This is an optimization exercise on Yosys and OpenROAD, whose aim is small area, not a production implementation.
At most, simulation tests tie the RTL to the original design; equivalence was not proved.
Not every run is shown, and edits may drop behaviour that the tests do not exercise.
For runs 6 and 10 to 13, only the layout was checked, not whether the RTL still works.
The flow treats the clock pin as an ideal source, which a real chip does not have.
Power and IR drop assume default switching activity.

File: flow/design.v
`timescale 1ns/1ps
module matrix_multiper #(
	parameter DSIZE	= 8,
	parameter MSIZE	= 8
)(
	input				clock,
	input [DSIZE-1:0]	iR,
	input [DSIZE-1:0]	iG,
	input [DSIZE-1:0]	iB,
	input [MSIZE-1:0]	M00,
	input [MSIZE-1:0]	M01,
	input [MSIZE-1:0]	M02,
	input [MSIZE-1:0]	M10,
	input [MSIZE-1:0]	M11,
	input [MSIZE-1:0]	M12,
	input [MSIZE-1:0]	M20,
	input [MSIZE-1:0]	M21,
	input [MSIZE-1:0]	M22,
	output[DSIZE-1:0]	Ro,
	output[DSIZE-1:0]	Go,
	output[DSIZE-1:0]	Bo
);
wire n1;
wire n2;
wire n3;
wire n4;
wire n5;
wire n6;
wire n7;
wire n8;
wire n9;
wire n10;
wire n11;
wire n12;
wire n13;
wire n14;
wire n15;
wire n16;
wire n17;
wire n18;
wire n19;
wire n20;
wire n21;
wire n22;
wire n23;
wire n24;
wire n25;
wire n26;
wire n27;
wire n28;
wire n29;
wire n30;
wire n31;
wire n32;
wire n33;
wire n34;
wire n35;
wire n36;
wire n37;
wire n38;
wire n39;
wire n40;
wire n41;
wire n42;
wire n43;
wire n44;
wire n45;
wire n46;
wire n47;
wire n48;
wire n49;
wire n50;
wire n51;
wire n52;
wire n53;
wire n54;
wire n55;
wire n56;
wire n57;
wire n58;
wire n59;
wire n60;
wire n61;
wire n62;
wire n63;
wire n64;
wire n65;
wire n66;
wire n67;
wire n68;
wire n69;
wire n70;
wire n71;
wire n72;
wire n73;
wire n74;
wire n75;
wire n76;
wire n77;
wire n78;
wire n79;
wire n80;
wire n81;
wire n82;
wire n83;
wire n84;
wire n85;
wire n86;
wire n87;
wire n88;
wire n89;
wire n90;
wire n91;
wire n92;
wire n93;
wire n94;
wire n95;
wire n96;
wire n97;
wire n98;
wire n99;
wire n100;
wire n101;
wire n102;
wire n103;
wire n104;
wire n105;
wire n106;
wire n107;
wire n108;
wire n109;
wire n110;
wire n111;
wire n112;
wire n113;
wire n114;
wire n115;
wire n116;
wire n117;
wire n118;
wire n119;
wire n120;
wire n121;
wire n122;
wire n123;
wire n124;
wire n125;
wire n126;
wire n127;
wire n128;
wire n129;
wire n130;
wire n131;
wire n132;
wire n133;
wire n134;
wire n135;
wire n136;
wire n137;
wire n138;
wire n139;
wire n140;
wire n141;
wire n142;
wire n143;
wire n144;
wire n145;
wire n146;
wire n147;
wire n148;
wire n149;
wire n150;
wire n151;
wire n152;
wire n153;
wire n154;
wire n155;
wire n156;
wire n157;
wire n158;
wire n159;
wire n160;
wire n161;
wire n162;
wire n163;
wire n164;
wire n165;
wire n166;
wire n167;
wire n168;
wire n169;
wire n170;
wire n171;
wire n172;
wire n173;
wire n174;
wire n175;
wire n176;
wire n177;
wire n178;
wire n179;
wire n180;
wire n181;
wire n182;
wire n183;
wire n184;
wire n185;
wire n186;
wire n187;
wire n188;
wire n189;
wire n190;
wire n191;
wire n192;
wire n193;
wire n194;
wire n195;
wire n196;
wire n197;
wire n198;
wire n199;
wire n200;
wire n201;
wire n202;
wire n203;
wire n204;
wire n205;
wire n206;
wire n207;
wire n208;
wire n209;
wire n210;
wire n211;
wire n212;
wire n213;
wire n214;
wire n215;
wire n216;
wire n217;
wire n218;
wire n219;
wire n220;
wire n221;
wire n222;
wire n223;
wire n224;
wire n225;
wire n226;
wire n227;
wire n228;
wire n229;
wire n230;
wire n231;
wire n232;
wire n233;
wire n234;
wire n235;
wire n236;
wire n237;
wire n238;
wire n239;
wire n240;
wire n241;
wire n242;
wire n243;
wire n244;
wire n245;
wire n246;
wire n247;
wire n248;
wire n249;
wire n250;
wire n251;
wire n252;
wire n253;
wire n254;
wire n255;
wire n256;
wire n257;
wire n258;
wire n259;
wire n260;
wire n261;
wire n262;
wire n263;
wire n264;
wire n265;
wire n266;
wire n267;
wire n268;
wire n269;
wire n270;
wire n271;
wire n272;
wire n273;
wire n274;
wire n275;
wire n276;
wire n277;
wire n278;
wire n279;
wire n280;
wire n281;
wire n282;
wire n283;
wire n284;
wire n285;
wire n286;
wire n287;
wire n288;
wire n289;
wire n290;
wire n291;
wire n292;
wire n293;
wire n294;
wire n295;
wire n296;
wire n297;
wire n298;
wire n299;
wire n300;
wire n301;
wire n302;
wire n303;
wire n304;
wire n305;
wire n306;
wire n307;
wire n308;
wire n309;
wire n310;
wire n311;
wire n312;
wire n313;
wire n314;
wire n315;
wire n316;
wire n317;
wire n318;
wire n319;
wire n320;
wire n321;
wire n322;
wire n323;
wire n324;
wire n325;
wire n326;
wire n327;
wire n328;
wire n329;
wire n330;
wire n331;
wire n332;
wire n333;
wire n334;
wire n335;
wire n336;
wire n337;
wire n338;
wire n339;
wire n340;
wire n341;
wire n342;
wire n343;
wire n344;
wire n345;
wire n346;
wire n347;
wire n348;
wire n349;
wire n350;
wire n351;
wire n352;
wire n353;
wire n354;
wire n355;
wire n356;
wire n357;
wire n358;
wire n359;
wire n360;
wire n361;
wire n362;
wire n363;
wire n364;
wire n365;
wire n366;
wire n367;
wire n368;
wire n369;
wire n370;
wire n371;
wire n372;
wire n373;
wire n374;
wire n375;
wire n376;
wire n377;
wire n378;
wire n379;
wire n380;
wire n381;
wire n382;
wire n383;
wire n384;
wire n385;
wire n386;
wire n387;
wire n388;
wire n389;
wire n390;
wire n391;
wire n392;
wire n393;
wire n394;
wire n395;
wire n396;
wire n397;
wire n398;
wire n399;
wire n400;
wire n401;
wire n402;
wire n403;
wire n404;
wire n405;
wire n406;
wire n407;
wire n408;
wire n409;
wire n410;
wire n411;
wire n412;
wire n413;
wire n414;
wire n415;
wire n416;
wire n417;
wire n418;
wire n419;
wire n420;
wire n421;
wire n422;
wire n423;
wire n424;
wire n425;
wire n426;
wire n427;
wire n428;
wire n429;
wire n430;
wire n431;
wire n432;
wire n433;
wire n434;
wire n435;
wire n436;
wire n437;
wire n438;
wire n439;
wire n440;
wire n441;
wire n442;
wire n443;
wire n444;
wire n445;
wire n446;
wire n447;
wire n448;
wire n449;
wire n450;
wire n451;
wire n452;
wire n453;
wire n454;
wire n455;
wire n456;
wire n457;
wire n458;
wire n459;
wire n460;
wire n461;
wire n462;
wire n463;
wire n464;
wire n465;
wire n466;
wire n467;
wire n468;
wire n469;
wire n470;
wire n471;
wire n472;
wire n473;
wire n474;
wire n475;
wire n476;
wire n477;
wire n478;
wire n479;
wire n480;
wire n481;
wire n482;
wire n483;
wire n484;
wire n485;
wire n486;
wire n487;
wire n488;
wire n489;
wire n490;
wire n491;
wire n492;
wire n493;
wire n494;
wire n495;
wire n496;
wire n497;
wire n498;
wire n499;
wire n500;
wire n501;
wire n502;
wire n503;
wire n504;
wire n505;
wire n506;
wire n507;
wire n508;
wire n509;
wire n510;
wire n511;
wire n512;
wire n513;
wire n514;
wire n515;
wire n516;
wire n517;
wire n518;
wire n519;
wire n520;
wire n521;
wire n522;
wire n523;
wire n524;
wire n525;
wire n526;
wire n527;
wire n528;
wire n529;
wire n530;
wire n531;
wire n532;
wire n533;
wire n534;
wire n535;
wire n536;
wire n537;
wire n538;
wire n539;
wire n540;
wire n541;
wire n542;
wire n543;
wire n544;
wire n545;
wire n546;
wire n547;
wire n548;
wire n549;
wire n550;
wire n551;
wire n552;
wire n553;
wire n554;
wire n555;
wire n556;
wire n557;
wire n558;
wire n559;
wire n560;
wire n561;
wire n562;
wire n563;
wire n564;
wire n565;
wire n566;
wire n567;
wire n568;
wire n569;
wire n570;
wire n571;
wire n572;
wire n573;
wire n574;
wire n575;
wire n576;
wire n577;
wire n578;
wire n579;
wire n580;
wire n581;
wire n582;
wire n583;
wire n584;
wire n585;
wire n586;
wire n587;
wire n588;
wire n589;
wire n590;
wire n591;
wire n592;
wire n593;
wire n594;
wire n595;
wire n596;
wire n597;
wire n598;
wire n599;
wire n600;
wire n601;
wire n602;
wire n603;
wire n604;
wire n605;
wire n606;
wire n607;
wire n608;
wire n609;
wire n610;
wire n611;
wire n612;
wire n613;
wire n614;
wire n615;
wire n616;
wire n617;
wire n618;
wire n619;
wire n620;
wire n621;
wire n622;
wire n623;
wire n624;
wire n625;
wire n626;
wire n627;
wire n628;
wire n629;
wire n630;
wire n631;
wire n632;
wire n633;
wire n634;
wire n635;
wire n636;
wire n637;
wire n638;
wire n639;
wire n640;
wire n641;
wire n642;
wire n643;
wire n644;
wire n645;
wire n646;
wire n647;
wire n648;
wire n649;
wire n650;
wire n651;
wire n652;
wire n653;
wire n654;
wire n655;
wire n656;
wire n657;
wire n658;
wire n659;
wire n660;
wire n661;
wire n662;
wire n663;
wire n664;
wire n665;
wire n666;
wire n667;
wire n668;
wire n669;
wire n670;
wire n671;
wire n672;
wire n673;
wire n674;
wire n675;
wire n676;
wire n677;
wire n678;
wire n679;
wire n680;
wire n681;
wire n682;
wire n683;
wire n684;
wire n685;
wire n686;
wire n687;
wire n688;
wire n689;
wire n690;
wire n691;
wire n692;
wire n693;
wire n694;
wire n695;
wire n696;
wire n697;
wire n698;
wire n699;
wire n700;
wire n701;
wire n702;
wire n703;
wire n704;
wire n705;
wire n706;
wire n707;
wire n708;
wire n709;
wire n710;
wire n711;
wire n712;
wire n713;
wire n714;
wire n715;
wire n716;
wire n717;
wire n718;
wire n719;
wire n720;
wire n721;
wire n722;
wire n723;
wire n724;
wire n725;
wire n726;
wire n727;
wire n728;
wire n729;
wire n730;
wire n731;
wire n732;
wire n733;
wire n734;
wire n735;
wire n736;
wire n737;
wire n738;
wire n739;
wire n740;
wire n741;
wire n742;
wire n743;
wire n744;
wire n745;
wire n746;
wire n747;
wire n748;
wire n749;
wire n750;
wire n751;
wire n752;
wire n753;
wire n754;
wire n755;
wire n756;
wire n757;
wire n758;
wire n759;
wire n760;
wire n761;
wire n762;
wire n763;
wire n764;
wire n765;
wire n766;
wire n767;
wire n768;
wire n769;
wire n770;
wire n771;
wire n772;
wire n773;
wire n774;
wire n775;
wire n776;
wire n777;
wire n778;
wire n779;
wire n780;
wire n781;
wire n782;
wire n783;
wire n784;
wire n785;
wire n786;
wire n787;
wire n788;
wire n789;
wire n790;
wire n791;
wire n792;
wire n793;
wire n794;
wire n795;
wire n796;
wire n797;
wire n798;
wire n799;
wire n800;
wire n801;
wire n802;
wire n803;
wire n804;
wire n805;
wire n806;
wire n807;
wire n808;
wire n809;
wire n810;
wire n811;
wire n812;
wire n813;
wire n814;
wire n815;
wire n816;
wire n817;
wire n818;
wire n819;
wire n820;
wire n821;
wire n822;
wire n823;
wire n824;
wire n825;
wire s826;
wire c827;
wire s828;
wire c829;
wire c830;
wire s831;
wire c832;
wire s833;
wire c834;
wire c835;
wire s836;
wire c837;
wire s838;
wire c839;
wire s840;
wire c841;
wire s842;
wire c843;
wire s844;
wire c845;
wire c846;
wire s847;
wire c848;
wire s849;
wire c850;
wire s851;
wire c852;
wire s853;
wire c854;
wire s855;
wire c856;
wire c857;
wire s858;
wire c859;
wire s860;
wire c861;
wire s862;
wire c863;
wire s864;
wire c865;
wire s866;
wire c867;
wire s868;
wire c869;
wire s870;
wire c871;
wire s872;
wire c873;
wire c874;
wire s875;
wire c876;
wire s877;
wire c878;
wire s879;
wire c880;
wire s881;
wire c882;
wire s883;
wire c884;
wire s885;
wire c886;
wire s887;
wire c888;
wire s889;
wire c890;
wire c891;
wire s892;
wire c893;
wire s894;
wire c895;
wire s896;
wire c897;
wire s898;
wire c899;
wire s900;
wire c901;
wire s902;
wire c903;
wire s904;
wire c905;
wire s906;
wire c907;
wire s908;
wire c909;
wire s910;
wire c911;
wire s912;
wire c913;
wire c914;
wire s915;
wire c916;
wire s917;
wire c918;
wire s919;
wire c920;
wire s921;
wire c922;
wire s923;
wire c924;
wire s925;
wire c926;
wire s927;
wire c928;
wire s929;
wire c930;
wire s931;
wire c932;
wire s933;
wire c934;
wire s935;
wire c936;
wire c937;
wire s938;
wire c939;
wire s940;
wire c941;
wire s942;
wire c943;
wire s944;
wire c945;
wire s946;
wire c947;
wire s948;
wire c949;
wire s950;
wire c951;
wire s952;
wire c953;
wire s954;
wire c955;
wire s956;
wire c957;
wire s958;
wire c959;
wire c960;
wire s961;
wire c962;
wire s963;
wire c964;
wire s965;
wire c966;
wire s967;
wire c968;
wire s969;
wire c970;
wire s971;
wire c972;
wire s973;
wire c974;
wire s975;
wire c976;
wire s977;
wire c978;
wire s979;
wire c980;
wire s981;
wire c982;
wire c983;
wire s984;
wire c985;
wire s986;
wire c987;
wire s988;
wire c989;
wire s990;
wire c991;
wire s992;
wire c993;
wire s994;
wire c995;
wire s996;
wire c997;
wire s998;
wire c999;
wire s1000;
wire c1001;
wire s1002;
wire c1003;
wire s1004;
wire c1005;
wire s1006;
wire c1007;
wire s1008;
wire c1009;
wire s1010;
wire c1011;
wire s1012;
wire c1013;
wire s1014;
wire c1015;
wire s1016;
wire c1017;
wire s1018;
wire c1019;
wire s1020;
wire c1021;
wire s1022;
wire c1023;
wire s1024;
wire c1025;
wire s1026;
wire c1027;
wire s1028;
wire c1029;
wire s1030;
wire c1031;
wire s1032;
wire c1033;
wire s1034;
wire c1035;
wire s1036;
wire c1037;
wire s1038;
wire c1039;
wire s1040;
wire c1041;
wire s1042;
wire c1043;
wire s1044;
wire c1045;
wire s1046;
wire c1047;
wire s1048;
wire c1049;
wire s1050;
wire c1051;
wire s1052;
wire c1053;
wire s1054;
wire c1055;
wire s1056;
wire c1057;
wire s1058;
wire c1059;
wire s1060;
wire c1061;
wire s1062;
wire c1063;
wire n1064;
wire s1065;
wire c1066;
wire s1067;
wire c1068;
wire c1069;
wire s1070;
wire c1071;
wire s1072;
wire c1073;
wire c1074;
wire s1075;
wire c1076;
wire s1077;
wire c1078;
wire s1079;
wire c1080;
wire s1081;
wire c1082;
wire s1083;
wire c1084;
wire c1085;
wire s1086;
wire c1087;
wire s1088;
wire c1089;
wire s1090;
wire c1091;
wire s1092;
wire c1093;
wire s1094;
wire c1095;
wire c1096;
wire s1097;
wire c1098;
wire s1099;
wire c1100;
wire s1101;
wire c1102;
wire s1103;
wire c1104;
wire s1105;
wire c1106;
wire s1107;
wire c1108;
wire s1109;
wire c1110;
wire s1111;
wire c1112;
wire c1113;
wire s1114;
wire c1115;
wire s1116;
wire c1117;
wire s1118;
wire c1119;
wire s1120;
wire c1121;
wire s1122;
wire c1123;
wire s1124;
wire c1125;
wire s1126;
wire c1127;
wire s1128;
wire c1129;
wire c1130;
wire s1131;
wire c1132;
wire s1133;
wire c1134;
wire s1135;
wire c1136;
wire s1137;
wire c1138;
wire s1139;
wire c1140;
wire s1141;
wire c1142;
wire s1143;
wire c1144;
wire s1145;
wire c1146;
wire s1147;
wire c1148;
wire s1149;
wire c1150;
wire s1151;
wire c1152;
wire c1153;
wire s1154;
wire c1155;
wire s1156;
wire c1157;
wire s1158;
wire c1159;
wire s1160;
wire c1161;
wire s1162;
wire c1163;
wire s1164;
wire c1165;
wire s1166;
wire c1167;
wire s1168;
wire c1169;
wire s1170;
wire c1171;
wire s1172;
wire c1173;
wire s1174;
wire c1175;
wire c1176;
wire s1177;
wire c1178;
wire s1179;
wire c1180;
wire s1181;
wire c1182;
wire s1183;
wire c1184;
wire s1185;
wire c1186;
wire s1187;
wire c1188;
wire s1189;
wire c1190;
wire s1191;
wire c1192;
wire s1193;
wire c1194;
wire s1195;
wire c1196;
wire s1197;
wire c1198;
wire c1199;
wire s1200;
wire c1201;
wire s1202;
wire c1203;
wire s1204;
wire c1205;
wire s1206;
wire c1207;
wire s1208;
wire c1209;
wire s1210;
wire c1211;
wire s1212;
wire c1213;
wire s1214;
wire c1215;
wire s1216;
wire c1217;
wire s1218;
wire c1219;
wire s1220;
wire c1221;
wire c1222;
wire s1223;
wire c1224;
wire s1225;
wire c1226;
wire s1227;
wire c1228;
wire s1229;
wire c1230;
wire s1231;
wire c1232;
wire s1233;
wire c1234;
wire s1235;
wire c1236;
wire s1237;
wire c1238;
wire s1239;
wire c1240;
wire s1241;
wire c1242;
wire s1243;
wire c1244;
wire s1245;
wire c1246;
wire s1247;
wire c1248;
wire s1249;
wire c1250;
wire s1251;
wire c1252;
wire s1253;
wire c1254;
wire s1255;
wire c1256;
wire s1257;
wire c1258;
wire s1259;
wire c1260;
wire s1261;
wire c1262;
wire s1263;
wire c1264;
wire s1265;
wire c1266;
wire s1267;
wire c1268;
wire s1269;
wire c1270;
wire s1271;
wire c1272;
wire s1273;
wire c1274;
wire s1275;
wire c1276;
wire s1277;
wire c1278;
wire s1279;
wire c1280;
wire s1281;
wire c1282;
wire s1283;
wire c1284;
wire s1285;
wire c1286;
wire s1287;
wire c1288;
wire s1289;
wire c1290;
wire s1291;
wire c1292;
wire s1293;
wire c1294;
wire s1295;
wire c1296;
wire s1297;
wire c1298;
wire s1299;
wire c1300;
wire s1301;
wire c1302;
wire n1303;
wire s1304;
wire c1305;
wire s1306;
wire c1307;
wire c1308;
wire s1309;
wire c1310;
wire s1311;
wire c1312;
wire c1313;
wire s1314;
wire c1315;
wire s1316;
wire c1317;
wire s1318;
wire c1319;
wire s1320;
wire c1321;
wire s1322;
wire c1323;
wire c1324;
wire s1325;
wire c1326;
wire s1327;
wire c1328;
wire s1329;
wire c1330;
wire s1331;
wire c1332;
wire s1333;
wire c1334;
wire c1335;
wire s1336;
wire c1337;
wire s1338;
wire c1339;
wire s1340;
wire c1341;
wire s1342;
wire c1343;
wire s1344;
wire c1345;
wire s1346;
wire c1347;
wire s1348;
wire c1349;
wire s1350;
wire c1351;
wire c1352;
wire s1353;
wire c1354;
wire s1355;
wire c1356;
wire s1357;
wire c1358;
wire s1359;
wire c1360;
wire s1361;
wire c1362;
wire s1363;
wire c1364;
wire s1365;
wire c1366;
wire s1367;
wire c1368;
wire c1369;
wire s1370;
wire c1371;
wire s1372;
wire c1373;
wire s1374;
wire c1375;
wire s1376;
wire c1377;
wire s1378;
wire c1379;
wire s1380;
wire c1381;
wire s1382;
wire c1383;
wire s1384;
wire c1385;
wire s1386;
wire c1387;
wire s1388;
wire c1389;
wire s1390;
wire c1391;
wire c1392;
wire s1393;
wire c1394;
wire s1395;
wire c1396;
wire s1397;
wire c1398;
wire s1399;
wire c1400;
wire s1401;
wire c1402;
wire s1403;
wire c1404;
wire s1405;
wire c1406;
wire s1407;
wire c1408;
wire s1409;
wire c1410;
wire s1411;
wire c1412;
wire s1413;
wire c1414;
wire c1415;
wire s1416;
wire c1417;
wire s1418;
wire c1419;
wire s1420;
wire c1421;
wire s1422;
wire c1423;
wire s1424;
wire c1425;
wire s1426;
wire c1427;
wire s1428;
wire c1429;
wire s1430;
wire c1431;
wire s1432;
wire c1433;
wire s1434;
wire c1435;
wire s1436;
wire c1437;
wire c1438;
wire s1439;
wire c1440;
wire s1441;
wire c1442;
wire s1443;
wire c1444;
wire s1445;
wire c1446;
wire s1447;
wire c1448;
wire s1449;
wire c1450;
wire s1451;
wire c1452;
wire s1453;
wire c1454;
wire s1455;
wire c1456;
wire s1457;
wire c1458;
wire s1459;
wire c1460;
wire c1461;
wire s1462;
wire c1463;
wire s1464;
wire c1465;
wire s1466;
wire c1467;
wire s1468;
wire c1469;
wire s1470;
wire c1471;
wire s1472;
wire c1473;
wire s1474;
wire c1475;
wire s1476;
wire c1477;
wire s1478;
wire c1479;
wire s1480;
wire c1481;
wire s1482;
wire c1483;
wire s1484;
wire c1485;
wire s1486;
wire c1487;
wire s1488;
wire c1489;
wire s1490;
wire c1491;
wire s1492;
wire c1493;
wire s1494;
wire c1495;
wire s1496;
wire c1497;
wire s1498;
wire c1499;
wire s1500;
wire c1501;
wire s1502;
wire c1503;
wire s1504;
wire c1505;
wire s1506;
wire c1507;
wire s1508;
wire c1509;
wire s1510;
wire c1511;
wire s1512;
wire c1513;
wire s1514;
wire c1515;
wire s1516;
wire c1517;
wire s1518;
wire c1519;
wire s1520;
wire c1521;
wire s1522;
wire c1523;
wire s1524;
wire c1525;
wire s1526;
wire c1527;
wire s1528;
wire c1529;
wire s1530;
wire c1531;
wire s1532;
wire c1533;
wire s1534;
wire c1535;
wire s1536;
wire c1537;
wire s1538;
wire c1539;
wire s1540;
wire c1541;
wire n1542;
reg p_c1001;
reg p_c1019;
reg p_c1033;
reg p_c1045;
reg p_c1053;
reg p_c1057;
reg p_c1059;
reg p_c1150;
reg p_c1152;
reg p_c1153;
reg p_c1173;
reg p_c1221;
reg p_c1240;
reg p_c1258;
reg p_c1272;
reg p_c1284;
reg p_c1292;
reg p_c1296;
reg p_c1298;
reg p_c1389;
reg p_c1391;
reg p_c1392;
reg p_c1412;
reg p_c1460;
reg p_c1479;
reg p_c1497;
reg p_c1511;
reg p_c1523;
reg p_c1531;
reg p_c1535;
reg p_c1537;
reg p_c911;
reg p_c913;
reg p_c914;
reg p_c934;
reg p_c982;
reg p_s1000;
reg p_s1018;
reg p_s1032;
reg p_s1044;
reg p_s1052;
reg p_s1058;
reg p_s1172;
reg p_s1195;
reg p_s1220;
reg p_s1239;
reg p_s1257;
reg p_s1271;
reg p_s1283;
reg p_s1291;
reg p_s1297;
reg p_s1411;
reg p_s1434;
reg p_s1459;
reg p_s1478;
reg p_s1496;
reg p_s1510;
reg p_s1522;
reg p_s1530;
reg p_s1536;
reg p_s933;
reg p_s956;
reg p_s981;
c_inv u0 (.a(iR[0]), .y(n1));
c_inv u1 (.a(iR[1]), .y(n2));
c_inv u2 (.a(iR[2]), .y(n3));
c_inv u3 (.a(iR[3]), .y(n4));
c_inv u4 (.a(iR[4]), .y(n5));
c_inv u5 (.a(iR[5]), .y(n6));
c_inv u6 (.a(iR[6]), .y(n7));
c_inv u7 (.a(iR[7]), .y(n8));
c_inv u8 (.a(iG[0]), .y(n9));
c_inv u9 (.a(iG[1]), .y(n10));
c_inv u10 (.a(iG[2]), .y(n11));
c_inv u11 (.a(iG[3]), .y(n12));
c_inv u12 (.a(iG[4]), .y(n13));
c_inv u13 (.a(iG[5]), .y(n14));
c_inv u14 (.a(iG[6]), .y(n15));
c_inv u15 (.a(iG[7]), .y(n16));
c_inv u16 (.a(iB[0]), .y(n17));
c_inv u17 (.a(iB[1]), .y(n18));
c_inv u18 (.a(iB[2]), .y(n19));
c_inv u19 (.a(iB[3]), .y(n20));
c_inv u20 (.a(iB[4]), .y(n21));
c_inv u21 (.a(iB[5]), .y(n22));
c_inv u22 (.a(iB[6]), .y(n23));
c_inv u23 (.a(iB[7]), .y(n24));
c_inv u24 (.a(M00[0]), .y(n25));
c_nand2b u25 (.an(M00[0]), .b(M00[1]), .y(n26));
c_xor2 u26 (.a(M00[1]), .b(M00[7]), .y(n27));
c_nor2 u27 (.a(n25), .b(n1), .y(n28));
c_xor2 u28 (.a(n28), .b(n27), .y(n29));
c_o22ai u29 (.a1(n25), .a2(n2), .b1(n26), .b2(n1), .y(n30));
c_xor2 u30 (.a(n30), .b(n27), .y(n31));
c_o22ai u31 (.a1(n25), .a2(n3), .b1(n26), .b2(n2), .y(n32));
c_xor2 u32 (.a(n32), .b(n27), .y(n33));
c_o22ai u33 (.a1(n25), .a2(n4), .b1(n26), .b2(n3), .y(n34));
c_xor2 u34 (.a(n34), .b(n27), .y(n35));
c_o22ai u35 (.a1(n25), .a2(n5), .b1(n26), .b2(n4), .y(n36));
c_xor2 u36 (.a(n36), .b(n27), .y(n37));
c_o22ai u37 (.a1(n25), .a2(n6), .b1(n26), .b2(n5), .y(n38));
c_xor2 u38 (.a(n38), .b(n27), .y(n39));
c_o22ai u39 (.a1(n25), .a2(n7), .b1(n26), .b2(n6), .y(n40));
c_xor2 u40 (.a(n40), .b(n27), .y(n41));
c_o22ai u41 (.a1(n25), .a2(n8), .b1(n26), .b2(n7), .y(n42));
c_xor2 u42 (.a(n42), .b(n27), .y(n43));
c_nor2 u43 (.a(n26), .b(n8), .y(n44));
c_xor2 u44 (.a(n44), .b(n27), .y(n45));
c_inv u45 (.a(n27), .y(n46));
c_xnor2 u46 (.a(M00[2]), .b(M00[1]), .y(n47));
c_xor2 u47 (.a(M00[3]), .b(M00[2]), .y(n48));
c_nand2 u48 (.a(n47), .b(n48), .y(n49));
c_xor2 u49 (.a(M00[3]), .b(M00[7]), .y(n50));
c_nor2 u50 (.a(n47), .b(n1), .y(n51));
c_xor2 u51 (.a(n51), .b(n50), .y(n52));
c_o22ai u52 (.a1(n47), .a2(n2), .b1(n49), .b2(n1), .y(n53));
c_xor2 u53 (.a(n53), .b(n50), .y(n54));
c_o22ai u54 (.a1(n47), .a2(n3), .b1(n49), .b2(n2), .y(n55));
c_xor2 u55 (.a(n55), .b(n50), .y(n56));
c_o22ai u56 (.a1(n47), .a2(n4), .b1(n49), .b2(n3), .y(n57));
c_xor2 u57 (.a(n57), .b(n50), .y(n58));
c_o22ai u58 (.a1(n47), .a2(n5), .b1(n49), .b2(n4), .y(n59));
c_xor2 u59 (.a(n59), .b(n50), .y(n60));
c_o22ai u60 (.a1(n47), .a2(n6), .b1(n49), .b2(n5), .y(n61));
c_xor2 u61 (.a(n61), .b(n50), .y(n62));
c_o22ai u62 (.a1(n47), .a2(n7), .b1(n49), .b2(n6), .y(n63));
c_xor2 u63 (.a(n63), .b(n50), .y(n64));
c_o22ai u64 (.a1(n47), .a2(n8), .b1(n49), .b2(n7), .y(n65));
c_xor2 u65 (.a(n65), .b(n50), .y(n66));
c_nor2 u66 (.a(n49), .b(n8), .y(n67));
c_xor2 u67 (.a(n67), .b(n50), .y(n68));
c_inv u68 (.a(n50), .y(n69));
c_xnor2 u69 (.a(M00[4]), .b(M00[3]), .y(n70));
c_xor2 u70 (.a(M00[5]), .b(M00[4]), .y(n71));
c_nand2 u71 (.a(n70), .b(n71), .y(n72));
c_xor2 u72 (.a(M00[5]), .b(M00[7]), .y(n73));
c_nor2 u73 (.a(n70), .b(n1), .y(n74));
c_xor2 u74 (.a(n74), .b(n73), .y(n75));
c_o22ai u75 (.a1(n70), .a2(n2), .b1(n72), .b2(n1), .y(n76));
c_xor2 u76 (.a(n76), .b(n73), .y(n77));
c_o22ai u77 (.a1(n70), .a2(n3), .b1(n72), .b2(n2), .y(n78));
c_xor2 u78 (.a(n78), .b(n73), .y(n79));
c_o22ai u79 (.a1(n70), .a2(n4), .b1(n72), .b2(n3), .y(n80));
c_xor2 u80 (.a(n80), .b(n73), .y(n81));
c_o22ai u81 (.a1(n70), .a2(n5), .b1(n72), .b2(n4), .y(n82));
c_xor2 u82 (.a(n82), .b(n73), .y(n83));
c_o22ai u83 (.a1(n70), .a2(n6), .b1(n72), .b2(n5), .y(n84));
c_xor2 u84 (.a(n84), .b(n73), .y(n85));
c_o22ai u85 (.a1(n70), .a2(n7), .b1(n72), .b2(n6), .y(n86));
c_xor2 u86 (.a(n86), .b(n73), .y(n87));
c_o22ai u87 (.a1(n70), .a2(n8), .b1(n72), .b2(n7), .y(n88));
c_xor2 u88 (.a(n88), .b(n73), .y(n89));
c_nor2 u89 (.a(n72), .b(n8), .y(n90));
c_xor2 u90 (.a(n90), .b(n73), .y(n91));
c_inv u91 (.a(n73), .y(n92));
c_xnor2 u92 (.a(M00[6]), .b(M00[5]), .y(n93));
c_nand2 u93 (.a(M00[6]), .b(M00[5]), .y(n94));
c_nor2 u94 (.a(n93), .b(n1), .y(n95));
c_xor2 u95 (.a(n95), .b(M00[7]), .y(n96));
c_o22ai u96 (.a1(n93), .a2(n2), .b1(n94), .b2(n1), .y(n97));
c_xor2 u97 (.a(n97), .b(M00[7]), .y(n98));
c_o22ai u98 (.a1(n93), .a2(n3), .b1(n94), .b2(n2), .y(n99));
c_xor2 u99 (.a(n99), .b(M00[7]), .y(n100));
c_o22ai u100 (.a1(n93), .a2(n4), .b1(n94), .b2(n3), .y(n101));
c_xor2 u101 (.a(n101), .b(M00[7]), .y(n102));
c_o22ai u102 (.a1(n93), .a2(n5), .b1(n94), .b2(n4), .y(n103));
c_xor2 u103 (.a(n103), .b(M00[7]), .y(n104));
c_o22ai u104 (.a1(n93), .a2(n6), .b1(n94), .b2(n5), .y(n105));
c_xor2 u105 (.a(n105), .b(M00[7]), .y(n106));
c_o22ai u106 (.a1(n93), .a2(n7), .b1(n94), .b2(n6), .y(n107));
c_xor2 u107 (.a(n107), .b(M00[7]), .y(n108));
c_o22ai u108 (.a1(n93), .a2(n8), .b1(n94), .b2(n7), .y(n109));
c_xor2 u109 (.a(n109), .b(M00[7]), .y(n110));
c_nor2 u110 (.a(n94), .b(n8), .y(n111));
c_xor2 u111 (.a(n111), .b(M00[7]), .y(n112));
c_inv u112 (.a(M00[7]), .y(n113));
c_inv u113 (.a(M01[0]), .y(n114));
c_nand2b u114 (.an(M01[0]), .b(M01[1]), .y(n115));
c_xor2 u115 (.a(M01[1]), .b(M01[7]), .y(n116));
c_nor2 u116 (.a(n114), .b(n9), .y(n117));
c_xor2 u117 (.a(n117), .b(n116), .y(n118));
c_o22ai u118 (.a1(n114), .a2(n10), .b1(n115), .b2(n9), .y(n119));
c_xor2 u119 (.a(n119), .b(n116), .y(n120));
c_o22ai u120 (.a1(n114), .a2(n11), .b1(n115), .b2(n10), .y(n121));
c_xor2 u121 (.a(n121), .b(n116), .y(n122));
c_o22ai u122 (.a1(n114), .a2(n12), .b1(n115), .b2(n11), .y(n123));
c_xor2 u123 (.a(n123), .b(n116), .y(n124));
c_o22ai u124 (.a1(n114), .a2(n13), .b1(n115), .b2(n12), .y(n125));
c_xor2 u125 (.a(n125), .b(n116), .y(n126));
c_o22ai u126 (.a1(n114), .a2(n14), .b1(n115), .b2(n13), .y(n127));
c_xor2 u127 (.a(n127), .b(n116), .y(n128));
c_o22ai u128 (.a1(n114), .a2(n15), .b1(n115), .b2(n14), .y(n129));
c_xor2 u129 (.a(n129), .b(n116), .y(n130));
c_o22ai u130 (.a1(n114), .a2(n16), .b1(n115), .b2(n15), .y(n131));
c_xor2 u131 (.a(n131), .b(n116), .y(n132));
c_nor2 u132 (.a(n115), .b(n16), .y(n133));
c_xor2 u133 (.a(n133), .b(n116), .y(n134));
c_inv u134 (.a(n116), .y(n135));
c_xnor2 u135 (.a(M01[2]), .b(M01[1]), .y(n136));
c_xor2 u136 (.a(M01[3]), .b(M01[2]), .y(n137));
c_nand2 u137 (.a(n136), .b(n137), .y(n138));
c_xor2 u138 (.a(M01[3]), .b(M01[7]), .y(n139));
c_nor2 u139 (.a(n136), .b(n9), .y(n140));
c_xor2 u140 (.a(n140), .b(n139), .y(n141));
c_o22ai u141 (.a1(n136), .a2(n10), .b1(n138), .b2(n9), .y(n142));
c_xor2 u142 (.a(n142), .b(n139), .y(n143));
c_o22ai u143 (.a1(n136), .a2(n11), .b1(n138), .b2(n10), .y(n144));
c_xor2 u144 (.a(n144), .b(n139), .y(n145));
c_o22ai u145 (.a1(n136), .a2(n12), .b1(n138), .b2(n11), .y(n146));
c_xor2 u146 (.a(n146), .b(n139), .y(n147));
c_o22ai u147 (.a1(n136), .a2(n13), .b1(n138), .b2(n12), .y(n148));
c_xor2 u148 (.a(n148), .b(n139), .y(n149));
c_o22ai u149 (.a1(n136), .a2(n14), .b1(n138), .b2(n13), .y(n150));
c_xor2 u150 (.a(n150), .b(n139), .y(n151));
c_o22ai u151 (.a1(n136), .a2(n15), .b1(n138), .b2(n14), .y(n152));
c_xor2 u152 (.a(n152), .b(n139), .y(n153));
c_o22ai u153 (.a1(n136), .a2(n16), .b1(n138), .b2(n15), .y(n154));
c_xor2 u154 (.a(n154), .b(n139), .y(n155));
c_nor2 u155 (.a(n138), .b(n16), .y(n156));
c_xor2 u156 (.a(n156), .b(n139), .y(n157));
c_inv u157 (.a(n139), .y(n158));
c_xnor2 u158 (.a(M01[4]), .b(M01[3]), .y(n159));
c_xor2 u159 (.a(M01[5]), .b(M01[4]), .y(n160));
c_nand2 u160 (.a(n159), .b(n160), .y(n161));
c_xor2 u161 (.a(M01[5]), .b(M01[7]), .y(n162));
c_nor2 u162 (.a(n159), .b(n9), .y(n163));
c_xor2 u163 (.a(n163), .b(n162), .y(n164));
c_o22ai u164 (.a1(n159), .a2(n10), .b1(n161), .b2(n9), .y(n165));
c_xor2 u165 (.a(n165), .b(n162), .y(n166));
c_o22ai u166 (.a1(n159), .a2(n11), .b1(n161), .b2(n10), .y(n167));
c_xor2 u167 (.a(n167), .b(n162), .y(n168));
c_o22ai u168 (.a1(n159), .a2(n12), .b1(n161), .b2(n11), .y(n169));
c_xor2 u169 (.a(n169), .b(n162), .y(n170));
c_o22ai u170 (.a1(n159), .a2(n13), .b1(n161), .b2(n12), .y(n171));
c_xor2 u171 (.a(n171), .b(n162), .y(n172));
c_o22ai u172 (.a1(n159), .a2(n14), .b1(n161), .b2(n13), .y(n173));
c_xor2 u173 (.a(n173), .b(n162), .y(n174));
c_o22ai u174 (.a1(n159), .a2(n15), .b1(n161), .b2(n14), .y(n175));
c_xor2 u175 (.a(n175), .b(n162), .y(n176));
c_o22ai u176 (.a1(n159), .a2(n16), .b1(n161), .b2(n15), .y(n177));
c_xor2 u177 (.a(n177), .b(n162), .y(n178));
c_nor2 u178 (.a(n161), .b(n16), .y(n179));
c_xor2 u179 (.a(n179), .b(n162), .y(n180));
c_inv u180 (.a(n162), .y(n181));
c_xnor2 u181 (.a(M01[6]), .b(M01[5]), .y(n182));
c_nand2 u182 (.a(M01[6]), .b(M01[5]), .y(n183));
c_nor2 u183 (.a(n182), .b(n9), .y(n184));
c_xor2 u184 (.a(n184), .b(M01[7]), .y(n185));
c_o22ai u185 (.a1(n182), .a2(n10), .b1(n183), .b2(n9), .y(n186));
c_xor2 u186 (.a(n186), .b(M01[7]), .y(n187));
c_o22ai u187 (.a1(n182), .a2(n11), .b1(n183), .b2(n10), .y(n188));
c_xor2 u188 (.a(n188), .b(M01[7]), .y(n189));
c_o22ai u189 (.a1(n182), .a2(n12), .b1(n183), .b2(n11), .y(n190));
c_xor2 u190 (.a(n190), .b(M01[7]), .y(n191));
c_o22ai u191 (.a1(n182), .a2(n13), .b1(n183), .b2(n12), .y(n192));
c_xor2 u192 (.a(n192), .b(M01[7]), .y(n193));
c_o22ai u193 (.a1(n182), .a2(n14), .b1(n183), .b2(n13), .y(n194));
c_xor2 u194 (.a(n194), .b(M01[7]), .y(n195));
c_o22ai u195 (.a1(n182), .a2(n15), .b1(n183), .b2(n14), .y(n196));
c_xor2 u196 (.a(n196), .b(M01[7]), .y(n197));
c_o22ai u197 (.a1(n182), .a2(n16), .b1(n183), .b2(n15), .y(n198));
c_xor2 u198 (.a(n198), .b(M01[7]), .y(n199));
c_nor2 u199 (.a(n183), .b(n16), .y(n200));
c_xor2 u200 (.a(n200), .b(M01[7]), .y(n201));
c_inv u201 (.a(M01[7]), .y(n202));
c_inv u202 (.a(M02[0]), .y(n203));
c_nand2b u203 (.an(M02[0]), .b(M02[1]), .y(n204));
c_xor2 u204 (.a(M02[1]), .b(M02[7]), .y(n205));
c_nor2 u205 (.a(n203), .b(n17), .y(n206));
c_xor2 u206 (.a(n206), .b(n205), .y(n207));
c_o22ai u207 (.a1(n203), .a2(n18), .b1(n204), .b2(n17), .y(n208));
c_xor2 u208 (.a(n208), .b(n205), .y(n209));
c_o22ai u209 (.a1(n203), .a2(n19), .b1(n204), .b2(n18), .y(n210));
c_xor2 u210 (.a(n210), .b(n205), .y(n211));
c_o22ai u211 (.a1(n203), .a2(n20), .b1(n204), .b2(n19), .y(n212));
c_xor2 u212 (.a(n212), .b(n205), .y(n213));
c_o22ai u213 (.a1(n203), .a2(n21), .b1(n204), .b2(n20), .y(n214));
c_xor2 u214 (.a(n214), .b(n205), .y(n215));
c_o22ai u215 (.a1(n203), .a2(n22), .b1(n204), .b2(n21), .y(n216));
c_xor2 u216 (.a(n216), .b(n205), .y(n217));
c_o22ai u217 (.a1(n203), .a2(n23), .b1(n204), .b2(n22), .y(n218));
c_xor2 u218 (.a(n218), .b(n205), .y(n219));
c_o22ai u219 (.a1(n203), .a2(n24), .b1(n204), .b2(n23), .y(n220));
c_xor2 u220 (.a(n220), .b(n205), .y(n221));
c_nor2 u221 (.a(n204), .b(n24), .y(n222));
c_xor2 u222 (.a(n222), .b(n205), .y(n223));
c_inv u223 (.a(n205), .y(n224));
c_xnor2 u224 (.a(M02[2]), .b(M02[1]), .y(n225));
c_xor2 u225 (.a(M02[3]), .b(M02[2]), .y(n226));
c_nand2 u226 (.a(n225), .b(n226), .y(n227));
c_xor2 u227 (.a(M02[3]), .b(M02[7]), .y(n228));
c_nor2 u228 (.a(n225), .b(n17), .y(n229));
c_xor2 u229 (.a(n229), .b(n228), .y(n230));
c_o22ai u230 (.a1(n225), .a2(n18), .b1(n227), .b2(n17), .y(n231));
c_xor2 u231 (.a(n231), .b(n228), .y(n232));
c_o22ai u232 (.a1(n225), .a2(n19), .b1(n227), .b2(n18), .y(n233));
c_xor2 u233 (.a(n233), .b(n228), .y(n234));
c_o22ai u234 (.a1(n225), .a2(n20), .b1(n227), .b2(n19), .y(n235));
c_xor2 u235 (.a(n235), .b(n228), .y(n236));
c_o22ai u236 (.a1(n225), .a2(n21), .b1(n227), .b2(n20), .y(n237));
c_xor2 u237 (.a(n237), .b(n228), .y(n238));
c_o22ai u238 (.a1(n225), .a2(n22), .b1(n227), .b2(n21), .y(n239));
c_xor2 u239 (.a(n239), .b(n228), .y(n240));
c_o22ai u240 (.a1(n225), .a2(n23), .b1(n227), .b2(n22), .y(n241));
c_xor2 u241 (.a(n241), .b(n228), .y(n242));
c_o22ai u242 (.a1(n225), .a2(n24), .b1(n227), .b2(n23), .y(n243));
c_xor2 u243 (.a(n243), .b(n228), .y(n244));
c_nor2 u244 (.a(n227), .b(n24), .y(n245));
c_xor2 u245 (.a(n245), .b(n228), .y(n246));
c_inv u246 (.a(n228), .y(n247));
c_xnor2 u247 (.a(M02[4]), .b(M02[3]), .y(n248));
c_xor2 u248 (.a(M02[5]), .b(M02[4]), .y(n249));
c_nand2 u249 (.a(n248), .b(n249), .y(n250));
c_xor2 u250 (.a(M02[5]), .b(M02[7]), .y(n251));
c_nor2 u251 (.a(n248), .b(n17), .y(n252));
c_xor2 u252 (.a(n252), .b(n251), .y(n253));
c_o22ai u253 (.a1(n248), .a2(n18), .b1(n250), .b2(n17), .y(n254));
c_xor2 u254 (.a(n254), .b(n251), .y(n255));
c_o22ai u255 (.a1(n248), .a2(n19), .b1(n250), .b2(n18), .y(n256));
c_xor2 u256 (.a(n256), .b(n251), .y(n257));
c_o22ai u257 (.a1(n248), .a2(n20), .b1(n250), .b2(n19), .y(n258));
c_xor2 u258 (.a(n258), .b(n251), .y(n259));
c_o22ai u259 (.a1(n248), .a2(n21), .b1(n250), .b2(n20), .y(n260));
c_xor2 u260 (.a(n260), .b(n251), .y(n261));
c_o22ai u261 (.a1(n248), .a2(n22), .b1(n250), .b2(n21), .y(n262));
c_xor2 u262 (.a(n262), .b(n251), .y(n263));
c_o22ai u263 (.a1(n248), .a2(n23), .b1(n250), .b2(n22), .y(n264));
c_xor2 u264 (.a(n264), .b(n251), .y(n265));
c_o22ai u265 (.a1(n248), .a2(n24), .b1(n250), .b2(n23), .y(n266));
c_xor2 u266 (.a(n266), .b(n251), .y(n267));
c_nor2 u267 (.a(n250), .b(n24), .y(n268));
c_xor2 u268 (.a(n268), .b(n251), .y(n269));
c_inv u269 (.a(n251), .y(n270));
c_xnor2 u270 (.a(M02[6]), .b(M02[5]), .y(n271));
c_nand2 u271 (.a(M02[6]), .b(M02[5]), .y(n272));
c_nor2 u272 (.a(n271), .b(n17), .y(n273));
c_xor2 u273 (.a(n273), .b(M02[7]), .y(n274));
c_o22ai u274 (.a1(n271), .a2(n18), .b1(n272), .b2(n17), .y(n275));
c_xor2 u275 (.a(n275), .b(M02[7]), .y(n276));
c_o22ai u276 (.a1(n271), .a2(n19), .b1(n272), .b2(n18), .y(n277));
c_xor2 u277 (.a(n277), .b(M02[7]), .y(n278));
c_o22ai u278 (.a1(n271), .a2(n20), .b1(n272), .b2(n19), .y(n279));
c_xor2 u279 (.a(n279), .b(M02[7]), .y(n280));
c_o22ai u280 (.a1(n271), .a2(n21), .b1(n272), .b2(n20), .y(n281));
c_xor2 u281 (.a(n281), .b(M02[7]), .y(n282));
c_o22ai u282 (.a1(n271), .a2(n22), .b1(n272), .b2(n21), .y(n283));
c_xor2 u283 (.a(n283), .b(M02[7]), .y(n284));
c_o22ai u284 (.a1(n271), .a2(n23), .b1(n272), .b2(n22), .y(n285));
c_xor2 u285 (.a(n285), .b(M02[7]), .y(n286));
c_o22ai u286 (.a1(n271), .a2(n24), .b1(n272), .b2(n23), .y(n287));
c_xor2 u287 (.a(n287), .b(M02[7]), .y(n288));
c_nor2 u288 (.a(n272), .b(n24), .y(n289));
c_xor2 u289 (.a(n289), .b(M02[7]), .y(n290));
c_inv u290 (.a(M02[7]), .y(n291));
c_inv u291 (.a(M10[0]), .y(n292));
c_nand2b u292 (.an(M10[0]), .b(M10[1]), .y(n293));
c_xor2 u293 (.a(M10[1]), .b(M10[7]), .y(n294));
c_nor2 u294 (.a(n292), .b(n1), .y(n295));
c_xor2 u295 (.a(n295), .b(n294), .y(n296));
c_o22ai u296 (.a1(n292), .a2(n2), .b1(n293), .b2(n1), .y(n297));
c_xor2 u297 (.a(n297), .b(n294), .y(n298));
c_o22ai u298 (.a1(n292), .a2(n3), .b1(n293), .b2(n2), .y(n299));
c_xor2 u299 (.a(n299), .b(n294), .y(n300));
c_o22ai u300 (.a1(n292), .a2(n4), .b1(n293), .b2(n3), .y(n301));
c_xor2 u301 (.a(n301), .b(n294), .y(n302));
c_o22ai u302 (.a1(n292), .a2(n5), .b1(n293), .b2(n4), .y(n303));
c_xor2 u303 (.a(n303), .b(n294), .y(n304));
c_o22ai u304 (.a1(n292), .a2(n6), .b1(n293), .b2(n5), .y(n305));
c_xor2 u305 (.a(n305), .b(n294), .y(n306));
c_o22ai u306 (.a1(n292), .a2(n7), .b1(n293), .b2(n6), .y(n307));
c_xor2 u307 (.a(n307), .b(n294), .y(n308));
c_o22ai u308 (.a1(n292), .a2(n8), .b1(n293), .b2(n7), .y(n309));
c_xor2 u309 (.a(n309), .b(n294), .y(n310));
c_nor2 u310 (.a(n293), .b(n8), .y(n311));
c_xor2 u311 (.a(n311), .b(n294), .y(n312));
c_inv u312 (.a(n294), .y(n313));
c_xnor2 u313 (.a(M10[2]), .b(M10[1]), .y(n314));
c_xor2 u314 (.a(M10[3]), .b(M10[2]), .y(n315));
c_nand2 u315 (.a(n314), .b(n315), .y(n316));
c_xor2 u316 (.a(M10[3]), .b(M10[7]), .y(n317));
c_nor2 u317 (.a(n314), .b(n1), .y(n318));
c_xor2 u318 (.a(n318), .b(n317), .y(n319));
c_o22ai u319 (.a1(n314), .a2(n2), .b1(n316), .b2(n1), .y(n320));
c_xor2 u320 (.a(n320), .b(n317), .y(n321));
c_o22ai u321 (.a1(n314), .a2(n3), .b1(n316), .b2(n2), .y(n322));
c_xor2 u322 (.a(n322), .b(n317), .y(n323));
c_o22ai u323 (.a1(n314), .a2(n4), .b1(n316), .b2(n3), .y(n324));
c_xor2 u324 (.a(n324), .b(n317), .y(n325));
c_o22ai u325 (.a1(n314), .a2(n5), .b1(n316), .b2(n4), .y(n326));
c_xor2 u326 (.a(n326), .b(n317), .y(n327));
c_o22ai u327 (.a1(n314), .a2(n6), .b1(n316), .b2(n5), .y(n328));
c_xor2 u328 (.a(n328), .b(n317), .y(n329));
c_o22ai u329 (.a1(n314), .a2(n7), .b1(n316), .b2(n6), .y(n330));
c_xor2 u330 (.a(n330), .b(n317), .y(n331));
c_o22ai u331 (.a1(n314), .a2(n8), .b1(n316), .b2(n7), .y(n332));
c_xor2 u332 (.a(n332), .b(n317), .y(n333));
c_nor2 u333 (.a(n316), .b(n8), .y(n334));
c_xor2 u334 (.a(n334), .b(n317), .y(n335));
c_inv u335 (.a(n317), .y(n336));
c_xnor2 u336 (.a(M10[4]), .b(M10[3]), .y(n337));
c_xor2 u337 (.a(M10[5]), .b(M10[4]), .y(n338));
c_nand2 u338 (.a(n337), .b(n338), .y(n339));
c_xor2 u339 (.a(M10[5]), .b(M10[7]), .y(n340));
c_nor2 u340 (.a(n337), .b(n1), .y(n341));
c_xor2 u341 (.a(n341), .b(n340), .y(n342));
c_o22ai u342 (.a1(n337), .a2(n2), .b1(n339), .b2(n1), .y(n343));
c_xor2 u343 (.a(n343), .b(n340), .y(n344));
c_o22ai u344 (.a1(n337), .a2(n3), .b1(n339), .b2(n2), .y(n345));
c_xor2 u345 (.a(n345), .b(n340), .y(n346));
c_o22ai u346 (.a1(n337), .a2(n4), .b1(n339), .b2(n3), .y(n347));
c_xor2 u347 (.a(n347), .b(n340), .y(n348));
c_o22ai u348 (.a1(n337), .a2(n5), .b1(n339), .b2(n4), .y(n349));
c_xor2 u349 (.a(n349), .b(n340), .y(n350));
c_o22ai u350 (.a1(n337), .a2(n6), .b1(n339), .b2(n5), .y(n351));
c_xor2 u351 (.a(n351), .b(n340), .y(n352));
c_o22ai u352 (.a1(n337), .a2(n7), .b1(n339), .b2(n6), .y(n353));
c_xor2 u353 (.a(n353), .b(n340), .y(n354));
c_o22ai u354 (.a1(n337), .a2(n8), .b1(n339), .b2(n7), .y(n355));
c_xor2 u355 (.a(n355), .b(n340), .y(n356));
c_nor2 u356 (.a(n339), .b(n8), .y(n357));
c_xor2 u357 (.a(n357), .b(n340), .y(n358));
c_inv u358 (.a(n340), .y(n359));
c_xnor2 u359 (.a(M10[6]), .b(M10[5]), .y(n360));
c_nand2 u360 (.a(M10[6]), .b(M10[5]), .y(n361));
c_nor2 u361 (.a(n360), .b(n1), .y(n362));
c_xor2 u362 (.a(n362), .b(M10[7]), .y(n363));
c_o22ai u363 (.a1(n360), .a2(n2), .b1(n361), .b2(n1), .y(n364));
c_xor2 u364 (.a(n364), .b(M10[7]), .y(n365));
c_o22ai u365 (.a1(n360), .a2(n3), .b1(n361), .b2(n2), .y(n366));
c_xor2 u366 (.a(n366), .b(M10[7]), .y(n367));
c_o22ai u367 (.a1(n360), .a2(n4), .b1(n361), .b2(n3), .y(n368));
c_xor2 u368 (.a(n368), .b(M10[7]), .y(n369));
c_o22ai u369 (.a1(n360), .a2(n5), .b1(n361), .b2(n4), .y(n370));
c_xor2 u370 (.a(n370), .b(M10[7]), .y(n371));
c_o22ai u371 (.a1(n360), .a2(n6), .b1(n361), .b2(n5), .y(n372));
c_xor2 u372 (.a(n372), .b(M10[7]), .y(n373));
c_o22ai u373 (.a1(n360), .a2(n7), .b1(n361), .b2(n6), .y(n374));
c_xor2 u374 (.a(n374), .b(M10[7]), .y(n375));
c_o22ai u375 (.a1(n360), .a2(n8), .b1(n361), .b2(n7), .y(n376));
c_xor2 u376 (.a(n376), .b(M10[7]), .y(n377));
c_nor2 u377 (.a(n361), .b(n8), .y(n378));
c_xor2 u378 (.a(n378), .b(M10[7]), .y(n379));
c_inv u379 (.a(M10[7]), .y(n380));
c_inv u380 (.a(M11[0]), .y(n381));
c_nand2b u381 (.an(M11[0]), .b(M11[1]), .y(n382));
c_xor2 u382 (.a(M11[1]), .b(M11[7]), .y(n383));
c_nor2 u383 (.a(n381), .b(n9), .y(n384));
c_xor2 u384 (.a(n384), .b(n383), .y(n385));
c_o22ai u385 (.a1(n381), .a2(n10), .b1(n382), .b2(n9), .y(n386));
c_xor2 u386 (.a(n386), .b(n383), .y(n387));
c_o22ai u387 (.a1(n381), .a2(n11), .b1(n382), .b2(n10), .y(n388));
c_xor2 u388 (.a(n388), .b(n383), .y(n389));
c_o22ai u389 (.a1(n381), .a2(n12), .b1(n382), .b2(n11), .y(n390));
c_xor2 u390 (.a(n390), .b(n383), .y(n391));
c_o22ai u391 (.a1(n381), .a2(n13), .b1(n382), .b2(n12), .y(n392));
c_xor2 u392 (.a(n392), .b(n383), .y(n393));
c_o22ai u393 (.a1(n381), .a2(n14), .b1(n382), .b2(n13), .y(n394));
c_xor2 u394 (.a(n394), .b(n383), .y(n395));
c_o22ai u395 (.a1(n381), .a2(n15), .b1(n382), .b2(n14), .y(n396));
c_xor2 u396 (.a(n396), .b(n383), .y(n397));
c_o22ai u397 (.a1(n381), .a2(n16), .b1(n382), .b2(n15), .y(n398));
c_xor2 u398 (.a(n398), .b(n383), .y(n399));
c_nor2 u399 (.a(n382), .b(n16), .y(n400));
c_xor2 u400 (.a(n400), .b(n383), .y(n401));
c_inv u401 (.a(n383), .y(n402));
c_xnor2 u402 (.a(M11[2]), .b(M11[1]), .y(n403));
c_xor2 u403 (.a(M11[3]), .b(M11[2]), .y(n404));
c_nand2 u404 (.a(n403), .b(n404), .y(n405));
c_xor2 u405 (.a(M11[3]), .b(M11[7]), .y(n406));
c_nor2 u406 (.a(n403), .b(n9), .y(n407));
c_xor2 u407 (.a(n407), .b(n406), .y(n408));
c_o22ai u408 (.a1(n403), .a2(n10), .b1(n405), .b2(n9), .y(n409));
c_xor2 u409 (.a(n409), .b(n406), .y(n410));
c_o22ai u410 (.a1(n403), .a2(n11), .b1(n405), .b2(n10), .y(n411));
c_xor2 u411 (.a(n411), .b(n406), .y(n412));
c_o22ai u412 (.a1(n403), .a2(n12), .b1(n405), .b2(n11), .y(n413));
c_xor2 u413 (.a(n413), .b(n406), .y(n414));
c_o22ai u414 (.a1(n403), .a2(n13), .b1(n405), .b2(n12), .y(n415));
c_xor2 u415 (.a(n415), .b(n406), .y(n416));
c_o22ai u416 (.a1(n403), .a2(n14), .b1(n405), .b2(n13), .y(n417));
c_xor2 u417 (.a(n417), .b(n406), .y(n418));
c_o22ai u418 (.a1(n403), .a2(n15), .b1(n405), .b2(n14), .y(n419));
c_xor2 u419 (.a(n419), .b(n406), .y(n420));
c_o22ai u420 (.a1(n403), .a2(n16), .b1(n405), .b2(n15), .y(n421));
c_xor2 u421 (.a(n421), .b(n406), .y(n422));
c_nor2 u422 (.a(n405), .b(n16), .y(n423));
c_xor2 u423 (.a(n423), .b(n406), .y(n424));
c_inv u424 (.a(n406), .y(n425));
c_xnor2 u425 (.a(M11[4]), .b(M11[3]), .y(n426));
c_xor2 u426 (.a(M11[5]), .b(M11[4]), .y(n427));
c_nand2 u427 (.a(n426), .b(n427), .y(n428));
c_xor2 u428 (.a(M11[5]), .b(M11[7]), .y(n429));
c_nor2 u429 (.a(n426), .b(n9), .y(n430));
c_xor2 u430 (.a(n430), .b(n429), .y(n431));
c_o22ai u431 (.a1(n426), .a2(n10), .b1(n428), .b2(n9), .y(n432));
c_xor2 u432 (.a(n432), .b(n429), .y(n433));
c_o22ai u433 (.a1(n426), .a2(n11), .b1(n428), .b2(n10), .y(n434));
c_xor2 u434 (.a(n434), .b(n429), .y(n435));
c_o22ai u435 (.a1(n426), .a2(n12), .b1(n428), .b2(n11), .y(n436));
c_xor2 u436 (.a(n436), .b(n429), .y(n437));
c_o22ai u437 (.a1(n426), .a2(n13), .b1(n428), .b2(n12), .y(n438));
c_xor2 u438 (.a(n438), .b(n429), .y(n439));
c_o22ai u439 (.a1(n426), .a2(n14), .b1(n428), .b2(n13), .y(n440));
c_xor2 u440 (.a(n440), .b(n429), .y(n441));
c_o22ai u441 (.a1(n426), .a2(n15), .b1(n428), .b2(n14), .y(n442));
c_xor2 u442 (.a(n442), .b(n429), .y(n443));
c_o22ai u443 (.a1(n426), .a2(n16), .b1(n428), .b2(n15), .y(n444));
c_xor2 u444 (.a(n444), .b(n429), .y(n445));
c_nor2 u445 (.a(n428), .b(n16), .y(n446));
c_xor2 u446 (.a(n446), .b(n429), .y(n447));
c_inv u447 (.a(n429), .y(n448));
c_xnor2 u448 (.a(M11[6]), .b(M11[5]), .y(n449));
c_nand2 u449 (.a(M11[6]), .b(M11[5]), .y(n450));
c_nor2 u450 (.a(n449), .b(n9), .y(n451));
c_xor2 u451 (.a(n451), .b(M11[7]), .y(n452));
c_o22ai u452 (.a1(n449), .a2(n10), .b1(n450), .b2(n9), .y(n453));
c_xor2 u453 (.a(n453), .b(M11[7]), .y(n454));
c_o22ai u454 (.a1(n449), .a2(n11), .b1(n450), .b2(n10), .y(n455));
c_xor2 u455 (.a(n455), .b(M11[7]), .y(n456));
c_o22ai u456 (.a1(n449), .a2(n12), .b1(n450), .b2(n11), .y(n457));
c_xor2 u457 (.a(n457), .b(M11[7]), .y(n458));
c_o22ai u458 (.a1(n449), .a2(n13), .b1(n450), .b2(n12), .y(n459));
c_xor2 u459 (.a(n459), .b(M11[7]), .y(n460));
c_o22ai u460 (.a1(n449), .a2(n14), .b1(n450), .b2(n13), .y(n461));
c_xor2 u461 (.a(n461), .b(M11[7]), .y(n462));
c_o22ai u462 (.a1(n449), .a2(n15), .b1(n450), .b2(n14), .y(n463));
c_xor2 u463 (.a(n463), .b(M11[7]), .y(n464));
c_o22ai u464 (.a1(n449), .a2(n16), .b1(n450), .b2(n15), .y(n465));
c_xor2 u465 (.a(n465), .b(M11[7]), .y(n466));
c_nor2 u466 (.a(n450), .b(n16), .y(n467));
c_xor2 u467 (.a(n467), .b(M11[7]), .y(n468));
c_inv u468 (.a(M11[7]), .y(n469));
c_inv u469 (.a(M12[0]), .y(n470));
c_nand2b u470 (.an(M12[0]), .b(M12[1]), .y(n471));
c_xor2 u471 (.a(M12[1]), .b(M12[7]), .y(n472));
c_nor2 u472 (.a(n470), .b(n17), .y(n473));
c_xor2 u473 (.a(n473), .b(n472), .y(n474));
c_o22ai u474 (.a1(n470), .a2(n18), .b1(n471), .b2(n17), .y(n475));
c_xor2 u475 (.a(n475), .b(n472), .y(n476));
c_o22ai u476 (.a1(n470), .a2(n19), .b1(n471), .b2(n18), .y(n477));
c_xor2 u477 (.a(n477), .b(n472), .y(n478));
c_o22ai u478 (.a1(n470), .a2(n20), .b1(n471), .b2(n19), .y(n479));
c_xor2 u479 (.a(n479), .b(n472), .y(n480));
c_o22ai u480 (.a1(n470), .a2(n21), .b1(n471), .b2(n20), .y(n481));
c_xor2 u481 (.a(n481), .b(n472), .y(n482));
c_o22ai u482 (.a1(n470), .a2(n22), .b1(n471), .b2(n21), .y(n483));
c_xor2 u483 (.a(n483), .b(n472), .y(n484));
c_o22ai u484 (.a1(n470), .a2(n23), .b1(n471), .b2(n22), .y(n485));
c_xor2 u485 (.a(n485), .b(n472), .y(n486));
c_o22ai u486 (.a1(n470), .a2(n24), .b1(n471), .b2(n23), .y(n487));
c_xor2 u487 (.a(n487), .b(n472), .y(n488));
c_nor2 u488 (.a(n471), .b(n24), .y(n489));
c_xor2 u489 (.a(n489), .b(n472), .y(n490));
c_inv u490 (.a(n472), .y(n491));
c_xnor2 u491 (.a(M12[2]), .b(M12[1]), .y(n492));
c_xor2 u492 (.a(M12[3]), .b(M12[2]), .y(n493));
c_nand2 u493 (.a(n492), .b(n493), .y(n494));
c_xor2 u494 (.a(M12[3]), .b(M12[7]), .y(n495));
c_nor2 u495 (.a(n492), .b(n17), .y(n496));
c_xor2 u496 (.a(n496), .b(n495), .y(n497));
c_o22ai u497 (.a1(n492), .a2(n18), .b1(n494), .b2(n17), .y(n498));
c_xor2 u498 (.a(n498), .b(n495), .y(n499));
c_o22ai u499 (.a1(n492), .a2(n19), .b1(n494), .b2(n18), .y(n500));
c_xor2 u500 (.a(n500), .b(n495), .y(n501));
c_o22ai u501 (.a1(n492), .a2(n20), .b1(n494), .b2(n19), .y(n502));
c_xor2 u502 (.a(n502), .b(n495), .y(n503));
c_o22ai u503 (.a1(n492), .a2(n21), .b1(n494), .b2(n20), .y(n504));
c_xor2 u504 (.a(n504), .b(n495), .y(n505));
c_o22ai u505 (.a1(n492), .a2(n22), .b1(n494), .b2(n21), .y(n506));
c_xor2 u506 (.a(n506), .b(n495), .y(n507));
c_o22ai u507 (.a1(n492), .a2(n23), .b1(n494), .b2(n22), .y(n508));
c_xor2 u508 (.a(n508), .b(n495), .y(n509));
c_o22ai u509 (.a1(n492), .a2(n24), .b1(n494), .b2(n23), .y(n510));
c_xor2 u510 (.a(n510), .b(n495), .y(n511));
c_nor2 u511 (.a(n494), .b(n24), .y(n512));
c_xor2 u512 (.a(n512), .b(n495), .y(n513));
c_inv u513 (.a(n495), .y(n514));
c_xnor2 u514 (.a(M12[4]), .b(M12[3]), .y(n515));
c_xor2 u515 (.a(M12[5]), .b(M12[4]), .y(n516));
c_nand2 u516 (.a(n515), .b(n516), .y(n517));
c_xor2 u517 (.a(M12[5]), .b(M12[7]), .y(n518));
c_nor2 u518 (.a(n515), .b(n17), .y(n519));
c_xor2 u519 (.a(n519), .b(n518), .y(n520));
c_o22ai u520 (.a1(n515), .a2(n18), .b1(n517), .b2(n17), .y(n521));
c_xor2 u521 (.a(n521), .b(n518), .y(n522));
c_o22ai u522 (.a1(n515), .a2(n19), .b1(n517), .b2(n18), .y(n523));
c_xor2 u523 (.a(n523), .b(n518), .y(n524));
c_o22ai u524 (.a1(n515), .a2(n20), .b1(n517), .b2(n19), .y(n525));
c_xor2 u525 (.a(n525), .b(n518), .y(n526));
c_o22ai u526 (.a1(n515), .a2(n21), .b1(n517), .b2(n20), .y(n527));
c_xor2 u527 (.a(n527), .b(n518), .y(n528));
c_o22ai u528 (.a1(n515), .a2(n22), .b1(n517), .b2(n21), .y(n529));
c_xor2 u529 (.a(n529), .b(n518), .y(n530));
c_o22ai u530 (.a1(n515), .a2(n23), .b1(n517), .b2(n22), .y(n531));
c_xor2 u531 (.a(n531), .b(n518), .y(n532));
c_o22ai u532 (.a1(n515), .a2(n24), .b1(n517), .b2(n23), .y(n533));
c_xor2 u533 (.a(n533), .b(n518), .y(n534));
c_nor2 u534 (.a(n517), .b(n24), .y(n535));
c_xor2 u535 (.a(n535), .b(n518), .y(n536));
c_inv u536 (.a(n518), .y(n537));
c_xnor2 u537 (.a(M12[6]), .b(M12[5]), .y(n538));
c_nand2 u538 (.a(M12[6]), .b(M12[5]), .y(n539));
c_nor2 u539 (.a(n538), .b(n17), .y(n540));
c_xor2 u540 (.a(n540), .b(M12[7]), .y(n541));
c_o22ai u541 (.a1(n538), .a2(n18), .b1(n539), .b2(n17), .y(n542));
c_xor2 u542 (.a(n542), .b(M12[7]), .y(n543));
c_o22ai u543 (.a1(n538), .a2(n19), .b1(n539), .b2(n18), .y(n544));
c_xor2 u544 (.a(n544), .b(M12[7]), .y(n545));
c_o22ai u545 (.a1(n538), .a2(n20), .b1(n539), .b2(n19), .y(n546));
c_xor2 u546 (.a(n546), .b(M12[7]), .y(n547));
c_o22ai u547 (.a1(n538), .a2(n21), .b1(n539), .b2(n20), .y(n548));
c_xor2 u548 (.a(n548), .b(M12[7]), .y(n549));
c_o22ai u549 (.a1(n538), .a2(n22), .b1(n539), .b2(n21), .y(n550));
c_xor2 u550 (.a(n550), .b(M12[7]), .y(n551));
c_o22ai u551 (.a1(n538), .a2(n23), .b1(n539), .b2(n22), .y(n552));
c_xor2 u552 (.a(n552), .b(M12[7]), .y(n553));
c_o22ai u553 (.a1(n538), .a2(n24), .b1(n539), .b2(n23), .y(n554));
c_xor2 u554 (.a(n554), .b(M12[7]), .y(n555));
c_nor2 u555 (.a(n539), .b(n24), .y(n556));
c_xor2 u556 (.a(n556), .b(M12[7]), .y(n557));
c_inv u557 (.a(M12[7]), .y(n558));
c_inv u558 (.a(M20[0]), .y(n559));
c_nand2b u559 (.an(M20[0]), .b(M20[1]), .y(n560));
c_xor2 u560 (.a(M20[1]), .b(M20[7]), .y(n561));
c_nor2 u561 (.a(n559), .b(n1), .y(n562));
c_xor2 u562 (.a(n562), .b(n561), .y(n563));
c_o22ai u563 (.a1(n559), .a2(n2), .b1(n560), .b2(n1), .y(n564));
c_xor2 u564 (.a(n564), .b(n561), .y(n565));
c_o22ai u565 (.a1(n559), .a2(n3), .b1(n560), .b2(n2), .y(n566));
c_xor2 u566 (.a(n566), .b(n561), .y(n567));
c_o22ai u567 (.a1(n559), .a2(n4), .b1(n560), .b2(n3), .y(n568));
c_xor2 u568 (.a(n568), .b(n561), .y(n569));
c_o22ai u569 (.a1(n559), .a2(n5), .b1(n560), .b2(n4), .y(n570));
c_xor2 u570 (.a(n570), .b(n561), .y(n571));
c_o22ai u571 (.a1(n559), .a2(n6), .b1(n560), .b2(n5), .y(n572));
c_xor2 u572 (.a(n572), .b(n561), .y(n573));
c_o22ai u573 (.a1(n559), .a2(n7), .b1(n560), .b2(n6), .y(n574));
c_xor2 u574 (.a(n574), .b(n561), .y(n575));
c_o22ai u575 (.a1(n559), .a2(n8), .b1(n560), .b2(n7), .y(n576));
c_xor2 u576 (.a(n576), .b(n561), .y(n577));
c_nor2 u577 (.a(n560), .b(n8), .y(n578));
c_xor2 u578 (.a(n578), .b(n561), .y(n579));
c_inv u579 (.a(n561), .y(n580));
c_xnor2 u580 (.a(M20[2]), .b(M20[1]), .y(n581));
c_xor2 u581 (.a(M20[3]), .b(M20[2]), .y(n582));
c_nand2 u582 (.a(n581), .b(n582), .y(n583));
c_xor2 u583 (.a(M20[3]), .b(M20[7]), .y(n584));
c_nor2 u584 (.a(n581), .b(n1), .y(n585));
c_xor2 u585 (.a(n585), .b(n584), .y(n586));
c_o22ai u586 (.a1(n581), .a2(n2), .b1(n583), .b2(n1), .y(n587));
c_xor2 u587 (.a(n587), .b(n584), .y(n588));
c_o22ai u588 (.a1(n581), .a2(n3), .b1(n583), .b2(n2), .y(n589));
c_xor2 u589 (.a(n589), .b(n584), .y(n590));
c_o22ai u590 (.a1(n581), .a2(n4), .b1(n583), .b2(n3), .y(n591));
c_xor2 u591 (.a(n591), .b(n584), .y(n592));
c_o22ai u592 (.a1(n581), .a2(n5), .b1(n583), .b2(n4), .y(n593));
c_xor2 u593 (.a(n593), .b(n584), .y(n594));
c_o22ai u594 (.a1(n581), .a2(n6), .b1(n583), .b2(n5), .y(n595));
c_xor2 u595 (.a(n595), .b(n584), .y(n596));
c_o22ai u596 (.a1(n581), .a2(n7), .b1(n583), .b2(n6), .y(n597));
c_xor2 u597 (.a(n597), .b(n584), .y(n598));
c_o22ai u598 (.a1(n581), .a2(n8), .b1(n583), .b2(n7), .y(n599));
c_xor2 u599 (.a(n599), .b(n584), .y(n600));
c_nor2 u600 (.a(n583), .b(n8), .y(n601));
c_xor2 u601 (.a(n601), .b(n584), .y(n602));
c_inv u602 (.a(n584), .y(n603));
c_xnor2 u603 (.a(M20[4]), .b(M20[3]), .y(n604));
c_xor2 u604 (.a(M20[5]), .b(M20[4]), .y(n605));
c_nand2 u605 (.a(n604), .b(n605), .y(n606));
c_xor2 u606 (.a(M20[5]), .b(M20[7]), .y(n607));
c_nor2 u607 (.a(n604), .b(n1), .y(n608));
c_xor2 u608 (.a(n608), .b(n607), .y(n609));
c_o22ai u609 (.a1(n604), .a2(n2), .b1(n606), .b2(n1), .y(n610));
c_xor2 u610 (.a(n610), .b(n607), .y(n611));
c_o22ai u611 (.a1(n604), .a2(n3), .b1(n606), .b2(n2), .y(n612));
c_xor2 u612 (.a(n612), .b(n607), .y(n613));
c_o22ai u613 (.a1(n604), .a2(n4), .b1(n606), .b2(n3), .y(n614));
c_xor2 u614 (.a(n614), .b(n607), .y(n615));
c_o22ai u615 (.a1(n604), .a2(n5), .b1(n606), .b2(n4), .y(n616));
c_xor2 u616 (.a(n616), .b(n607), .y(n617));
c_o22ai u617 (.a1(n604), .a2(n6), .b1(n606), .b2(n5), .y(n618));
c_xor2 u618 (.a(n618), .b(n607), .y(n619));
c_o22ai u619 (.a1(n604), .a2(n7), .b1(n606), .b2(n6), .y(n620));
c_xor2 u620 (.a(n620), .b(n607), .y(n621));
c_o22ai u621 (.a1(n604), .a2(n8), .b1(n606), .b2(n7), .y(n622));
c_xor2 u622 (.a(n622), .b(n607), .y(n623));
c_nor2 u623 (.a(n606), .b(n8), .y(n624));
c_xor2 u624 (.a(n624), .b(n607), .y(n625));
c_inv u625 (.a(n607), .y(n626));
c_xnor2 u626 (.a(M20[6]), .b(M20[5]), .y(n627));
c_nand2 u627 (.a(M20[6]), .b(M20[5]), .y(n628));
c_nor2 u628 (.a(n627), .b(n1), .y(n629));
c_xor2 u629 (.a(n629), .b(M20[7]), .y(n630));
c_o22ai u630 (.a1(n627), .a2(n2), .b1(n628), .b2(n1), .y(n631));
c_xor2 u631 (.a(n631), .b(M20[7]), .y(n632));
c_o22ai u632 (.a1(n627), .a2(n3), .b1(n628), .b2(n2), .y(n633));
c_xor2 u633 (.a(n633), .b(M20[7]), .y(n634));
c_o22ai u634 (.a1(n627), .a2(n4), .b1(n628), .b2(n3), .y(n635));
c_xor2 u635 (.a(n635), .b(M20[7]), .y(n636));
c_o22ai u636 (.a1(n627), .a2(n5), .b1(n628), .b2(n4), .y(n637));
c_xor2 u637 (.a(n637), .b(M20[7]), .y(n638));
c_o22ai u638 (.a1(n627), .a2(n6), .b1(n628), .b2(n5), .y(n639));
c_xor2 u639 (.a(n639), .b(M20[7]), .y(n640));
c_o22ai u640 (.a1(n627), .a2(n7), .b1(n628), .b2(n6), .y(n641));
c_xor2 u641 (.a(n641), .b(M20[7]), .y(n642));
c_o22ai u642 (.a1(n627), .a2(n8), .b1(n628), .b2(n7), .y(n643));
c_xor2 u643 (.a(n643), .b(M20[7]), .y(n644));
c_nor2 u644 (.a(n628), .b(n8), .y(n645));
c_xor2 u645 (.a(n645), .b(M20[7]), .y(n646));
c_inv u646 (.a(M20[7]), .y(n647));
c_inv u647 (.a(M21[0]), .y(n648));
c_nand2b u648 (.an(M21[0]), .b(M21[1]), .y(n649));
c_xor2 u649 (.a(M21[1]), .b(M21[7]), .y(n650));
c_nor2 u650 (.a(n648), .b(n9), .y(n651));
c_xor2 u651 (.a(n651), .b(n650), .y(n652));
c_o22ai u652 (.a1(n648), .a2(n10), .b1(n649), .b2(n9), .y(n653));
c_xor2 u653 (.a(n653), .b(n650), .y(n654));
c_o22ai u654 (.a1(n648), .a2(n11), .b1(n649), .b2(n10), .y(n655));
c_xor2 u655 (.a(n655), .b(n650), .y(n656));
c_o22ai u656 (.a1(n648), .a2(n12), .b1(n649), .b2(n11), .y(n657));
c_xor2 u657 (.a(n657), .b(n650), .y(n658));
c_o22ai u658 (.a1(n648), .a2(n13), .b1(n649), .b2(n12), .y(n659));
c_xor2 u659 (.a(n659), .b(n650), .y(n660));
c_o22ai u660 (.a1(n648), .a2(n14), .b1(n649), .b2(n13), .y(n661));
c_xor2 u661 (.a(n661), .b(n650), .y(n662));
c_o22ai u662 (.a1(n648), .a2(n15), .b1(n649), .b2(n14), .y(n663));
c_xor2 u663 (.a(n663), .b(n650), .y(n664));
c_o22ai u664 (.a1(n648), .a2(n16), .b1(n649), .b2(n15), .y(n665));
c_xor2 u665 (.a(n665), .b(n650), .y(n666));
c_nor2 u666 (.a(n649), .b(n16), .y(n667));
c_xor2 u667 (.a(n667), .b(n650), .y(n668));
c_inv u668 (.a(n650), .y(n669));
c_xnor2 u669 (.a(M21[2]), .b(M21[1]), .y(n670));
c_xor2 u670 (.a(M21[3]), .b(M21[2]), .y(n671));
c_nand2 u671 (.a(n670), .b(n671), .y(n672));
c_xor2 u672 (.a(M21[3]), .b(M21[7]), .y(n673));
c_nor2 u673 (.a(n670), .b(n9), .y(n674));
c_xor2 u674 (.a(n674), .b(n673), .y(n675));
c_o22ai u675 (.a1(n670), .a2(n10), .b1(n672), .b2(n9), .y(n676));
c_xor2 u676 (.a(n676), .b(n673), .y(n677));
c_o22ai u677 (.a1(n670), .a2(n11), .b1(n672), .b2(n10), .y(n678));
c_xor2 u678 (.a(n678), .b(n673), .y(n679));
c_o22ai u679 (.a1(n670), .a2(n12), .b1(n672), .b2(n11), .y(n680));
c_xor2 u680 (.a(n680), .b(n673), .y(n681));
c_o22ai u681 (.a1(n670), .a2(n13), .b1(n672), .b2(n12), .y(n682));
c_xor2 u682 (.a(n682), .b(n673), .y(n683));
c_o22ai u683 (.a1(n670), .a2(n14), .b1(n672), .b2(n13), .y(n684));
c_xor2 u684 (.a(n684), .b(n673), .y(n685));
c_o22ai u685 (.a1(n670), .a2(n15), .b1(n672), .b2(n14), .y(n686));
c_xor2 u686 (.a(n686), .b(n673), .y(n687));
c_o22ai u687 (.a1(n670), .a2(n16), .b1(n672), .b2(n15), .y(n688));
c_xor2 u688 (.a(n688), .b(n673), .y(n689));
c_nor2 u689 (.a(n672), .b(n16), .y(n690));
c_xor2 u690 (.a(n690), .b(n673), .y(n691));
c_inv u691 (.a(n673), .y(n692));
c_xnor2 u692 (.a(M21[4]), .b(M21[3]), .y(n693));
c_xor2 u693 (.a(M21[5]), .b(M21[4]), .y(n694));
c_nand2 u694 (.a(n693), .b(n694), .y(n695));
c_xor2 u695 (.a(M21[5]), .b(M21[7]), .y(n696));
c_nor2 u696 (.a(n693), .b(n9), .y(n697));
c_xor2 u697 (.a(n697), .b(n696), .y(n698));
c_o22ai u698 (.a1(n693), .a2(n10), .b1(n695), .b2(n9), .y(n699));
c_xor2 u699 (.a(n699), .b(n696), .y(n700));
c_o22ai u700 (.a1(n693), .a2(n11), .b1(n695), .b2(n10), .y(n701));
c_xor2 u701 (.a(n701), .b(n696), .y(n702));
c_o22ai u702 (.a1(n693), .a2(n12), .b1(n695), .b2(n11), .y(n703));
c_xor2 u703 (.a(n703), .b(n696), .y(n704));
c_o22ai u704 (.a1(n693), .a2(n13), .b1(n695), .b2(n12), .y(n705));
c_xor2 u705 (.a(n705), .b(n696), .y(n706));
c_o22ai u706 (.a1(n693), .a2(n14), .b1(n695), .b2(n13), .y(n707));
c_xor2 u707 (.a(n707), .b(n696), .y(n708));
c_o22ai u708 (.a1(n693), .a2(n15), .b1(n695), .b2(n14), .y(n709));
c_xor2 u709 (.a(n709), .b(n696), .y(n710));
c_o22ai u710 (.a1(n693), .a2(n16), .b1(n695), .b2(n15), .y(n711));
c_xor2 u711 (.a(n711), .b(n696), .y(n712));
c_nor2 u712 (.a(n695), .b(n16), .y(n713));
c_xor2 u713 (.a(n713), .b(n696), .y(n714));
c_inv u714 (.a(n696), .y(n715));
c_xnor2 u715 (.a(M21[6]), .b(M21[5]), .y(n716));
c_nand2 u716 (.a(M21[6]), .b(M21[5]), .y(n717));
c_nor2 u717 (.a(n716), .b(n9), .y(n718));
c_xor2 u718 (.a(n718), .b(M21[7]), .y(n719));
c_o22ai u719 (.a1(n716), .a2(n10), .b1(n717), .b2(n9), .y(n720));
c_xor2 u720 (.a(n720), .b(M21[7]), .y(n721));
c_o22ai u721 (.a1(n716), .a2(n11), .b1(n717), .b2(n10), .y(n722));
c_xor2 u722 (.a(n722), .b(M21[7]), .y(n723));
c_o22ai u723 (.a1(n716), .a2(n12), .b1(n717), .b2(n11), .y(n724));
c_xor2 u724 (.a(n724), .b(M21[7]), .y(n725));
c_o22ai u725 (.a1(n716), .a2(n13), .b1(n717), .b2(n12), .y(n726));
c_xor2 u726 (.a(n726), .b(M21[7]), .y(n727));
c_o22ai u727 (.a1(n716), .a2(n14), .b1(n717), .b2(n13), .y(n728));
c_xor2 u728 (.a(n728), .b(M21[7]), .y(n729));
c_o22ai u729 (.a1(n716), .a2(n15), .b1(n717), .b2(n14), .y(n730));
c_xor2 u730 (.a(n730), .b(M21[7]), .y(n731));
c_o22ai u731 (.a1(n716), .a2(n16), .b1(n717), .b2(n15), .y(n732));
c_xor2 u732 (.a(n732), .b(M21[7]), .y(n733));
c_nor2 u733 (.a(n717), .b(n16), .y(n734));
c_xor2 u734 (.a(n734), .b(M21[7]), .y(n735));
c_inv u735 (.a(M21[7]), .y(n736));
c_inv u736 (.a(M22[0]), .y(n737));
c_nand2b u737 (.an(M22[0]), .b(M22[1]), .y(n738));
c_xor2 u738 (.a(M22[1]), .b(M22[7]), .y(n739));
c_nor2 u739 (.a(n737), .b(n17), .y(n740));
c_xor2 u740 (.a(n740), .b(n739), .y(n741));
c_o22ai u741 (.a1(n737), .a2(n18), .b1(n738), .b2(n17), .y(n742));
c_xor2 u742 (.a(n742), .b(n739), .y(n743));
c_o22ai u743 (.a1(n737), .a2(n19), .b1(n738), .b2(n18), .y(n744));
c_xor2 u744 (.a(n744), .b(n739), .y(n745));
c_o22ai u745 (.a1(n737), .a2(n20), .b1(n738), .b2(n19), .y(n746));
c_xor2 u746 (.a(n746), .b(n739), .y(n747));
c_o22ai u747 (.a1(n737), .a2(n21), .b1(n738), .b2(n20), .y(n748));
c_xor2 u748 (.a(n748), .b(n739), .y(n749));
c_o22ai u749 (.a1(n737), .a2(n22), .b1(n738), .b2(n21), .y(n750));
c_xor2 u750 (.a(n750), .b(n739), .y(n751));
c_o22ai u751 (.a1(n737), .a2(n23), .b1(n738), .b2(n22), .y(n752));
c_xor2 u752 (.a(n752), .b(n739), .y(n753));
c_o22ai u753 (.a1(n737), .a2(n24), .b1(n738), .b2(n23), .y(n754));
c_xor2 u754 (.a(n754), .b(n739), .y(n755));
c_nor2 u755 (.a(n738), .b(n24), .y(n756));
c_xor2 u756 (.a(n756), .b(n739), .y(n757));
c_inv u757 (.a(n739), .y(n758));
c_xnor2 u758 (.a(M22[2]), .b(M22[1]), .y(n759));
c_xor2 u759 (.a(M22[3]), .b(M22[2]), .y(n760));
c_nand2 u760 (.a(n759), .b(n760), .y(n761));
c_xor2 u761 (.a(M22[3]), .b(M22[7]), .y(n762));
c_nor2 u762 (.a(n759), .b(n17), .y(n763));
c_xor2 u763 (.a(n763), .b(n762), .y(n764));
c_o22ai u764 (.a1(n759), .a2(n18), .b1(n761), .b2(n17), .y(n765));
c_xor2 u765 (.a(n765), .b(n762), .y(n766));
c_o22ai u766 (.a1(n759), .a2(n19), .b1(n761), .b2(n18), .y(n767));
c_xor2 u767 (.a(n767), .b(n762), .y(n768));
c_o22ai u768 (.a1(n759), .a2(n20), .b1(n761), .b2(n19), .y(n769));
c_xor2 u769 (.a(n769), .b(n762), .y(n770));
c_o22ai u770 (.a1(n759), .a2(n21), .b1(n761), .b2(n20), .y(n771));
c_xor2 u771 (.a(n771), .b(n762), .y(n772));
c_o22ai u772 (.a1(n759), .a2(n22), .b1(n761), .b2(n21), .y(n773));
c_xor2 u773 (.a(n773), .b(n762), .y(n774));
c_o22ai u774 (.a1(n759), .a2(n23), .b1(n761), .b2(n22), .y(n775));
c_xor2 u775 (.a(n775), .b(n762), .y(n776));
c_o22ai u776 (.a1(n759), .a2(n24), .b1(n761), .b2(n23), .y(n777));
c_xor2 u777 (.a(n777), .b(n762), .y(n778));
c_nor2 u778 (.a(n761), .b(n24), .y(n779));
c_xor2 u779 (.a(n779), .b(n762), .y(n780));
c_inv u780 (.a(n762), .y(n781));
c_xnor2 u781 (.a(M22[4]), .b(M22[3]), .y(n782));
c_xor2 u782 (.a(M22[5]), .b(M22[4]), .y(n783));
c_nand2 u783 (.a(n782), .b(n783), .y(n784));
c_xor2 u784 (.a(M22[5]), .b(M22[7]), .y(n785));
c_nor2 u785 (.a(n782), .b(n17), .y(n786));
c_xor2 u786 (.a(n786), .b(n785), .y(n787));
c_o22ai u787 (.a1(n782), .a2(n18), .b1(n784), .b2(n17), .y(n788));
c_xor2 u788 (.a(n788), .b(n785), .y(n789));
c_o22ai u789 (.a1(n782), .a2(n19), .b1(n784), .b2(n18), .y(n790));
c_xor2 u790 (.a(n790), .b(n785), .y(n791));
c_o22ai u791 (.a1(n782), .a2(n20), .b1(n784), .b2(n19), .y(n792));
c_xor2 u792 (.a(n792), .b(n785), .y(n793));
c_o22ai u793 (.a1(n782), .a2(n21), .b1(n784), .b2(n20), .y(n794));
c_xor2 u794 (.a(n794), .b(n785), .y(n795));
c_o22ai u795 (.a1(n782), .a2(n22), .b1(n784), .b2(n21), .y(n796));
c_xor2 u796 (.a(n796), .b(n785), .y(n797));
c_o22ai u797 (.a1(n782), .a2(n23), .b1(n784), .b2(n22), .y(n798));
c_xor2 u798 (.a(n798), .b(n785), .y(n799));
c_o22ai u799 (.a1(n782), .a2(n24), .b1(n784), .b2(n23), .y(n800));
c_xor2 u800 (.a(n800), .b(n785), .y(n801));
c_nor2 u801 (.a(n784), .b(n24), .y(n802));
c_xor2 u802 (.a(n802), .b(n785), .y(n803));
c_inv u803 (.a(n785), .y(n804));
c_xnor2 u804 (.a(M22[6]), .b(M22[5]), .y(n805));
c_nand2 u805 (.a(M22[6]), .b(M22[5]), .y(n806));
c_nor2 u806 (.a(n805), .b(n17), .y(n807));
c_xor2 u807 (.a(n807), .b(M22[7]), .y(n808));
c_o22ai u808 (.a1(n805), .a2(n18), .b1(n806), .b2(n17), .y(n809));
c_xor2 u809 (.a(n809), .b(M22[7]), .y(n810));
c_o22ai u810 (.a1(n805), .a2(n19), .b1(n806), .b2(n18), .y(n811));
c_xor2 u811 (.a(n811), .b(M22[7]), .y(n812));
c_o22ai u812 (.a1(n805), .a2(n20), .b1(n806), .b2(n19), .y(n813));
c_xor2 u813 (.a(n813), .b(M22[7]), .y(n814));
c_o22ai u814 (.a1(n805), .a2(n21), .b1(n806), .b2(n20), .y(n815));
c_xor2 u815 (.a(n815), .b(M22[7]), .y(n816));
c_o22ai u816 (.a1(n805), .a2(n22), .b1(n806), .b2(n21), .y(n817));
c_xor2 u817 (.a(n817), .b(M22[7]), .y(n818));
c_o22ai u818 (.a1(n805), .a2(n23), .b1(n806), .b2(n22), .y(n819));
c_xor2 u819 (.a(n819), .b(M22[7]), .y(n820));
c_o22ai u820 (.a1(n805), .a2(n24), .b1(n806), .b2(n23), .y(n821));
c_xor2 u821 (.a(n821), .b(M22[7]), .y(n822));
c_nor2 u822 (.a(n806), .b(n24), .y(n823));
c_xor2 u823 (.a(n823), .b(M22[7]), .y(n824));
c_inv u824 (.a(M22[7]), .y(n825));
fa u825 (.a(n27), .b(n116), .ci(n205), .s(s826), .co(c827));
fa u826 (.a(n29), .b(n118), .ci(n207), .s(s828), .co(c829));
c_and2 u827 (.a(s826), .b(s828), .y(c830));
fa u828 (.a(n31), .b(n120), .ci(n209), .s(s831), .co(c832));
fa u829 (.a(c827), .b(c829), .ci(s831), .s(s833), .co(c834));
c_and2 u830 (.a(c830), .b(s833), .y(c835));
fa u831 (.a(n50), .b(n139), .ci(n228), .s(s836), .co(c837));
fa u832 (.a(n33), .b(n122), .ci(n211), .s(s838), .co(c839));
fa u833 (.a(n52), .b(n141), .ci(n230), .s(s840), .co(c841));
fa u834 (.a(s836), .b(c832), .ci(s838), .s(s842), .co(c843));
fa u835 (.a(s840), .b(c834), .ci(s842), .s(s844), .co(c845));
c_and2 u836 (.a(c835), .b(s844), .y(c846));
fa u837 (.a(n35), .b(n124), .ci(n213), .s(s847), .co(c848));
fa u838 (.a(c837), .b(n54), .ci(n143), .s(s849), .co(c850));
fa u839 (.a(n232), .b(c839), .ci(c841), .s(s851), .co(c852));
fa u840 (.a(s847), .b(s849), .ci(c843), .s(s853), .co(c854));
fa u841 (.a(s851), .b(c845), .ci(s853), .s(s855), .co(c856));
c_and2 u842 (.a(c846), .b(s855), .y(c857));
fa u843 (.a(n73), .b(n162), .ci(n251), .s(s858), .co(c859));
fa u844 (.a(n37), .b(n126), .ci(n215), .s(s860), .co(c861));
fa u845 (.a(n75), .b(n164), .ci(n253), .s(s862), .co(c863));
fa u846 (.a(n56), .b(n145), .ci(n234), .s(s864), .co(c865));
fa u847 (.a(s858), .b(c848), .ci(s860), .s(s866), .co(c867));
fa u848 (.a(s862), .b(c850), .ci(s864), .s(s868), .co(c869));
fa u849 (.a(c852), .b(s866), .ci(s868), .s(s870), .co(c871));
fa u850 (.a(c854), .b(s870), .ci(c856), .s(s872), .co(c873));
c_and2 u851 (.a(c857), .b(s872), .y(c874));
fa u852 (.a(n39), .b(n128), .ci(n217), .s(s875), .co(c876));
fa u853 (.a(c859), .b(n58), .ci(n77), .s(s877), .co(c878));
fa u854 (.a(n147), .b(n166), .ci(n236), .s(s879), .co(c880));
fa u855 (.a(n255), .b(c861), .ci(c863), .s(s881), .co(c882));
fa u856 (.a(s875), .b(c865), .ci(s877), .s(s883), .co(c884));
fa u857 (.a(s879), .b(c867), .ci(s881), .s(s885), .co(c886));
fa u858 (.a(c869), .b(s883), .ci(s885), .s(s887), .co(c888));
fa u859 (.a(c871), .b(s887), .ci(c873), .s(s889), .co(c890));
c_and2 u860 (.a(c874), .b(s889), .y(c891));
fa u861 (.a(M00[7]), .b(M01[7]), .ci(M02[7]), .s(s892), .co(c893));
fa u862 (.a(n41), .b(n130), .ci(n219), .s(s894), .co(c895));
fa u863 (.a(s892), .b(n96), .ci(n185), .s(s896), .co(c897));
fa u864 (.a(n274), .b(n60), .ci(n79), .s(s898), .co(c899));
fa u865 (.a(n149), .b(n168), .ci(n238), .s(s900), .co(c901));
fa u866 (.a(n257), .b(c876), .ci(s894), .s(s902), .co(c903));
fa u867 (.a(s896), .b(c878), .ci(c880), .s(s904), .co(c905));
fa u868 (.a(s898), .b(s900), .ci(c882), .s(s906), .co(c907));
fa u869 (.a(s902), .b(c884), .ci(s904), .s(s908), .co(c909));
fa u870 (.a(c886), .b(s906), .ci(s908), .s(s910), .co(c911));
fa u871 (.a(c888), .b(s910), .ci(c890), .s(s912), .co(c913));
c_and2 u872 (.a(c891), .b(s912), .y(c914));
fa u873 (.a(c893), .b(n43), .ci(n132), .s(s915), .co(c916));
fa u874 (.a(n221), .b(n98), .ci(n187), .s(s917), .co(c918));
fa u875 (.a(n276), .b(n62), .ci(n81), .s(s919), .co(c920));
fa u876 (.a(n151), .b(n170), .ci(n240), .s(s921), .co(c922));
fa u877 (.a(n259), .b(c895), .ci(c897), .s(s923), .co(c924));
fa u878 (.a(s915), .b(c899), .ci(c901), .s(s925), .co(c926));
fa u879 (.a(s917), .b(s919), .ci(s921), .s(s927), .co(c928));
fa u880 (.a(c903), .b(s923), .ci(c905), .s(s929), .co(c930));
fa u881 (.a(s925), .b(s927), .ci(c907), .s(s931), .co(c932));
fa u882 (.a(c909), .b(s929), .ci(s931), .s(s933), .co(c934));
fa u883 (.a(p_c911), .b(p_s933), .ci(p_c913), .s(s935), .co(c936));
c_and2 u884 (.a(p_c914), .b(s935), .y(c937));
fa u885 (.a(n45), .b(n134), .ci(n223), .s(s938), .co(c939));
fa u886 (.a(n100), .b(n189), .ci(n278), .s(s940), .co(c941));
fa u887 (.a(n64), .b(n83), .ci(n153), .s(s942), .co(c943));
fa u888 (.a(n172), .b(n242), .ci(n261), .s(s944), .co(c945));
fa u889 (.a(c916), .b(s938), .ci(c918), .s(s946), .co(c947));
fa u890 (.a(c920), .b(c922), .ci(s940), .s(s948), .co(c949));
fa u891 (.a(s942), .b(s944), .ci(c924), .s(s950), .co(c951));
fa u892 (.a(c926), .b(s946), .ci(c928), .s(s952), .co(c953));
fa u893 (.a(s948), .b(s950), .ci(c930), .s(s954), .co(c955));
fa u894 (.a(s952), .b(c932), .ci(s954), .s(s956), .co(c957));
fa u895 (.a(p_c934), .b(p_s956), .ci(c936), .s(s958), .co(c959));
c_and2 u896 (.a(c937), .b(s958), .y(c960));
c_xnor2 u897 (.a(n46), .b(n135), .y(s961));
c_or2 u898 (.a(n46), .b(n135), .y(c962));
fa u899 (.a(n224), .b(s961), .ci(n102), .s(s963), .co(c964));
fa u900 (.a(n191), .b(n280), .ci(n66), .s(s965), .co(c966));
fa u901 (.a(n85), .b(n155), .ci(n174), .s(s967), .co(c968));
fa u902 (.a(n244), .b(n263), .ci(c939), .s(s969), .co(c970));
fa u903 (.a(c941), .b(c943), .ci(c945), .s(s971), .co(c972));
fa u904 (.a(s963), .b(s965), .ci(s967), .s(s973), .co(c974));
fa u905 (.a(s969), .b(c947), .ci(c949), .s(s975), .co(c976));
fa u906 (.a(s971), .b(s973), .ci(c951), .s(s977), .co(c978));
fa u907 (.a(c953), .b(s975), .ci(s977), .s(s979), .co(c980));
fa u908 (.a(c955), .b(s979), .ci(c957), .s(s981), .co(c982));
c_maj3 u909 (.a(p_s981), .b(c959), .c(c960), .y(c983));
fa u910 (.a(c962), .b(n104), .ci(n193), .s(s984), .co(c985));
fa u911 (.a(n282), .b(n68), .ci(n157), .s(s986), .co(c987));
fa u912 (.a(n246), .b(n87), .ci(n176), .s(s988), .co(c989));
fa u913 (.a(n265), .b(c964), .ci(c966), .s(s990), .co(c991));
fa u914 (.a(c968), .b(s984), .ci(s986), .s(s992), .co(c993));
fa u915 (.a(s988), .b(c970), .ci(c972), .s(s994), .co(c995));
fa u916 (.a(c974), .b(s990), .ci(s992), .s(s996), .co(c997));
fa u917 (.a(c976), .b(s994), .ci(s996), .s(s998), .co(c999));
fa u918 (.a(c978), .b(s998), .ci(c980), .s(s1000), .co(c1001));
fa u919 (.a(p_s1000), .b(p_c982), .ci(c983), .s(s1002), .co(c1003));
fa u920 (.a(n69), .b(n158), .ci(n247), .s(s1004), .co(c1005));
fa u921 (.a(n106), .b(n195), .ci(n284), .s(s1006), .co(c1007));
fa u922 (.a(n89), .b(n178), .ci(n267), .s(s1008), .co(c1009));
fa u923 (.a(s1004), .b(c985), .ci(c987), .s(s1010), .co(c1011));
fa u924 (.a(c989), .b(s1006), .ci(s1008), .s(s1012), .co(c1013));
fa u925 (.a(c991), .b(c993), .ci(s1010), .s(s1014), .co(c1015));
fa u926 (.a(s1012), .b(c995), .ci(c997), .s(s1016), .co(c1017));
fa u927 (.a(s1014), .b(c999), .ci(s1016), .s(s1018), .co(c1019));
fa u928 (.a(p_s1018), .b(p_c1001), .ci(c1003), .s(s1020), .co(c1021));
fa u929 (.a(n108), .b(n197), .ci(n286), .s(s1022), .co(c1023));
fa u930 (.a(n91), .b(n180), .ci(n269), .s(s1024), .co(c1025));
fa u931 (.a(c1005), .b(c1007), .ci(c1009), .s(s1026), .co(c1027));
fa u932 (.a(s1022), .b(s1024), .ci(c1011), .s(s1028), .co(c1029));
fa u933 (.a(c1013), .b(s1026), .ci(c1015), .s(s1030), .co(c1031));
fa u934 (.a(s1028), .b(c1017), .ci(s1030), .s(s1032), .co(c1033));
fa u935 (.a(p_c1019), .b(p_s1032), .ci(c1021), .s(s1034), .co(c1035));
fa u936 (.a(n92), .b(n181), .ci(n270), .s(s1036), .co(c1037));
fa u937 (.a(n110), .b(n199), .ci(n288), .s(s1038), .co(c1039));
fa u938 (.a(s1036), .b(c1023), .ci(c1025), .s(s1040), .co(c1041));
fa u939 (.a(s1038), .b(c1027), .ci(s1040), .s(s1042), .co(c1043));
fa u940 (.a(c1029), .b(s1042), .ci(c1031), .s(s1044), .co(c1045));
fa u941 (.a(p_c1033), .b(p_s1044), .ci(c1035), .s(s1046), .co(c1047));
fa u942 (.a(n112), .b(n201), .ci(n290), .s(s1048), .co(c1049));
fa u943 (.a(c1037), .b(s1048), .ci(c1039), .s(s1050), .co(c1051));
fa u944 (.a(c1041), .b(s1050), .ci(c1043), .s(s1052), .co(c1053));
fa u945 (.a(p_s1052), .b(p_c1045), .ci(c1047), .s(s1054), .co(c1055));
fa u946 (.a(n113), .b(n202), .ci(n291), .s(s1056), .co(c1057));
fa u947 (.a(s1056), .b(c1049), .ci(c1051), .s(s1058), .co(c1059));
fa u948 (.a(p_s1058), .b(p_c1053), .ci(c1055), .s(s1060), .co(c1061));
fa u949 (.a(p_c1057), .b(p_c1059), .ci(c1061), .s(s1062), .co(c1063));
c_inv u950 (.a(c1063), .y(n1064));
fa u951 (.a(n294), .b(n383), .ci(n472), .s(s1065), .co(c1066));
fa u952 (.a(n296), .b(n385), .ci(n474), .s(s1067), .co(c1068));
c_and2 u953 (.a(s1065), .b(s1067), .y(c1069));
fa u954 (.a(n298), .b(n387), .ci(n476), .s(s1070), .co(c1071));
fa u955 (.a(c1066), .b(c1068), .ci(s1070), .s(s1072), .co(c1073));
c_and2 u956 (.a(c1069), .b(s1072), .y(c1074));
fa u957 (.a(n317), .b(n406), .ci(n495), .s(s1075), .co(c1076));
fa u958 (.a(n300), .b(n389), .ci(n478), .s(s1077), .co(c1078));
fa u959 (.a(n319), .b(n408), .ci(n497), .s(s1079), .co(c1080));
fa u960 (.a(s1075), .b(c1071), .ci(s1077), .s(s1081), .co(c1082));
fa u961 (.a(s1079), .b(c1073), .ci(s1081), .s(s1083), .co(c1084));
c_and2 u962 (.a(c1074), .b(s1083), .y(c1085));
fa u963 (.a(n302), .b(n391), .ci(n480), .s(s1086), .co(c1087));
fa u964 (.a(c1076), .b(n321), .ci(n410), .s(s1088), .co(c1089));
fa u965 (.a(n499), .b(c1078), .ci(c1080), .s(s1090), .co(c1091));
fa u966 (.a(s1086), .b(s1088), .ci(c1082), .s(s1092), .co(c1093));
fa u967 (.a(s1090), .b(c1084), .ci(s1092), .s(s1094), .co(c1095));
c_and2 u968 (.a(c1085), .b(s1094), .y(c1096));
fa u969 (.a(n340), .b(n429), .ci(n518), .s(s1097), .co(c1098));
fa u970 (.a(n304), .b(n393), .ci(n482), .s(s1099), .co(c1100));
fa u971 (.a(n342), .b(n431), .ci(n520), .s(s1101), .co(c1102));
fa u972 (.a(n323), .b(n412), .ci(n501), .s(s1103), .co(c1104));
fa u973 (.a(s1097), .b(c1087), .ci(s1099), .s(s1105), .co(c1106));
fa u974 (.a(s1101), .b(c1089), .ci(s1103), .s(s1107), .co(c1108));
fa u975 (.a(c1091), .b(s1105), .ci(s1107), .s(s1109), .co(c1110));
fa u976 (.a(c1093), .b(s1109), .ci(c1095), .s(s1111), .co(c1112));
c_and2 u977 (.a(c1096), .b(s1111), .y(c1113));
fa u978 (.a(n306), .b(n395), .ci(n484), .s(s1114), .co(c1115));
fa u979 (.a(c1098), .b(n325), .ci(n344), .s(s1116), .co(c1117));
fa u980 (.a(n414), .b(n433), .ci(n503), .s(s1118), .co(c1119));
fa u981 (.a(n522), .b(c1100), .ci(c1102), .s(s1120), .co(c1121));
fa u982 (.a(s1114), .b(c1104), .ci(s1116), .s(s1122), .co(c1123));
fa u983 (.a(s1118), .b(c1106), .ci(s1120), .s(s1124), .co(c1125));
fa u984 (.a(c1108), .b(s1122), .ci(s1124), .s(s1126), .co(c1127));
fa u985 (.a(c1110), .b(s1126), .ci(c1112), .s(s1128), .co(c1129));
c_and2 u986 (.a(c1113), .b(s1128), .y(c1130));
fa u987 (.a(M10[7]), .b(M11[7]), .ci(M12[7]), .s(s1131), .co(c1132));
fa u988 (.a(n308), .b(n397), .ci(n486), .s(s1133), .co(c1134));
fa u989 (.a(s1131), .b(n363), .ci(n452), .s(s1135), .co(c1136));
fa u990 (.a(n541), .b(n327), .ci(n346), .s(s1137), .co(c1138));
fa u991 (.a(n416), .b(n435), .ci(n505), .s(s1139), .co(c1140));
fa u992 (.a(n524), .b(c1115), .ci(s1133), .s(s1141), .co(c1142));
fa u993 (.a(s1135), .b(c1117), .ci(c1119), .s(s1143), .co(c1144));
fa u994 (.a(s1137), .b(s1139), .ci(c1121), .s(s1145), .co(c1146));
fa u995 (.a(s1141), .b(c1123), .ci(s1143), .s(s1147), .co(c1148));
fa u996 (.a(c1125), .b(s1145), .ci(s1147), .s(s1149), .co(c1150));
fa u997 (.a(c1127), .b(s1149), .ci(c1129), .s(s1151), .co(c1152));
c_and2 u998 (.a(c1130), .b(s1151), .y(c1153));
fa u999 (.a(c1132), .b(n310), .ci(n399), .s(s1154), .co(c1155));
fa u1000 (.a(n488), .b(n365), .ci(n454), .s(s1156), .co(c1157));
fa u1001 (.a(n543), .b(n329), .ci(n348), .s(s1158), .co(c1159));
fa u1002 (.a(n418), .b(n437), .ci(n507), .s(s1160), .co(c1161));
fa u1003 (.a(n526), .b(c1134), .ci(c1136), .s(s1162), .co(c1163));
fa u1004 (.a(s1154), .b(c1138), .ci(c1140), .s(s1164), .co(c1165));
fa u1005 (.a(s1156), .b(s1158), .ci(s1160), .s(s1166), .co(c1167));
fa u1006 (.a(c1142), .b(s1162), .ci(c1144), .s(s1168), .co(c1169));
fa u1007 (.a(s1164), .b(s1166), .ci(c1146), .s(s1170), .co(c1171));
fa u1008 (.a(c1148), .b(s1168), .ci(s1170), .s(s1172), .co(c1173));
fa u1009 (.a(p_c1150), .b(p_s1172), .ci(p_c1152), .s(s1174), .co(c1175));
c_and2 u1010 (.a(p_c1153), .b(s1174), .y(c1176));
fa u1011 (.a(n312), .b(n401), .ci(n490), .s(s1177), .co(c1178));
fa u1012 (.a(n367), .b(n456), .ci(n545), .s(s1179), .co(c1180));
fa u1013 (.a(n331), .b(n350), .ci(n420), .s(s1181), .co(c1182));
fa u1014 (.a(n439), .b(n509), .ci(n528), .s(s1183), .co(c1184));
fa u1015 (.a(c1155), .b(s1177), .ci(c1157), .s(s1185), .co(c1186));
fa u1016 (.a(c1159), .b(c1161), .ci(s1179), .s(s1187), .co(c1188));
fa u1017 (.a(s1181), .b(s1183), .ci(c1163), .s(s1189), .co(c1190));
fa u1018 (.a(c1165), .b(s1185), .ci(c1167), .s(s1191), .co(c1192));
fa u1019 (.a(s1187), .b(s1189), .ci(c1169), .s(s1193), .co(c1194));
fa u1020 (.a(s1191), .b(c1171), .ci(s1193), .s(s1195), .co(c1196));
fa u1021 (.a(p_c1173), .b(p_s1195), .ci(c1175), .s(s1197), .co(c1198));
c_and2 u1022 (.a(c1176), .b(s1197), .y(c1199));
c_xnor2 u1023 (.a(n313), .b(n402), .y(s1200));
c_or2 u1024 (.a(n313), .b(n402), .y(c1201));
fa u1025 (.a(n491), .b(s1200), .ci(n369), .s(s1202), .co(c1203));
fa u1026 (.a(n458), .b(n547), .ci(n333), .s(s1204), .co(c1205));
fa u1027 (.a(n352), .b(n422), .ci(n441), .s(s1206), .co(c1207));
fa u1028 (.a(n511), .b(n530), .ci(c1178), .s(s1208), .co(c1209));
fa u1029 (.a(c1180), .b(c1182), .ci(c1184), .s(s1210), .co(c1211));
fa u1030 (.a(s1202), .b(s1204), .ci(s1206), .s(s1212), .co(c1213));
fa u1031 (.a(s1208), .b(c1186), .ci(c1188), .s(s1214), .co(c1215));
fa u1032 (.a(s1210), .b(s1212), .ci(c1190), .s(s1216), .co(c1217));
fa u1033 (.a(c1192), .b(s1214), .ci(s1216), .s(s1218), .co(c1219));
fa u1034 (.a(c1194), .b(s1218), .ci(c1196), .s(s1220), .co(c1221));
c_maj3 u1035 (.a(p_s1220), .b(c1198), .c(c1199), .y(c1222));
fa u1036 (.a(c1201), .b(n371), .ci(n460), .s(s1223), .co(c1224));
fa u1037 (.a(n549), .b(n335), .ci(n424), .s(s1225), .co(c1226));
fa u1038 (.a(n513), .b(n354), .ci(n443), .s(s1227), .co(c1228));
fa u1039 (.a(n532), .b(c1203), .ci(c1205), .s(s1229), .co(c1230));
fa u1040 (.a(c1207), .b(s1223), .ci(s1225), .s(s1231), .co(c1232));
fa u1041 (.a(s1227), .b(c1209), .ci(c1211), .s(s1233), .co(c1234));
fa u1042 (.a(c1213), .b(s1229), .ci(s1231), .s(s1235), .co(c1236));
fa u1043 (.a(c1215), .b(s1233), .ci(s1235), .s(s1237), .co(c1238));
fa u1044 (.a(c1217), .b(s1237), .ci(c1219), .s(s1239), .co(c1240));
fa u1045 (.a(p_s1239), .b(p_c1221), .ci(c1222), .s(s1241), .co(c1242));
fa u1046 (.a(n336), .b(n425), .ci(n514), .s(s1243), .co(c1244));
fa u1047 (.a(n373), .b(n462), .ci(n551), .s(s1245), .co(c1246));
fa u1048 (.a(n356), .b(n445), .ci(n534), .s(s1247), .co(c1248));
fa u1049 (.a(s1243), .b(c1224), .ci(c1226), .s(s1249), .co(c1250));
fa u1050 (.a(c1228), .b(s1245), .ci(s1247), .s(s1251), .co(c1252));
fa u1051 (.a(c1230), .b(c1232), .ci(s1249), .s(s1253), .co(c1254));
fa u1052 (.a(s1251), .b(c1234), .ci(c1236), .s(s1255), .co(c1256));
fa u1053 (.a(s1253), .b(c1238), .ci(s1255), .s(s1257), .co(c1258));
fa u1054 (.a(p_s1257), .b(p_c1240), .ci(c1242), .s(s1259), .co(c1260));
fa u1055 (.a(n375), .b(n464), .ci(n553), .s(s1261), .co(c1262));
fa u1056 (.a(n358), .b(n447), .ci(n536), .s(s1263), .co(c1264));
fa u1057 (.a(c1244), .b(c1246), .ci(c1248), .s(s1265), .co(c1266));
fa u1058 (.a(s1261), .b(s1263), .ci(c1250), .s(s1267), .co(c1268));
fa u1059 (.a(c1252), .b(s1265), .ci(c1254), .s(s1269), .co(c1270));
fa u1060 (.a(s1267), .b(c1256), .ci(s1269), .s(s1271), .co(c1272));
fa u1061 (.a(p_c1258), .b(p_s1271), .ci(c1260), .s(s1273), .co(c1274));
fa u1062 (.a(n359), .b(n448), .ci(n537), .s(s1275), .co(c1276));
fa u1063 (.a(n377), .b(n466), .ci(n555), .s(s1277), .co(c1278));
fa u1064 (.a(s1275), .b(c1262), .ci(c1264), .s(s1279), .co(c1280));
fa u1065 (.a(s1277), .b(c1266), .ci(s1279), .s(s1281), .co(c1282));
fa u1066 (.a(c1268), .b(s1281), .ci(c1270), .s(s1283), .co(c1284));
fa u1067 (.a(p_c1272), .b(p_s1283), .ci(c1274), .s(s1285), .co(c1286));
fa u1068 (.a(n379), .b(n468), .ci(n557), .s(s1287), .co(c1288));
fa u1069 (.a(c1276), .b(s1287), .ci(c1278), .s(s1289), .co(c1290));
fa u1070 (.a(c1280), .b(s1289), .ci(c1282), .s(s1291), .co(c1292));
fa u1071 (.a(p_s1291), .b(p_c1284), .ci(c1286), .s(s1293), .co(c1294));
fa u1072 (.a(n380), .b(n469), .ci(n558), .s(s1295), .co(c1296));
fa u1073 (.a(s1295), .b(c1288), .ci(c1290), .s(s1297), .co(c1298));
fa u1074 (.a(p_s1297), .b(p_c1292), .ci(c1294), .s(s1299), .co(c1300));
fa u1075 (.a(p_c1296), .b(p_c1298), .ci(c1300), .s(s1301), .co(c1302));
c_inv u1076 (.a(c1302), .y(n1303));
fa u1077 (.a(n561), .b(n650), .ci(n739), .s(s1304), .co(c1305));
fa u1078 (.a(n563), .b(n652), .ci(n741), .s(s1306), .co(c1307));
c_and2 u1079 (.a(s1304), .b(s1306), .y(c1308));
fa u1080 (.a(n565), .b(n654), .ci(n743), .s(s1309), .co(c1310));
fa u1081 (.a(c1305), .b(c1307), .ci(s1309), .s(s1311), .co(c1312));
c_and2 u1082 (.a(c1308), .b(s1311), .y(c1313));
fa u1083 (.a(n584), .b(n673), .ci(n762), .s(s1314), .co(c1315));
fa u1084 (.a(n567), .b(n656), .ci(n745), .s(s1316), .co(c1317));
fa u1085 (.a(n586), .b(n675), .ci(n764), .s(s1318), .co(c1319));
fa u1086 (.a(s1314), .b(c1310), .ci(s1316), .s(s1320), .co(c1321));
fa u1087 (.a(s1318), .b(c1312), .ci(s1320), .s(s1322), .co(c1323));
c_and2 u1088 (.a(c1313), .b(s1322), .y(c1324));
fa u1089 (.a(n569), .b(n658), .ci(n747), .s(s1325), .co(c1326));
fa u1090 (.a(c1315), .b(n588), .ci(n677), .s(s1327), .co(c1328));
fa u1091 (.a(n766), .b(c1317), .ci(c1319), .s(s1329), .co(c1330));
fa u1092 (.a(s1325), .b(s1327), .ci(c1321), .s(s1331), .co(c1332));
fa u1093 (.a(s1329), .b(c1323), .ci(s1331), .s(s1333), .co(c1334));
c_and2 u1094 (.a(c1324), .b(s1333), .y(c1335));
fa u1095 (.a(n607), .b(n696), .ci(n785), .s(s1336), .co(c1337));
fa u1096 (.a(n571), .b(n660), .ci(n749), .s(s1338), .co(c1339));
fa u1097 (.a(n609), .b(n698), .ci(n787), .s(s1340), .co(c1341));
fa u1098 (.a(n590), .b(n679), .ci(n768), .s(s1342), .co(c1343));
fa u1099 (.a(s1336), .b(c1326), .ci(s1338), .s(s1344), .co(c1345));
fa u1100 (.a(s1340), .b(c1328), .ci(s1342), .s(s1346), .co(c1347));
fa u1101 (.a(c1330), .b(s1344), .ci(s1346), .s(s1348), .co(c1349));
fa u1102 (.a(c1332), .b(s1348), .ci(c1334), .s(s1350), .co(c1351));
c_and2 u1103 (.a(c1335), .b(s1350), .y(c1352));
fa u1104 (.a(n573), .b(n662), .ci(n751), .s(s1353), .co(c1354));
fa u1105 (.a(c1337), .b(n592), .ci(n611), .s(s1355), .co(c1356));
fa u1106 (.a(n681), .b(n700), .ci(n770), .s(s1357), .co(c1358));
fa u1107 (.a(n789), .b(c1339), .ci(c1341), .s(s1359), .co(c1360));
fa u1108 (.a(s1353), .b(c1343), .ci(s1355), .s(s1361), .co(c1362));
fa u1109 (.a(s1357), .b(c1345), .ci(s1359), .s(s1363), .co(c1364));
fa u1110 (.a(c1347), .b(s1361), .ci(s1363), .s(s1365), .co(c1366));
fa u1111 (.a(c1349), .b(s1365), .ci(c1351), .s(s1367), .co(c1368));
c_and2 u1112 (.a(c1352), .b(s1367), .y(c1369));
fa u1113 (.a(M20[7]), .b(M21[7]), .ci(M22[7]), .s(s1370), .co(c1371));
fa u1114 (.a(n575), .b(n664), .ci(n753), .s(s1372), .co(c1373));
fa u1115 (.a(s1370), .b(n630), .ci(n719), .s(s1374), .co(c1375));
fa u1116 (.a(n808), .b(n594), .ci(n613), .s(s1376), .co(c1377));
fa u1117 (.a(n683), .b(n702), .ci(n772), .s(s1378), .co(c1379));
fa u1118 (.a(n791), .b(c1354), .ci(s1372), .s(s1380), .co(c1381));
fa u1119 (.a(s1374), .b(c1356), .ci(c1358), .s(s1382), .co(c1383));
fa u1120 (.a(s1376), .b(s1378), .ci(c1360), .s(s1384), .co(c1385));
fa u1121 (.a(s1380), .b(c1362), .ci(s1382), .s(s1386), .co(c1387));
fa u1122 (.a(c1364), .b(s1384), .ci(s1386), .s(s1388), .co(c1389));
fa u1123 (.a(c1366), .b(s1388), .ci(c1368), .s(s1390), .co(c1391));
c_and2 u1124 (.a(c1369), .b(s1390), .y(c1392));
fa u1125 (.a(c1371), .b(n577), .ci(n666), .s(s1393), .co(c1394));
fa u1126 (.a(n755), .b(n632), .ci(n721), .s(s1395), .co(c1396));
fa u1127 (.a(n810), .b(n596), .ci(n615), .s(s1397), .co(c1398));
fa u1128 (.a(n685), .b(n704), .ci(n774), .s(s1399), .co(c1400));
fa u1129 (.a(n793), .b(c1373), .ci(c1375), .s(s1401), .co(c1402));
fa u1130 (.a(s1393), .b(c1377), .ci(c1379), .s(s1403), .co(c1404));
fa u1131 (.a(s1395), .b(s1397), .ci(s1399), .s(s1405), .co(c1406));
fa u1132 (.a(c1381), .b(s1401), .ci(c1383), .s(s1407), .co(c1408));
fa u1133 (.a(s1403), .b(s1405), .ci(c1385), .s(s1409), .co(c1410));
fa u1134 (.a(c1387), .b(s1407), .ci(s1409), .s(s1411), .co(c1412));
fa u1135 (.a(p_c1389), .b(p_s1411), .ci(p_c1391), .s(s1413), .co(c1414));
c_and2 u1136 (.a(p_c1392), .b(s1413), .y(c1415));
fa u1137 (.a(n579), .b(n668), .ci(n757), .s(s1416), .co(c1417));
fa u1138 (.a(n634), .b(n723), .ci(n812), .s(s1418), .co(c1419));
fa u1139 (.a(n598), .b(n617), .ci(n687), .s(s1420), .co(c1421));
fa u1140 (.a(n706), .b(n776), .ci(n795), .s(s1422), .co(c1423));
fa u1141 (.a(c1394), .b(s1416), .ci(c1396), .s(s1424), .co(c1425));
fa u1142 (.a(c1398), .b(c1400), .ci(s1418), .s(s1426), .co(c1427));
fa u1143 (.a(s1420), .b(s1422), .ci(c1402), .s(s1428), .co(c1429));
fa u1144 (.a(c1404), .b(s1424), .ci(c1406), .s(s1430), .co(c1431));
fa u1145 (.a(s1426), .b(s1428), .ci(c1408), .s(s1432), .co(c1433));
fa u1146 (.a(s1430), .b(c1410), .ci(s1432), .s(s1434), .co(c1435));
fa u1147 (.a(p_c1412), .b(p_s1434), .ci(c1414), .s(s1436), .co(c1437));
c_and2 u1148 (.a(c1415), .b(s1436), .y(c1438));
c_xnor2 u1149 (.a(n580), .b(n669), .y(s1439));
c_or2 u1150 (.a(n580), .b(n669), .y(c1440));
fa u1151 (.a(n758), .b(s1439), .ci(n636), .s(s1441), .co(c1442));
fa u1152 (.a(n725), .b(n814), .ci(n600), .s(s1443), .co(c1444));
fa u1153 (.a(n619), .b(n689), .ci(n708), .s(s1445), .co(c1446));
fa u1154 (.a(n778), .b(n797), .ci(c1417), .s(s1447), .co(c1448));
fa u1155 (.a(c1419), .b(c1421), .ci(c1423), .s(s1449), .co(c1450));
fa u1156 (.a(s1441), .b(s1443), .ci(s1445), .s(s1451), .co(c1452));
fa u1157 (.a(s1447), .b(c1425), .ci(c1427), .s(s1453), .co(c1454));
fa u1158 (.a(s1449), .b(s1451), .ci(c1429), .s(s1455), .co(c1456));
fa u1159 (.a(c1431), .b(s1453), .ci(s1455), .s(s1457), .co(c1458));
fa u1160 (.a(c1433), .b(s1457), .ci(c1435), .s(s1459), .co(c1460));
c_maj3 u1161 (.a(p_s1459), .b(c1437), .c(c1438), .y(c1461));
fa u1162 (.a(c1440), .b(n638), .ci(n727), .s(s1462), .co(c1463));
fa u1163 (.a(n816), .b(n602), .ci(n691), .s(s1464), .co(c1465));
fa u1164 (.a(n780), .b(n621), .ci(n710), .s(s1466), .co(c1467));
fa u1165 (.a(n799), .b(c1442), .ci(c1444), .s(s1468), .co(c1469));
fa u1166 (.a(c1446), .b(s1462), .ci(s1464), .s(s1470), .co(c1471));
fa u1167 (.a(s1466), .b(c1448), .ci(c1450), .s(s1472), .co(c1473));
fa u1168 (.a(c1452), .b(s1468), .ci(s1470), .s(s1474), .co(c1475));
fa u1169 (.a(c1454), .b(s1472), .ci(s1474), .s(s1476), .co(c1477));
fa u1170 (.a(c1456), .b(s1476), .ci(c1458), .s(s1478), .co(c1479));
fa u1171 (.a(p_s1478), .b(p_c1460), .ci(c1461), .s(s1480), .co(c1481));
fa u1172 (.a(n603), .b(n692), .ci(n781), .s(s1482), .co(c1483));
fa u1173 (.a(n640), .b(n729), .ci(n818), .s(s1484), .co(c1485));
fa u1174 (.a(n623), .b(n712), .ci(n801), .s(s1486), .co(c1487));
fa u1175 (.a(s1482), .b(c1463), .ci(c1465), .s(s1488), .co(c1489));
fa u1176 (.a(c1467), .b(s1484), .ci(s1486), .s(s1490), .co(c1491));
fa u1177 (.a(c1469), .b(c1471), .ci(s1488), .s(s1492), .co(c1493));
fa u1178 (.a(s1490), .b(c1473), .ci(c1475), .s(s1494), .co(c1495));
fa u1179 (.a(s1492), .b(c1477), .ci(s1494), .s(s1496), .co(c1497));
fa u1180 (.a(p_s1496), .b(p_c1479), .ci(c1481), .s(s1498), .co(c1499));
fa u1181 (.a(n642), .b(n731), .ci(n820), .s(s1500), .co(c1501));
fa u1182 (.a(n625), .b(n714), .ci(n803), .s(s1502), .co(c1503));
fa u1183 (.a(c1483), .b(c1485), .ci(c1487), .s(s1504), .co(c1505));
fa u1184 (.a(s1500), .b(s1502), .ci(c1489), .s(s1506), .co(c1507));
fa u1185 (.a(c1491), .b(s1504), .ci(c1493), .s(s1508), .co(c1509));
fa u1186 (.a(s1506), .b(c1495), .ci(s1508), .s(s1510), .co(c1511));
fa u1187 (.a(p_c1497), .b(p_s1510), .ci(c1499), .s(s1512), .co(c1513));
fa u1188 (.a(n626), .b(n715), .ci(n804), .s(s1514), .co(c1515));
fa u1189 (.a(n644), .b(n733), .ci(n822), .s(s1516), .co(c1517));
fa u1190 (.a(s1514), .b(c1501), .ci(c1503), .s(s1518), .co(c1519));
fa u1191 (.a(s1516), .b(c1505), .ci(s1518), .s(s1520), .co(c1521));
fa u1192 (.a(c1507), .b(s1520), .ci(c1509), .s(s1522), .co(c1523));
fa u1193 (.a(p_c1511), .b(p_s1522), .ci(c1513), .s(s1524), .co(c1525));
fa u1194 (.a(n646), .b(n735), .ci(n824), .s(s1526), .co(c1527));
fa u1195 (.a(c1515), .b(s1526), .ci(c1517), .s(s1528), .co(c1529));
fa u1196 (.a(c1519), .b(s1528), .ci(c1521), .s(s1530), .co(c1531));
fa u1197 (.a(p_s1530), .b(p_c1523), .ci(c1525), .s(s1532), .co(c1533));
fa u1198 (.a(n647), .b(n736), .ci(n825), .s(s1534), .co(c1535));
fa u1199 (.a(s1534), .b(c1527), .ci(c1529), .s(s1536), .co(c1537));
fa u1200 (.a(p_s1536), .b(p_c1531), .ci(c1533), .s(s1538), .co(c1539));
fa u1201 (.a(p_c1535), .b(p_c1537), .ci(c1539), .s(s1540), .co(c1541));
c_inv u1202 (.a(c1541), .y(n1542));
always @(posedge clock) begin
	p_c1001 <= c1001;
	p_c1019 <= c1019;
	p_c1033 <= c1033;
	p_c1045 <= c1045;
	p_c1053 <= c1053;
	p_c1057 <= c1057;
	p_c1059 <= c1059;
	p_c1150 <= c1150;
	p_c1152 <= c1152;
	p_c1153 <= c1153;
	p_c1173 <= c1173;
	p_c1221 <= c1221;
	p_c1240 <= c1240;
	p_c1258 <= c1258;
	p_c1272 <= c1272;
	p_c1284 <= c1284;
	p_c1292 <= c1292;
	p_c1296 <= c1296;
	p_c1298 <= c1298;
	p_c1389 <= c1389;
	p_c1391 <= c1391;
	p_c1392 <= c1392;
	p_c1412 <= c1412;
	p_c1460 <= c1460;
	p_c1479 <= c1479;
	p_c1497 <= c1497;
	p_c1511 <= c1511;
	p_c1523 <= c1523;
	p_c1531 <= c1531;
	p_c1535 <= c1535;
	p_c1537 <= c1537;
	p_c911 <= c911;
	p_c913 <= c913;
	p_c914 <= c914;
	p_c934 <= c934;
	p_c982 <= c982;
	p_s1000 <= s1000;
	p_s1018 <= s1018;
	p_s1032 <= s1032;
	p_s1044 <= s1044;
	p_s1052 <= s1052;
	p_s1058 <= s1058;
	p_s1172 <= s1172;
	p_s1195 <= s1195;
	p_s1220 <= s1220;
	p_s1239 <= s1239;
	p_s1257 <= s1257;
	p_s1271 <= s1271;
	p_s1283 <= s1283;
	p_s1291 <= s1291;
	p_s1297 <= s1297;
	p_s1411 <= s1411;
	p_s1434 <= s1434;
	p_s1459 <= s1459;
	p_s1478 <= s1478;
	p_s1496 <= s1496;
	p_s1510 <= s1510;
	p_s1522 <= s1522;
	p_s1530 <= s1530;
	p_s1536 <= s1536;
	p_s933 <= s933;
	p_s956 <= s956;
	p_s981 <= s981;
end
wire [7:0] r0 = {n1064, s1062, s1060, s1054, s1046, s1034, s1020, s1002};
wire [7:0] r1 = {n1303, s1301, s1299, s1293, s1285, s1273, s1259, s1241};
wire [7:0] r2 = {n1542, s1540, s1538, s1532, s1524, s1512, s1498, s1480};
reg [23:0] q2, q3, q4;
always @(posedge clock) begin
	q2 <= {r0, r1, r2};
	q3 <= q2;
	q4 <= q3;
end
assign Ro = q4[23:16];
assign Go = q4[15:8];
assign Bo = q4[7:0];
endmodule
module c_inv (input a, output y);
assign y = ~a;
endmodule
module c_xor2 (input a, input b, output y);
assign y = a ^ b;
endmodule
module c_xnor2 (input a, input b, output y);
assign y = ~(a ^ b);
endmodule
module c_nand2 (input a, input b, output y);
assign y = ~(a & b);
endmodule
module c_nor2 (input a, input b, output y);
assign y = ~(a | b);
endmodule
module c_and2 (input a, input b, output y);
assign y = a & b;
endmodule
module c_or2 (input a, input b, output y);
assign y = a | b;
endmodule
module c_nand2b (input an, input b, output y);
assign y = ~(~an & b);
endmodule
module c_o22ai (input a1, input a2, input b1, input b2, output y);
assign y = ~((a1 | a2) & (b1 | b2));
endmodule
module c_maj3 (input a, input b, input c, output y);
assign y = (a & b) | (a & c) | (b & c);
endmodule
module fa (input a, input b, input ci, output s, output co);
assign s = a ^ b ^ ci;
assign co = (a & b) | (a & ci) | (b & ci);
endmodule
module ha (input a, input b, output s, output co);
assign s = a ^ b;
assign co = a & b;
endmodule
File: flow/run.sh
#!/bin/bash
# synth_recipe.tcl (not shown) runs the flow's synth.tcl, then flattens the netlist and writes it again
# the make line also repeats each setting of config.mk as NAME=value (left out here)
make -C /OpenROAD-flow-scripts/flow DESIGN_CONFIG=/design/flow/config.mk WORK_HOME=/design/flow/orfs CLKGATE_MAP_FILE= SYNTH_SCRIPT=/design/flow/synth_recipe.tcl finish
File: flow/config.mk
export PLATFORM = sky130hd
export DESIGN_NAME = matrix_multiper
export DESIGN_NICKNAME = matrix_multiper
export VERILOG_FILES = /design/flow/design.v
export SDC_FILE = /design/flow/constraint.sdc
export NUM_CORES = 4
export LEC_CHECK = 0
export CAP_MARGIN = 20
export CORE_MARGIN = 2
export CORE_UTILIZATION = 40
export SLEW_MARGIN = 20
export SYNTH_HIERARCHICAL = 1
File: flow/constraint.sdc
create_clock -name core_clock -period 6.0 [get_ports {clock}]
set_input_delay 1.2000 -clock core_clock [delete_from_list [all_inputs] [get_ports {clock}]]
set_output_delay 1.2000 -clock core_clock [all_outputs]
set_load 0.01 [all_outputs]
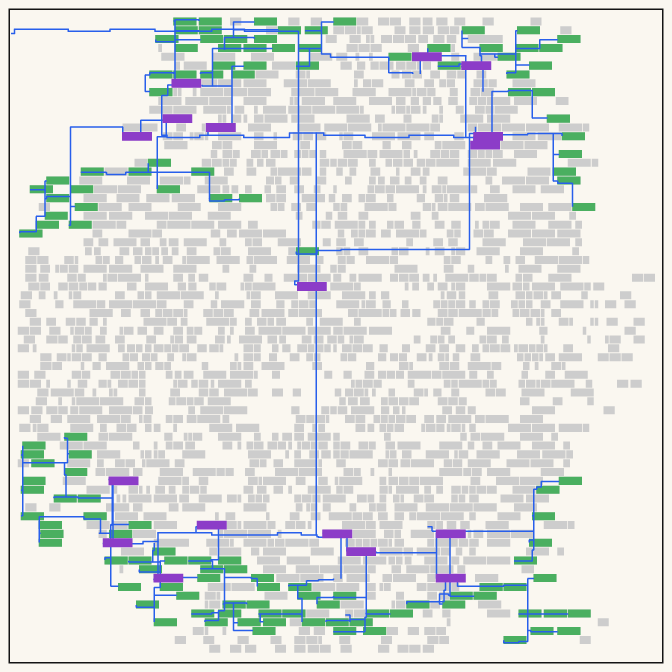
Run 1: routed clock nets over the placement
legend:
  clock wires:
    colour: blue
    length: 2,050 um
  clock drivers:
    colour: purple
    count: 17
  flip-flops:
    colour: green
    count: 135
flops lie: all over the die
routed clock nets: 18
worst skew pair latency: 450 ps
worst clock skew: 14.06 ps
clock power share: 11.1%
Clk. pwr: 0.00110 W

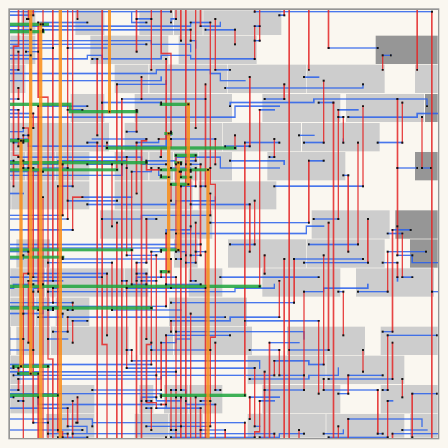
Run 1: layout detail
Window x 131 to 171, y 131 to 171 um. Cells in grey, sequential cells in the stronger grey; small squares are vias.
legend:
  metal 2:
    colour: red
  metal 1:
    colour: blue
  metal 4:
    colour: orange
  metal 3:
    colour: green
most frequent: fa_1 (33), xor2_1 (17), o22ai_1 (8)
cells with their middle in the window: 72
netlist names of flops here include: p_c913 (1), p_s956 (1)
sequential cells in the window: 2

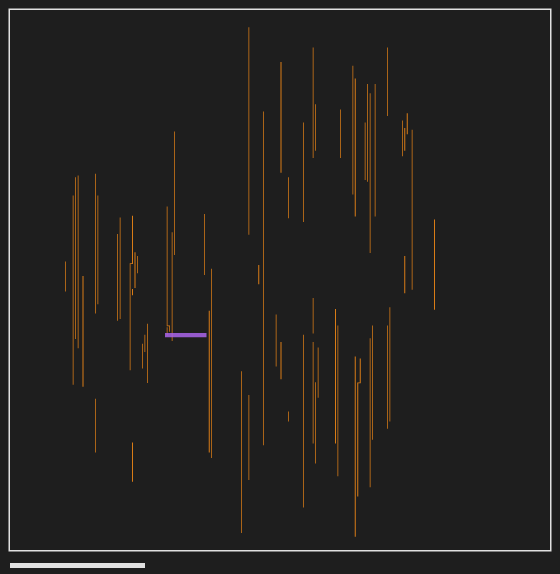
Run 1: signal wires by layer
Scale bar: 50 um. Two of the layers only.
legend:
  metal 5:
    colour: purple
    wire_length: 13.8 um
  metal 4:
    colour: orange
    wire_length: 2,330 um
Via Count: 11,830
routed len/inst: 22.48 um
Routed WL: 47.93 mm
GRT Util Overall: 24.65%

==> impl_metrics.json, run 1 <==
{
  "status": "timing/DRC/antenna clean",
  "drt_iter0_drc": 1168,
  "synth.top_cells.by_count": "369 x xor2_1, 339 x fa_1, 252 x o22ai_1",
  "dp.cells": 2100,
  "syn_avg_cell_area_um2": 11.57,
  "antenna_found_initial": 1,
  "rr_worst_depth": 11,
  "crit_path_start_kind": "input pin",
  "yosysSeqAreaShare_pct": 17.46,
  "root_buffer": "clkbuf_16",
  "hpwl_mm": 38.35,
  "die_area_um2": 40290,
  "ys_types": 12,
  "yosysMostFrequentCell": "xor2_1",
  "gp_congestion": 0.9928,
  "tns_ps": 0,
  "clk_path_buf_depth": 2,
  "max_cap_viol_count": 0,
  "fin_cells": 2132,
  "vias_per_cell": 5.546,
  "critPathMaxFanout": 8,
  "cts_buffers": 17,
  "min_path_type": "flip-flop to flip-flop",
  "postSynthCellCount": 1338,
  "syn-cell-area_um2": 15480,
  "clock.fmax_ghz": 0.1880,
  "path_common_cell": "fa_1",
  "final_cell_area_um2": 18920,
  "p_per_area_nw_per_um2": 524.8,
  "largestRegisters": "q2 x24, q3 x24, q4 x24",
  "start_util_pct": 40.24,
  "hold_viol_final": 0,
  "critPathArrivalTime_ps": 5660,
  "hold_path_depth": 0,
  "synth_edf_count": 0,
  "post_cts_buffers": 0,
  "min-delay-start": "q2[21]",
  "holdBufCountCts": 0,
  "cp.required_ps": 6340,
  "max_stage_delay_ps": 610,
  "fin_ws_ps": 682.2,
  "dpl_worst_slack_ps": 200.9,
  "grt_max_degree": 25,
  "multi_input_comb_area_um2": 12510,
  "coreArea_um2": 38470,
  "post_route_cells_drive_above_1_share_pct": 9.851,
  "area_growth_pct": 22.22,
  "end_kind": "flip-flop",
  "drt_first_pass_iters": 6,
  "synth_nets": 1774,
  "crit_type": "input pin to flip-flop",
  "crit_chain": "clkdlybuf4s50_1 -> nand2b_1 -> o22ai_1 -> xor2_1 -> fa_1 -> fa_1 -> fa_1 -> fa_1 -> fa_1 -> fa_1 -> fa_1 -> and2_1",
  "cts_tree": "built",
  "period_share_pct": 88.63,
  "rsz0062_at_grt": "no",
  "cts_num_sinks": 135,
  "htreeDepth": 4,
  "leakage_nw": 7.825,
  "synth_seq_cells": 135,
  "utilization_pct": 49.18,
  "grt_pass1_vias": 12690,
  "ir_drop_mv": 0.4099,
  "clkSlewWorstSetupHoldPaths_ps": 60,
  "grt_pass1_wl_mm": 74.54,
  "worst_slew_pin_slew_ps": 780.7,
  "rrSetupSlack_ps": 1300,
  "register_area_um2": 2703,
  "n_antenna_cell": 0,
  "io_pins": 121,
  "die_h_um": 200.7,
  "synth_warnings": 7,
  "synth.top_cell.area_share_pct": 43.84,
  "final.fill_count": 3505,
  "die_x_um": 200.7,
  "drc": 0,
  "synth-async-reset-ratio_pct": 0,
  "placed_cell_area_um2": 18300,
  "period_needed_ps": 5318,
  "detail-route-antenna-nets": 0,
  "timing.rr.end": "q2[6]",
  "overflow": 0,
  "yosysTopAreaCell": "fa_1",
  "worstHoldEndpoint": "q3[21]",
  "critPathSlowestCell": "clkdlybuf4s50_1",
  "drv_slew": 0,
  "reg2reg_from": "p_c1389",
  "fin_nets": 2037,
  "relSlewSlack_pct": 47.58,
  "rows": 72,
  "portBuffers": 120,
  "synthFlopType": "dfxtp_1",
  "cts_resized": 0,
  "synthTopCellsByArea": "fa_1 44%, xor2_1 21%, dfxtp_1 17%, o22ai_1 10%, inv_1 1.7%",
  "setup_viol": 0
}
run 1: worst max path at each step:
stage	start	endpoint	cells after the start
global route	M10[1]	p_c1153	12
finish	M12[1]	p_c1153	12
CTS	M11[7]	p_c1153	12
detailed placement	M11[7]	p_c1153	12
global placement	M11[7]	p_c1153	12
floorplan	M10[7]	p_c1153	10
run 1: cells by family after synthesis:
family | Yosys count | share of synthesized area [%]
buf+inv | 72 | 1.746
fa+ha+maj | 342 | 44.06
compound gates | 252 | 10.18
simple gates | 138 | 3.977
flops | 135 | 17.46
xor+xnor | 399 | 22.58
run 1: stage by stage:
step	hold WS, ps	power (W)
6_report	322.5	0.009928
3_5_place_dp	312.1	0.009015
5_1_grt	324.7	0.01132
3_3_place_gp	311.5	0.008844
2_1_floorplan	309.6	0.006626
4_1_cts	321.6	0.01015
run 1: placed cells by master (no fill, tap or decap):
cell type / Yosys / layout
clkinv_2: 0 / 2
o22ai_1: 252 / 252
maj3_2: 3 / 3
clkinv_4: 0 / 1
and2_1: 27 / 27
clkbuf_8: 0 / 2
clkbuf_16: 0 / 17
inv_8: 0 / 1
xor2_1: 369 / 369
clkinvlp_4: 0 / 3
or2_1: 3 / 3
bufinv_16: 0 / 3
nand2b_1: 9 / 9
dfxtp_1: 135 / 135
nand2_1: 27 / 27
inv_1: 72 / 72
buf_4: 0 / 121
nor2_1: 72 / 72
xnor2_1: 30 / 30
clkdlybuf4s50_1: 0 / 120
fa_1: 339 / 339
buf_12: 0 / 3
inv_6: 0 / 3
run 1: critical path, delay by kind of cell:
kind            cells  cell delay (ps)
xor+xnor            1              210
simple gates        2              420
fa+ha+maj           7             2980
compound gates      1              250
buf+inv             1              610
run 1: layer usage:
layer	vias up	part of all wire [%]	global-route usage [%]
met5	-	0.027	0
met3	142	9.5	6.526
met1	5951	41	33.77
met4	2	4.9	11.67
li1	5029	-	-
met2	701	44	36.55
run 1: Yosys stat by module (local to each module, per instance):
| module | cells inside | flops+latches | cell area, um2 |
|---|---|---|---|
| c_nand2b | 1 | 0 | 6.256 |
| c_o22ai | 1 | 0 | 6.256 |
| fa | 1 | 0 | 20.02 |
| c_maj3 | 1 | 0 | 11.26 |
| c_nand2 | 1 | 0 | 3.754 |
| matrix_multiper | 135 | 135 | 2703 |
| c_xor2 | 1 | 0 | 8.758 |
| c_and2 | 1 | 0 | 6.256 |
| c_xnor2 | 1 | 0 | 8.758 |
| c_inv | 1 | 0 | 3.754 |
| c_nor2 | 1 | 0 | 3.754 |
| c_or2 | 1 | 0 | 6.256 |
run 1: report_power, final:
part | total, W | internal (W) | switching [W]
combinational | 0.00710 | 0.00334 | 0.00376
sequential | 0.00172 | 0.00156 | 0.000161
clock | 0.00110 | 0.000680 | 0.000424
total | 0.00993 | 0.00559 | 0.00434
run 1: final cells by class:
class,instances,area share (%)
tap,518,3.426
clock inverter,13,0.8928
sequential,135,14.28
inverter,72,1.428
timing repair buffer,244,11.47
clock buffer,19,2.394
multi-input combinational,1131,66.11
Run 1, port wiring:
Scale bar: 50 um.
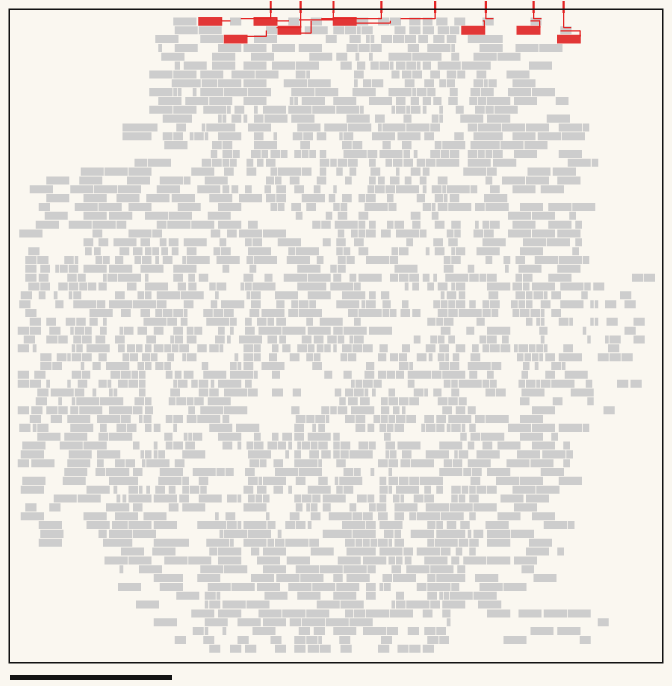

==> run 2: changes to the inputs <==
==> flow/flow/run.sh (new file) <==
#!/bin/bash
# The standard layout, except that the port buffers are the smallest buffer
# (buf_1) instead of the delay buffer buffer_ports picks by default.
set -euo pipefail
export BUFFER_PORTS_ARGS="-buffer_cell sky130_fd_sc_hd__buf_1"
bash standard.sh finish > flow_make.log 2>&1
==> flow/standard.sh (new file) <==
#!/bin/bash
# synth_recipe.tcl (not shown) runs the flow's synth.tcl, then flattens the netlist and writes it again
# the make line also repeats each setting of config.mk as NAME=value (left out here)
make -C /OpenROAD-flow-scripts/flow DESIGN_CONFIG=/design/flow/config.mk WORK_HOME=/design/flow/orfs CLKGATE_MAP_FILE= SYNTH_SCRIPT=/design/flow/synth_recipe.tcl "${@:-finish}"
--- a/flow/config.mk
+++ b/flow/config.mk
@@ -9,4 +9,5 @@
 export CORE_MARGIN = 2
 export CORE_UTILIZATION = 40
+export GPL_TIMING_DRIVEN = 0
 export SLEW_MARGIN = 20
 export SYNTH_HIERARCHICAL = 1
removed: flow/run.sh
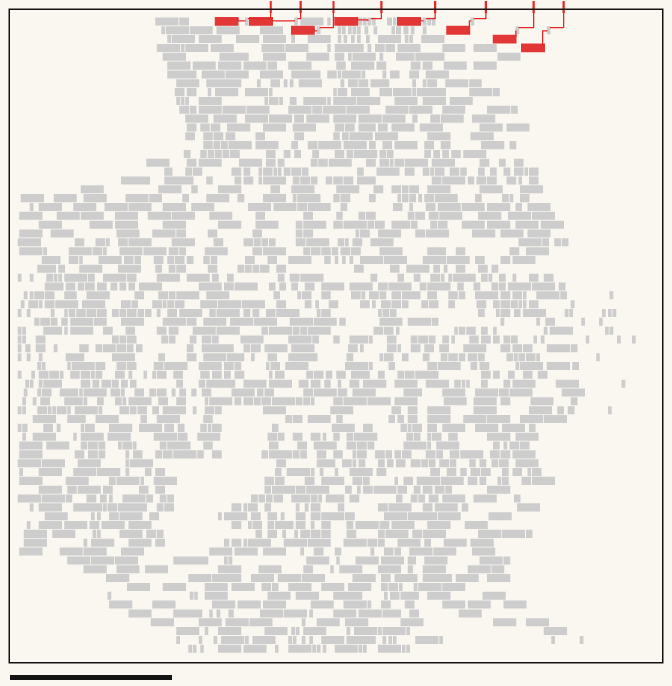
Run 2: port wiring
Scale bar: 50 um.
legend:
  Ro:
    colour: red
    bits: 8
    direction: output
    edge: top
    end_cells: 8
    buffers: 8
    wire: 84.3 um
Port Buf Inserts: 120
IO Pins: 121

==> run 2 against run 1 <==
Critical endpoint is now p_c1392. Global-route usage down 1.1 points. Fmax down 5.2%. Register-to-register slack better by 20 ps. First-iteration DRC count up 13%.
==> impl_metrics.json, run 2 <==
{
  "status": "timing/DRC/antenna clean",
  "vias_per_cell": 5.738,
  "post_route_cells_drive_above_1_share_pct": 5.344,
  "overflow": 0,
  "wl_per_cell_um": 22.93,
  "start_util_pct": 40.24,
  "synth.top_cell.area_share_pct": 43.84,
  "synth_edf_count": 0,
  "synth_seq_cells": 135,
  "drt_iter0_drc": 1315,
  "syn-cell-area_um2": 15480,
  "period_needed_ps": 5609,
  "synth.top_cells.by_count": "369 x xor2_1, 339 x fa_1, 252 x o22ai_1",
  "multi_input_comb_area_um2": 12710,
  "yosysSeqAreaShare_pct": 17.46,
  "critPathSlowestCell": "clkinv_1",
  "drt_first_pass_iters": 6,
  "syn_avg_cell_area_um2": 11.57,
  "crit_chain": "buf_1 -> clkinv_1 -> o22ai_1 -> xor2_1 -> fa_1 -> fa_1 -> fa_1 -> fa_1 -> fa_1 -> fa_1 -> fa_1 -> and2_1",
  "min_path_type": "flip-flop to flip-flop",
  "synth_warnings": 7,
  "die_x_um": 200.7,
  "drv_slew": 0,
  "worst_slew_pin_slew_ps": 1237,
  "end_kind": "flip-flop",
  "final.fill_count": 3658,
  "cts_num_sinks": 135,
  "drc": 0,
  "critPathArrivalTime_ps": 5930,
  "grt_pass1_wl_mm": 71.73,
  "path_common_cell": "fa_1",
  "max_cap_viol_count": 0,
  "relSlewSlack_pct": 17.43,
  "cts_buffers": 17,
  "ys_types": 12,
  "setup_viol": 0,
  "cp.required_ps": 6320,
  "critPathMaxFanout": 24,
  "htreeDepth": 4,
  "grt_pass1_vias": 12620,
  "hpwl_mm": 33.33,
  "clk_path_buf_depth": 2,
  "postSynthCellCount": 1338,
  "synth-async-reset-ratio_pct": 0,
  "placed_cell_area_um2": 16860,
  "fin_nets": 1922,
  "critical-path-top-delay-family": "adder cells",
  "period_share_pct": 93.48,
  "cts_tree": "built",
  "post_cts_buffers": 0,
  "crit_path_start_kind": "input pin",
  "final_cell_area_um2": 17480,
  "leakage_nw": 6.956,
  "root_buffer": "clkbuf_16",
  "coreArea_um2": 38470,
  "area_growth_pct": 12.95,
  "die_h_um": 200.7,
  "hold_viol_final": 0,
  "detail-route-antenna-nets": 0,
  "yosysMostFrequentCell": "xor2_1",
  "die_area_um2": 40290,
  "largestRegisters": "q2 x24, q3 x24, q4 x24",
  "cts_resized": 0,
  "synth_nets": 1774,
  "antenna_found_initial": 0,
  "utilization_pct": 45.45,
  "dr_total_vias": 11570,
  "crit_type": "input pin to flip-flop",
  "ir_drop_mv": 0.4675,
  "yosysTopAreaCell": "fa_1",
  "routed_wl_mm": 46.23,
  "gp_congestion": 0.8741,
  "rows": 72,
  "holdBufCountCts": 0,
  "clock.fmax_ghz": 0.1783,
  "grt_util_all_layers_pct": 23.58,
  "rsz0062_at_grt": "no",
  "cp_num_buf_inv": 2,
  "max_stage_delay_ps": 820,
  "grt_max_degree": 25,
  "clkSlewWorstSetupHoldPaths_ps": 60,
  "layout_common_cells": "342 x xor2_1, 339 x fa_1, 252 x o22ai_1",
  "layout_commonest_cell": "xor2_1",
  "register_area_um2": 2703,
  "synthTopCellsByArea": "fa_1 44%, xor2_1 21%, dfxtp_1 17%, o22ai_1 10%, inv_1 1.7%",
  "p_per_area_nw_per_um2": 548.0,
  "synthFlopType": "dfxtp_1"
}
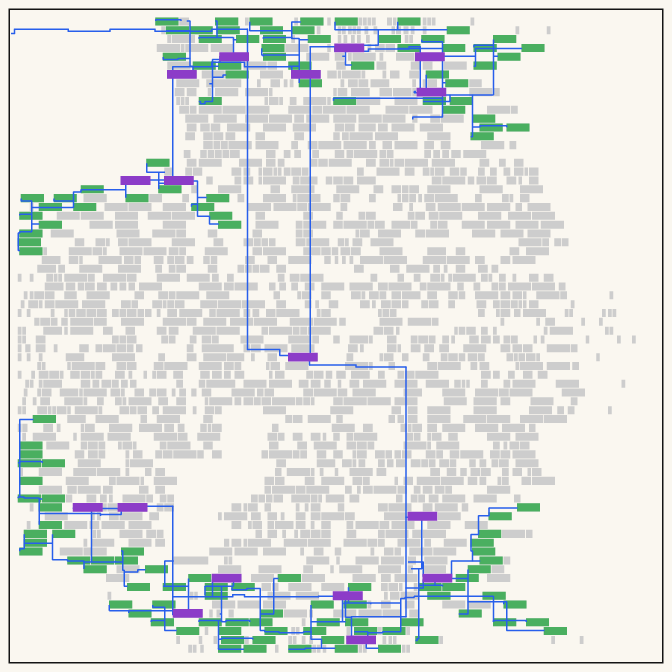
Run 2: routed clock nets over the placement
legend:
  flip-flops:
    colour: green
    count: 135
  clock wires:
    colour: blue
    length: 2,000 um
  clock drivers:
    colour: purple
    count: 17
routed clock nets: 18
flops lie: all over the die
worst clock skew: 9.383 ps
clock power share: 10.3%
Clk. pwr: 0.000989 W
worst skew pair latency: 440 ps

==> run 2: cell counts after synthesis <==
Identical to the previous run, type by type.
==> run 2: final timing paths <==
check / to / startpoint / cells after the start / slack (ps)
max: p_c1392 / iB[1] / 12 / 390
min reg2reg: q3[13] / q2[13] / 0 / 320
max reg2reg: q2[6] / p_c1389 / 11 / 1320
min: q3[13] / q2[13] / 0 / 320
==> run 2: cell families after synthesis <==
family          Yosys count  synth area share [%]
xor+xnor                399                 22.58
fa+ha+maj               342                 44.06
buf+inv                  72                 1.746
flops                   135                 17.46
compound gates          252                 10.18
simple gates            138                 3.977
==> run 2: area by class of cell <==
cell class | count | share of cell area [%]
Clock inverter | 8 | 0.5868
Antenna cell | 1 | 0.01431
Timing Repair Buffer | 129 | 3.456
Clock buffer | 22 | 2.540
Inverter | 72 | 1.546
Multi-Input combinational cell | 1131 | 72.69
Sequential cell | 135 | 15.46
Tap cell | 518 | 3.707
==> run 2: per-layer routing <==
| layer | track usage (%) | share of wire, % |
|---|---|---|
| met4 | 11.32 | 4.3 |
| met3 | 4.692 | 9.2 |
| met5 | 0 | 0 |
| met1 | 30.59 | 39 |
| met2 | 38.03 | 48 |
==> run 2: Yosys stat by module (local to each module, per instance), a selection <==
module,copies in the design,cell area [um2]
c_or2,3,6.256
c_nand2,27,3.754
c_nand2b,9,6.256
c_nor2,72,3.754
c_and2,27,6.256
c_xnor2,30,8.758
c_maj3,3,11.26
matrix_multiper,1,2703
c_inv,72,3.754
==> run 2: stage by stage <==
step	hold slack, ps	std cells	total power (W)	worst slack, ps	setup TNS [ps]
detailed placement	312.1	1982	0.008755	-371.9	-593.1
finish	322.3	2016	0.009582	391.1	0
floorplan	309.6	1338	0.006626	613.9	0
global placement	311.6	1976	0.008461	-818.4	-8025
global route	326.3	2015	0.01086	191.4	0
CTS	322.7	2012	0.009794	162.5	0
==> run 2: where the power goes <==
group	switching, W	internal (W)
combinational	0.00371	0.00316
clock	0.000385	0.000604
sequential	0.000162	0.00156
==> run 2: worst register-to-register path, cell delays in order (launching register included) <==
cell	delay (ps)
dfxtp_1	310
fa_1	450
fa_1	430
and2_1	150
maj3_2	320
fa_1	390
fa_1	460
fa_1	420
fa_1	410
fa_1	420
fa_1	390
fa_1	420
==> run 3: changes to the inputs <==
==> flow/flow/run.sh (replaced) <==
#!/bin/bash
# The standard layout with two changes that only shrink cells:
#  - port buffers are the smallest buffer (buf_1) instead of the delay buffer
#    buffer_ports picks by default;
#  - clock tree synthesis uses smaller clock buffers and no dummy loads.
set -euo pipefail
export BUFFER_PORTS_ARGS="-buffer_cell sky130_fd_sc_hd__buf_1"
export CTS_ARGS="-sink_clustering_enable -repair_clock_nets -dont_use_dummy_load -buf_list {sky130_fd_sc_hd__clkbuf_4 sky130_fd_sc_hd__clkbuf_8} -root_buf sky130_fd_sc_hd__clkbuf_8"
bash standard.sh finish > flow_make.log 2>&1
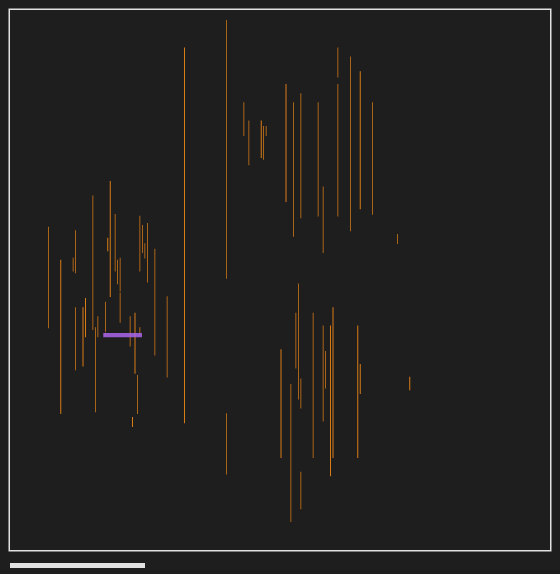
Run 3: signal wires by layer
Scale bar: 50 um. Two of the layers only.
legend:
  metal 5:
    colour: purple
    wire_length: 12.9 um
  metal 4:
    colour: orange
    wire_length: 1,760 um
routed len/inst: 22.89 um
GRT Util Overall: 23.41%
Via Count: 11,500

==> run 3 against run 2 <==
Critical path type unchanged. Largest cell class unchanged. Utilization is 0.82 points lower. Global-route usage is 0.17 points lower. Highest routed layer is now met5. Register-to-register slack improved by 20 ps. Clock power shrank 45%.
==> impl_metrics.json, run 3 <==
{
  "synth_seq_cells": 135,
  "post_cts_buffers": 0,
  "fin_nets": 1922,
  "max_cap_viol_count": 0,
  "post_route_cells_drive_above_1_share_pct": 4.852,
  "cp.required_ps": 6340,
  "period_share_pct": 93.83,
  "path_common_cell": "fa_1",
  "reg2reg_from": "p_c1389",
  "largestRegisters": "q2 x24, q3 x24, q4 x24",
  "rsz0062_at_grt": "no",
  "die_area_um2": 40290,
  "overflow": 0,
  "p_sw_share_pct": 45.66,
  "coreArea_um2": 38470,
  "die_x_um": 200.7,
  "gp_congestion": 0.8741,
  "p_clk_share_pct": 6.0,
  "dp.cells": 1982,
  "synth-async-reset-ratio_pct": 0,
  "clk_latency_ps": 480,
  "p_per_area_nw_per_um2": 532.4,
  "synth_edf_count": 0,
  "rrSetupSlack_ps": 1340,
  "ys_types": 12,
  "status": "timing/DRC/antenna clean",
  "yosysMostFrequentCell": "xor2_1",
  "vias_per_cell": 5.744,
  "clk_path_buf_depth": 2,
  "postSynthCellCount": 1338,
  "period_needed_ps": 5630,
  "crit_chain": "buf_1 -> xnor2_1 -> nand2_1 -> o22ai_1 -> xor2_1 -> fa_1 -> fa_1 -> fa_1 -> fa_1 -> fa_1 -> fa_1 -> and2_1",
  "antenna_found_initial": 1,
  "io_pins": 121,
  "tns_ps": 0,
  "synthTopCellsByArea": "fa_1 44%, xor2_1 21%, dfxtp_1 17%, o22ai_1 10%, inv_1 1.7%",
  "hpwl_mm": 33.33,
  "cts_tree": "built",
  "clkSlewWorstSetupHoldPaths_ps": 60,
  "cp_num_buf_inv": 1,
  "power.share.combinational_pct": 75.2,
  "setup_viol": 0,
  "rows": 72,
  "critPathMaxFanout": 9,
  "portBuffers": 120,
  "synthFlopType": "dfxtp_1",
  "fin_skew_ps": 25.40,
  "synth.top_cells.by_count": "369 x xor2_1, 339 x fa_1, 252 x o22ai_1",
  "crit_path_start": "M20[1]",
  "area_growth_pct": 10.91,
  "dpl_worst_slack_ps": -371.9,
  "detail-route-antenna-nets": 0,
  "grt_pass1_vias": 12540,
  "placed_cell_area_um2": 16860,
  "fin_ws_ps": 370.1,
  "start_util_pct": 40.24,
  "drc": 0,
  "timing.rr.end": "q2[6]",
  "yosysTopAreaCell": "fa_1",
  "grt_pass1_wl_mm": 71.35,
  "drt_iter0_drc": 1180,
  "drv_slew": 0,
  "clock.fmax_ghz": 0.1776,
  "die_h_um": 200.7,
  "cts_num_sinks": 135,
  "hold_viol_final": 0,
  "yosysSeqAreaShare_pct": 17.46,
  "grt_max_degree": 25,
  "min_path_type": "flip-flop to flip-flop",
  "syn_avg_cell_area_um2": 11.57,
  "crit_type": "input pin to flip-flop",
  "layout_common_cells": "342 x xor2_1, 339 x fa_1, 252 x o22ai_1",
  "critPathArrivalTime_ps": 5970,
  "final_cell_area_um2": 17170,
  "max_stage_delay_ps": 840,
  "cp.depth": 12,
  "intPower_w": 0.004967,
  "rr_worst_depth": 11,
  "ir_drop_mv": 0.4599,
  "synth.top_cell.area_share_pct": 43.84,
  "relSlewSlack_pct": 19.80,
  "htreeDepth": 4,
  "critPathSlowestCell": "xnor2_1",
  "root_buffer": "clkbuf_8",
  "holdBufCountCts": 0,
  "end_kind": "flip-flop",
  "routed_wl_mm": 45.83,
  "critical-path-top-delay-family": "adder cells",
  "synth_nets": 1774,
  "critPathCapture": "p_c1392",
  "syn-cell-area_um2": 15480,
  "synth_warnings": 7,
  "n_antenna_cell": 0,
  "crit_path_start_kind": "input pin",
  "seqPwrFrac_pct": 18.9,
  "cts_resized": 0,
  "power_switching_w": 0.004174,
  "worst_slew_pin_slew_ps": 1202,
  "fin_cells": 2002,
  "layout_commonest_cell": "xor2_1",
  "leakage_nw": 6.815,
  "drt_first_pass_iters": 5
}
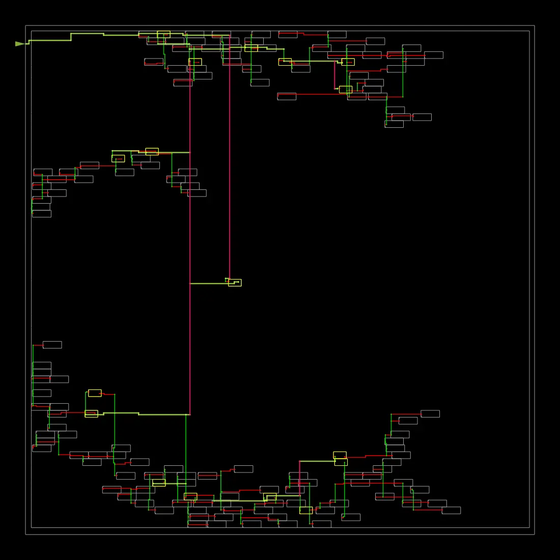
Run 3: clock routing
clkbuf count: 17
Clk. pwr: 0.000545 W
CTS Buf Count: 17

run 3: worst min-delay path by stage:
stage	startpoint	end	cells past startpoint	slack (ps)
after floorplan	q2[0]	q3[0]	0	310
after global routing	q2[21]	q3[21]	0	320
final	q2[21]	q3[21]	0	310
after CTS	q2[21]	q3[21]	0	320
after global placement	q3[11]	q4[11]	0	310
after detailed placement	q2[23]	q3[23]	0	310
run 3: cell families (layout without fill, tap and decap cells):
logic type                 Yosys count  after routing  synth area share (%)
buffers and inverters               72            218                 1.746
xor gates and xnor gates           399            399                 22.58
adders and majority gates          342            342                 44.06
DFF                                135            135                 17.46
AOI/OAI and AO/OA                  252            252                 10.18
and+or+nand+nor                    138            138                 3.977
run 3: area by class of cell:
| class | instances | area, um2 |
|---|---|---|
| inverters | 72 | 270.3 |
| well taps | 518 | 648.1 |
| clock buffers | 17 | 234.0 |
| multi-input cells | 1131 | 12710 |
| flip-flops and latches | 135 | 2703 |
| fillers | 3690 | 21300 |
| repair buffers | 129 | 604.3 |
run 3: Yosys stat by module, one instance, submodules excluded, excerpt:
module	times used	flops+latches	area, um2
c_and2	27	0	6.256
c_or2	3	0	6.256
c_inv	72	0	3.754
matrix_multiper	1	135	2703
c_nand2	27	0	3.754
c_maj3	3	0	11.26
c_nand2b	9	0	6.256
c_xor2	369	0	8.758
c_nor2	72	0	3.754
run 3: layer usage:
layer  vias up  part of all wire, %  global-route usage [%]
li1       4749                    -                       -
met1      5875                   39                   30.37
met2       744                   48                   38.11
met3       129                  8.8                   4.821
met4         2                  3.8                   10.21
met5         -                0.026                       0
run 3: power by group through the flow:
stage	clock [W]	sequential, W	combinational (W)
finish	0.000545	0.00172	0.00687
global route	0.000609	0.00177	0.00802
CTS	0.000577	0.00174	0.00703
detailed placement	0	0.00175	0.00700
global placement	0	0.00174	0.00672
floorplan	0	0.00177	0.00486
run 3: through the flow:
step | utilization (%) | hold slack (ps) | total power [W]
floorplan | - | 309.6 | 0.006626
global placement | 43.10 | 311.6 | 0.008461
detailed placement | 43.84 | 312.1 | 0.008755
CTS | 44.45 | 315.4 | 0.009341
global route | 44.63 | 319.9 | 0.01041
finish | 44.63 | 313.1 | 0.009141
run 3: worst reg2reg max path, delay by kind of cell, from the launching register on:
kind | cells | cell delay, ps
adder cells (fa/ha/maj) | 10 | 4110
AND/OR/NAND/NOR | 1 | 150
flip-flops | 1 | 310
==> run 4: changes to the inputs <==
--- a/flow/design.v
+++ b/flow/design.v
@@ -1570,8 +1570,7 @@
 reg p_c1057;
 reg p_c1059;
-reg p_c1150;
-reg p_c1152;
 reg p_c1153;
 reg p_c1173;
+reg p_c1175;
 reg p_c1221;
 reg p_c1240;
@@ -1582,8 +1581,7 @@
 reg p_c1296;
 reg p_c1298;
-reg p_c1389;
-reg p_c1391;
 reg p_c1392;
 reg p_c1412;
+reg p_c1414;
 reg p_c1460;
 reg p_c1479;
@@ -1594,8 +1592,7 @@
 reg p_c1535;
 reg p_c1537;
-reg p_c911;
-reg p_c913;
 reg p_c914;
 reg p_c934;
+reg p_c936;
 reg p_c982;
 reg p_s1000;
@@ -1605,5 +1602,5 @@
 reg p_s1052;
 reg p_s1058;
-reg p_s1172;
+reg p_s1174;
 reg p_s1195;
 reg p_s1220;
@@ -1614,5 +1611,5 @@
 reg p_s1291;
 reg p_s1297;
-reg p_s1411;
+reg p_s1413;
 reg p_s1434;
 reg p_s1459;
@@ -1623,5 +1620,5 @@
 reg p_s1530;
 reg p_s1536;
-reg p_s933;
+reg p_s935;
 reg p_s956;
 reg p_s981;
@@ -2509,6 +2506,6 @@
 fa u881 (.a(s925), .b(s927), .ci(c907), .s(s931), .co(c932));
 fa u882 (.a(c909), .b(s929), .ci(s931), .s(s933), .co(c934));
-fa u883 (.a(p_c911), .b(p_s933), .ci(p_c913), .s(s935), .co(c936));
-c_and2 u884 (.a(p_c914), .b(s935), .y(c937));
+fa u883 (.a(c911), .b(s933), .ci(c913), .s(s935), .co(c936));
+c_and2 u884 (.a(p_c914), .b(p_s935), .y(c937));
 fa u885 (.a(n45), .b(n134), .ci(n223), .s(s938), .co(c939));
 fa u886 (.a(n100), .b(n189), .ci(n278), .s(s940), .co(c941));
@@ -2521,5 +2518,5 @@
 fa u893 (.a(s948), .b(s950), .ci(c930), .s(s954), .co(c955));
 fa u894 (.a(s952), .b(c932), .ci(s954), .s(s956), .co(c957));
-fa u895 (.a(p_c934), .b(p_s956), .ci(c936), .s(s958), .co(c959));
+fa u895 (.a(p_c934), .b(p_s956), .ci(p_c936), .s(s958), .co(c959));
 c_and2 u896 (.a(c937), .b(s958), .y(c960));
 c_xnor2 u897 (.a(n46), .b(n135), .y(s961));
@@ -2635,6 +2632,6 @@
 fa u1007 (.a(s1164), .b(s1166), .ci(c1146), .s(s1170), .co(c1171));
 fa u1008 (.a(c1148), .b(s1168), .ci(s1170), .s(s1172), .co(c1173));
-fa u1009 (.a(p_c1150), .b(p_s1172), .ci(p_c1152), .s(s1174), .co(c1175));
-c_and2 u1010 (.a(p_c1153), .b(s1174), .y(c1176));
+fa u1009 (.a(c1150), .b(s1172), .ci(c1152), .s(s1174), .co(c1175));
+c_and2 u1010 (.a(p_c1153), .b(p_s1174), .y(c1176));
 fa u1011 (.a(n312), .b(n401), .ci(n490), .s(s1177), .co(c1178));
 fa u1012 (.a(n367), .b(n456), .ci(n545), .s(s1179), .co(c1180));
@@ -2647,5 +2644,5 @@
 fa u1019 (.a(s1187), .b(s1189), .ci(c1169), .s(s1193), .co(c1194));
 fa u1020 (.a(s1191), .b(c1171), .ci(s1193), .s(s1195), .co(c1196));
-fa u1021 (.a(p_c1173), .b(p_s1195), .ci(c1175), .s(s1197), .co(c1198));
+fa u1021 (.a(p_c1173), .b(p_s1195), .ci(p_c1175), .s(s1197), .co(c1198));
 c_and2 u1022 (.a(c1176), .b(s1197), .y(c1199));
 c_xnor2 u1023 (.a(n313), .b(n402), .y(s1200));
@@ -2761,6 +2758,6 @@
 fa u1133 (.a(s1403), .b(s1405), .ci(c1385), .s(s1409), .co(c1410));
 fa u1134 (.a(c1387), .b(s1407), .ci(s1409), .s(s1411), .co(c1412));
-fa u1135 (.a(p_c1389), .b(p_s1411), .ci(p_c1391), .s(s1413), .co(c1414));
-c_and2 u1136 (.a(p_c1392), .b(s1413), .y(c1415));
+fa u1135 (.a(c1389), .b(s1411), .ci(c1391), .s(s1413), .co(c1414));
+c_and2 u1136 (.a(p_c1392), .b(p_s1413), .y(c1415));
 fa u1137 (.a(n579), .b(n668), .ci(n757), .s(s1416), .co(c1417));
 fa u1138 (.a(n634), .b(n723), .ci(n812), .s(s1418), .co(c1419));
@@ -2773,5 +2770,5 @@
 fa u1145 (.a(s1426), .b(s1428), .ci(c1408), .s(s1432), .co(c1433));
 fa u1146 (.a(s1430), .b(c1410), .ci(s1432), .s(s1434), .co(c1435));
-fa u1147 (.a(p_c1412), .b(p_s1434), .ci(c1414), .s(s1436), .co(c1437));
+fa u1147 (.a(p_c1412), .b(p_s1434), .ci(p_c1414), .s(s1436), .co(c1437));
 c_and2 u1148 (.a(c1415), .b(s1436), .y(c1438));
 c_xnor2 u1149 (.a(n580), .b(n669), .y(s1439));
@@ -2837,8 +2834,7 @@
 	p_c1057 <= c1057;
 	p_c1059 <= c1059;
-	p_c1150 <= c1150;
-	p_c1152 <= c1152;
 	p_c1153 <= c1153;
 	p_c1173 <= c1173;
+	p_c1175 <= c1175;
 	p_c1221 <= c1221;
 	p_c1240 <= c1240;
@@ -2849,8 +2845,7 @@
 	p_c1296 <= c1296;
 	p_c1298 <= c1298;
-	p_c1389 <= c1389;
-	p_c1391 <= c1391;
 	p_c1392 <= c1392;
 	p_c1412 <= c1412;
+	p_c1414 <= c1414;
 	p_c1460 <= c1460;
 	p_c1479 <= c1479;
@@ -2861,8 +2856,7 @@
 	p_c1535 <= c1535;
 	p_c1537 <= c1537;
-	p_c911 <= c911;
-	p_c913 <= c913;
 	p_c914 <= c914;
 	p_c934 <= c934;
+	p_c936 <= c936;
 	p_c982 <= c982;
 	p_s1000 <= s1000;
@@ -2872,5 +2866,5 @@
 	p_s1052 <= s1052;
 	p_s1058 <= s1058;
-	p_s1172 <= s1172;
+	p_s1174 <= s1174;
 	p_s1195 <= s1195;
 	p_s1220 <= s1220;
@@ -2881,5 +2875,5 @@
 	p_s1291 <= s1291;
 	p_s1297 <= s1297;
-	p_s1411 <= s1411;
+	p_s1413 <= s1413;
 	p_s1434 <= s1434;
 	p_s1459 <= s1459;
@@ -2890,5 +2884,5 @@
 	p_s1530 <= s1530;
 	p_s1536 <= s1536;
-	p_s933 <= s933;
+	p_s935 <= s935;
 	p_s956 <= s956;
 	p_s981 <= s981;
==> flow/flow/run.sh (replaced) <==
#!/bin/bash
# The standard layout, except that the port buffers are the smallest buffer
# (buf_1) instead of the delay buffer buffer_ports picks by default.
set -euo pipefail
export BUFFER_PORTS_ARGS="-buffer_cell sky130_fd_sc_hd__buf_1"
bash standard.sh finish > flow_make.log 2>&1
==> run 4 against run 3 <==
Final area rose by 3.1%. Final cell count rose by 0.65%. First-iteration DRC count rose by 3.3%.
==> impl_metrics.json, run 4 <==
{
  "wl_per_cell_um": 22.47,
  "critPathArrivalTime_ps": 6200,
  "hold_viol_final": 0,
  "tns_ps": 0,
  "ys_types": 12,
  "cts_num_sinks": 132,
  "p_per_area_nw_per_um2": 552.2,
  "root_buffer": "clkbuf_16",
  "drt_iter0_drc": 1219,
  "portBuffers": 120,
  "yosysSeqAreaShare_pct": 17.14,
  "grt_pass1_wl_mm": 72.53,
  "period_share_pct": 97.89,
  "largestRegisters": "q2 x24, q3 x24, q4 x24",
  "cts_tree": "built",
  "syn-cell-area_um2": 15420,
  "htreeDepth": 4,
  "gp_congestion": 0.9078,
  "worst_slew_pin_slew_ps": 1209,
  "io_pins": 121,
  "status": "timing/DRC/antenna clean",
  "layout_common_cells": "342 x xor2_1, 339 x fa_1, 252 x o22ai_1",
  "start_util_pct": 40.75,
  "overflow": 0,
  "min_path_type": "flip-flop to flip-flop",
  "n_antenna_cell": 0,
  "routed_wl_mm": 45.27,
  "die_h_um": 200.3,
  "fin_cells": 2015,
  "vias_per_cell": 5.651,
  "synth.top_cells.by_count": "369 x xor2_1, 339 x fa_1, 252 x o22ai_1",
  "setup_viol": 0,
  "grt_util_all_layers_pct": 23.46,
  "drc": 0,
  "dr_total_vias": 11390,
  "fin_skew_ps": 7.761,
  "cts_buffers": 17,
  "antenna_found_initial": 0,
  "grt_pass1_vias": 12740,
  "rows": 71,
  "post_route_cells_drive_above_1_share_pct": 6.582,
  "synthTopCellsByArea": "fa_1 44%, xor2_1 21%, dfxtp_1 17%, o22ai_1 10%, inv_1 1.8%",
  "grt_max_degree": 25,
  "synth_edf_count": 0,
  "drv_slew": 0,
  "synthFlopType": "dfxtp_1",
  "clkSlewWorstSetupHoldPaths_ps": 70,
  "clk_path_buf_depth": 2,
  "yosysTopAreaCell": "fa_1",
  "synth_nets": 1771,
  "fin_nets": 1927,
  "drt_first_pass_iters": 6,
  "die_area_um2": 40140,
  "crit_path_start_kind": "input pin",
  "max_cap_viol_count": 0,
  "end_kind": "flip-flop",
  "die_x_um": 200.3,
  "critPathMaxFanout": 14,
  "cp.required_ps": 6330,
  "synth_warnings": 7,
  "synth.top_cell.area_share_pct": 44.01,
  "rsz0062_at_grt": "no",
  "ir_drop_mv": 0.3224,
  "relSlewSlack_pct": 19.40,
  "synth_seq_cells": 132,
  "clk_latency_ps": 450,
  "yosysMostFrequentCell": "xor2_1",
  "placed_cell_area_um2": 16800,
  "synth-async-reset-ratio_pct": 0,
  "leakage_nw": 7.060,
  "clock.fmax_ghz": 0.1703,
  "coreArea_um2": 37840,
  "syn_avg_cell_area_um2": 11.55,
  "postSynthCellCount": 1335,
  "layout_commonest_cell": "xor2_1",
  "hpwl_mm": 32.86,
  "period_needed_ps": 5873,
  "area_growth_pct": 14.85,
  "detail-route-antenna-nets": 0,
  "final_cell_area_um2": 17710,
  "crit_type": "input pin to flip-flop",
  "holdBufCountCts": 0,
  "dp.cells": 1972
}
-- run 4: cell count changes in the layout (fill, tap and decap cells not counted), moves of 5 or more --
cell / previous run / this run
xor2_4: 0 / 9
xnor2_2: 0 / 7
xnor2_1: 30 / 23
inv_8: 0 / 5
inv_6: 0 / 5
clkbuf_16: 1 / 17
clkbuf_8: 17 / 0
buf_4: 0 / 7
xor2_2: 27 / 18
-- run 4: per-layer routing --
metal | GRT usage [%] | wire length [um]
met5 | 0 | 0
met1 | 32.55 | 18520
met3 | 4.621 | 4355
met4 | 8.677 | 1690
met2 | 36.58 | 20710
-- run 4: worst paths after layout --
| kind | from | end | slack, ps | cells past startpoint |
|---|---|---|---|---|
| max | M22[7] | p_s1413 | 130 | 12 |
| min | q2[6] | q3[6] | 330 | 0 |
| max reg2reg | p_c1412 | q2[6] | 1760 | 10 |
| min reg2reg | q2[6] | q3[6] | 330 | 0 |
-- run 4: what timing repair did --
item / in CTS / in global routing
setup buffers: 0 / 9
resized for setup: 15 / 7
pin swaps: 0 / 2
endpoints found under the setup margin: 4 / 6
gates cloned: 0 / 0
-- run 4: kinds of logic after synthesis --
kind of cell               count (synthesis)  synth area share, %
and+or+nand+nor                          138                3.992
DFF                                      132                17.14
xor gates and xnor gates                 399                22.66
buffers and inverters                     72                1.753
AOI/OAI and AO/OA                        252                10.22
adders and majority gates                342                44.23
-- run 4: metrics by stage --
stage	total power (W)	hold WS, ps	utilization [%]	setup WS [ps]
finish	0.009779	326.0	46.80	126.6
global placement	0.008659	310.2	43.63	-1026
detailed placement	0.008884	312.8	44.40	-616.0
global route	0.01111	331.2	46.80	24.97
floorplan	0.006898	309.6	-	349.5
CTS	0.009967	327.7	46.33	47.27
-- run 4: cell type report --
class | count | area [um2]
clock inverters | 15 | 178.9
flip-flops and latches | 132 | 2643
multi-input cells | 1131 | 12860
fillers | 3541 | 20130
clock buffers | 17 | 425.4
inverters | 72 | 274.0
repair buffers | 137 | 685.7
well taps | 511 | 639.4
-- run 4: power breakdown --
part | total, W | internal, W | switching, W | leakage, nW
clock network | 0.00107 | 0.000596 | 0.000470 | 0.295
logic | 0.00700 | 0.00327 | 0.00374 | 5.65
registers | 0.00171 | 0.00155 | 0.000161 | 1.11
total | 0.00978 | 0.00541 | 0.00437 | 7.06
-- run 4: critical path, stage by stage --
cell and delay (ps):
clkdlybuf4s15_1 800, xor2_4 420, buf_12 220, xor2_1 200, fa_1 450, fa_1 410
fa_1 500, fa_1 400, fa_1 390, fa_1 390, fa_1 390, fa_1 430
-- run 4: modules after synthesis (local to each module, per instance), a selection --
module	flops+latches	copies in the design
c_or2	0	3
c_and2	0	27
c_nor2	0	72
c_nand2	0	27
c_xor2	0	369
c_nand2b	0	9
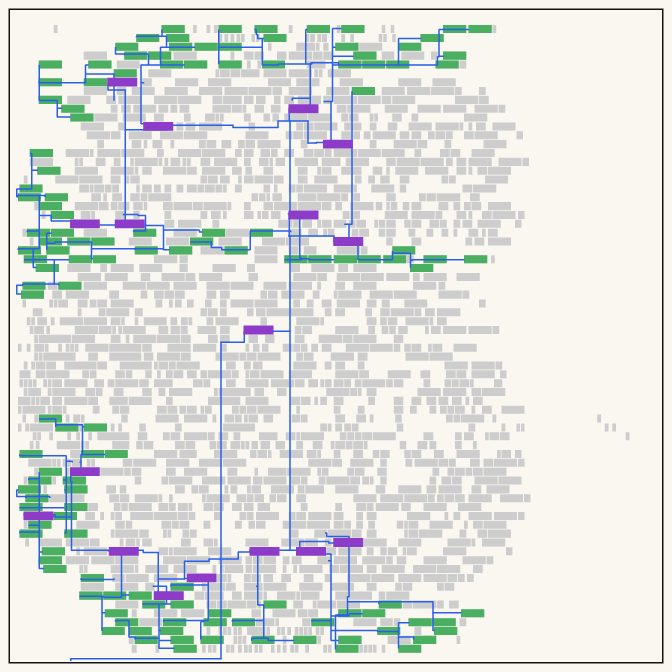
Run 4: routed clock nets over the placement
legend:
  flip-flops:
    colour: green
    count: 132
  clock drivers:
    colour: purple
    count: 17
  clock wires:
    colour: blue
    length: 1,910 um
routed clock nets: 18

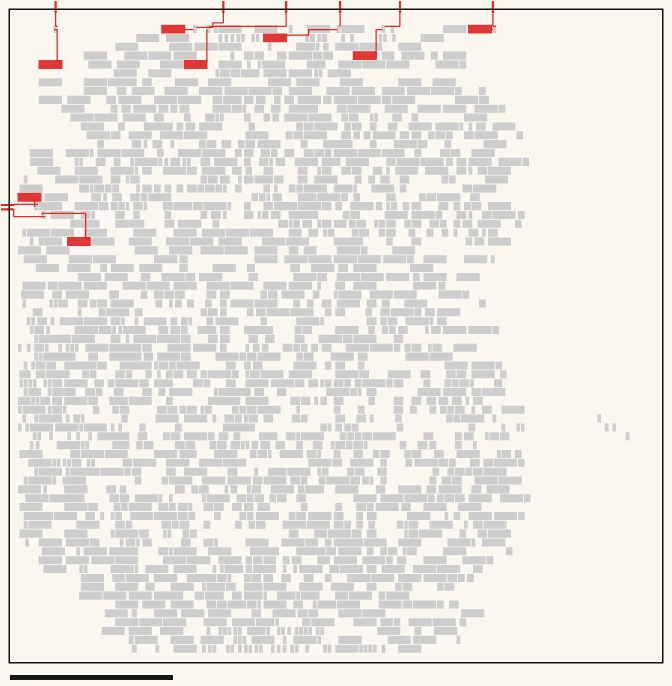
Run 4: port wiring
Scale bar: 50 um.
legend:
  Ro:
    colour: red
    bits: 8
    direction: output
    edge: 6 top, 2 left
    end_cells: 8
    buffers: 8
    wire: 169 um

==> run 5: changes to the inputs <==
==> flow/run.sh (new file) <==
#!/bin/bash
# synth_recipe.tcl (not shown) runs the flow's synth.tcl, then flattens the netlist and writes it again
# the make line also repeats each setting of config.mk as NAME=value (left out here)
make -C /OpenROAD-flow-scripts/flow DESIGN_CONFIG=/design/flow/config.mk WORK_HOME=/design/flow/orfs CLKGATE_MAP_FILE= SYNTH_SCRIPT=/design/flow/synth_recipe.tcl finish
removed: flow/flow/run.sh
removed: flow/standard.sh
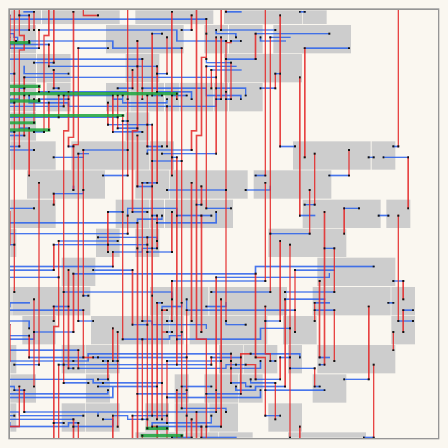
Run 5: layout detail
Window x 130 to 170, y 130 to 170 um. Cells in grey, sequential cells in the stronger grey; small squares are vias.
legend:
  metal 1:
    colour: blue
  metal 2:
    colour: red
  metal 3:
    colour: green
sequential cells in the window: 0
most frequent: xor2_1 (23), fa_1 (19), o22ai_1 (15)
cells with their middle in the window: 68

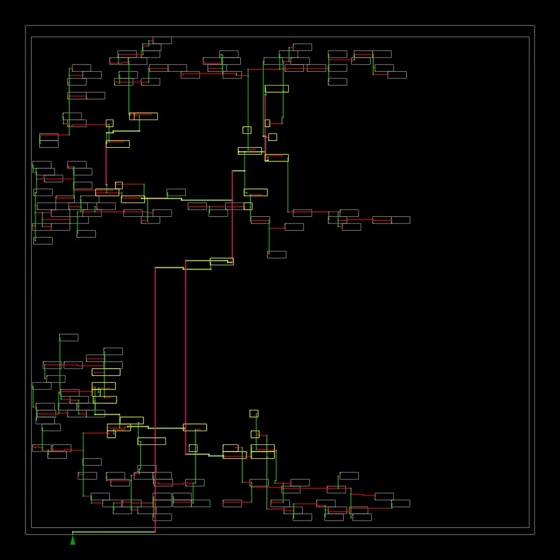
Run 5: clock routing
sequential cells: 132
worst skew pair latency: 430 ps
Clk. pwr: 0.00106 W
worst clock skew: 9.815 ps
CTS sink count: 132

==> run 5 against run 4 <==
Hold slack got worse by 4.0 ps. Global-route usage increased by 0.30 points. Fmax decreased by 0.54%. Sequential power about the same. Highest routed layer unchanged. Synthesized cell count unchanged. Non-clock buffer count increased by 13. Still clean. Critical path type unchanged. Clock skew increased by 2.1 ps.
==> impl_metrics.json, run 5 <==
{
  "antenna_found_initial": 0,
  "synth_warnings": 7,
  "critPathSlowestCell": "clkdlybuf4s15_1",
  "rsz0062_at_grt": "no",
  "crit_path_start_kind": "input pin",
  "syn-cell-area_um2": 15420,
  "synth_nets": 1771,
  "cts_buffers": 17,
  "drt_first_pass_iters": 5,
  "status": "timing/DRC/antenna clean",
  "die_h_um": 200.3,
  "synth.top_cells.by_count": "369 x xor2_1, 339 x fa_1, 252 x o22ai_1",
  "synth_seq_cells": 132,
  "end_kind": "flip-flop",
  "detail-route-antenna-nets": 0,
  "root_buffer": "clkbuf_16",
  "relSlewSlack_pct": 20.31,
  "dr_total_vias": 11560,
  "max_stage_delay_ps": 780,
  "p_per_area_nw_per_um2": 525.1,
  "area_growth_pct": 22.22,
  "wl_per_cell_um": 23.22,
  "drt_iter0_drc": 1198,
  "rows": 71,
  "critPathArrivalTime_ps": 6220,
  "coreArea_um2": 37840,
  "synthTopCellsByArea": "fa_1 44%, xor2_1 21%, dfxtp_1 17%, o22ai_1 10%, inv_1 1.8%",
  "overflow": 0,
  "cp.required_ps": 6320,
  "crit_type": "input pin to flip-flop",
  "hold_viol_final": 0,
  "grt_pass1_vias": 12820,
  "routed_wl_mm": 47.20,
  "grt_util_all_layers_pct": 23.76,
  "n_antenna_cell": 0,
  "crit_chain": "clkdlybuf4s15_1 -> xor2_4 -> xor2_1 -> fa_1 -> fa_1 -> fa_1 -> fa_1 -> fa_1 -> fa_1 -> fa_1 -> fa_1",
  "synth.top_cell.area_share_pct": 44.01,
  "period_share_pct": 98.42,
  "vias_per_cell": 5.685,
  "ir_drop_mv": 0.3019,
  "htreeDepth": 4,
  "clk_path_buf_depth": 2,
  "yosysSeqAreaShare_pct": 17.14,
  "clock.fmax_ghz": 0.1693,
  "grt_pass1_wl_mm": 73.64,
  "largestRegisters": "q2 x24, q3 x24, q4 x24",
  "synth-async-reset-ratio_pct": 0,
  "portBuffers": 120,
  "drc": 0,
  "io_pins": 121,
  "grt_max_degree": 25,
  "total_power_w": 0.009896,
  "worst_slew_pin_slew_ps": 1194,
  "layout_common_cells": "342 x xor2_1, 339 x fa_1, 252 x o22ai_1",
  "max_cap_viol_count": 0,
  "syn_avg_cell_area_um2": 11.55,
  "cts_tree": "built",
  "die_area_um2": 40140,
  "yosysTopAreaCell": "fa_1",
  "clkSlewWorstSetupHoldPaths_ps": 70,
  "min_path_type": "flip-flop to flip-flop",
  "post_route_cells_drive_above_1_share_pct": 8.739,
  "ys_types": 12,
  "cp_num_buf_inv": 1,
  "leakage_nw": 7.505,
  "yosysMostFrequentCell": "xor2_1",
  "period_needed_ps": 5905,
  "postSynthCellCount": 1335,
  "path_common_cell": "fa_1",
  "start_util_pct": 40.75,
  "tns_ps": 0,
  "critical-path-top-delay-family": "adder cells",
  "critPathMaxFanout": 14,
  "gp_congestion": 0.9286,
  "drv_slew": 0,
  "final.fill_count": 3480,
  "synth_edf_count": 0,
  "die_x_um": 200.3,
  "fin_nets": 1945,
  "synthFlopType": "dfxtp_1",
  "hpwl_mm": 33.44,
  "setup_viol": 0,
  "layout_commonest_cell": "xor2_1"
}
==> run 5: cell types whose count changed in the layout (fill, tap and decap cells not counted), sizes merged <==
| cell | delta |
|---|---|
| buf | -99 |
| clkbuf | +1 |
| clkdlybuf4s50 | +109 |
| clkinvlp | +12 |
| dlymetal6s2s | +2 |
| bufinv | +1 |
| inv | -8 |
==> run 5: cell type report <==
class / count / area (um2) / share of cell area (%)
timing repair inverter: 5 / 25.02 / 0.1328
multi-input combinational: 1131 / 13160 / 69.85
timing repair buffer: 150 / 1483 / 7.867
inverter: 72 / 296.5 / 1.573
tap: 511 / 639.4 / 3.392
sequential: 132 / 2643 / 14.02
clock inverter: 15 / 171.4 / 0.9095
clock buffer: 17 / 425.4 / 2.257
==> run 5: worst paths after layout <==
kind	cells after the start	start	end	slack (ps)
max reg2reg	10	p_c1412	q2[6]	1770
min	0	q2[14]	q3[14]	320
max	11	M22[7]	p_s1413	90
min reg2reg	0	q2[14]	q3[14]	320
==> run 5: routing by layer <==
metal	track usage, %	part of all wire [%]
met1	33.10	41
met5	0	0
met3	4.767	9.6
met4	8.307	3.5
met2	37.05	46
==> run 5: per-stage QoR <==
stage | utilization [%] | std cells | worst slack (ps) | hold WS, ps | cell area [um2]
global placement | 45.61 | 1966 | -1318 | 309.6 | 17260
finish | 49.80 | 2033 | 94.88 | 322.0 | 18850
CTS | 48.92 | 2007 | 3.995 | 323.4 | 18510
global route | 49.80 | 2033 | 1.419 | 328.5 | 18850
floorplan | - | 1335 | 349.5 | 309.6 | 15420
detailed placement | 46.29 | 1971 | -1009 | 312.1 | 17520
==> run 5: modules after synthesis, one instance, submodules excluded, excerpt <==
module | flip-flops and latches | cells inside
matrix_multiper | 132 | 132
fa | 0 | 1
c_xnor2 | 0 | 1
c_xor2 | 0 | 1
c_or2 | 0 | 1
c_o22ai | 0 | 1
c_nand2 | 0 | 1
c_inv | 0 | 1
==> run 5: cells by family after synthesis <==
family | Yosys count | share of synthesized area (%)
AO/OA/AOI/OAI | 252 | 10.22
XOR/XNOR | 399 | 22.66
adder cells (fa/ha/maj) | 342 | 44.23
buffers and inverters | 72 | 1.753
flip-flops | 132 | 17.14
AND/OR/NAND/NOR | 138 | 3.992
==> run 5: power by group <==
| group | switching, W | internal (W) | leakage (nW) |
|---|---|---|---|
| clock | 0.000440 | 0.000622 | 0.288 |
| combinational | 0.00373 | 0.00339 | 6.10 |
| sequential | 0.000161 | 0.00155 | 1.11 |
| total | 0.00433 | 0.00556 | 7.50 |
==> run 5: repair_timing <==
action / in CTS / in global routing
cloned: 0 / 5
resized for setup: 54 / 18
pin swaps: 2 / 7
setup buffers: 4 / 18
hold buffers: 0 / 0
endpoints found under the setup margin: 9 / 6
==> run 6: too many edits to list; what changed since run 5 <==
flow/design.v: 2940 -> 2856 lines; modules unchanged: 12
  matrix_multiper: edited, 2901 -> 2817 lines
==> flow/flow/run.sh (new file) <==
#!/bin/bash
# The standard layout with two changes that only shrink cells:
#  - port buffers are the smallest buffer (buf_1) instead of the delay buffer
#    buffer_ports picks by default;
#  - clock tree synthesis uses smaller clock buffers and no dummy loads.
set -euo pipefail
export BUFFER_PORTS_ARGS="-buffer_cell sky130_fd_sc_hd__buf_1"
export CTS_ARGS="-sink_clustering_enable -repair_clock_nets -dont_use_dummy_load -buf_list {sky130_fd_sc_hd__clkbuf_4 sky130_fd_sc_hd__clkbuf_8} -root_buf sky130_fd_sc_hd__clkbuf_8"
bash standard.sh finish > flow_make.log 2>&1
==> flow/standard.sh (new file) <==
#!/bin/bash
# synth_recipe.tcl (not shown) runs the flow's synth.tcl, then flattens the netlist and writes it again
# the make line also repeats each setting of config.mk as NAME=value (left out here)
make -C /OpenROAD-flow-scripts/flow DESIGN_CONFIG=/design/flow/config.mk WORK_HOME=/design/flow/orfs CLKGATE_MAP_FILE= SYNTH_SCRIPT=/design/flow/synth_recipe.tcl "${@:-finish}"
--- a/flow/config.mk
+++ b/flow/config.mk
@@ -10,4 +10,5 @@
 export CORE_UTILIZATION = 40
 export GPL_TIMING_DRIVEN = 0
+export SETUP_SLACK_MARGIN = 0.1
 export SLEW_MARGIN = 20
 export SYNTH_HIERARCHICAL = 1
removed: flow/run.sh
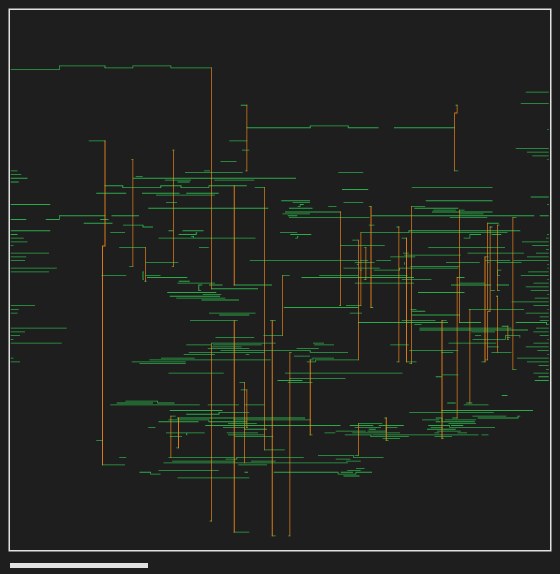
Run 6: signal wires by layer
Scale bar: 50 um. Two of the layers only.
legend:
  metal 4:
    colour: orange
    wire_length: 1,590 um
  metal 3:
    colour: green
    wire_length: 3,860 um

==> run 6 against run 5 <==
Hold slack got worse by 11 ps. Clock skew rose by 13 ps. Critical path depth did not move. Wire length fell by 7.1%. Critical path type unchanged. First-iteration DRC count fell by 13%. Final area fell by 14%. Combinational power fell by 9.7%. Largest cell class unchanged.
==> impl_metrics.json, run 6 <==
{
  "die_area_um2": 38450,
  "drv_slew": 0,
  "area_growth_pct": 9.283,
  "rsz0062_at_grt": "no",
  "synth_edf_count": 0,
  "n_antenna_cell": 0,
  "coreArea_um2": 36430,
  "cts_num_sinks": 126,
  "grt_max_degree": 25,
  "final.fill_count": 3503,
  "post_route_cells_drive_above_1_share_pct": 3.870,
  "status": "timing/DRC/antenna clean",
  "drt_first_pass_iters": 5,
  "critPathMaxFanout": 8,
  "critPathArrivalTime_ps": 5950,
  "syn-cell-area_um2": 14760,
  "cp.required_ps": 6340,
  "period_needed_ps": 5611,
  "dp.cells": 1896,
  "die_h_um": 196.1,
  "fin_skew_ps": 23.21,
  "grt_pass1_vias": 12090,
  "cts_tree": "built",
  "p_per_area_nw_per_um2": 531.7,
  "min_path_type": "flip-flop to flip-flop",
  "layout_commonest_cell": "fa_1",
  "htreeDepth": 4,
  "yosysSeqAreaShare_pct": 17.09,
  "drt_iter0_drc": 1039,
  "relSlewSlack_pct": 20.17,
  "portBuffers": 120,
  "die_x_um": 196.1,
  "synth_nets": 1717,
  "ys_types": 12,
  "largestRegisters": "q2 x24, q3 x24, q4 x24",
  "grt_util_all_layers_pct": 24.01,
  "start_util_pct": 40.51,
  "post_cts_buffers": 0,
  "crit_path_start_kind": "input pin",
  "synth_seq_cells": 126,
  "hold_path_depth": 0,
  "wl_per_cell_um": 22.90,
  "holdBufCountCts": 0,
  "cts_resized": 0,
  "hold_viol_final": 0,
  "ir_drop_mv": 0.2921,
  "leakage_nw": 6.020,
  "postSynthCellCount": 1305,
  "routed_wl_mm": 43.85,
  "setup_viol": 0,
  "clk_path_buf_depth": 2,
  "layout_common_cells": "315 x fa_1, 252 x o22ai_1, 189 x xor2_1",
  "drc": 0,
  "synth.top_cells.by_count": "315 x fa_1, 252 x o22ai_1, 189 x xor2_1",
  "synthFlopType": "dfxtp_1",
  "worst_slew_pin_slew_ps": 1196,
  "tns_ps": 0,
  "antenna_found_initial": 0,
  "syn_avg_cell_area_um2": 11.31,
  "grt_pass1_wl_mm": 69.36,
  "io_pins": 121,
  "cts_buffers": 17,
  "hpwl_mm": 32.97,
  "max_cap_viol_count": 0
}
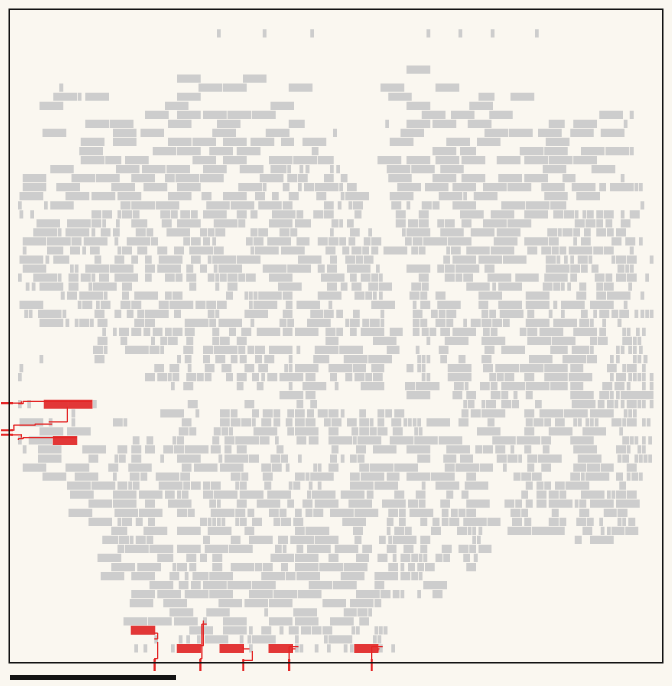
Run 6: port wiring
Scale bar: 50 um.
legend:
  Ro:
    colour: red
    bits: 8
    direction: output
    edge: 5 bottom, 3 left
    end_cells: 8
    buffers: 8
    wire: 129 um

==> run 6: cells by family after synthesis <==
family	count (synthesis)	share of synthesized area, %
AOI/OAI and AO/OA	252	10.68
adders and majority gates	342	44.79
xor gates and xnor gates	363	21.54
DFF	126	17.09
buffers and inverters	72	1.831
and+or+nand+nor	150	4.069
==> run 6: final timing paths <==
| path | start | endpoint |
|---|---|---|
| worst min register to register | q3[22] | q4[22] |
| worst max register to register | p_s942 | q2[22] |
| worst max-delay path | M22[7] | p_c1367 |
| worst min-delay path | q3[22] | q4[22] |
==> run 6: final cells by class <==
cell class / count / area [um2] / share of cell area, %
well taps: 468 / 585.6 / 3.630
repair buffers: 125 / 550.5 / 3.413
multi-input cells: 1107 / 11970 / 74.19
inverters: 72 / 270.3 / 1.676
flip-flops and latches: 126 / 2522 / 15.64
clock buffers: 17 / 234.0 / 1.451
==> run 6: where the power goes <==
part | switching, W | total (W) | internal [W]
sequential | 0.000143 | 0.00161 | 0.00146
combinational | 0.00336 | 0.00643 | 0.00307
clock | 0.000292 | 0.000540 | 0.000248
==> run 6: per-module statistics from Yosys, one instance, submodules excluded, a selection <==
module,flops+latches,area (um2),times used,cells inside
c_nand2,0,3.754,27,1
c_nor2,0,3.754,108,1
c_xor2,0,8.758,189,1
c_nand2b,0,6.256,9,1
c_xnor2,0,8.758,174,1
c_and2,0,6.256,3,1
==> run 6: stage by stage <==
| stage | setup WS (ps) | hold slack (ps) | util [%] | area (um2) |
|---|---|---|---|---|
| floorplan | 1093 | 309.6 | - | 14760 |
| global placement | 39.14 | 310.2 | 43.35 | 15800 |
| detailed placement | -6.086 | 312.1 | 43.51 | 15850 |
| CTS | 497.1 | 313.2 | 44.15 | 16090 |
| global route | 331.6 | 316.3 | 44.27 | 16130 |
| finish | 388.8 | 310.6 | 44.27 | 16130 |
==> run 6: worst max-delay path: stages <==
cell and delay [ps]:
buf_1 620, xor2_1 590, inv_1 350, xnor2_1 240, fa_1 460, fa_1 560, fa_1 430, fa_1 490
maj3_2 350, maj3_2 310, maj3_2 340
==> run 6: layer usage <==
| metal | global-route usage (%) | wire [um] | vias up |
|---|---|---|---|
| li1 | - | - | 4682 |
| met1 | 32.28 | 18010 | 5561 |
| met2 | 37.97 | 20390 | 636 |
| met3 | 4.813 | 3858 | 96 |
| met4 | 10.16 | 1589 | 0 |
| met5 | 0 | 0 | - |
==> run 7: changes to the inputs <==
--- a/flow/design.v
+++ b/flow/design.v
@@ -1521,6 +1521,6 @@
 reg p_c1041;
 reg p_c1043;
-reg p_c1144;
 reg p_c1166;
+reg p_c1167;
 reg p_c1189;
 reg p_c1208;
@@ -1531,6 +1531,6 @@
 reg p_c1264;
 reg p_c1266;
-reg p_c1367;
 reg p_c1389;
+reg p_c1390;
 reg p_c1412;
 reg p_c1431;
@@ -1541,6 +1541,6 @@
 reg p_c1487;
 reg p_c1489;
-reg p_c921;
 reg p_c943;
+reg p_c944;
 reg p_c966;
 reg p_c985;
@@ -1550,5 +1550,4 @@
 reg p_s1036;
 reg p_s1042;
-reg p_s1165;
 reg p_s1188;
 reg p_s1207;
@@ -1558,5 +1557,4 @@
 reg p_s1259;
 reg p_s1265;
-reg p_s1388;
 reg p_s1411;
 reg p_s1430;
@@ -1566,5 +1564,4 @@
 reg p_s1482;
 reg p_s1488;
-reg p_s942;
 reg p_s965;
 reg p_s984;
@@ -2457,5 +2454,5 @@
 fa u886 (.a(c916), .b(s936), .ci(s938), .s(s940), .co(c941));
 fa u887 (.a(c918), .b(s940), .ci(c920), .s(s942), .co(c943));
-c_and2 u888 (.a(p_s942), .b(p_c921), .y(c944));
+c_and2 u888 (.a(s942), .b(c921), .y(c944));
 c_xnor2 u889 (.a(n28), .b(n117), .y(s945));
 c_or2 u890 (.a(n28), .b(n117), .y(c946));
@@ -2470,5 +2467,5 @@
 fa u899 (.a(c937), .b(s959), .ci(c939), .s(s963), .co(c964));
 fa u900 (.a(s961), .b(c941), .ci(s963), .s(s965), .co(c966));
-c_maj3 u901 (.a(p_s965), .b(p_c943), .c(c944), .y(c967));
+c_maj3 u901 (.a(p_s965), .b(p_c943), .c(p_c944), .y(c967));
 fa u902 (.a(c946), .b(n105), .ci(n194), .s(s968), .co(c969));
 fa u903 (.a(n283), .b(n69), .ci(n158), .s(s970), .co(c971));
@@ -2575,5 +2572,5 @@
 fa u1004 (.a(c1139), .b(s1159), .ci(s1161), .s(s1163), .co(c1164));
 fa u1005 (.a(c1141), .b(s1163), .ci(c1143), .s(s1165), .co(c1166));
-c_and2 u1006 (.a(p_s1165), .b(p_c1144), .y(c1167));
+c_and2 u1006 (.a(s1165), .b(c1144), .y(c1167));
 c_xnor2 u1007 (.a(n295), .b(n384), .y(s1168));
 c_or2 u1008 (.a(n295), .b(n384), .y(c1169));
@@ -2588,5 +2585,5 @@
 fa u1017 (.a(c1160), .b(s1182), .ci(c1162), .s(s1186), .co(c1187));
 fa u1018 (.a(s1184), .b(c1164), .ci(s1186), .s(s1188), .co(c1189));
-c_maj3 u1019 (.a(p_s1188), .b(p_c1166), .c(c1167), .y(c1190));
+c_maj3 u1019 (.a(p_s1188), .b(p_c1166), .c(p_c1167), .y(c1190));
 fa u1020 (.a(c1169), .b(n372), .ci(n461), .s(s1191), .co(c1192));
 fa u1021 (.a(n550), .b(n336), .ci(n425), .s(s1193), .co(c1194));
@@ -2693,5 +2690,5 @@
 fa u1122 (.a(c1362), .b(s1382), .ci(s1384), .s(s1386), .co(c1387));
 fa u1123 (.a(c1364), .b(s1386), .ci(c1366), .s(s1388), .co(c1389));
-c_and2 u1124 (.a(p_s1388), .b(p_c1367), .y(c1390));
+c_and2 u1124 (.a(s1388), .b(c1367), .y(c1390));
 c_xnor2 u1125 (.a(n562), .b(n651), .y(s1391));
 c_or2 u1126 (.a(n562), .b(n651), .y(c1392));
@@ -2706,5 +2703,5 @@
 fa u1135 (.a(c1383), .b(s1405), .ci(c1385), .s(s1409), .co(c1410));
 fa u1136 (.a(s1407), .b(c1387), .ci(s1409), .s(s1411), .co(c1412));
-c_maj3 u1137 (.a(p_s1411), .b(p_c1389), .c(c1390), .y(c1413));
+c_maj3 u1137 (.a(p_s1411), .b(p_c1389), .c(p_c1390), .y(c1413));
 fa u1138 (.a(c1392), .b(n639), .ci(n728), .s(s1414), .co(c1415));
 fa u1139 (.a(n817), .b(n603), .ci(n692), .s(s1416), .co(c1417));
@@ -2755,6 +2752,6 @@
 	p_c1041 <= c1041;
 	p_c1043 <= c1043;
-	p_c1144 <= c1144;
 	p_c1166 <= c1166;
+	p_c1167 <= c1167;
 	p_c1189 <= c1189;
 	p_c1208 <= c1208;
@@ -2765,6 +2762,6 @@
 	p_c1264 <= c1264;
 	p_c1266 <= c1266;
-	p_c1367 <= c1367;
 	p_c1389 <= c1389;
+	p_c1390 <= c1390;
 	p_c1412 <= c1412;
 	p_c1431 <= c1431;
@@ -2775,6 +2772,6 @@
 	p_c1487 <= c1487;
 	p_c1489 <= c1489;
-	p_c921 <= c921;
 	p_c943 <= c943;
+	p_c944 <= c944;
 	p_c966 <= c966;
 	p_c985 <= c985;
@@ -2784,5 +2781,4 @@
 	p_s1036 <= s1036;
 	p_s1042 <= s1042;
-	p_s1165 <= s1165;
 	p_s1188 <= s1188;
 	p_s1207 <= s1207;
@@ -2792,5 +2788,4 @@
 	p_s1259 <= s1259;
 	p_s1265 <= s1265;
-	p_s1388 <= s1388;
 	p_s1411 <= s1411;
 	p_s1430 <= s1430;
@@ -2800,5 +2795,4 @@
 	p_s1482 <= s1482;
 	p_s1488 <= s1488;
-	p_s942 <= s942;
 	p_s965 <= s965;
 	p_s984 <= s984;
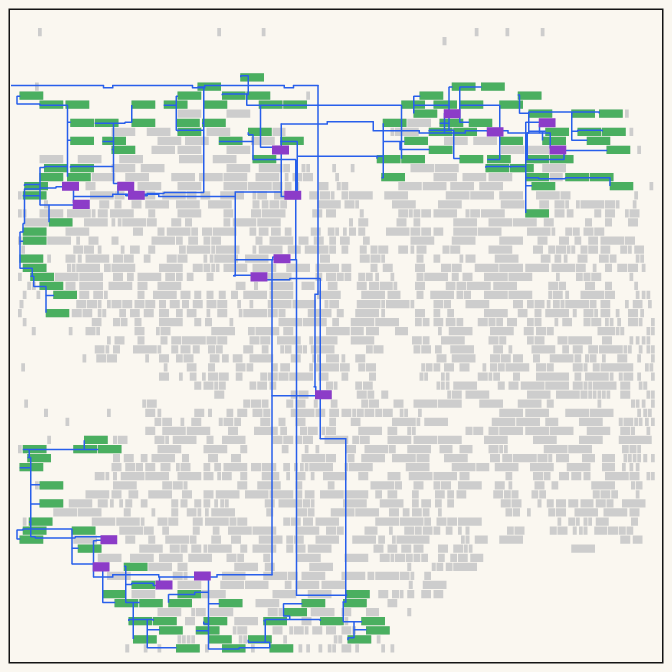
Run 7: routed clock nets over the placement
legend:
  flip-flops:
    colour: green
    count: 123
  clock drivers:
    colour: purple
    count: 17
  clock wires:
    colour: blue
    length: 2,030 um
flops lie: all over the die
routed clock nets: 18

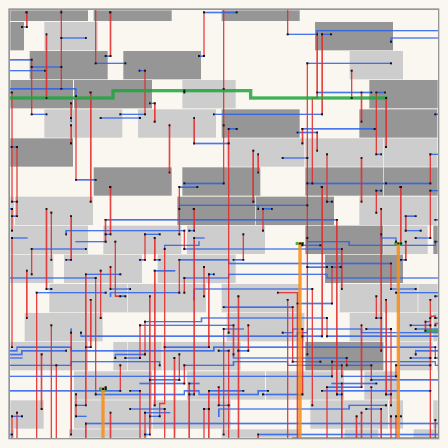
Run 7: layout detail
Window x 127 to 167, y 127 to 167 um. Cells in grey, sequential cells in the stronger grey; small squares are vias.
legend:
  metal 4:
    colour: orange
  metal 1:
    colour: blue
  metal 2:
    colour: red
  metal 3:
    colour: green
sequential cells in the window: 18
most frequent: fa_1 (26), dfxtp_1 (18), xnor2_1 (7)
netlist names of flops here include: q2 (5)
cells with their middle in the window: 58

==> run 7 against run 6 <==
Still clean. Die area fell by 0.40%. Hold slack got worse by 15 ps. Sequential power fell by 4%. Wire length rose by 1.7%. Setup slack got worse by 87 ps. Area after synthesis fell by 0.41%. Clock skew rose by 4.5 ps. Sequential share of layout area fell by 0.34 points. Global-route usage rose by 0.19 points. Count of clock-buffer cells in the layout did not move. Final cell count fell by 0.16%. Highest routed layer unchanged.
==> impl_metrics.json, run 7 <==
{
  "overflow": 0,
  "grt_util_all_layers_pct": 24.20,
  "post_route_cells_drive_above_1_share_pct": 4.017,
  "highest_layer": "met4",
  "tns_ps": 0,
  "final.fill_count": 3541,
  "die_area_um2": 38300,
  "syn-cell-area_um2": 14700,
  "setup_viol": 0,
  "coreArea_um2": 36430,
  "max_stage_delay_ps": 670,
  "period_needed_ps": 5699,
  "synth-async-reset-ratio_pct": 0,
  "crit_chain": "buf_1 -> xor2_1 -> inv_1 -> xnor2_1 -> fa_1 -> fa_1 -> fa_1 -> fa_1 -> maj3_2 -> maj3_2 -> maj3_2 -> and2_1",
  "period_share_pct": 94.98,
  "n_antenna_cell": 0,
  "cts_tree": "built",
  "layout_common_cells": "315 x fa_1, 252 x o22ai_1, 189 x xor2_1",
  "grt_pass1_vias": 12160,
  "grt_pass1_wl_mm": 69.78,
  "start_util_pct": 40.34,
  "p_clk_share_pct": 6.3,
  "yosysTopAreaCell": "fa_1",
  "drv_slew": 0,
  "dr_total_vias": 11190,
  "end_kind": "flip-flop",
  "cts_num_sinks": 123,
  "power_switching_w": 0.003911,
  "path_common_cell": "fa_1",
  "route.met2.wl_mm": 20.74,
  "antenna_found_initial": 0,
  "critical-path-top-delay-family": "adder cells",
  "clk_path_buf_depth": 2,
  "synth_seq_cells": 123,
  "clock.fmax_ghz": 0.1755,
  "synthTopCellsByArea": "fa_1 43%, dfxtp_1 17%, xor2_1 11%, o22ai_1 11%, xnor2_1 10%",
  "min_path_type": "flip-flop to flip-flop",
  "postSynthCellCount": 1302,
  "yosysMostFrequentCell": "fa_1",
  "synth_edf_count": 0,
  "clkSlewWorstSetupHoldPaths_ps": 80,
  "yosysSeqAreaShare_pct": 16.75,
  "seqPwrFrac_pct": 17.8,
  "drt_first_pass_iters": 6,
  "max_cap_viol_count": 0,
  "p_per_area_nw_per_um2": 542.0,
  "synth.top_cell.area_share_pct": 42.90,
  "hold_viol_final": 0,
  "synth_nets": 1714,
  "crit_type": "input pin to flip-flop",
  "crit_path_start_kind": "input pin",
  "rsz0062_at_grt": "no",
  "cts_buffers": 17,
  "intPower_w": 0.004812,
  "p_sw_share_pct": 44.83,
  "area_growth_pct": 9.491,
  "holdBufCountCts": 0,
  "gp_congestion": 0.8846,
  "rrSetupSlack_ps": 2410,
  "die_h_um": 195.7,
  "htreeDepth": 4,
  "die_x_um": 195.7,
  "critPathMaxFanout": 8,
  "syn_avg_cell_area_um2": 11.29,
  "wl_met1_mm": 18.05,
  "fin_skew_ps": 27.71,
  "detail-route-antenna-nets": 0,
  "layout_commonest_cell": "fa_1",
  "cp.depth": 12,
  "synth_warnings": 7,
  "hold_path_depth": 0,
  "vias_per_cell": 5.851,
  "largestRegisters": "q2 x24, q3 x24, q4 x24",
  "ys_types": 12,
  "hpwl_mm": 33.17,
  "drc": 0,
  "rows": 70,
  "ir_drop_mv": 0.3171,
  "critPathSlowestCell": "xor2_1",
  "register_area_um2": 2462,
  "routed_wl_mm": 44.60,
  "grt_max_degree": 25,
  "utilization_pct": 44.17,
  "post_cts_buffers": 0,
  "portBuffers": 120,
  "status": "timing/DRC/antenna clean",
  "synthFlopType": "dfxtp_1",
  "worst_slew_pin_slew_ps": 1176,
  "clk_latency_ps": 470,
  "rr_worst_depth": 8,
  "fin_ws_ps": 301.5,
  "wl_per_cell_um": 23.33,
  "io_pins": 121,
  "leakage_nw": 6.002,
  "power.share.combinational_pct": 75.9,
  "root_buffer": "clkbuf_8",
  "routed-wl-met3_mm": 4.130,
  "critPathArrivalTime_ps": 6040,
  "cp.required_ps": 6340,
  "dpl_worst_slack_ps": -124.2,
  "drt_iter0_drc": 986,
  "synth.top_cells.by_count": "315 x fa_1, 252 x o22ai_1, 189 x xor2_1",
  "relSlewSlack_pct": 21.13,
  "multi_input_comb_area_um2": 11970,
  "cp_num_buf_inv": 2,
  "cts_resized": 0,
  "fin_nets": 1858
}
run 7: worst register-to-register path, cell delays in order (launching register included):
cell and delay, ps:
dfxtp_1 310, maj3_2 310, fa_1 410, fa_1 410
fa_1 400, fa_1 390, fa_1 400, fa_1 390
fa_1 440
run 7: cells by family after synthesis:
| kind of cell | count (synthesis) | synth area share, % |
|---|---|---|
| buffers and inverters | 72 | 1.839 |
| AO/OA/AOI/OAI | 252 | 10.73 |
| AND/OR/NAND/NOR | 150 | 4.086 |
| XOR/XNOR | 363 | 21.63 |
| adder cells (fa/ha/maj) | 342 | 44.97 |
| flip-flops | 123 | 16.75 |
run 7: worst paths after layout:
path                             start       to
worst min-delay path             q3[4]    q4[4]
worst max-delay path            M22[7]  p_c1390
worst min register to register   q3[4]    q4[4]
worst max register to register  p_c943   q2[22]
run 7: cell type report:
type	count	share of cell area, %
multi-input cells	1107	74.35
flip-flops and latches	123	15.30
well taps	468	3.638
repair buffers	125	3.576
inverters	72	1.679
clock buffers	17	1.454
run 7: layer usage:
metal	GRT usage, %	up-vias
li1	-	4681
met1	32.48	5735
met2	38.56	677
met3	5.020	94
met4	9.792	0
met5	0	-
run 7: per-module statistics from Yosys, one instance, submodules excluded:
module,flops+latches,cells,copies in the design
c_and2,0,1,3
c_inv,0,1,72
c_maj3,0,1,27
c_nand2,0,1,27
c_nand2b,0,1,9
c_nor2,0,1,108
c_o22ai,0,1,252
c_or2,0,1,3
c_xnor2,0,1,174
c_xor2,0,1,189
fa,0,1,315
matrix_multiper,123,123,1
run 7: power by group through the flow:
stage          Combinational, W  Clock (W)  Sequential, W
6_report                0.00662   0.000551        0.00155
2_1_floorplan           0.00487          0        0.00159
3_3_place_gp            0.00655          0        0.00157
5_1_grt                 0.00762   0.000609        0.00160
4_1_cts                 0.00675   0.000578        0.00156
3_5_place_dp            0.00671          0        0.00157
run 7: through the flow:
stage | cells | total power (W) | cell area, um2 | hold slack [ps]
2_1_floorplan | 1302 | 0.006457 | 14700 | 309.6
3_3_place_gp | 1890 | 0.008120 | 15740 | 310.9
3_5_place_dp | 1893 | 0.008279 | 15820 | 312.1
4_1_cts | 1910 | 0.008893 | 16050 | 302.2
5_1_grt | 1912 | 0.009835 | 16090 | 308.3
6_report | 1912 | 0.008723 | 16090 | 295.5
==> run 8: changes to the inputs <==
--- a/flow/config.mk
+++ b/flow/config.mk
@@ -6,9 +6,9 @@
 export NUM_CORES = 4
 export LEC_CHECK = 0
-export CAP_MARGIN = 20
+export CAP_MARGIN = 0
 export CORE_MARGIN = 2
 export CORE_UTILIZATION = 40
 export GPL_TIMING_DRIVEN = 0
 export SETUP_SLACK_MARGIN = 0.1
-export SLEW_MARGIN = 20
+export SLEW_MARGIN = 0
 export SYNTH_HIERARCHICAL = 1
==> run 8 against run 7 <==
Still clean on timing, DRC and antenna. Sequential share of layout area grew 0.12 points. Global-route usage shrank 0.12 points. Synthesized cell count is the same. Clock power shrank 3%. Via count shrank 1.2%. Utilization shrank 0.34 points. Combinational power is essentially flat. Sequential power is essentially flat. Hold slack gained 7.9 ps. Final area shrank 0.78%. Wire length shrank 0.75%. Largest cell class unchanged. Largest power group unchanged. Highest routed layer unchanged.
==> impl_metrics.json, run 8 <==
{
  "die_x_um": 195.7,
  "holdBufCountCts": 0,
  "p_per_area_nw_per_um2": 544.8,
  "cts_tree": "built",
  "hpwl_mm": 32.69,
  "period_needed_ps": 5753,
  "root_buffer": "clkbuf_8",
  "postSynthCellCount": 1302,
  "htreeDepth": 4,
  "reg2reg_from": "p_c944",
  "p_sw_share_pct": 44.73,
  "layout_common_cells": "315 x fa_1, 252 x o22ai_1, 189 x xor2_1",
  "worst_slew_pin_slew_ps": 1331,
  "grt_max_degree": 25,
  "synth.top_cells.by_count": "315 x fa_1, 252 x o22ai_1, 189 x xor2_1",
  "crit_path_start_kind": "input pin",
  "overflow": 0,
  "min_path_type": "flip-flop to flip-flop",
  "synth_nets": 1714,
  "wl_met1_mm": 18.34,
  "critPathMaxFanout": 8,
  "largestRegisters": "q2 x24, q3 x24, q4 x24",
  "gp_congestion": 0.8846,
  "cts_buffers": 17,
  "start_util_pct": 40.34,
  "coreArea_um2": 36430,
  "vias_per_cell": 5.794,
  "end_kind": "flip-flop",
  "dr_total_vias": 11050,
  "ir_drop_mv": 0.3138,
  "dp.cells": 1890,
  "synth_edf_count": 0,
  "cp_num_buf_inv": 2,
  "post_cts_buffers": 0,
  "n_antenna_cell": 0,
  "drt_first_pass_iters": 6,
  "cts_num_sinks": 123,
  "p_clk_share_pct": 6.1,
  "power_switching_w": 0.003892,
  "post_route_cells_drive_above_1_share_pct": 3.058,
  "routed-wl-met3_mm": 3.891,
  "antenna_found_initial": 0,
  "synth-async-reset-ratio_pct": 0,
  "cts_resized": 0,
  "yosysTopAreaCell": "fa_1",
  "crit_type": "input pin to flip-flop",
  "yosysMostFrequentCell": "fa_1",
  "synth_seq_cells": 123,
  "leakage_nw": 5.965,
  "grt_util_all_layers_pct": 24.08,
  "die_h_um": 195.7,
  "seqPwrFrac_pct": 17.8,
  "synth.top_cell.area_share_pct": 42.90,
  "hold_viol_final": 0,
  "route.met2.wl_mm": 20.23,
  "die_area_um2": 38300,
  "timing.hold.ws_ps": 303.4,
  "syn_avg_cell_area_um2": 11.29,
  "drv_slew": 0,
  "drt_iter0_drc": 910,
  "layout_commonest_cell": "fa_1",
  "detail-route-antenna-nets": 0,
  "max_stage_delay_ps": 650,
  "status": "timing/DRC/antenna clean",
  "clock.fmax_ghz": 0.1738,
  "power.share.combinational_pct": 76.1,
  "intPower_w": 0.004809,
  "routed_wl_mm": 44.27,
  "cp.required_ps": 6330,
  "path_common_cell": "fa_1",
  "ys_types": 12,
  "dpl_worst_slack_ps": -159.6,
  "area_growth_pct": 8.640,
  "period_share_pct": 95.88,
  "synthFlopType": "dfxtp_1",
  "min-delay-start": "q3[4]",
  "grt_pass1_vias": 12120,
  "yosysSeqAreaShare_pct": 16.75,
  "highest_layer": "met4",
  "portBuffers": 120,
  "fin_cells": 1907,
  "clk_path_buf_depth": 2,
  "io_pins": 121,
  "rows": 70,
  "crit_chain": "buf_1 -> xor2_1 -> inv_1 -> xnor2_1 -> fa_1 -> fa_1 -> fa_1 -> fa_1 -> maj3_2 -> maj3_2 -> maj3_2 -> and2_1",
  "synth_warnings": 7,
  "synthTopCellsByArea": "fa_1 43%, dfxtp_1 17%, xor2_1 11%, o22ai_1 11%, xnor2_1 10%",
  "grt_pass1_wl_mm": 69.46,
  "rsz0062_at_grt": "no",
  "fin_nets": 1853,
  "max_cap_viol_count": 0,
  "setup_viol": 0,
  "critical-path-top-delay-family": "adder cells",
  "relSlewSlack_pct": 11.17,
  "fin_ws_ps": 247.0,
  "clkSlewWorstSetupHoldPaths_ps": 70,
  "critPathSlowestCell": "xor2_1",
  "syn-cell-area_um2": 14700,
  "drc": 0,
  "critPathArrivalTime_ps": 6080,
  "wl_per_cell_um": 23.21,
  "crit_path_start": "M20[7]",
  "tns_ps": 0
}
[run 8: cell counts after synthesis]
No cell type changed its count.
[run 8: power groups by stage]
stage,combinational [W],clock (W),sequential (W)
after global routing,0.00761,0.000592,0.00161
after detailed placement,0.00670,0,0.00157
final,0.00662,0.000532,0.00155
after floorplan,0.00487,0,0.00159
after CTS,0.00675,0.000561,0.00156
after global placement,0.00655,0,0.00157
[run 8: worst reg2reg max path, cell delays in order (launching register included)]
cell     delay (ps)
dfxtp_1         310
maj3_2          310
fa_1            410
fa_1            410
fa_1            400
fa_1            390
fa_1            400
fa_1            390
fa_1            440
[run 8: kinds of logic (layout without fill, tap and decap cells)]
kind of cell / count (synthesis) / count (layout) / share of synthesized area, %
AO/OA/AOI/OAI: 252 / 252 / 10.73
adder cells (fa/ha/maj): 342 / 342 / 44.97
AND/OR/NAND/NOR: 150 / 150 / 4.086
flip-flops: 123 / 123 / 16.75
XOR/XNOR: 363 / 363 / 21.63
buffers and inverters: 72 / 209 / 1.839
[run 8: final timing paths]
check / endpoint / slack, ps / cells after the start
max: p_c1390 / 250 / 12
min: q4[4] / 300 / 0
max reg2reg: q2[22] / 2420 / 8
min reg2reg: q4[4] / 300 / 0
[run 8: layout make-up]
type                    count  area [um2]
inverters                  72       270.3
fillers                  3508       20470
clock buffers              17       234.0
well taps                 468       585.6
multi-input cells        1107       11970
repair buffers            120       450.4
flip-flops and latches    123        2462
[run 8: metal layers]
layer | GRT usage [%] | up-vias
met2 | 37.92 | 624
met1 | 32.24 | 5648
met3 | 5.192 | 107
li1 | - | 4670
met5 | 0 | -
met4 | 10.52 | 0
[run 8: modules after synthesis (local to each module, per instance), excerpt]
module / cell area (um2) / flip-flops and latches / cells inside
c_nand2: 3.754 / 0 / 1
c_xor2: 8.758 / 0 / 1
c_nand2b: 6.256 / 0 / 1
c_maj3: 11.26 / 0 / 1
c_inv: 3.754 / 0 / 1
c_and2: 6.256 / 0 / 1
c_xnor2: 8.758 / 0 / 1
matrix_multiper: 2462 / 123 / 123
c_nor2: 3.754 / 0 / 1
c_or2: 6.256 / 0 / 1
[run 8: stage by stage]
stage	utilization [%]	instance area, um2	total power, W
global placement	43.19	15740	0.008120
global route	43.83	15970	0.009804
floorplan	-	14700	0.006457
CTS	43.83	15970	0.008872
detailed placement	43.19	15740	0.008273
finish	43.83	15970	0.008700
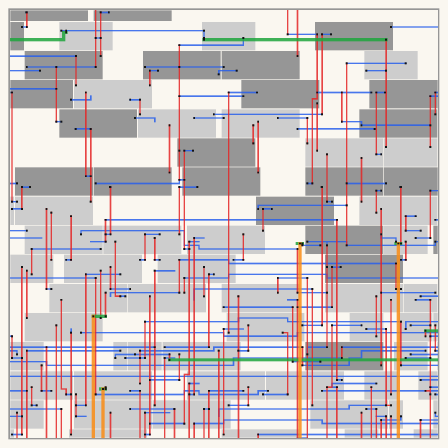
Run 8: layout detail
Window x 127 to 167, y 127 to 167 um. Cells in grey, sequential cells in the stronger grey; small squares are vias.
legend:
  metal 1:
    colour: blue
  metal 4:
    colour: orange
  metal 3:
    colour: green
  metal 2:
    colour: red
most frequent: fa_1 (26), dfxtp_1 (19), xnor2_1 (8)
netlist names of flops here include: q2 (5)
sequential cells in the window: 19
cells with their middle in the window: 61

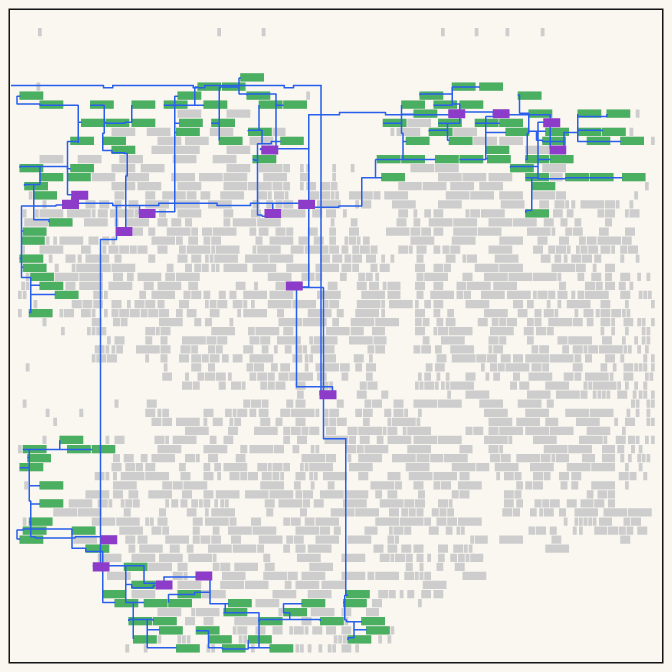
Run 8: routed clock nets over the placement
legend:
  flip-flops:
    colour: green
    count: 123
  clock drivers:
    colour: purple
    count: 17
  clock wires:
    colour: blue
    length: 1,840 um
routed clock nets: 18
flops lie: all over the die
worst clock skew: 30.10 ps
worst skew pair latency: 480 ps
Clk. pwr: 0.000532 W

Run 8, clock routing:
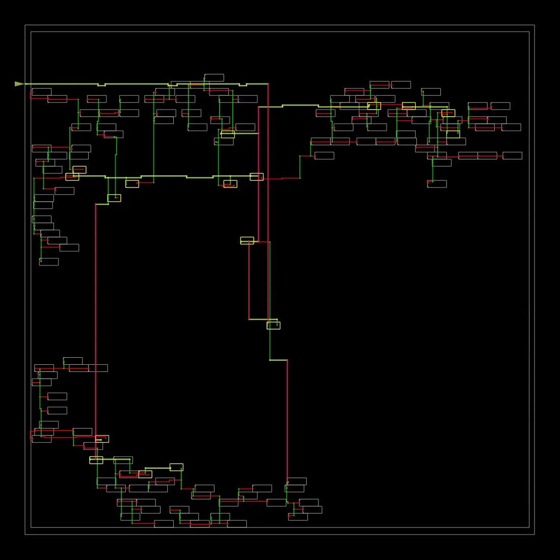

==> run 9: changes to the inputs <==
--- a/flow/flow/run.sh
+++ b/flow/flow/run.sh
@@ -6,4 +6,4 @@
 set -euo pipefail
 export BUFFER_PORTS_ARGS="-buffer_cell sky130_fd_sc_hd__buf_1"
-export CTS_ARGS="-sink_clustering_enable -repair_clock_nets -dont_use_dummy_load -buf_list {sky130_fd_sc_hd__clkbuf_4 sky130_fd_sc_hd__clkbuf_8} -root_buf sky130_fd_sc_hd__clkbuf_8"
+export CTS_ARGS="-sink_clustering_enable -repair_clock_nets -dont_use_dummy_load -buf_list {sky130_fd_sc_hd__clkbuf_4 sky130_fd_sc_hd__clkbuf_8} -root_buf sky130_fd_sc_hd__clkbuf_8 -sink_clustering_size 30 -sink_clustering_max_diameter 120"
 bash standard.sh finish > flow_make.log 2>&1
--- a/flow/config.mk
+++ b/flow/config.mk
@@ -6,9 +6,9 @@
 export NUM_CORES = 4
 export LEC_CHECK = 0
-export CAP_MARGIN = 0
+export CAP_MARGIN = 20
 export CORE_MARGIN = 2
 export CORE_UTILIZATION = 40
 export GPL_TIMING_DRIVEN = 0
 export SETUP_SLACK_MARGIN = 0.1
-export SLEW_MARGIN = 0
+export SLEW_MARGIN = 20
 export SYNTH_HIERARCHICAL = 1
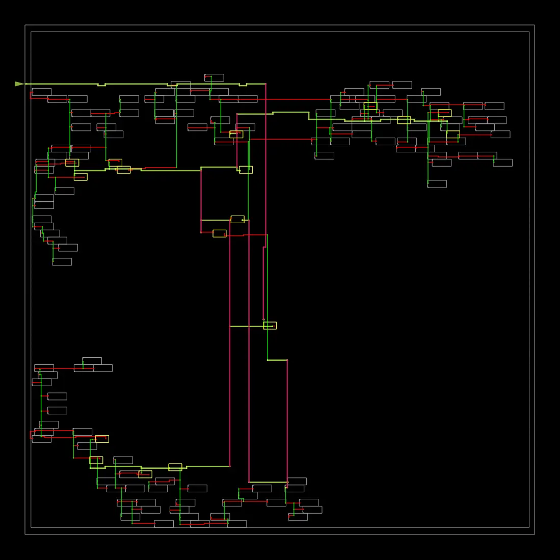
Run 9: clock routing
sequential cells: 123
worst skew pair latency: 470 ps
Clk. pwr: 0.000551 W

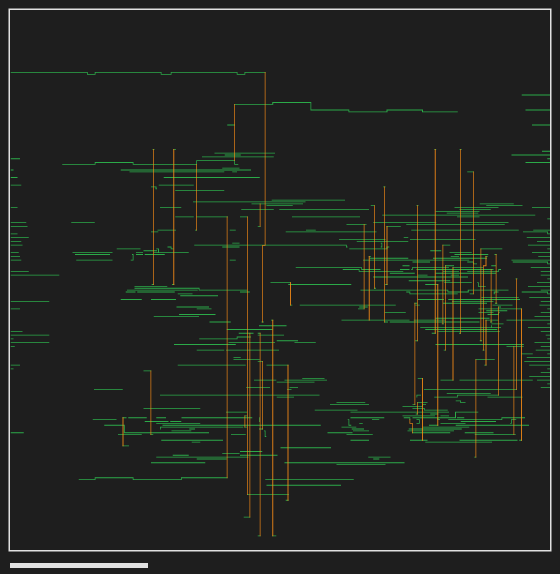
Run 9: signal wires by layer
Scale bar: 50 um. Two of the layers only.
legend:
  metal 4:
    colour: orange
    wire_length: 1,680 um
  metal 3:
    colour: green
    wire_length: 4,130 um

==> run 9 against run 8 <==
Still clean. Final area rose by 0.78%. Synthesized cell count did not move. First-iteration DRC count rose by 8.4%. Flip-flop and latch count did not move. Non-clock buffer count rose by 5. Area after synthesis did not move. Global-route usage rose by 0.12 points. Setup slack improved by 54 ps. Combinational power barely moved. Fmax rose by 0.96%. Critical path type unchanged. Largest cell class unchanged.
==> impl_metrics.json, run 9 <==
{
  "hold_viol_final": 0,
  "drt_first_pass_iters": 6,
  "critPathMaxFanout": 8,
  "p_per_area_nw_per_um2": 542.0,
  "min_path_type": "flip-flop to flip-flop",
  "overflow": 0,
  "root_buffer": "clkbuf_8",
  "crit_chain": "buf_1 -> xor2_1 -> inv_1 -> xnor2_1 -> fa_1 -> fa_1 -> fa_1 -> fa_1 -> maj3_2 -> maj3_2 -> maj3_2 -> and2_1",
  "grt_util_all_layers_pct": 24.20,
  "antenna_found_initial": 0,
  "cts_tree": "built",
  "start_util_pct": 40.34,
  "utilization_pct": 44.17,
  "placed_cell_area_um2": 15820,
  "rr_worst_depth": 8,
  "final.fill_count": 3541,
  "synthTopCellsByArea": "fa_1 43%, dfxtp_1 17%, xor2_1 11%, o22ai_1 11%, xnor2_1 10%",
  "ir_drop_mv": 0.3171,
  "dr_total_vias": 11190,
  "cp.required_ps": 6340,
  "fin_nets": 1858,
  "hpwl_mm": 33.17,
  "syn-cell-area_um2": 14700,
  "postSynthCellCount": 1302,
  "layout_common_cells": "315 x fa_1, 252 x o22ai_1, 189 x xor2_1",
  "grt_max_degree": 25,
  "clk_path_buf_depth": 2,
  "final_cell_area_um2": 16090,
  "htreeDepth": 4,
  "timing.hold.ws_ps": 295.5,
  "synth_nets": 1714,
  "hold_path_depth": 0,
  "cts_resized": 0,
  "yosysSeqAreaShare_pct": 16.75,
  "rsz0062_at_grt": "no",
  "post_route_cells_drive_above_1_share_pct": 4.017,
  "portBuffers": 120,
  "vias_per_cell": 5.851,
  "die_h_um": 195.7,
  "die_area_um2": 38300,
  "cts_num_sinks": 123,
  "synth-async-reset-ratio_pct": 0,
  "dp.cells": 1893,
  "synth_warnings": 7,
  "syn_avg_cell_area_um2": 11.29,
  "critPathArrivalTime_ps": 6040,
  "detail-route-antenna-nets": 0,
  "post_cts_buffers": 0,
  "period_share_pct": 94.98,
  "path_common_cell": "fa_1",
  "area_growth_pct": 9.491,
  "grt_pass1_wl_mm": 69.78,
  "cp.depth": 12,
  "cp_num_buf_inv": 2,
  "max_cap_viol_count": 0,
  "die_x_um": 195.7,
  "n_antenna_cell": 0,
  "synthFlopType": "dfxtp_1",
  "worst_slew_pin_slew_ps": 1176,
  "cts_buffers": 17,
  "synth_edf_count": 0,
  "critical-path-top-delay-family": "adder cells",
  "end_kind": "flip-flop",
  "holdBufCountCts": 0,
  "fin_cells": 1912,
  "coreArea_um2": 36430,
  "clkSlewWorstSetupHoldPaths_ps": 80,
  "max_stage_delay_ps": 670,
  "leakage_nw": 6.002,
  "layout_commonest_cell": "fa_1",
  "rows": 70,
  "crit_type": "input pin to flip-flop",
  "drv_slew": 0,
  "synth.top_cells.by_count": "315 x fa_1, 252 x o22ai_1, 189 x xor2_1",
  "io_pins": 121,
  "wl_per_cell_um": 23.33,
  "grt_pass1_vias": 12160,
  "status": "timing/DRC/antenna clean",
  "total_power_w": 0.008723,
  "drc": 0,
  "multi_input_comb_area_um2": 11970,
  "fin_skew_ps": 27.71,
  "largestRegisters": "q2 x24, q3 x24, q4 x24",
  "yosysTopAreaCell": "fa_1",
  "period_needed_ps": 5699,
  "synth.top_cell.area_share_pct": 42.90,
  "ys_types": 12,
  "drt_iter0_drc": 986,
  "setup_viol": 0,
  "yosysMostFrequentCell": "fa_1",
  "critPathSlowestCell": "xor2_1",
  "routed_wl_mm": 44.60,
  "synth_seq_cells": 123,
  "relSlewSlack_pct": 21.13,
  "clock.fmax_ghz": 0.1755,
  "gp_congestion": 0.8846,
  "register_area_um2": 2462,
  "crit_path_start_kind": "input pin"
}
run 9: worst register-to-register path, stage by stage (launching register included):
cell     delay, ps
dfxtp_1        310
maj3_2         310
fa_1           410
fa_1           410
fa_1           400
fa_1           390
fa_1           400
fa_1           390
fa_1           440
run 9: final cells by class:
type	instances	share of cell area, %
Clock buffer	17	1.454
Sequential cell	123	15.30
Multi-Input combinational cell	1107	74.35
Timing Repair Buffer	125	3.576
Inverter	72	1.679
Tap cell	468	3.638
run 9: routing by layer:
| metal | track usage (%) | share of wire, % |
|---|---|---|
| met2 | 38.56 | 47 |
| met5 | 0 | 0 |
| met3 | 5.020 | 9.3 |
| met1 | 32.48 | 40 |
| met4 | 9.792 | 3.8 |
run 9: cell families after synthesis:
logic type	count (synthesis)	synth area share, %
xor gates and xnor gates	363	21.63
buffers and inverters	72	1.839
and+or+nand+nor	150	4.086
DFF	123	16.75
adders and majority gates	342	44.97
AOI/OAI and AO/OA	252	10.73
run 9: final timing paths:
kind                            startpoint      end  slack (ps)
worst min-delay path                 q3[4]    q4[4]         300
worst max-delay path                M22[7]  p_c1390         300
worst min register to register       q3[4]    q4[4]         300
worst max register to register      p_c943   q2[22]        2410
run 9: Yosys stat by module (local to each module, per instance):
module / copies in the design / cells
fa: 315 / 1
c_o22ai: 252 / 1
c_maj3: 27 / 1
c_nor2: 108 / 1
matrix_multiper: 1 / 123
c_or2: 3 / 1
c_and2: 3 / 1
c_nand2b: 9 / 1
c_nand2: 27 / 1
c_inv: 72 / 1
c_xor2: 189 / 1
c_xnor2: 174 / 1
run 9: power breakdown:
| part | leakage [nW] | internal [W] | total (W) | switching [W] |
|---|---|---|---|---|
| clock | 0.122 | 0.000248 | 0.000551 | 0.000302 |
| combinational | 4.84 | 0.00316 | 0.00662 | 0.00347 |
| sequential | 1.04 | 0.00141 | 0.00155 | 0.000142 |
run 9: metrics by stage:
step           setup TNS (ps)  setup slack (ps)
6_report                    0             301.5
5_1_grt                     0             214.4
4_1_cts                     0             367.7
3_5_place_dp           -186.8            -124.2
3_3_place_gp           -122.6            -100.1
2_1_floorplan               0             975.9
==> run 10: changes to the inputs <==
--- a/flow/design.v
+++ b/flow/design.v
@@ -1521,7 +1521,6 @@
 reg p_c1041;
 reg p_c1043;
-reg p_c1166;
-reg p_c1167;
 reg p_c1189;
+reg p_c1190;
 reg p_c1208;
 reg p_c1226;
@@ -1531,7 +1530,6 @@
 reg p_c1264;
 reg p_c1266;
-reg p_c1389;
-reg p_c1390;
 reg p_c1412;
+reg p_c1413;
 reg p_c1431;
 reg p_c1449;
@@ -1541,7 +1539,6 @@
 reg p_c1487;
 reg p_c1489;
-reg p_c943;
-reg p_c944;
 reg p_c966;
+reg p_c967;
 reg p_c985;
 reg p_s1002;
@@ -1550,5 +1547,4 @@
 reg p_s1036;
 reg p_s1042;
-reg p_s1188;
 reg p_s1207;
 reg p_s1225;
@@ -1557,5 +1553,4 @@
 reg p_s1259;
 reg p_s1265;
-reg p_s1411;
 reg p_s1430;
 reg p_s1448;
@@ -1564,5 +1559,4 @@
 reg p_s1482;
 reg p_s1488;
-reg p_s965;
 reg p_s984;
 c_inv u0 (.a(iR[0]), .y(n1));
@@ -2467,5 +2461,5 @@
 fa u899 (.a(c937), .b(s959), .ci(c939), .s(s963), .co(c964));
 fa u900 (.a(s961), .b(c941), .ci(s963), .s(s965), .co(c966));
-c_maj3 u901 (.a(p_s965), .b(p_c943), .c(p_c944), .y(c967));
+c_maj3 u901 (.a(s965), .b(c943), .c(c944), .y(c967));
 fa u902 (.a(c946), .b(n105), .ci(n194), .s(s968), .co(c969));
 fa u903 (.a(n283), .b(n69), .ci(n158), .s(s970), .co(c971));
@@ -2477,5 +2471,5 @@
 fa u909 (.a(c960), .b(s978), .ci(c962), .s(s982), .co(c983));
 fa u910 (.a(s980), .b(c964), .ci(s982), .s(s984), .co(c985));
-fa u911 (.a(p_c966), .b(p_s984), .ci(c967), .s(s986), .co(c987));
+fa u911 (.a(p_c966), .b(p_s984), .ci(p_c967), .s(s986), .co(c987));
 fa u912 (.a(n51), .b(n140), .ci(n229), .s(s988), .co(c989));
 fa u913 (.a(n107), .b(n196), .ci(n285), .s(s990), .co(c991));
@@ -2585,5 +2579,5 @@
 fa u1017 (.a(c1160), .b(s1182), .ci(c1162), .s(s1186), .co(c1187));
 fa u1018 (.a(s1184), .b(c1164), .ci(s1186), .s(s1188), .co(c1189));
-c_maj3 u1019 (.a(p_s1188), .b(p_c1166), .c(p_c1167), .y(c1190));
+c_maj3 u1019 (.a(s1188), .b(c1166), .c(c1167), .y(c1190));
 fa u1020 (.a(c1169), .b(n372), .ci(n461), .s(s1191), .co(c1192));
 fa u1021 (.a(n550), .b(n336), .ci(n425), .s(s1193), .co(c1194));
@@ -2595,5 +2589,5 @@
 fa u1027 (.a(c1183), .b(s1201), .ci(c1185), .s(s1205), .co(c1206));
 fa u1028 (.a(s1203), .b(c1187), .ci(s1205), .s(s1207), .co(c1208));
-fa u1029 (.a(p_c1189), .b(p_s1207), .ci(c1190), .s(s1209), .co(c1210));
+fa u1029 (.a(p_c1189), .b(p_s1207), .ci(p_c1190), .s(s1209), .co(c1210));
 fa u1030 (.a(n318), .b(n407), .ci(n496), .s(s1211), .co(c1212));
 fa u1031 (.a(n374), .b(n463), .ci(n552), .s(s1213), .co(c1214));
@@ -2703,5 +2697,5 @@
 fa u1135 (.a(c1383), .b(s1405), .ci(c1385), .s(s1409), .co(c1410));
 fa u1136 (.a(s1407), .b(c1387), .ci(s1409), .s(s1411), .co(c1412));
-c_maj3 u1137 (.a(p_s1411), .b(p_c1389), .c(p_c1390), .y(c1413));
+c_maj3 u1137 (.a(s1411), .b(c1389), .c(c1390), .y(c1413));
 fa u1138 (.a(c1392), .b(n639), .ci(n728), .s(s1414), .co(c1415));
 fa u1139 (.a(n817), .b(n603), .ci(n692), .s(s1416), .co(c1417));
@@ -2713,5 +2707,5 @@
 fa u1145 (.a(c1406), .b(s1424), .ci(c1408), .s(s1428), .co(c1429));
 fa u1146 (.a(s1426), .b(c1410), .ci(s1428), .s(s1430), .co(c1431));
-fa u1147 (.a(p_c1412), .b(p_s1430), .ci(c1413), .s(s1432), .co(c1433));
+fa u1147 (.a(p_c1412), .b(p_s1430), .ci(p_c1413), .s(s1432), .co(c1433));
 fa u1148 (.a(n585), .b(n674), .ci(n763), .s(s1434), .co(c1435));
 fa u1149 (.a(n641), .b(n730), .ci(n819), .s(s1436), .co(c1437));
@@ -2752,7 +2746,6 @@
 	p_c1041 <= c1041;
 	p_c1043 <= c1043;
-	p_c1166 <= c1166;
-	p_c1167 <= c1167;
 	p_c1189 <= c1189;
+	p_c1190 <= c1190;
 	p_c1208 <= c1208;
 	p_c1226 <= c1226;
@@ -2762,7 +2755,6 @@
 	p_c1264 <= c1264;
 	p_c1266 <= c1266;
-	p_c1389 <= c1389;
-	p_c1390 <= c1390;
 	p_c1412 <= c1412;
+	p_c1413 <= c1413;
 	p_c1431 <= c1431;
 	p_c1449 <= c1449;
@@ -2772,7 +2764,6 @@
 	p_c1487 <= c1487;
 	p_c1489 <= c1489;
-	p_c943 <= c943;
-	p_c944 <= c944;
 	p_c966 <= c966;
+	p_c967 <= c967;
 	p_c985 <= c985;
 	p_s1002 <= s1002;
@@ -2781,5 +2772,4 @@
 	p_s1036 <= s1036;
 	p_s1042 <= s1042;
-	p_s1188 <= s1188;
 	p_s1207 <= s1207;
 	p_s1225 <= s1225;
@@ -2788,5 +2778,4 @@
 	p_s1259 <= s1259;
 	p_s1265 <= s1265;
-	p_s1411 <= s1411;
 	p_s1430 <= s1430;
 	p_s1448 <= s1448;
@@ -2795,5 +2784,4 @@
 	p_s1482 <= s1482;
 	p_s1488 <= s1488;
-	p_s965 <= s965;
 	p_s984 <= s984;
 end
==> flow/flow/run.sh (replaced) <==
#!/bin/bash
# The standard layout with two changes that only shrink cells:
#  - port buffers are the smallest buffer (buf_1) instead of the delay buffer
#    buffer_ports picks by default;
#  - clock tree synthesis uses smaller clock buffers and no dummy loads.
set -euo pipefail
export BUFFER_PORTS_ARGS="-buffer_cell sky130_fd_sc_hd__buf_1"
export CTS_ARGS="-sink_clustering_enable -repair_clock_nets -dont_use_dummy_load -buf_list {sky130_fd_sc_hd__clkbuf_4 sky130_fd_sc_hd__clkbuf_8} -root_buf sky130_fd_sc_hd__clkbuf_8"
bash standard.sh finish > flow_make.log 2>&1
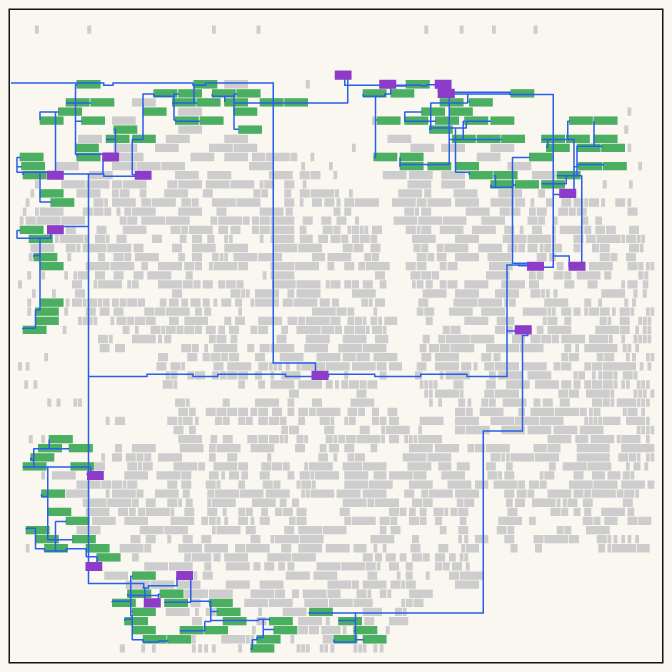
Run 10: routed clock nets over the placement
legend:
  clock wires:
    colour: blue
    length: 1,800 um
  flip-flops:
    colour: green
    count: 117
  clock drivers:
    colour: purple
    count: 17
routed clock nets: 18
Clk. pwr: 0.000520 W
worst skew pair latency: 490 ps
clock power share: 5.8%
worst clock skew: 25.01 ps

==> run 10 against run 9 <==
Still clean. Flip-flop and latch count shrank 6. Clock skew down 2.7 ps. Global-route usage increased by 0.29 points.
==> impl_metrics.json, run 10 <==
{
  "critPathSlowestCell": "xnor2_1",
  "grt_max_degree": 25,
  "overflow": 0,
  "critPathMaxFanout": 9,
  "start_util_pct": 40.79,
  "yosysTopAreaCell": "fa_1",
  "n_antenna_cell": 0,
  "hold_viol_final": 0,
  "path_common_cell": "maj3_2",
  "drv_slew": 0,
  "rr_worst_depth": 7,
  "clk_path_buf_depth": 2,
  "grt_use_met3_pct": 5.605,
  "post_cts_buffers": 0,
  "critPathArrivalTime_ps": 6180,
  "hpwl_mm": 32.99,
  "ys_types": 12,
  "clock.fmax_ghz": 0.1716,
  "synth_nets": 1708,
  "io_pins": 121,
  "cts_tree": "built",
  "max_stage_delay_ps": 770,
  "crit_chain": "buf_1 -> xnor2_1 -> nand2_1 -> o22ai_1 -> xnor2_1 -> fa_1 -> fa_1 -> fa_1 -> maj3_2 -> maj3_2 -> maj3_2 -> maj3_2 -> and2_1 -> maj3_2",
  "yosysSeqAreaShare_pct": 16.07,
  "die_area_um2": 37990,
  "leakage_nw": 6.004,
  "die_x_um": 194.9,
  "synth-async-reset-ratio_pct": 0,
  "root_buffer": "clkbuf_8",
  "grt_util_all_layers_pct": 24.49,
  "routed_wl_mm": 44.62,
  "vias_per_cell": 5.826,
  "coreArea_um2": 35740,
  "area_growth_pct": 10.37,
  "rsz0062_at_grt": "no",
  "use_met1_pct": 33.02,
  "cp_num_buf_inv": 1,
  "drc": 0,
  "critPathCapture": "p_c1190",
  "dp.cells": 1879,
  "worst_slew_pin_slew_ps": 1176,
  "synthFlopType": "dfxtp_1",
  "grt-busiest-layer": "met2",
  "drt_iter0_drc": 1110,
  "relSlewSlack_pct": 21.51,
  "ir_drop_mv": 0.3800,
  "htreeDepth": 4,
  "drt_first_pass_iters": 5,
  "grtUsageMet2_pct": 38.82,
  "cp.depth": 14,
  "final.fill_count": 3401,
  "wl_per_cell_um": 23.50,
  "layout_common_cells": "315 x fa_1, 252 x o22ai_1, 180 x xor2_1",
  "fin_cells": 1899,
  "synth_edf_count": 0,
  "timing.rr.end": "q2[6]",
  "p_per_area_nw_per_um2": 559.9,
  "period_needed_ps": 5827,
  "syn-cell-area_um2": 14580,
  "syn_avg_cell_area_um2": 11.25,
  "setup_viol": 0,
  "status": "timing/DRC/antenna clean",
  "portBuffers": 120,
  "yosysMostFrequentCell": "fa_1",
  "largestRegisters": "q2 x24, q3 x24, q4 x24",
  "layout_commonest_cell": "fa_1",
  "crit_path_start": "M12[1]",
  "period_share_pct": 97.11,
  "gp_congestion": 0.8954,
  "clkSlewWorstSetupHoldPaths_ps": 60,
  "reg2reg_from": "p_c1412",
  "grt_pass1_vias": 11990,
  "detail-route-antenna-nets": 0,
  "fin_nets": 1852,
  "holdBufCountCts": 0,
  "rrSetupSlack_ps": 2680,
  "critical-path-top-delay-family": "adder cells",
  "min_path_type": "flip-flop to flip-flop",
  "synth.top_cells.by_count": "315 x fa_1, 252 x o22ai_1, 189 x xor2_1",
  "timing.hold.ws_ps": 305.4,
  "cts_num_sinks": 117,
  "crit_path_start_kind": "input pin"
}
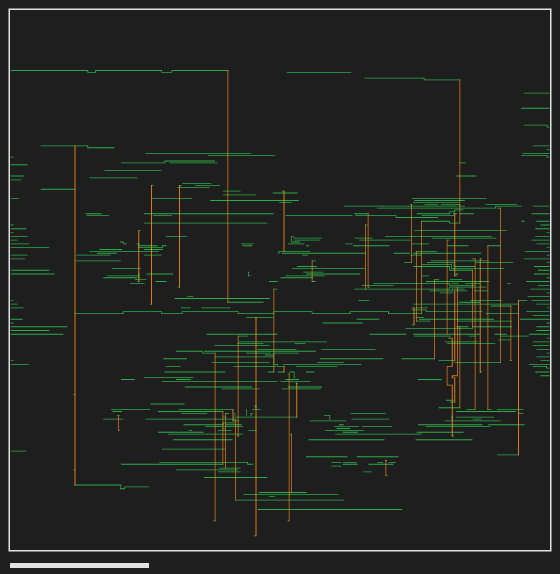
Run 10: signal wires by layer
Scale bar: 50 um. Two of the layers only.
legend:
  metal 3:
    colour: green
    wire_length: 4,180 um
  metal 4:
    colour: orange
    wire_length: 1,430 um

==> run 10: cell types whose count changed after synthesis <==
cell / change
dfxtp_1: -6
==> run 10: area by class of cell <==
cell class / instances / area [um2] / area share [%]
Multi-Input combinational cell: 1107 / 12090 / 75.12
Sequential cell: 117 / 2342 / 14.56
Timing Repair Buffer: 125 / 580.6 / 3.608
Tap cell: 461 / 576.8 / 3.585
Inverter: 72 / 270.3 / 1.680
Clock buffer: 17 / 234.0 / 1.454
==> run 10: worst min path at each step <==
| stage | from | to | slack (ps) | cells past startpoint |
|---|---|---|---|---|
| 3_5_place_dp | q2[18] | q3[18] | 310 | 0 |
| 4_1_cts | q3[8] | q4[8] | 310 | 0 |
| 3_3_place_gp | q3[1] | q4[1] | 310 | 0 |
| 2_1_floorplan | q2[0] | q3[0] | 310 | 0 |
| 6_report | q3[11] | q4[11] | 310 | 0 |
| 5_1_grt | q3[11] | q4[11] | 310 | 0 |
==> run 10: cell families (layout without fill, tap and decap cells) <==
family          after synthesis  in the layout  synth area share (%)
buf+inv                      72            214                 1.854
xor+xnor                    363            363                 21.81
simple gates                150            150                 4.119
flops                       117            117                 16.07
fa+ha+maj                   342            342                 45.34
compound gates              252            252                 10.81
==> run 10: through the flow <==
step / setup TNS, ps / utilization, % / power [W] / cell area, um2 / setup slack, ps
global placement: -1069 / 43.66 / 0.008398 / 15610 / -452.9
detailed placement: -1091 / 43.82 / 0.008595 / 15660 / -488.2
finish: 0 / 45.02 / 0.009009 / 16090 / 173.2
CTS: 0 / 44.49 / 0.009187 / 15900 / 129.4
floorplan: 0 / - / 0.006700 / 14580 / 669.8
global route: 0 / 45.02 / 0.01026 / 16090 / 109.0
==> run 10: where the power goes <==
part	total [W]	switching, W	internal, W	leakage, nW
sequential	0.00146	0.000135	0.00132	0.987
combinational	0.00703	0.00361	0.00342	4.90
clock	0.000520	0.000273	0.000247	0.122
total	0.00901	0.00402	0.00499	6.00
==> run 10: what timing repair did <==
item / CTS / global route
resized for setup: 1 / 19
pin swaps: 0 / 0
endpoints found under the setup margin: 1 / 3
gates cloned: 0 / 0
==> run 10: modules after synthesis, one instance, submodules excluded, a selection <==
module           area, um2  cells  flip-flops and latches  copies in the design
c_and2               6.256      1                       0                     3
c_inv                3.754      1                       0                    72
c_maj3               11.26      1                       0                    27
c_nand2              3.754      1                       0                    27
c_nand2b             6.256      1                       0                     9
c_nor2               3.754      1                       0                   108
c_o22ai              6.256      1                       0                   252
c_or2                6.256      1                       0                     3
c_xnor2              8.758      1                       0                   174
c_xor2               8.758      1                       0                   189
matrix_multiper       2342    117                     117                     1
==> run 10: metal layers <==
metal / part of all wire (%) / vias up
li1: - / 4660
met1: 40 / 5647
met2: 47 / 657
met3: 9.4 / 99
met4: 3.2 / 0
met5: 0 / -
==> run 11: changes to the inputs <==
==> flow/flow/run.sh (replaced) <==
#!/bin/bash
# The standard layout (standard.sh, the standard flow's own ORFS run) with changes that
# only pick smaller cells; the netlist's logic and registers are untouched:
#  - port buffers are the smallest buffer (buf_1) instead of the delay buffer
#    that buffer_ports picks by default;
#  - clock tree synthesis uses clkbuf_4 leaves under a clkbuf_8 root and no
#    dummy loads; leaves whose flip-flop clock pins would see a slew over
#    100 ps are then sized up to clkbuf_8 and the placement legalised.
# Each tool's output goes to a log file of its own in this folder.
set -euo pipefail
export BUFFER_PORTS_ARGS="-buffer_cell sky130_fd_sc_hd__buf_1"
export CTS_ARGS="-sink_clustering_enable -repair_clock_nets -dont_use_dummy_load -buf_list {sky130_fd_sc_hd__clkbuf_4} -root_buf sky130_fd_sc_hd__clkbuf_8"
export RES=orfs/results/${FLOW_PLATFORM}/matrix_multiper/base
bash standard.sh cts > flow_make_cts.log 2>&1
openroad -no_init -exit flow/clkleaf.tcl > flow_clkleaf.log 2>&1
bash standard.sh finish > flow_make_finish.log 2>&1
==> flow/flow/clkleaf.tcl (new file) <==
# Size up the clock tree leaf buffers whose flip-flop clock pins see a slew
# over 100 ps, then legalise the placement.
read_liberty $::env(FLOW_HOME)/platforms/sky130hd/lib/sky130_fd_sc_hd__tt_025C_1v80.lib
read_db $::env(RES)/4_cts.odb
read_sdc $::env(RES)/4_cts.sdc
source $::env(FLOW_HOME)/platforms/sky130hd/setRC.tcl
estimate_parasitics -placement
proc worst_sink_slew {inst} {
  set worst 0
  set out [get_pins -of_objects $inst -filter "direction==output"]
  foreach p [get_pins -of_objects [get_nets -of_objects $out] -filter "direction==input"] {
    foreach pr {slew_max_rise slew_max_fall} {
      set v [get_property $p $pr]
      if {$v > $worst} { set worst $v }
    }
  }
  return $worst
}
set n 0
foreach inst [get_cells *] {
  if {[get_property $inst ref_name] != "sky130_fd_sc_hd__clkbuf_4"} continue
  set w [worst_sink_slew $inst]
  if {$w > 0.100} {
    replace_cell $inst sky130_fd_sc_hd__clkbuf_8
    puts "sized up [get_name $inst] (sink slew $w)"
    incr n
  }
}
puts "sized up $n clock buffers"
detailed_placement
check_placement
estimate_parasitics -placement
set ms 0
foreach p [get_pins -hierarchical */CLK] {
  foreach pr {slew_max_rise slew_max_fall} {
    set v [get_property $p $pr]
    if {$v > $ms} { set ms $v }
  }
}
puts "worst flip-flop clock pin slew now $ms"
write_db $::env(RES)/4_cts.odb
--- a/flow/config.mk
+++ b/flow/config.mk
@@ -6,9 +6,9 @@
 export NUM_CORES = 4
 export LEC_CHECK = 0
-export CAP_MARGIN = 20
+export CAP_MARGIN = 0
 export CORE_MARGIN = 2
 export CORE_UTILIZATION = 40
 export GPL_TIMING_DRIVEN = 0
 export SETUP_SLACK_MARGIN = 0.1
-export SLEW_MARGIN = 20
+export SLEW_MARGIN = 0
 export SYNTH_HIERARCHICAL = 1
==> run 11 against run 10 <==
Final cell count decreased by 0.26%. First-iteration DRC count is 2.0% higher. Synthesized cell count unchanged. Clock power decreased by 14%. Still clean on timing, DRC and antenna. Flip-flop and latch count is the same. Wire length fell by 0.58%.
==> impl_metrics.json, run 11 <==
{
  "multi_input_comb_area_um2": 12090,
  "drc": 0,
  "cts_buffers": 17,
  "hpwl_mm": 32.66,
  "status": "timing/DRC/antenna clean",
  "hold_viol_final": 0,
  "period_needed_ps": 5844,
  "antenna_found_initial": 0,
  "synth.top_cells.by_count": "315 x fa_1, 252 x o22ai_1, 189 x xor2_1",
  "p_sw_share_pct": 44.98,
  "syn-cell-area_um2": 14580,
  "die_area_um2": 37990,
  "rsz0062_at_grt": "no",
  "coreArea_um2": 35740,
  "holdBufCountCts": 0,
  "power_switching_w": 0.003994,
  "fin_nets": 1847,
  "post_route_cells_drive_above_1_share_pct": 4.606,
  "grt_util_all_layers_pct": 24.35,
  "cts_num_sinks": 117,
  "n_antenna_cell": 0,
  "rows": 69,
  "cp.required_ps": 6310,
  "clock.fmax_ghz": 0.1711,
  "synth_seq_cells": 117,
  "vias_per_cell": 5.757,
  "max_cap_viol_count": 0,
  "detail-route-antenna-nets": 0,
  "area_growth_pct": 9.054,
  "syn_avg_cell_area_um2": 11.25,
  "relSlewSlack_pct": 6.848,
  "wl_per_cell_um": 23.42,
  "power.share.combinational_pct": 78.5,
  "period_share_pct": 97.40,
  "setup_viol": 0,
  "total_power_w": 0.008878,
  "root_buffer": "clkbuf_8",
  "yosysTopAreaCell": "fa_1",
  "drt_first_pass_iters": 6,
  "htreeDepth": 4,
  "intPower_w": 0.004884,
  "final.fill_count": 3435,
  "fin_ws_ps": 156.2,
  "drt_iter0_drc": 1132,
  "p_clk_share_pct": 5.0,
  "largestRegisters": "q2 x24, q3 x24, q4 x24",
  "clk_latency_ps": 440,
  "drv_slew": 0,
  "clkSlewWorstSetupHoldPaths_ps": 90,
  "dr_total_vias": 10900,
  "gp_congestion": 0.8954,
  "synth_warnings": 7,
  "crit_type": "input pin to flip-flop",
  "p_per_area_nw_per_um2": 558.4,
  "ys_types": 12,
  "ir_drop_mv": 0.3537,
  "layout_commonest_cell": "fa_1",
  "overflow": 0,
  "synth_nets": 1708,
  "grt_pass1_wl_mm": 69.36,
  "cts_tree": "built",
  "portBuffers": 120,
  "routed_wl_mm": 44.36,
  "start_util_pct": 40.79,
  "final_cell_area_um2": 15900,
  "grt_max_degree": 25,
  "crit_path_start_kind": "input pin",
  "synth.top_cell.area_share_pct": 43.25,
  "utilization_pct": 44.48,
  "seqPwrFrac_pct": 16.4,
  "postSynthCellCount": 1296,
  "critPathMaxFanout": 9,
  "placed_cell_area_um2": 15610,
  "end_kind": "flip-flop",
  "synth_edf_count": 0,
  "yosysMostFrequentCell": "fa_1",
  "yosysSeqAreaShare_pct": 16.07,
  "io_pins": 121,
  "dpl_worst_slack_ps": -521.4,
  "clk_path_buf_depth": 2,
  "synth-async-reset-ratio_pct": 0,
  "leakage_nw": 5.942,
  "worst_slew_pin_slew_ps": 1396,
  "layout_common_cells": "315 x fa_1, 252 x o22ai_1, 177 x xor2_1",
  "synthTopCellsByArea": "fa_1 43%, dfxtp_1 16%, xor2_1 11%, o22ai_1 11%, xnor2_1 10%",
  "die_h_um": 194.9,
  "min_path_type": "flip-flop to flip-flop",
  "post_cts_buffers": 0,
  "critPathArrivalTime_ps": 6160,
  "register_area_um2": 2342,
  "grt_pass1_vias": 11960,
  "die_x_um": 194.9,
  "synthFlopType": "dfxtp_1"
}
run 11: cell counts after synthesis:
No cell type changed its count.
run 11: final cells by class:
class | count | share of cell area [%]
clock buffers | 17 | 1.039
well taps | 461 | 3.628
inverters | 72 | 1.700
multi-input cells | 1107 | 76.02
repair buffers | 120 | 2.880
flip-flops and latches | 117 | 14.73
run 11: timing repair:
action	4_1_cts	5_1_grt
resized for setup	3	19
endpoints found under the setup margin	1	3
pin swaps	0	0
run 11: per-stage QoR:
stage	cells	TNS, ps	hold WS [ps]
5_1_grt	1894	0	312.2
2_1_floorplan	1296	0	309.6
6_report	1894	0	305.5
3_5_place_dp	1877	-1148	312.1
3_3_place_gp	1877	-1069	310.4
4_1_cts	1894	0	301.0
run 11: worst max-delay path, stage by stage:
cell	delay (ps)
buf_1	150
xnor2_1	750
nand2_1	430
o22ai_1	280
xnor2_1	170
fa_1	470
fa_1	510
fa_1	420
maj3_2	330
maj3_2	320
maj3_2	310
maj3_2	310
and2_1	160
maj3_2	340
run 11: power by group through the flow:
| stage | Clock [W] | Combinational, W | Sequential (W) |
|---|---|---|---|
| 2_1_floorplan | 0 | 0.00520 | 0.00150 |
| 3_3_place_gp | 0 | 0.00692 | 0.00148 |
| 3_5_place_dp | 0 | 0.00708 | 0.00148 |
| 4_1_cts | 0.000437 | 0.00711 | 0.00147 |
| 5_1_grt | 0.000506 | 0.00814 | 0.00151 |
| 6_report | 0.000446 | 0.00697 | 0.00146 |
run 11: final timing paths:
check        slack, ps       to    from  cells after the start
max                160  p_c1190  M12[1]                     14
min                310    q3[3]   q2[3]                      0
max reg2reg       2710   q2[22]  p_c966                      7
min reg2reg        310    q3[3]   q2[3]                      0
run 11: per-module statistics from Yosys (local to each module, per instance):
module / cells / cell area [um2] / flip-flops and latches
c_and2: 1 / 6.256 / 0
c_inv: 1 / 3.754 / 0
c_maj3: 1 / 11.26 / 0
c_nand2: 1 / 3.754 / 0
c_nand2b: 1 / 6.256 / 0
c_nor2: 1 / 3.754 / 0
c_o22ai: 1 / 6.256 / 0
c_or2: 1 / 6.256 / 0
c_xnor2: 1 / 8.758 / 0
c_xor2: 1 / 8.758 / 0
fa: 1 / 20.02 / 0
matrix_multiper: 117 / 2342 / 117
run 11: cells by family after synthesis:
logic type      share of synthesized area (%)
xor+xnor                                21.81
fa+ha+maj                               45.34
compound gates                          10.81
simple gates                            4.119
flops                                   16.07
buf+inv                                 1.854
run 11: routing by layer:
layer	vias up	routed length, um	track usage, %	part of all wire [%]
met3	96	3950	4.702	8.9
li1	4644	-	-	-
met1	5529	18100	33.21	41
met2	634	20930	38.49	47
met4	0	1382	9.386	3.1
met5	-	0	0	0
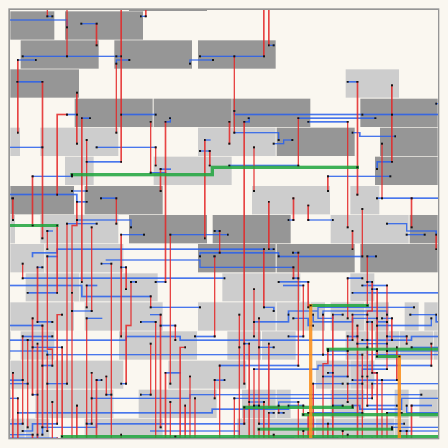
Run 11: layout detail
Window x 126 to 166, y 126 to 166 um. Cells in grey, sequential cells in the stronger grey; small squares are vias.
legend:
  metal 1:
    colour: blue
  metal 4:
    colour: orange
  metal 2:
    colour: red
  metal 3:
    colour: green
most frequent: fa_1 (20), dfxtp_1 (20), xnor2_1 (7)
sequential cells in the window: 20
netlist names of flops here include: q2 (5), q3 (4)
cells with their middle in the window: 64

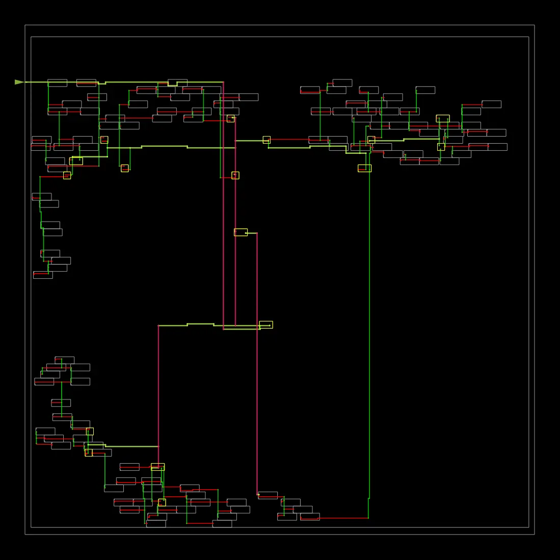
Run 11: clock routing
worst clock skew: 25.82 ps
Clk. pwr: 0.000446 W

==> run 12: changes to the inputs <==
--- a/flow/config.mk
+++ b/flow/config.mk
@@ -9,5 +9,5 @@
 export CORE_MARGIN = 2
 export CORE_UTILIZATION = 40
-export GPL_TIMING_DRIVEN = 0
+export GPL_TIMING_DRIVEN = 1
 export SETUP_SLACK_MARGIN = 0.1
 export SLEW_MARGIN = 0
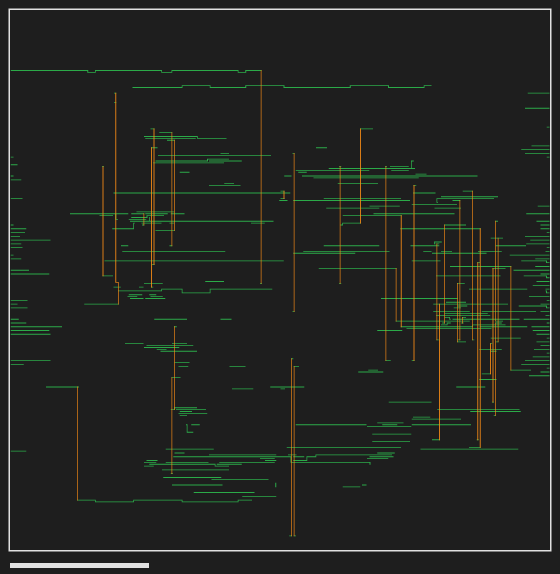
Run 12: signal wires by layer
Scale bar: 50 um. Two of the layers only.
legend:
  metal 4:
    colour: orange
    wire_length: 1,520 um
  metal 3:
    colour: green
    wire_length: 3,260 um
GRT Util Overall: 24.66%
Via Count: 11,130

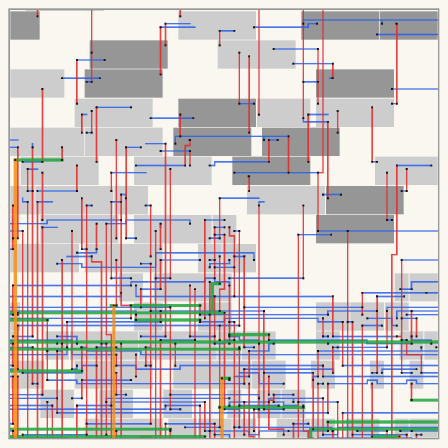
Run 12: layout detail
Window x 126 to 166, y 126 to 166 um. Cells in grey, sequential cells in the stronger grey; small squares are vias.
legend:
  metal 2:
    colour: red
  metal 1:
    colour: blue
  metal 4:
    colour: orange
  metal 3:
    colour: green
most frequent: fa_1 (21), o22ai_1 (13), dfxtp_1 (11)
cells with their middle in the window: 72
netlist names of flops here include: q2 (3)
sequential cells in the window: 11

==> run 12 against run 11 <==
Still clean on timing, DRC and antenna. First-iteration DRC count shrank 20%. Flip-flop and latch count is the same. Final area grew 4.7%. Sequential share of layout area shrank 0.66 points. Setup slack gained 450 ps. Final cell count grew 5.9%. Critical endpoint unchanged.
==> impl_metrics.json, run 12 <==
{
  "status": "timing/DRC/antenna clean",
  "worst_slew_pin_slew_ps": 929.4,
  "placed_cell_area_um2": 16480,
  "power_switching_w": 0.003969,
  "cts_num_sinks": 117,
  "root_buffer": "clkbuf_8",
  "setup_viol": 0,
  "detail-route-antenna-nets": 0,
  "reg2reg_from": "p_c1412",
  "synth.top_cells.by_count": "315 x fa_1, 252 x o22ai_1, 189 x xor2_1",
  "critPathArrivalTime_ps": 5710,
  "leakage_nw": 6.436,
  "tns_ps": 0,
  "die_h_um": 194.9,
  "start_util_pct": 40.79,
  "htreeDepth": 4,
  "fin_nets": 1959,
  "drt_iter0_drc": 904,
  "cts_tree": "built",
  "p_clk_share_pct": 4.8,
  "die_area_um2": 37990,
  "period_needed_ps": 5394,
  "crit_path_start_kind": "input pin",
  "antenna_found_initial": 0,
  "synth.top_cell.area_share_pct": 43.25,
  "vias_per_cell": 5.550,
  "max_stage_delay_ps": 680,
  "critPathSlowestCell": "xnor2_1",
  "post_route_cells_drive_above_1_share_pct": 10.10,
  "post_cts_buffers": 0,
  "io_pins": 121,
  "yosysSeqAreaShare_pct": 16.07,
  "crit_type": "input pin to flip-flop",
  "max_cap_viol_count": 0,
  "final_cell_area_um2": 16640,
  "crit_path_start": "M10[3]",
  "area_growth_pct": 14.16,
  "power.share.combinational_pct": 78.9,
  "grt_max_degree": 25,
  "cts_buffers": 17,
  "path_common_cell": "fa_1",
  "hpwl_mm": 36.85,
  "wl_per_cell_um": 22.28,
  "drt_first_pass_iters": 5,
  "clock.fmax_ghz": 0.1854,
  "drv_slew": 0,
  "yosysTopAreaCell": "fa_1",
  "postSynthCellCount": 1296,
  "synthFlopType": "dfxtp_1",
  "layout_commonest_cell": "fa_1",
  "routed_wl_mm": 44.70,
  "n_antenna_cell": 0,
  "cts_resized": 0,
  "synth_nets": 1708,
  "crit_chain": "buf_1 -> xnor2_1 -> nand2_1 -> o22ai_1 -> xor2_1 -> fa_1 -> fa_1 -> fa_1 -> fa_1 -> maj3_2 -> maj3_2 -> and2_1 -> maj3_2",
  "ys_types": 12,
  "end_kind": "flip-flop",
  "rsz0062_at_grt": "no",
  "clk_latency_ps": 450,
  "ir_drop_mv": 0.3097,
  "cp.required_ps": 6320,
  "holdBufCountCts": 0,
  "period_share_pct": 89.91,
  "synth-async-reset-ratio_pct": 0,
  "utilization_pct": 46.57,
  "p_per_area_nw_per_um2": 537.0,
  "grt_pass1_vias": 12030,
  "drc": 0,
  "min_path_type": "flip-flop to flip-flop",
  "seqPwrFrac_pct": 16.3,
  "portBuffers": 120,
  "timing.hold.ws_ps": 298.8,
  "gp_congestion": 0.9701,
  "p_sw_share_pct": 44.41,
  "total_power_w": 0.008938,
  "synth_edf_count": 0,
  "critical-path-top-delay-family": "adder cells",
  "grt_pass1_wl_mm": 70.03,
  "clkSlewWorstSetupHoldPaths_ps": 90,
  "coreArea_um2": 35740,
  "synth_warnings": 7,
  "fin_skew_ps": 26.65,
  "die_x_um": 194.9,
  "cp_num_buf_inv": 1,
  "rows": 69,
  "syn-cell-area_um2": 14580,
  "min-delay-start": "q3[18]",
  "synth_seq_cells": 117,
  "intPower_w": 0.004968,
  "clk_path_buf_depth": 2,
  "overflow": 0,
  "synthTopCellsByArea": "fa_1 43%, dfxtp_1 16%, xor2_1 11%, o22ai_1 11%, xnor2_1 10%",
  "yosysMostFrequentCell": "fa_1",
  "hold_viol_final": 0
}
-- run 12: cell count changes in the layout (fill, tap and decap cells not counted), sizes merged --
cell / previous run / this run
buf: 116 / 232
clkbuf: 21 / 17
-- run 12: kinds of logic after synthesis --
kind of cell,Yosys count,synth area share (%)
buf+inv,72,1.854
flops,117,16.07
compound gates,252,10.81
fa+ha+maj,342,45.34
simple gates,150,4.119
xor+xnor,363,21.81
-- run 12: layout make-up --
type	count	area [um2]
Clock buffer	17	158.9
Fill cell	3452	19100
Inverter	72	270.3
Multi-Input combinational cell	1107	11970
Sequential cell	117	2342
Tap cell	461	576.8
Timing Repair Buffer	232	1329
-- run 12: per-stage QoR --
stage               cells  worst slack [ps]
detailed placement   1989             251.2
global placement     1989             275.1
global route         2006             434.0
CTS                  2006             753.1
finish               2006             605.5
floorplan            1296             669.8
-- run 12: layer usage --
layer	global-route usage, %	part of all wire [%]	vias up
met3	5.119	7.3	76
met1	33.67	43	5665
li1	-	-	4881
met5	0	0	-
met2	39.11	46	512
met4	8.567	3.4	0
-- run 12: final timing paths --
path,end,cells past startpoint
min,q4[18],0
max reg2reg,q2[6],7
max,p_c1190,13
min reg2reg,q4[18],0
-- run 12: power by group through the flow --
stage               Combinational, W  Clock (W)  Sequential, W
finish                       0.00705   0.000432        0.00146
global route                 0.00811   0.000490        0.00151
CTS                          0.00717   0.000433        0.00147
detailed placement           0.00713          0        0.00148
global placement             0.00696          0        0.00147
floorplan                    0.00520          0        0.00150
-- run 12: Yosys stat by module (local to each module, per instance) --
module           copies in the design  flip-flops and latches  cells  area, um2
c_and2                              3                       0      1      6.256
c_inv                              72                       0      1      3.754
c_maj3                             27                       0      1      11.26
c_nand2                            27                       0      1      3.754
c_nand2b                            9                       0      1      6.256
c_nor2                            108                       0      1      3.754
c_o22ai                           252                       0      1      6.256
c_or2                               3                       0      1      6.256
c_xnor2                           174                       0      1      8.758
c_xor2                            189                       0      1      8.758
fa                                315                       0      1      20.02
matrix_multiper                     1                     117    117       2342
==> run 13: changes to the inputs <==
--- a/flow/config.mk
+++ b/flow/config.mk
@@ -8,6 +8,6 @@
 export CAP_MARGIN = 0
 export CORE_MARGIN = 2
-export CORE_UTILIZATION = 40
-export GPL_TIMING_DRIVEN = 1
+export CORE_UTILIZATION = 60
+export GPL_TIMING_DRIVEN = 0
 export SETUP_SLACK_MARGIN = 0.1
 export SLEW_MARGIN = 0
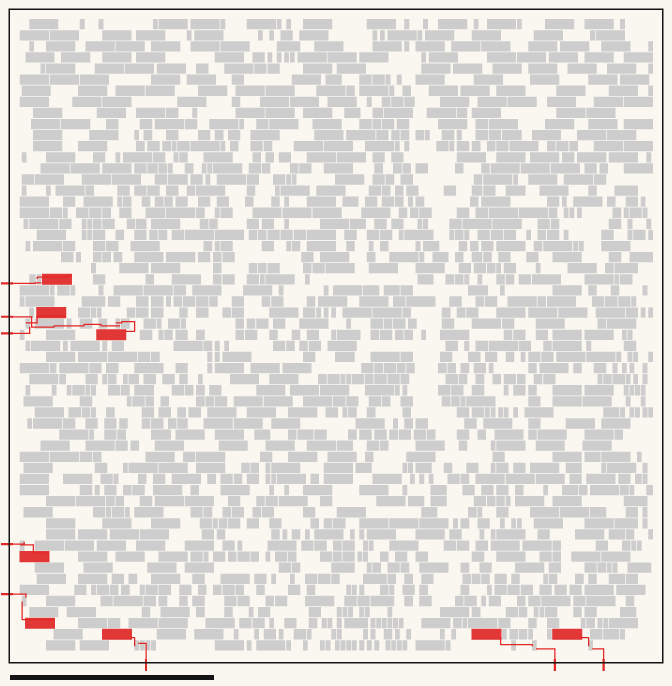
Run 13: port wiring
Scale bar: 50 um.
legend:
  Ro:
    colour: red
    bits: 8
    direction: output
    edge: 5 left, 3 bottom
    end_cells: 8
    buffers: 8
    wire: 138 um

==> run 13 against run 12 <==
Critical path depth did not move. Final area fell by 5.6%. Non-clock buffer count fell by 112. Final cell count fell by 12%. Critical path type unchanged. Synthesized cell count did not move. Die area fell by 33%. Sequential share of layout area rose by 0.83 points.
==> impl_metrics.json, run 13 <==
{
  "status": "timing/DRC/antenna clean",
  "synth_nets": 1708,
  "seqPwrFrac_pct": 16.0,
  "drt_first_pass_iters": 5,
  "end_kind": "flip-flop",
  "max_cap_viol_count": 0,
  "crit_path_start_kind": "input pin",
  "intPower_w": 0.004964,
  "synth_seq_cells": 117,
  "leakage_nw": 5.940,
  "synthFlopType": "dfxtp_1",
  "vias_per_cell": 6.343,
  "grt_pass1_wl_mm": 67.66,
  "synth.top_cell.area_share_pct": 43.25,
  "rrSetupSlack_ps": 2650,
  "htreeDepth": 4,
  "period_needed_ps": 5873,
  "hpwl_mm": 31.47,
  "synth-async-reset-ratio_pct": 0,
  "die_h_um": 159.9,
  "min_path_type": "flip-flop to flip-flop",
  "largestRegisters": "q2 x24, q3 x24, q4 x24",
  "detail-route-antenna-nets": 0,
  "post_route_cells_drive_above_1_share_pct": 4.327,
  "crit_path_start": "M02[7]",
  "crit_chain": "buf_1 -> xor2_1 -> inv_1 -> nor2_1 -> fa_1 -> fa_1 -> fa_1 -> fa_1 -> maj3_2 -> maj3_2 -> maj3_2 -> and2_1 -> maj3_2",
  "cts_tree": "built",
  "synth.top_cells.by_count": "315 x fa_1, 252 x o22ai_1, 189 x xor2_1",
  "fin_skew_ps": 29.35,
  "timing.hold.ws_ps": 309.8,
  "layout_commonest_cell": "fa_1",
  "synth_edf_count": 0,
  "power_switching_w": 0.004115,
  "drc": 0,
  "p_sw_share_pct": 45.32,
  "synth_warnings": 7,
  "gp_congestion": 0.9195,
  "utilization_pct": 65.20,
  "power.share.combinational_pct": 78.7,
  "critPathMaxFanout": 8,
  "p_per_area_nw_per_um2": 577.7,
  "timing.rr.end": "q2[22]",
  "ys_types": 12,
  "syn_avg_cell_area_um2": 11.25,
  "hold_path_depth": 0,
  "io_pins": 121,
  "ir_drop_mv": 0.5585,
  "worstHoldEndpoint": "q3[15]",
  "postSynthCellCount": 1296,
  "max_stage_delay_ps": 620,
  "period_share_pct": 97.88,
  "rr_worst_depth": 7,
  "clk_path_buf_depth": 2,
  "p_clk_share_pct": 5.3,
  "min-delay-start": "q2[15]",
  "crit_type": "input pin to flip-flop",
  "rows": 57,
  "portBuffers": 120,
  "total_power_w": 0.009080,
  "clock.fmax_ghz": 0.1703,
  "setup_viol": 0,
  "holdBufCountCts": 0,
  "start_util_pct": 60.48,
  "fin_nets": 1847,
  "die_x_um": 159.9,
  "syn-cell-area_um2": 14580,
  "clk_latency_ps": 430,
  "hold_viol_final": 0,
  "drv_slew": 0,
  "overflow": 0,
  "cp.required_ps": 6310,
  "cts_buffers": 17,
  "coreArea_um2": 24110,
  "synthTopCellsByArea": "fa_1 43%, dfxtp_1 16%, xor2_1 11%, o22ai_1 11%, xnor2_1 10%",
  "grt_max_degree": 25,
  "yosysTopAreaCell": "fa_1",
  "yosysMostFrequentCell": "fa_1",
  "die_area_um2": 25560,
  "root_buffer": "clkbuf_8",
  "layout_common_cells": "315 x fa_1, 252 x o22ai_1, 180 x xor2_1",
  "placed_cell_area_um2": 15430,
  "reg2reg_from": "p_c966",
  "relSlewSlack_pct": 13.32,
  "rsz0062_at_grt": "yes",
  "critPathSlowestCell": "buf_1",
  "grt_pass1_vias": 11870,
  "area_growth_pct": 7.801,
  "n_antenna_cell": 0,
  "drt_iter0_drc": 1190,
  "cts_num_sinks": 117,
  "antenna_found_initial": 0,
  "critPathArrivalTime_ps": 6180,
  "worst_slew_pin_slew_ps": 1299,
  "yosysSeqAreaShare_pct": 16.07,
  "clkSlewWorstSetupHoldPaths_ps": 90,
  "final_cell_area_um2": 15720
}
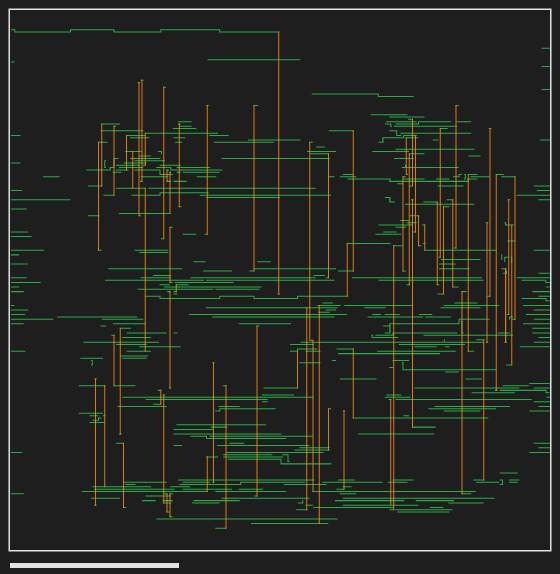
Run 13: signal wires by layer
Scale bar: 50 um. Two of the layers only.
legend:
  metal 3:
    colour: green
    wire_length: 3,870 um
  metal 4:
    colour: orange
    wire_length: 2,140 um
Via Count: 11,150
routed len/inst: 24.74 um
Routed WL: 43.47 mm
GRT Util Overall: 35.42%

==> run 13: cell counts after synthesis <==
Identical to the previous run, type by type.
==> run 13: routing by layer <==
| metal | GRT usage, % | routed length [um] | up-vias |
|---|---|---|---|
| li1 | - | - | 4646 |
| met2 | 58.01 | 21010 | 732 |
| met5 | 0 | 0 | - |
| met1 | 46.36 | 16450 | 5625 |
| met3 | 6.338 | 3866 | 142 |
| met4 | 16.58 | 2140 | 0 |
==> run 13: how the worst max path moves through the flow <==
stage,end,slack (ps),cells past startpoint
3_3_place_gp,p_c967,-370,13
3_5_place_dp,p_c967,-390,13
5_1_grt,p_c967,50,13
2_1_floorplan,p_c1190,670,13
6_report,p_c967,130,13
4_1_cts,p_c967,120,13
==> run 13: area by class of cell <==
cell class	instances	area, um2
fill	2052	8389
sequential	117	2342
clock buffer	17	177.7
timing repair buffer	120	456.7
multi-input combinational	1107	12060
inverter	72	270.3
tap	324	405.4
==> run 13: metrics by stage <==
step           TNS (ps)  worst slack, ps  std cells
2_1_floorplan         0            669.8       1296
3_3_place_gp     -735.5           -367.0       1740
3_5_place_dp     -857.9           -394.2       1740
4_1_cts               0            119.6       1757
5_1_grt               0            45.23       1757
6_report              0            127.0       1757
==> run 13: worst max-delay path, delay by kind of cell <==
family	cells	cell delay [ps]
xor+xnor	1	560
fa+ha+maj	8	3120
simple gates	2	340
buf+inv	2	950
==> run 13: power groups by stage <==
stage               Clock (W)  Combinational (W)  Sequential [W]
finish               0.000477            0.00715         0.00146
global route         0.000522            0.00813         0.00150
CTS                  0.000446            0.00723         0.00147
detailed placement          0            0.00718         0.00148
global placement            0            0.00702         0.00147
floorplan                   0            0.00520         0.00150
==> run 13: cells by family (layout without fill, tap and decap cells) <==
family	count (synthesis)	in the layout	share of synthesized area, %
and+or+nand+nor	150	150	4.119
buffers and inverters	72	209	1.854
adders and majority gates	342	342	45.34
xor gates and xnor gates	363	363	21.81
AOI/OAI and AO/OA	252	252	10.81
DFF	117	117	16.07
==> run 13: Yosys stat by module (local to each module, per instance) <==
module           copies in the design  cell area [um2]  cells
c_o22ai                           252            6.256      1
c_nor2                            108            3.754      1
fa                                315            20.02      1
c_nand2                            27            3.754      1
c_or2                               3            6.256      1
matrix_multiper                     1             2342    117
c_inv                              72            3.754      1
c_maj3                             27            11.26      1
c_nand2b                            9            6.256      1
c_xnor2                           174            8.758      1
c_xor2                            189            8.758      1
c_and2                              3            6.256      1
==> run 13: timing repair <==
| action | 4_1_cts | 5_1_grt |
|---|---|---|
| setup endpoints to repair | 1 | 3 |
| resized for setup | 3 | 15 |
| buffers inserted | 0 | 0 |

==> layout pictures side by side <==
Signal wires by layer.
Scale bar: 50 um. Two of the layers only.
image #1
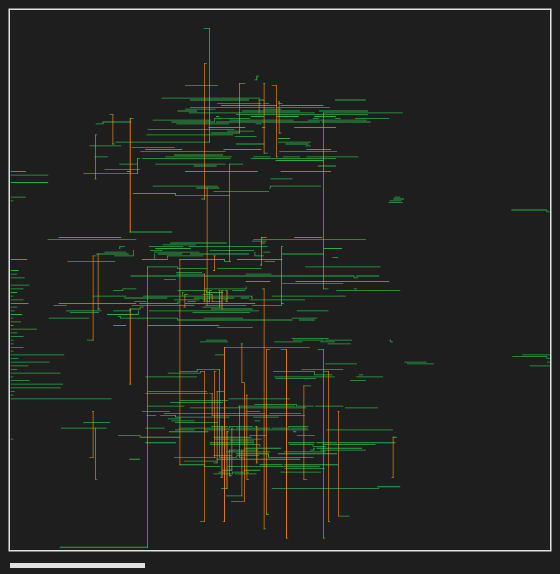
image #2
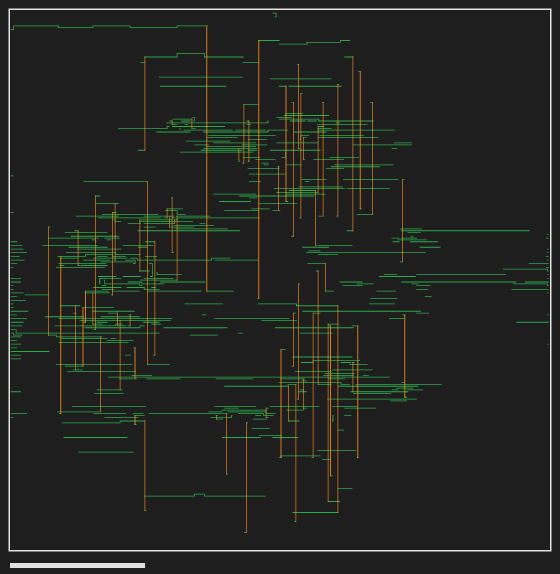
image #3
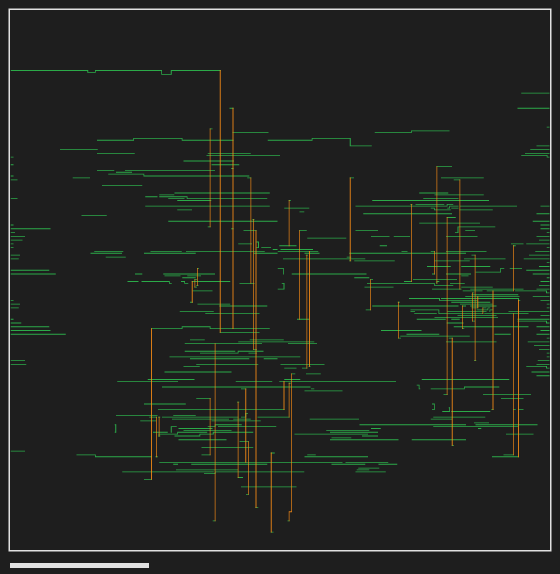
For run 11, see image #3.
For run 5, see image #1.
For run 2, see image #2.

Key to image #3:
legend:
  metal 3:
    colour: green
    wire_length: 3,950 um
  metal 4:
    colour: orange
    wire_length: 1,380 um

-- re-timing with driven ports --
Ports are ideal in the flow. The routed layouts listed here were re-timed in OpenROAD.
Step 1 (the two cells are an assumption about what drives the block):
set clk [get_ports {clock}]
set_driving_cell -lib_cell sky130_fd_sc_hd__clkbuf_16 $clk
set_driving_cell -lib_cell sky130_fd_sc_hd__buf_2 [delete_from_list [all_inputs] $clk]
Step 2 moves the port delays by t, midway between the first and last clock arrival at a register: inputs arrive t later, outputs are due t later. That takes back most of the time a late clock gives input paths.
Slacks: ideal / step 1 / step 2; pairs: ideal / step 1.
run | t (ns) | slack for setup (ns) | worst setup path after step 2 | worst data-port slew with drivers (ns)
run 1 | 0.491 | 0.682 / 0.704 / 0.213 | input to register | 0.10
run 2 | 0.493 | 0.391 / 0.402 / -0.092 | input to register | 0.08
run 3 | 0.513 | 0.370 / 0.394 / -0.119 | input to register | 0.09
run 4 | 0.493 | 0.127 / 0.152 / -0.342 | input to register | 0.05
run 5 | 0.481 | 0.095 / 0.117 / -0.364 | input to register | 0.05
run 6 | 0.510 | 0.389 / 0.410 / -0.099 | input to register | 0.07
run 7 | 0.502 | 0.301 / 0.319 / -0.183 | input to register | 0.06
run 8 | 0.504 | 0.247 / 0.264 / -0.240 | input to register | 0.06
run 9 | 0.502 | 0.301 / 0.319 / -0.183 | input to register | 0.06
run 10 | 0.516 | 0.173 / 0.199 / -0.317 | input to register | 0.05
run 11 | 0.478 | 0.156 / 0.185 / -0.293 | input to register | 0.05
run 12 | 0.482 | 0.606 / 0.621 / 0.139 | input to register | 0.05
run 13 | 0.456 | 0.127 / 0.147 / -0.309 | input to register | 0.04
With both steps, setup timing fails in 11 of these runs, where it was met with ideal ports. For run 10, which loses most, drivers alone change the setup slack by +0.026 ns; drivers and shift together by -0.490 ns.
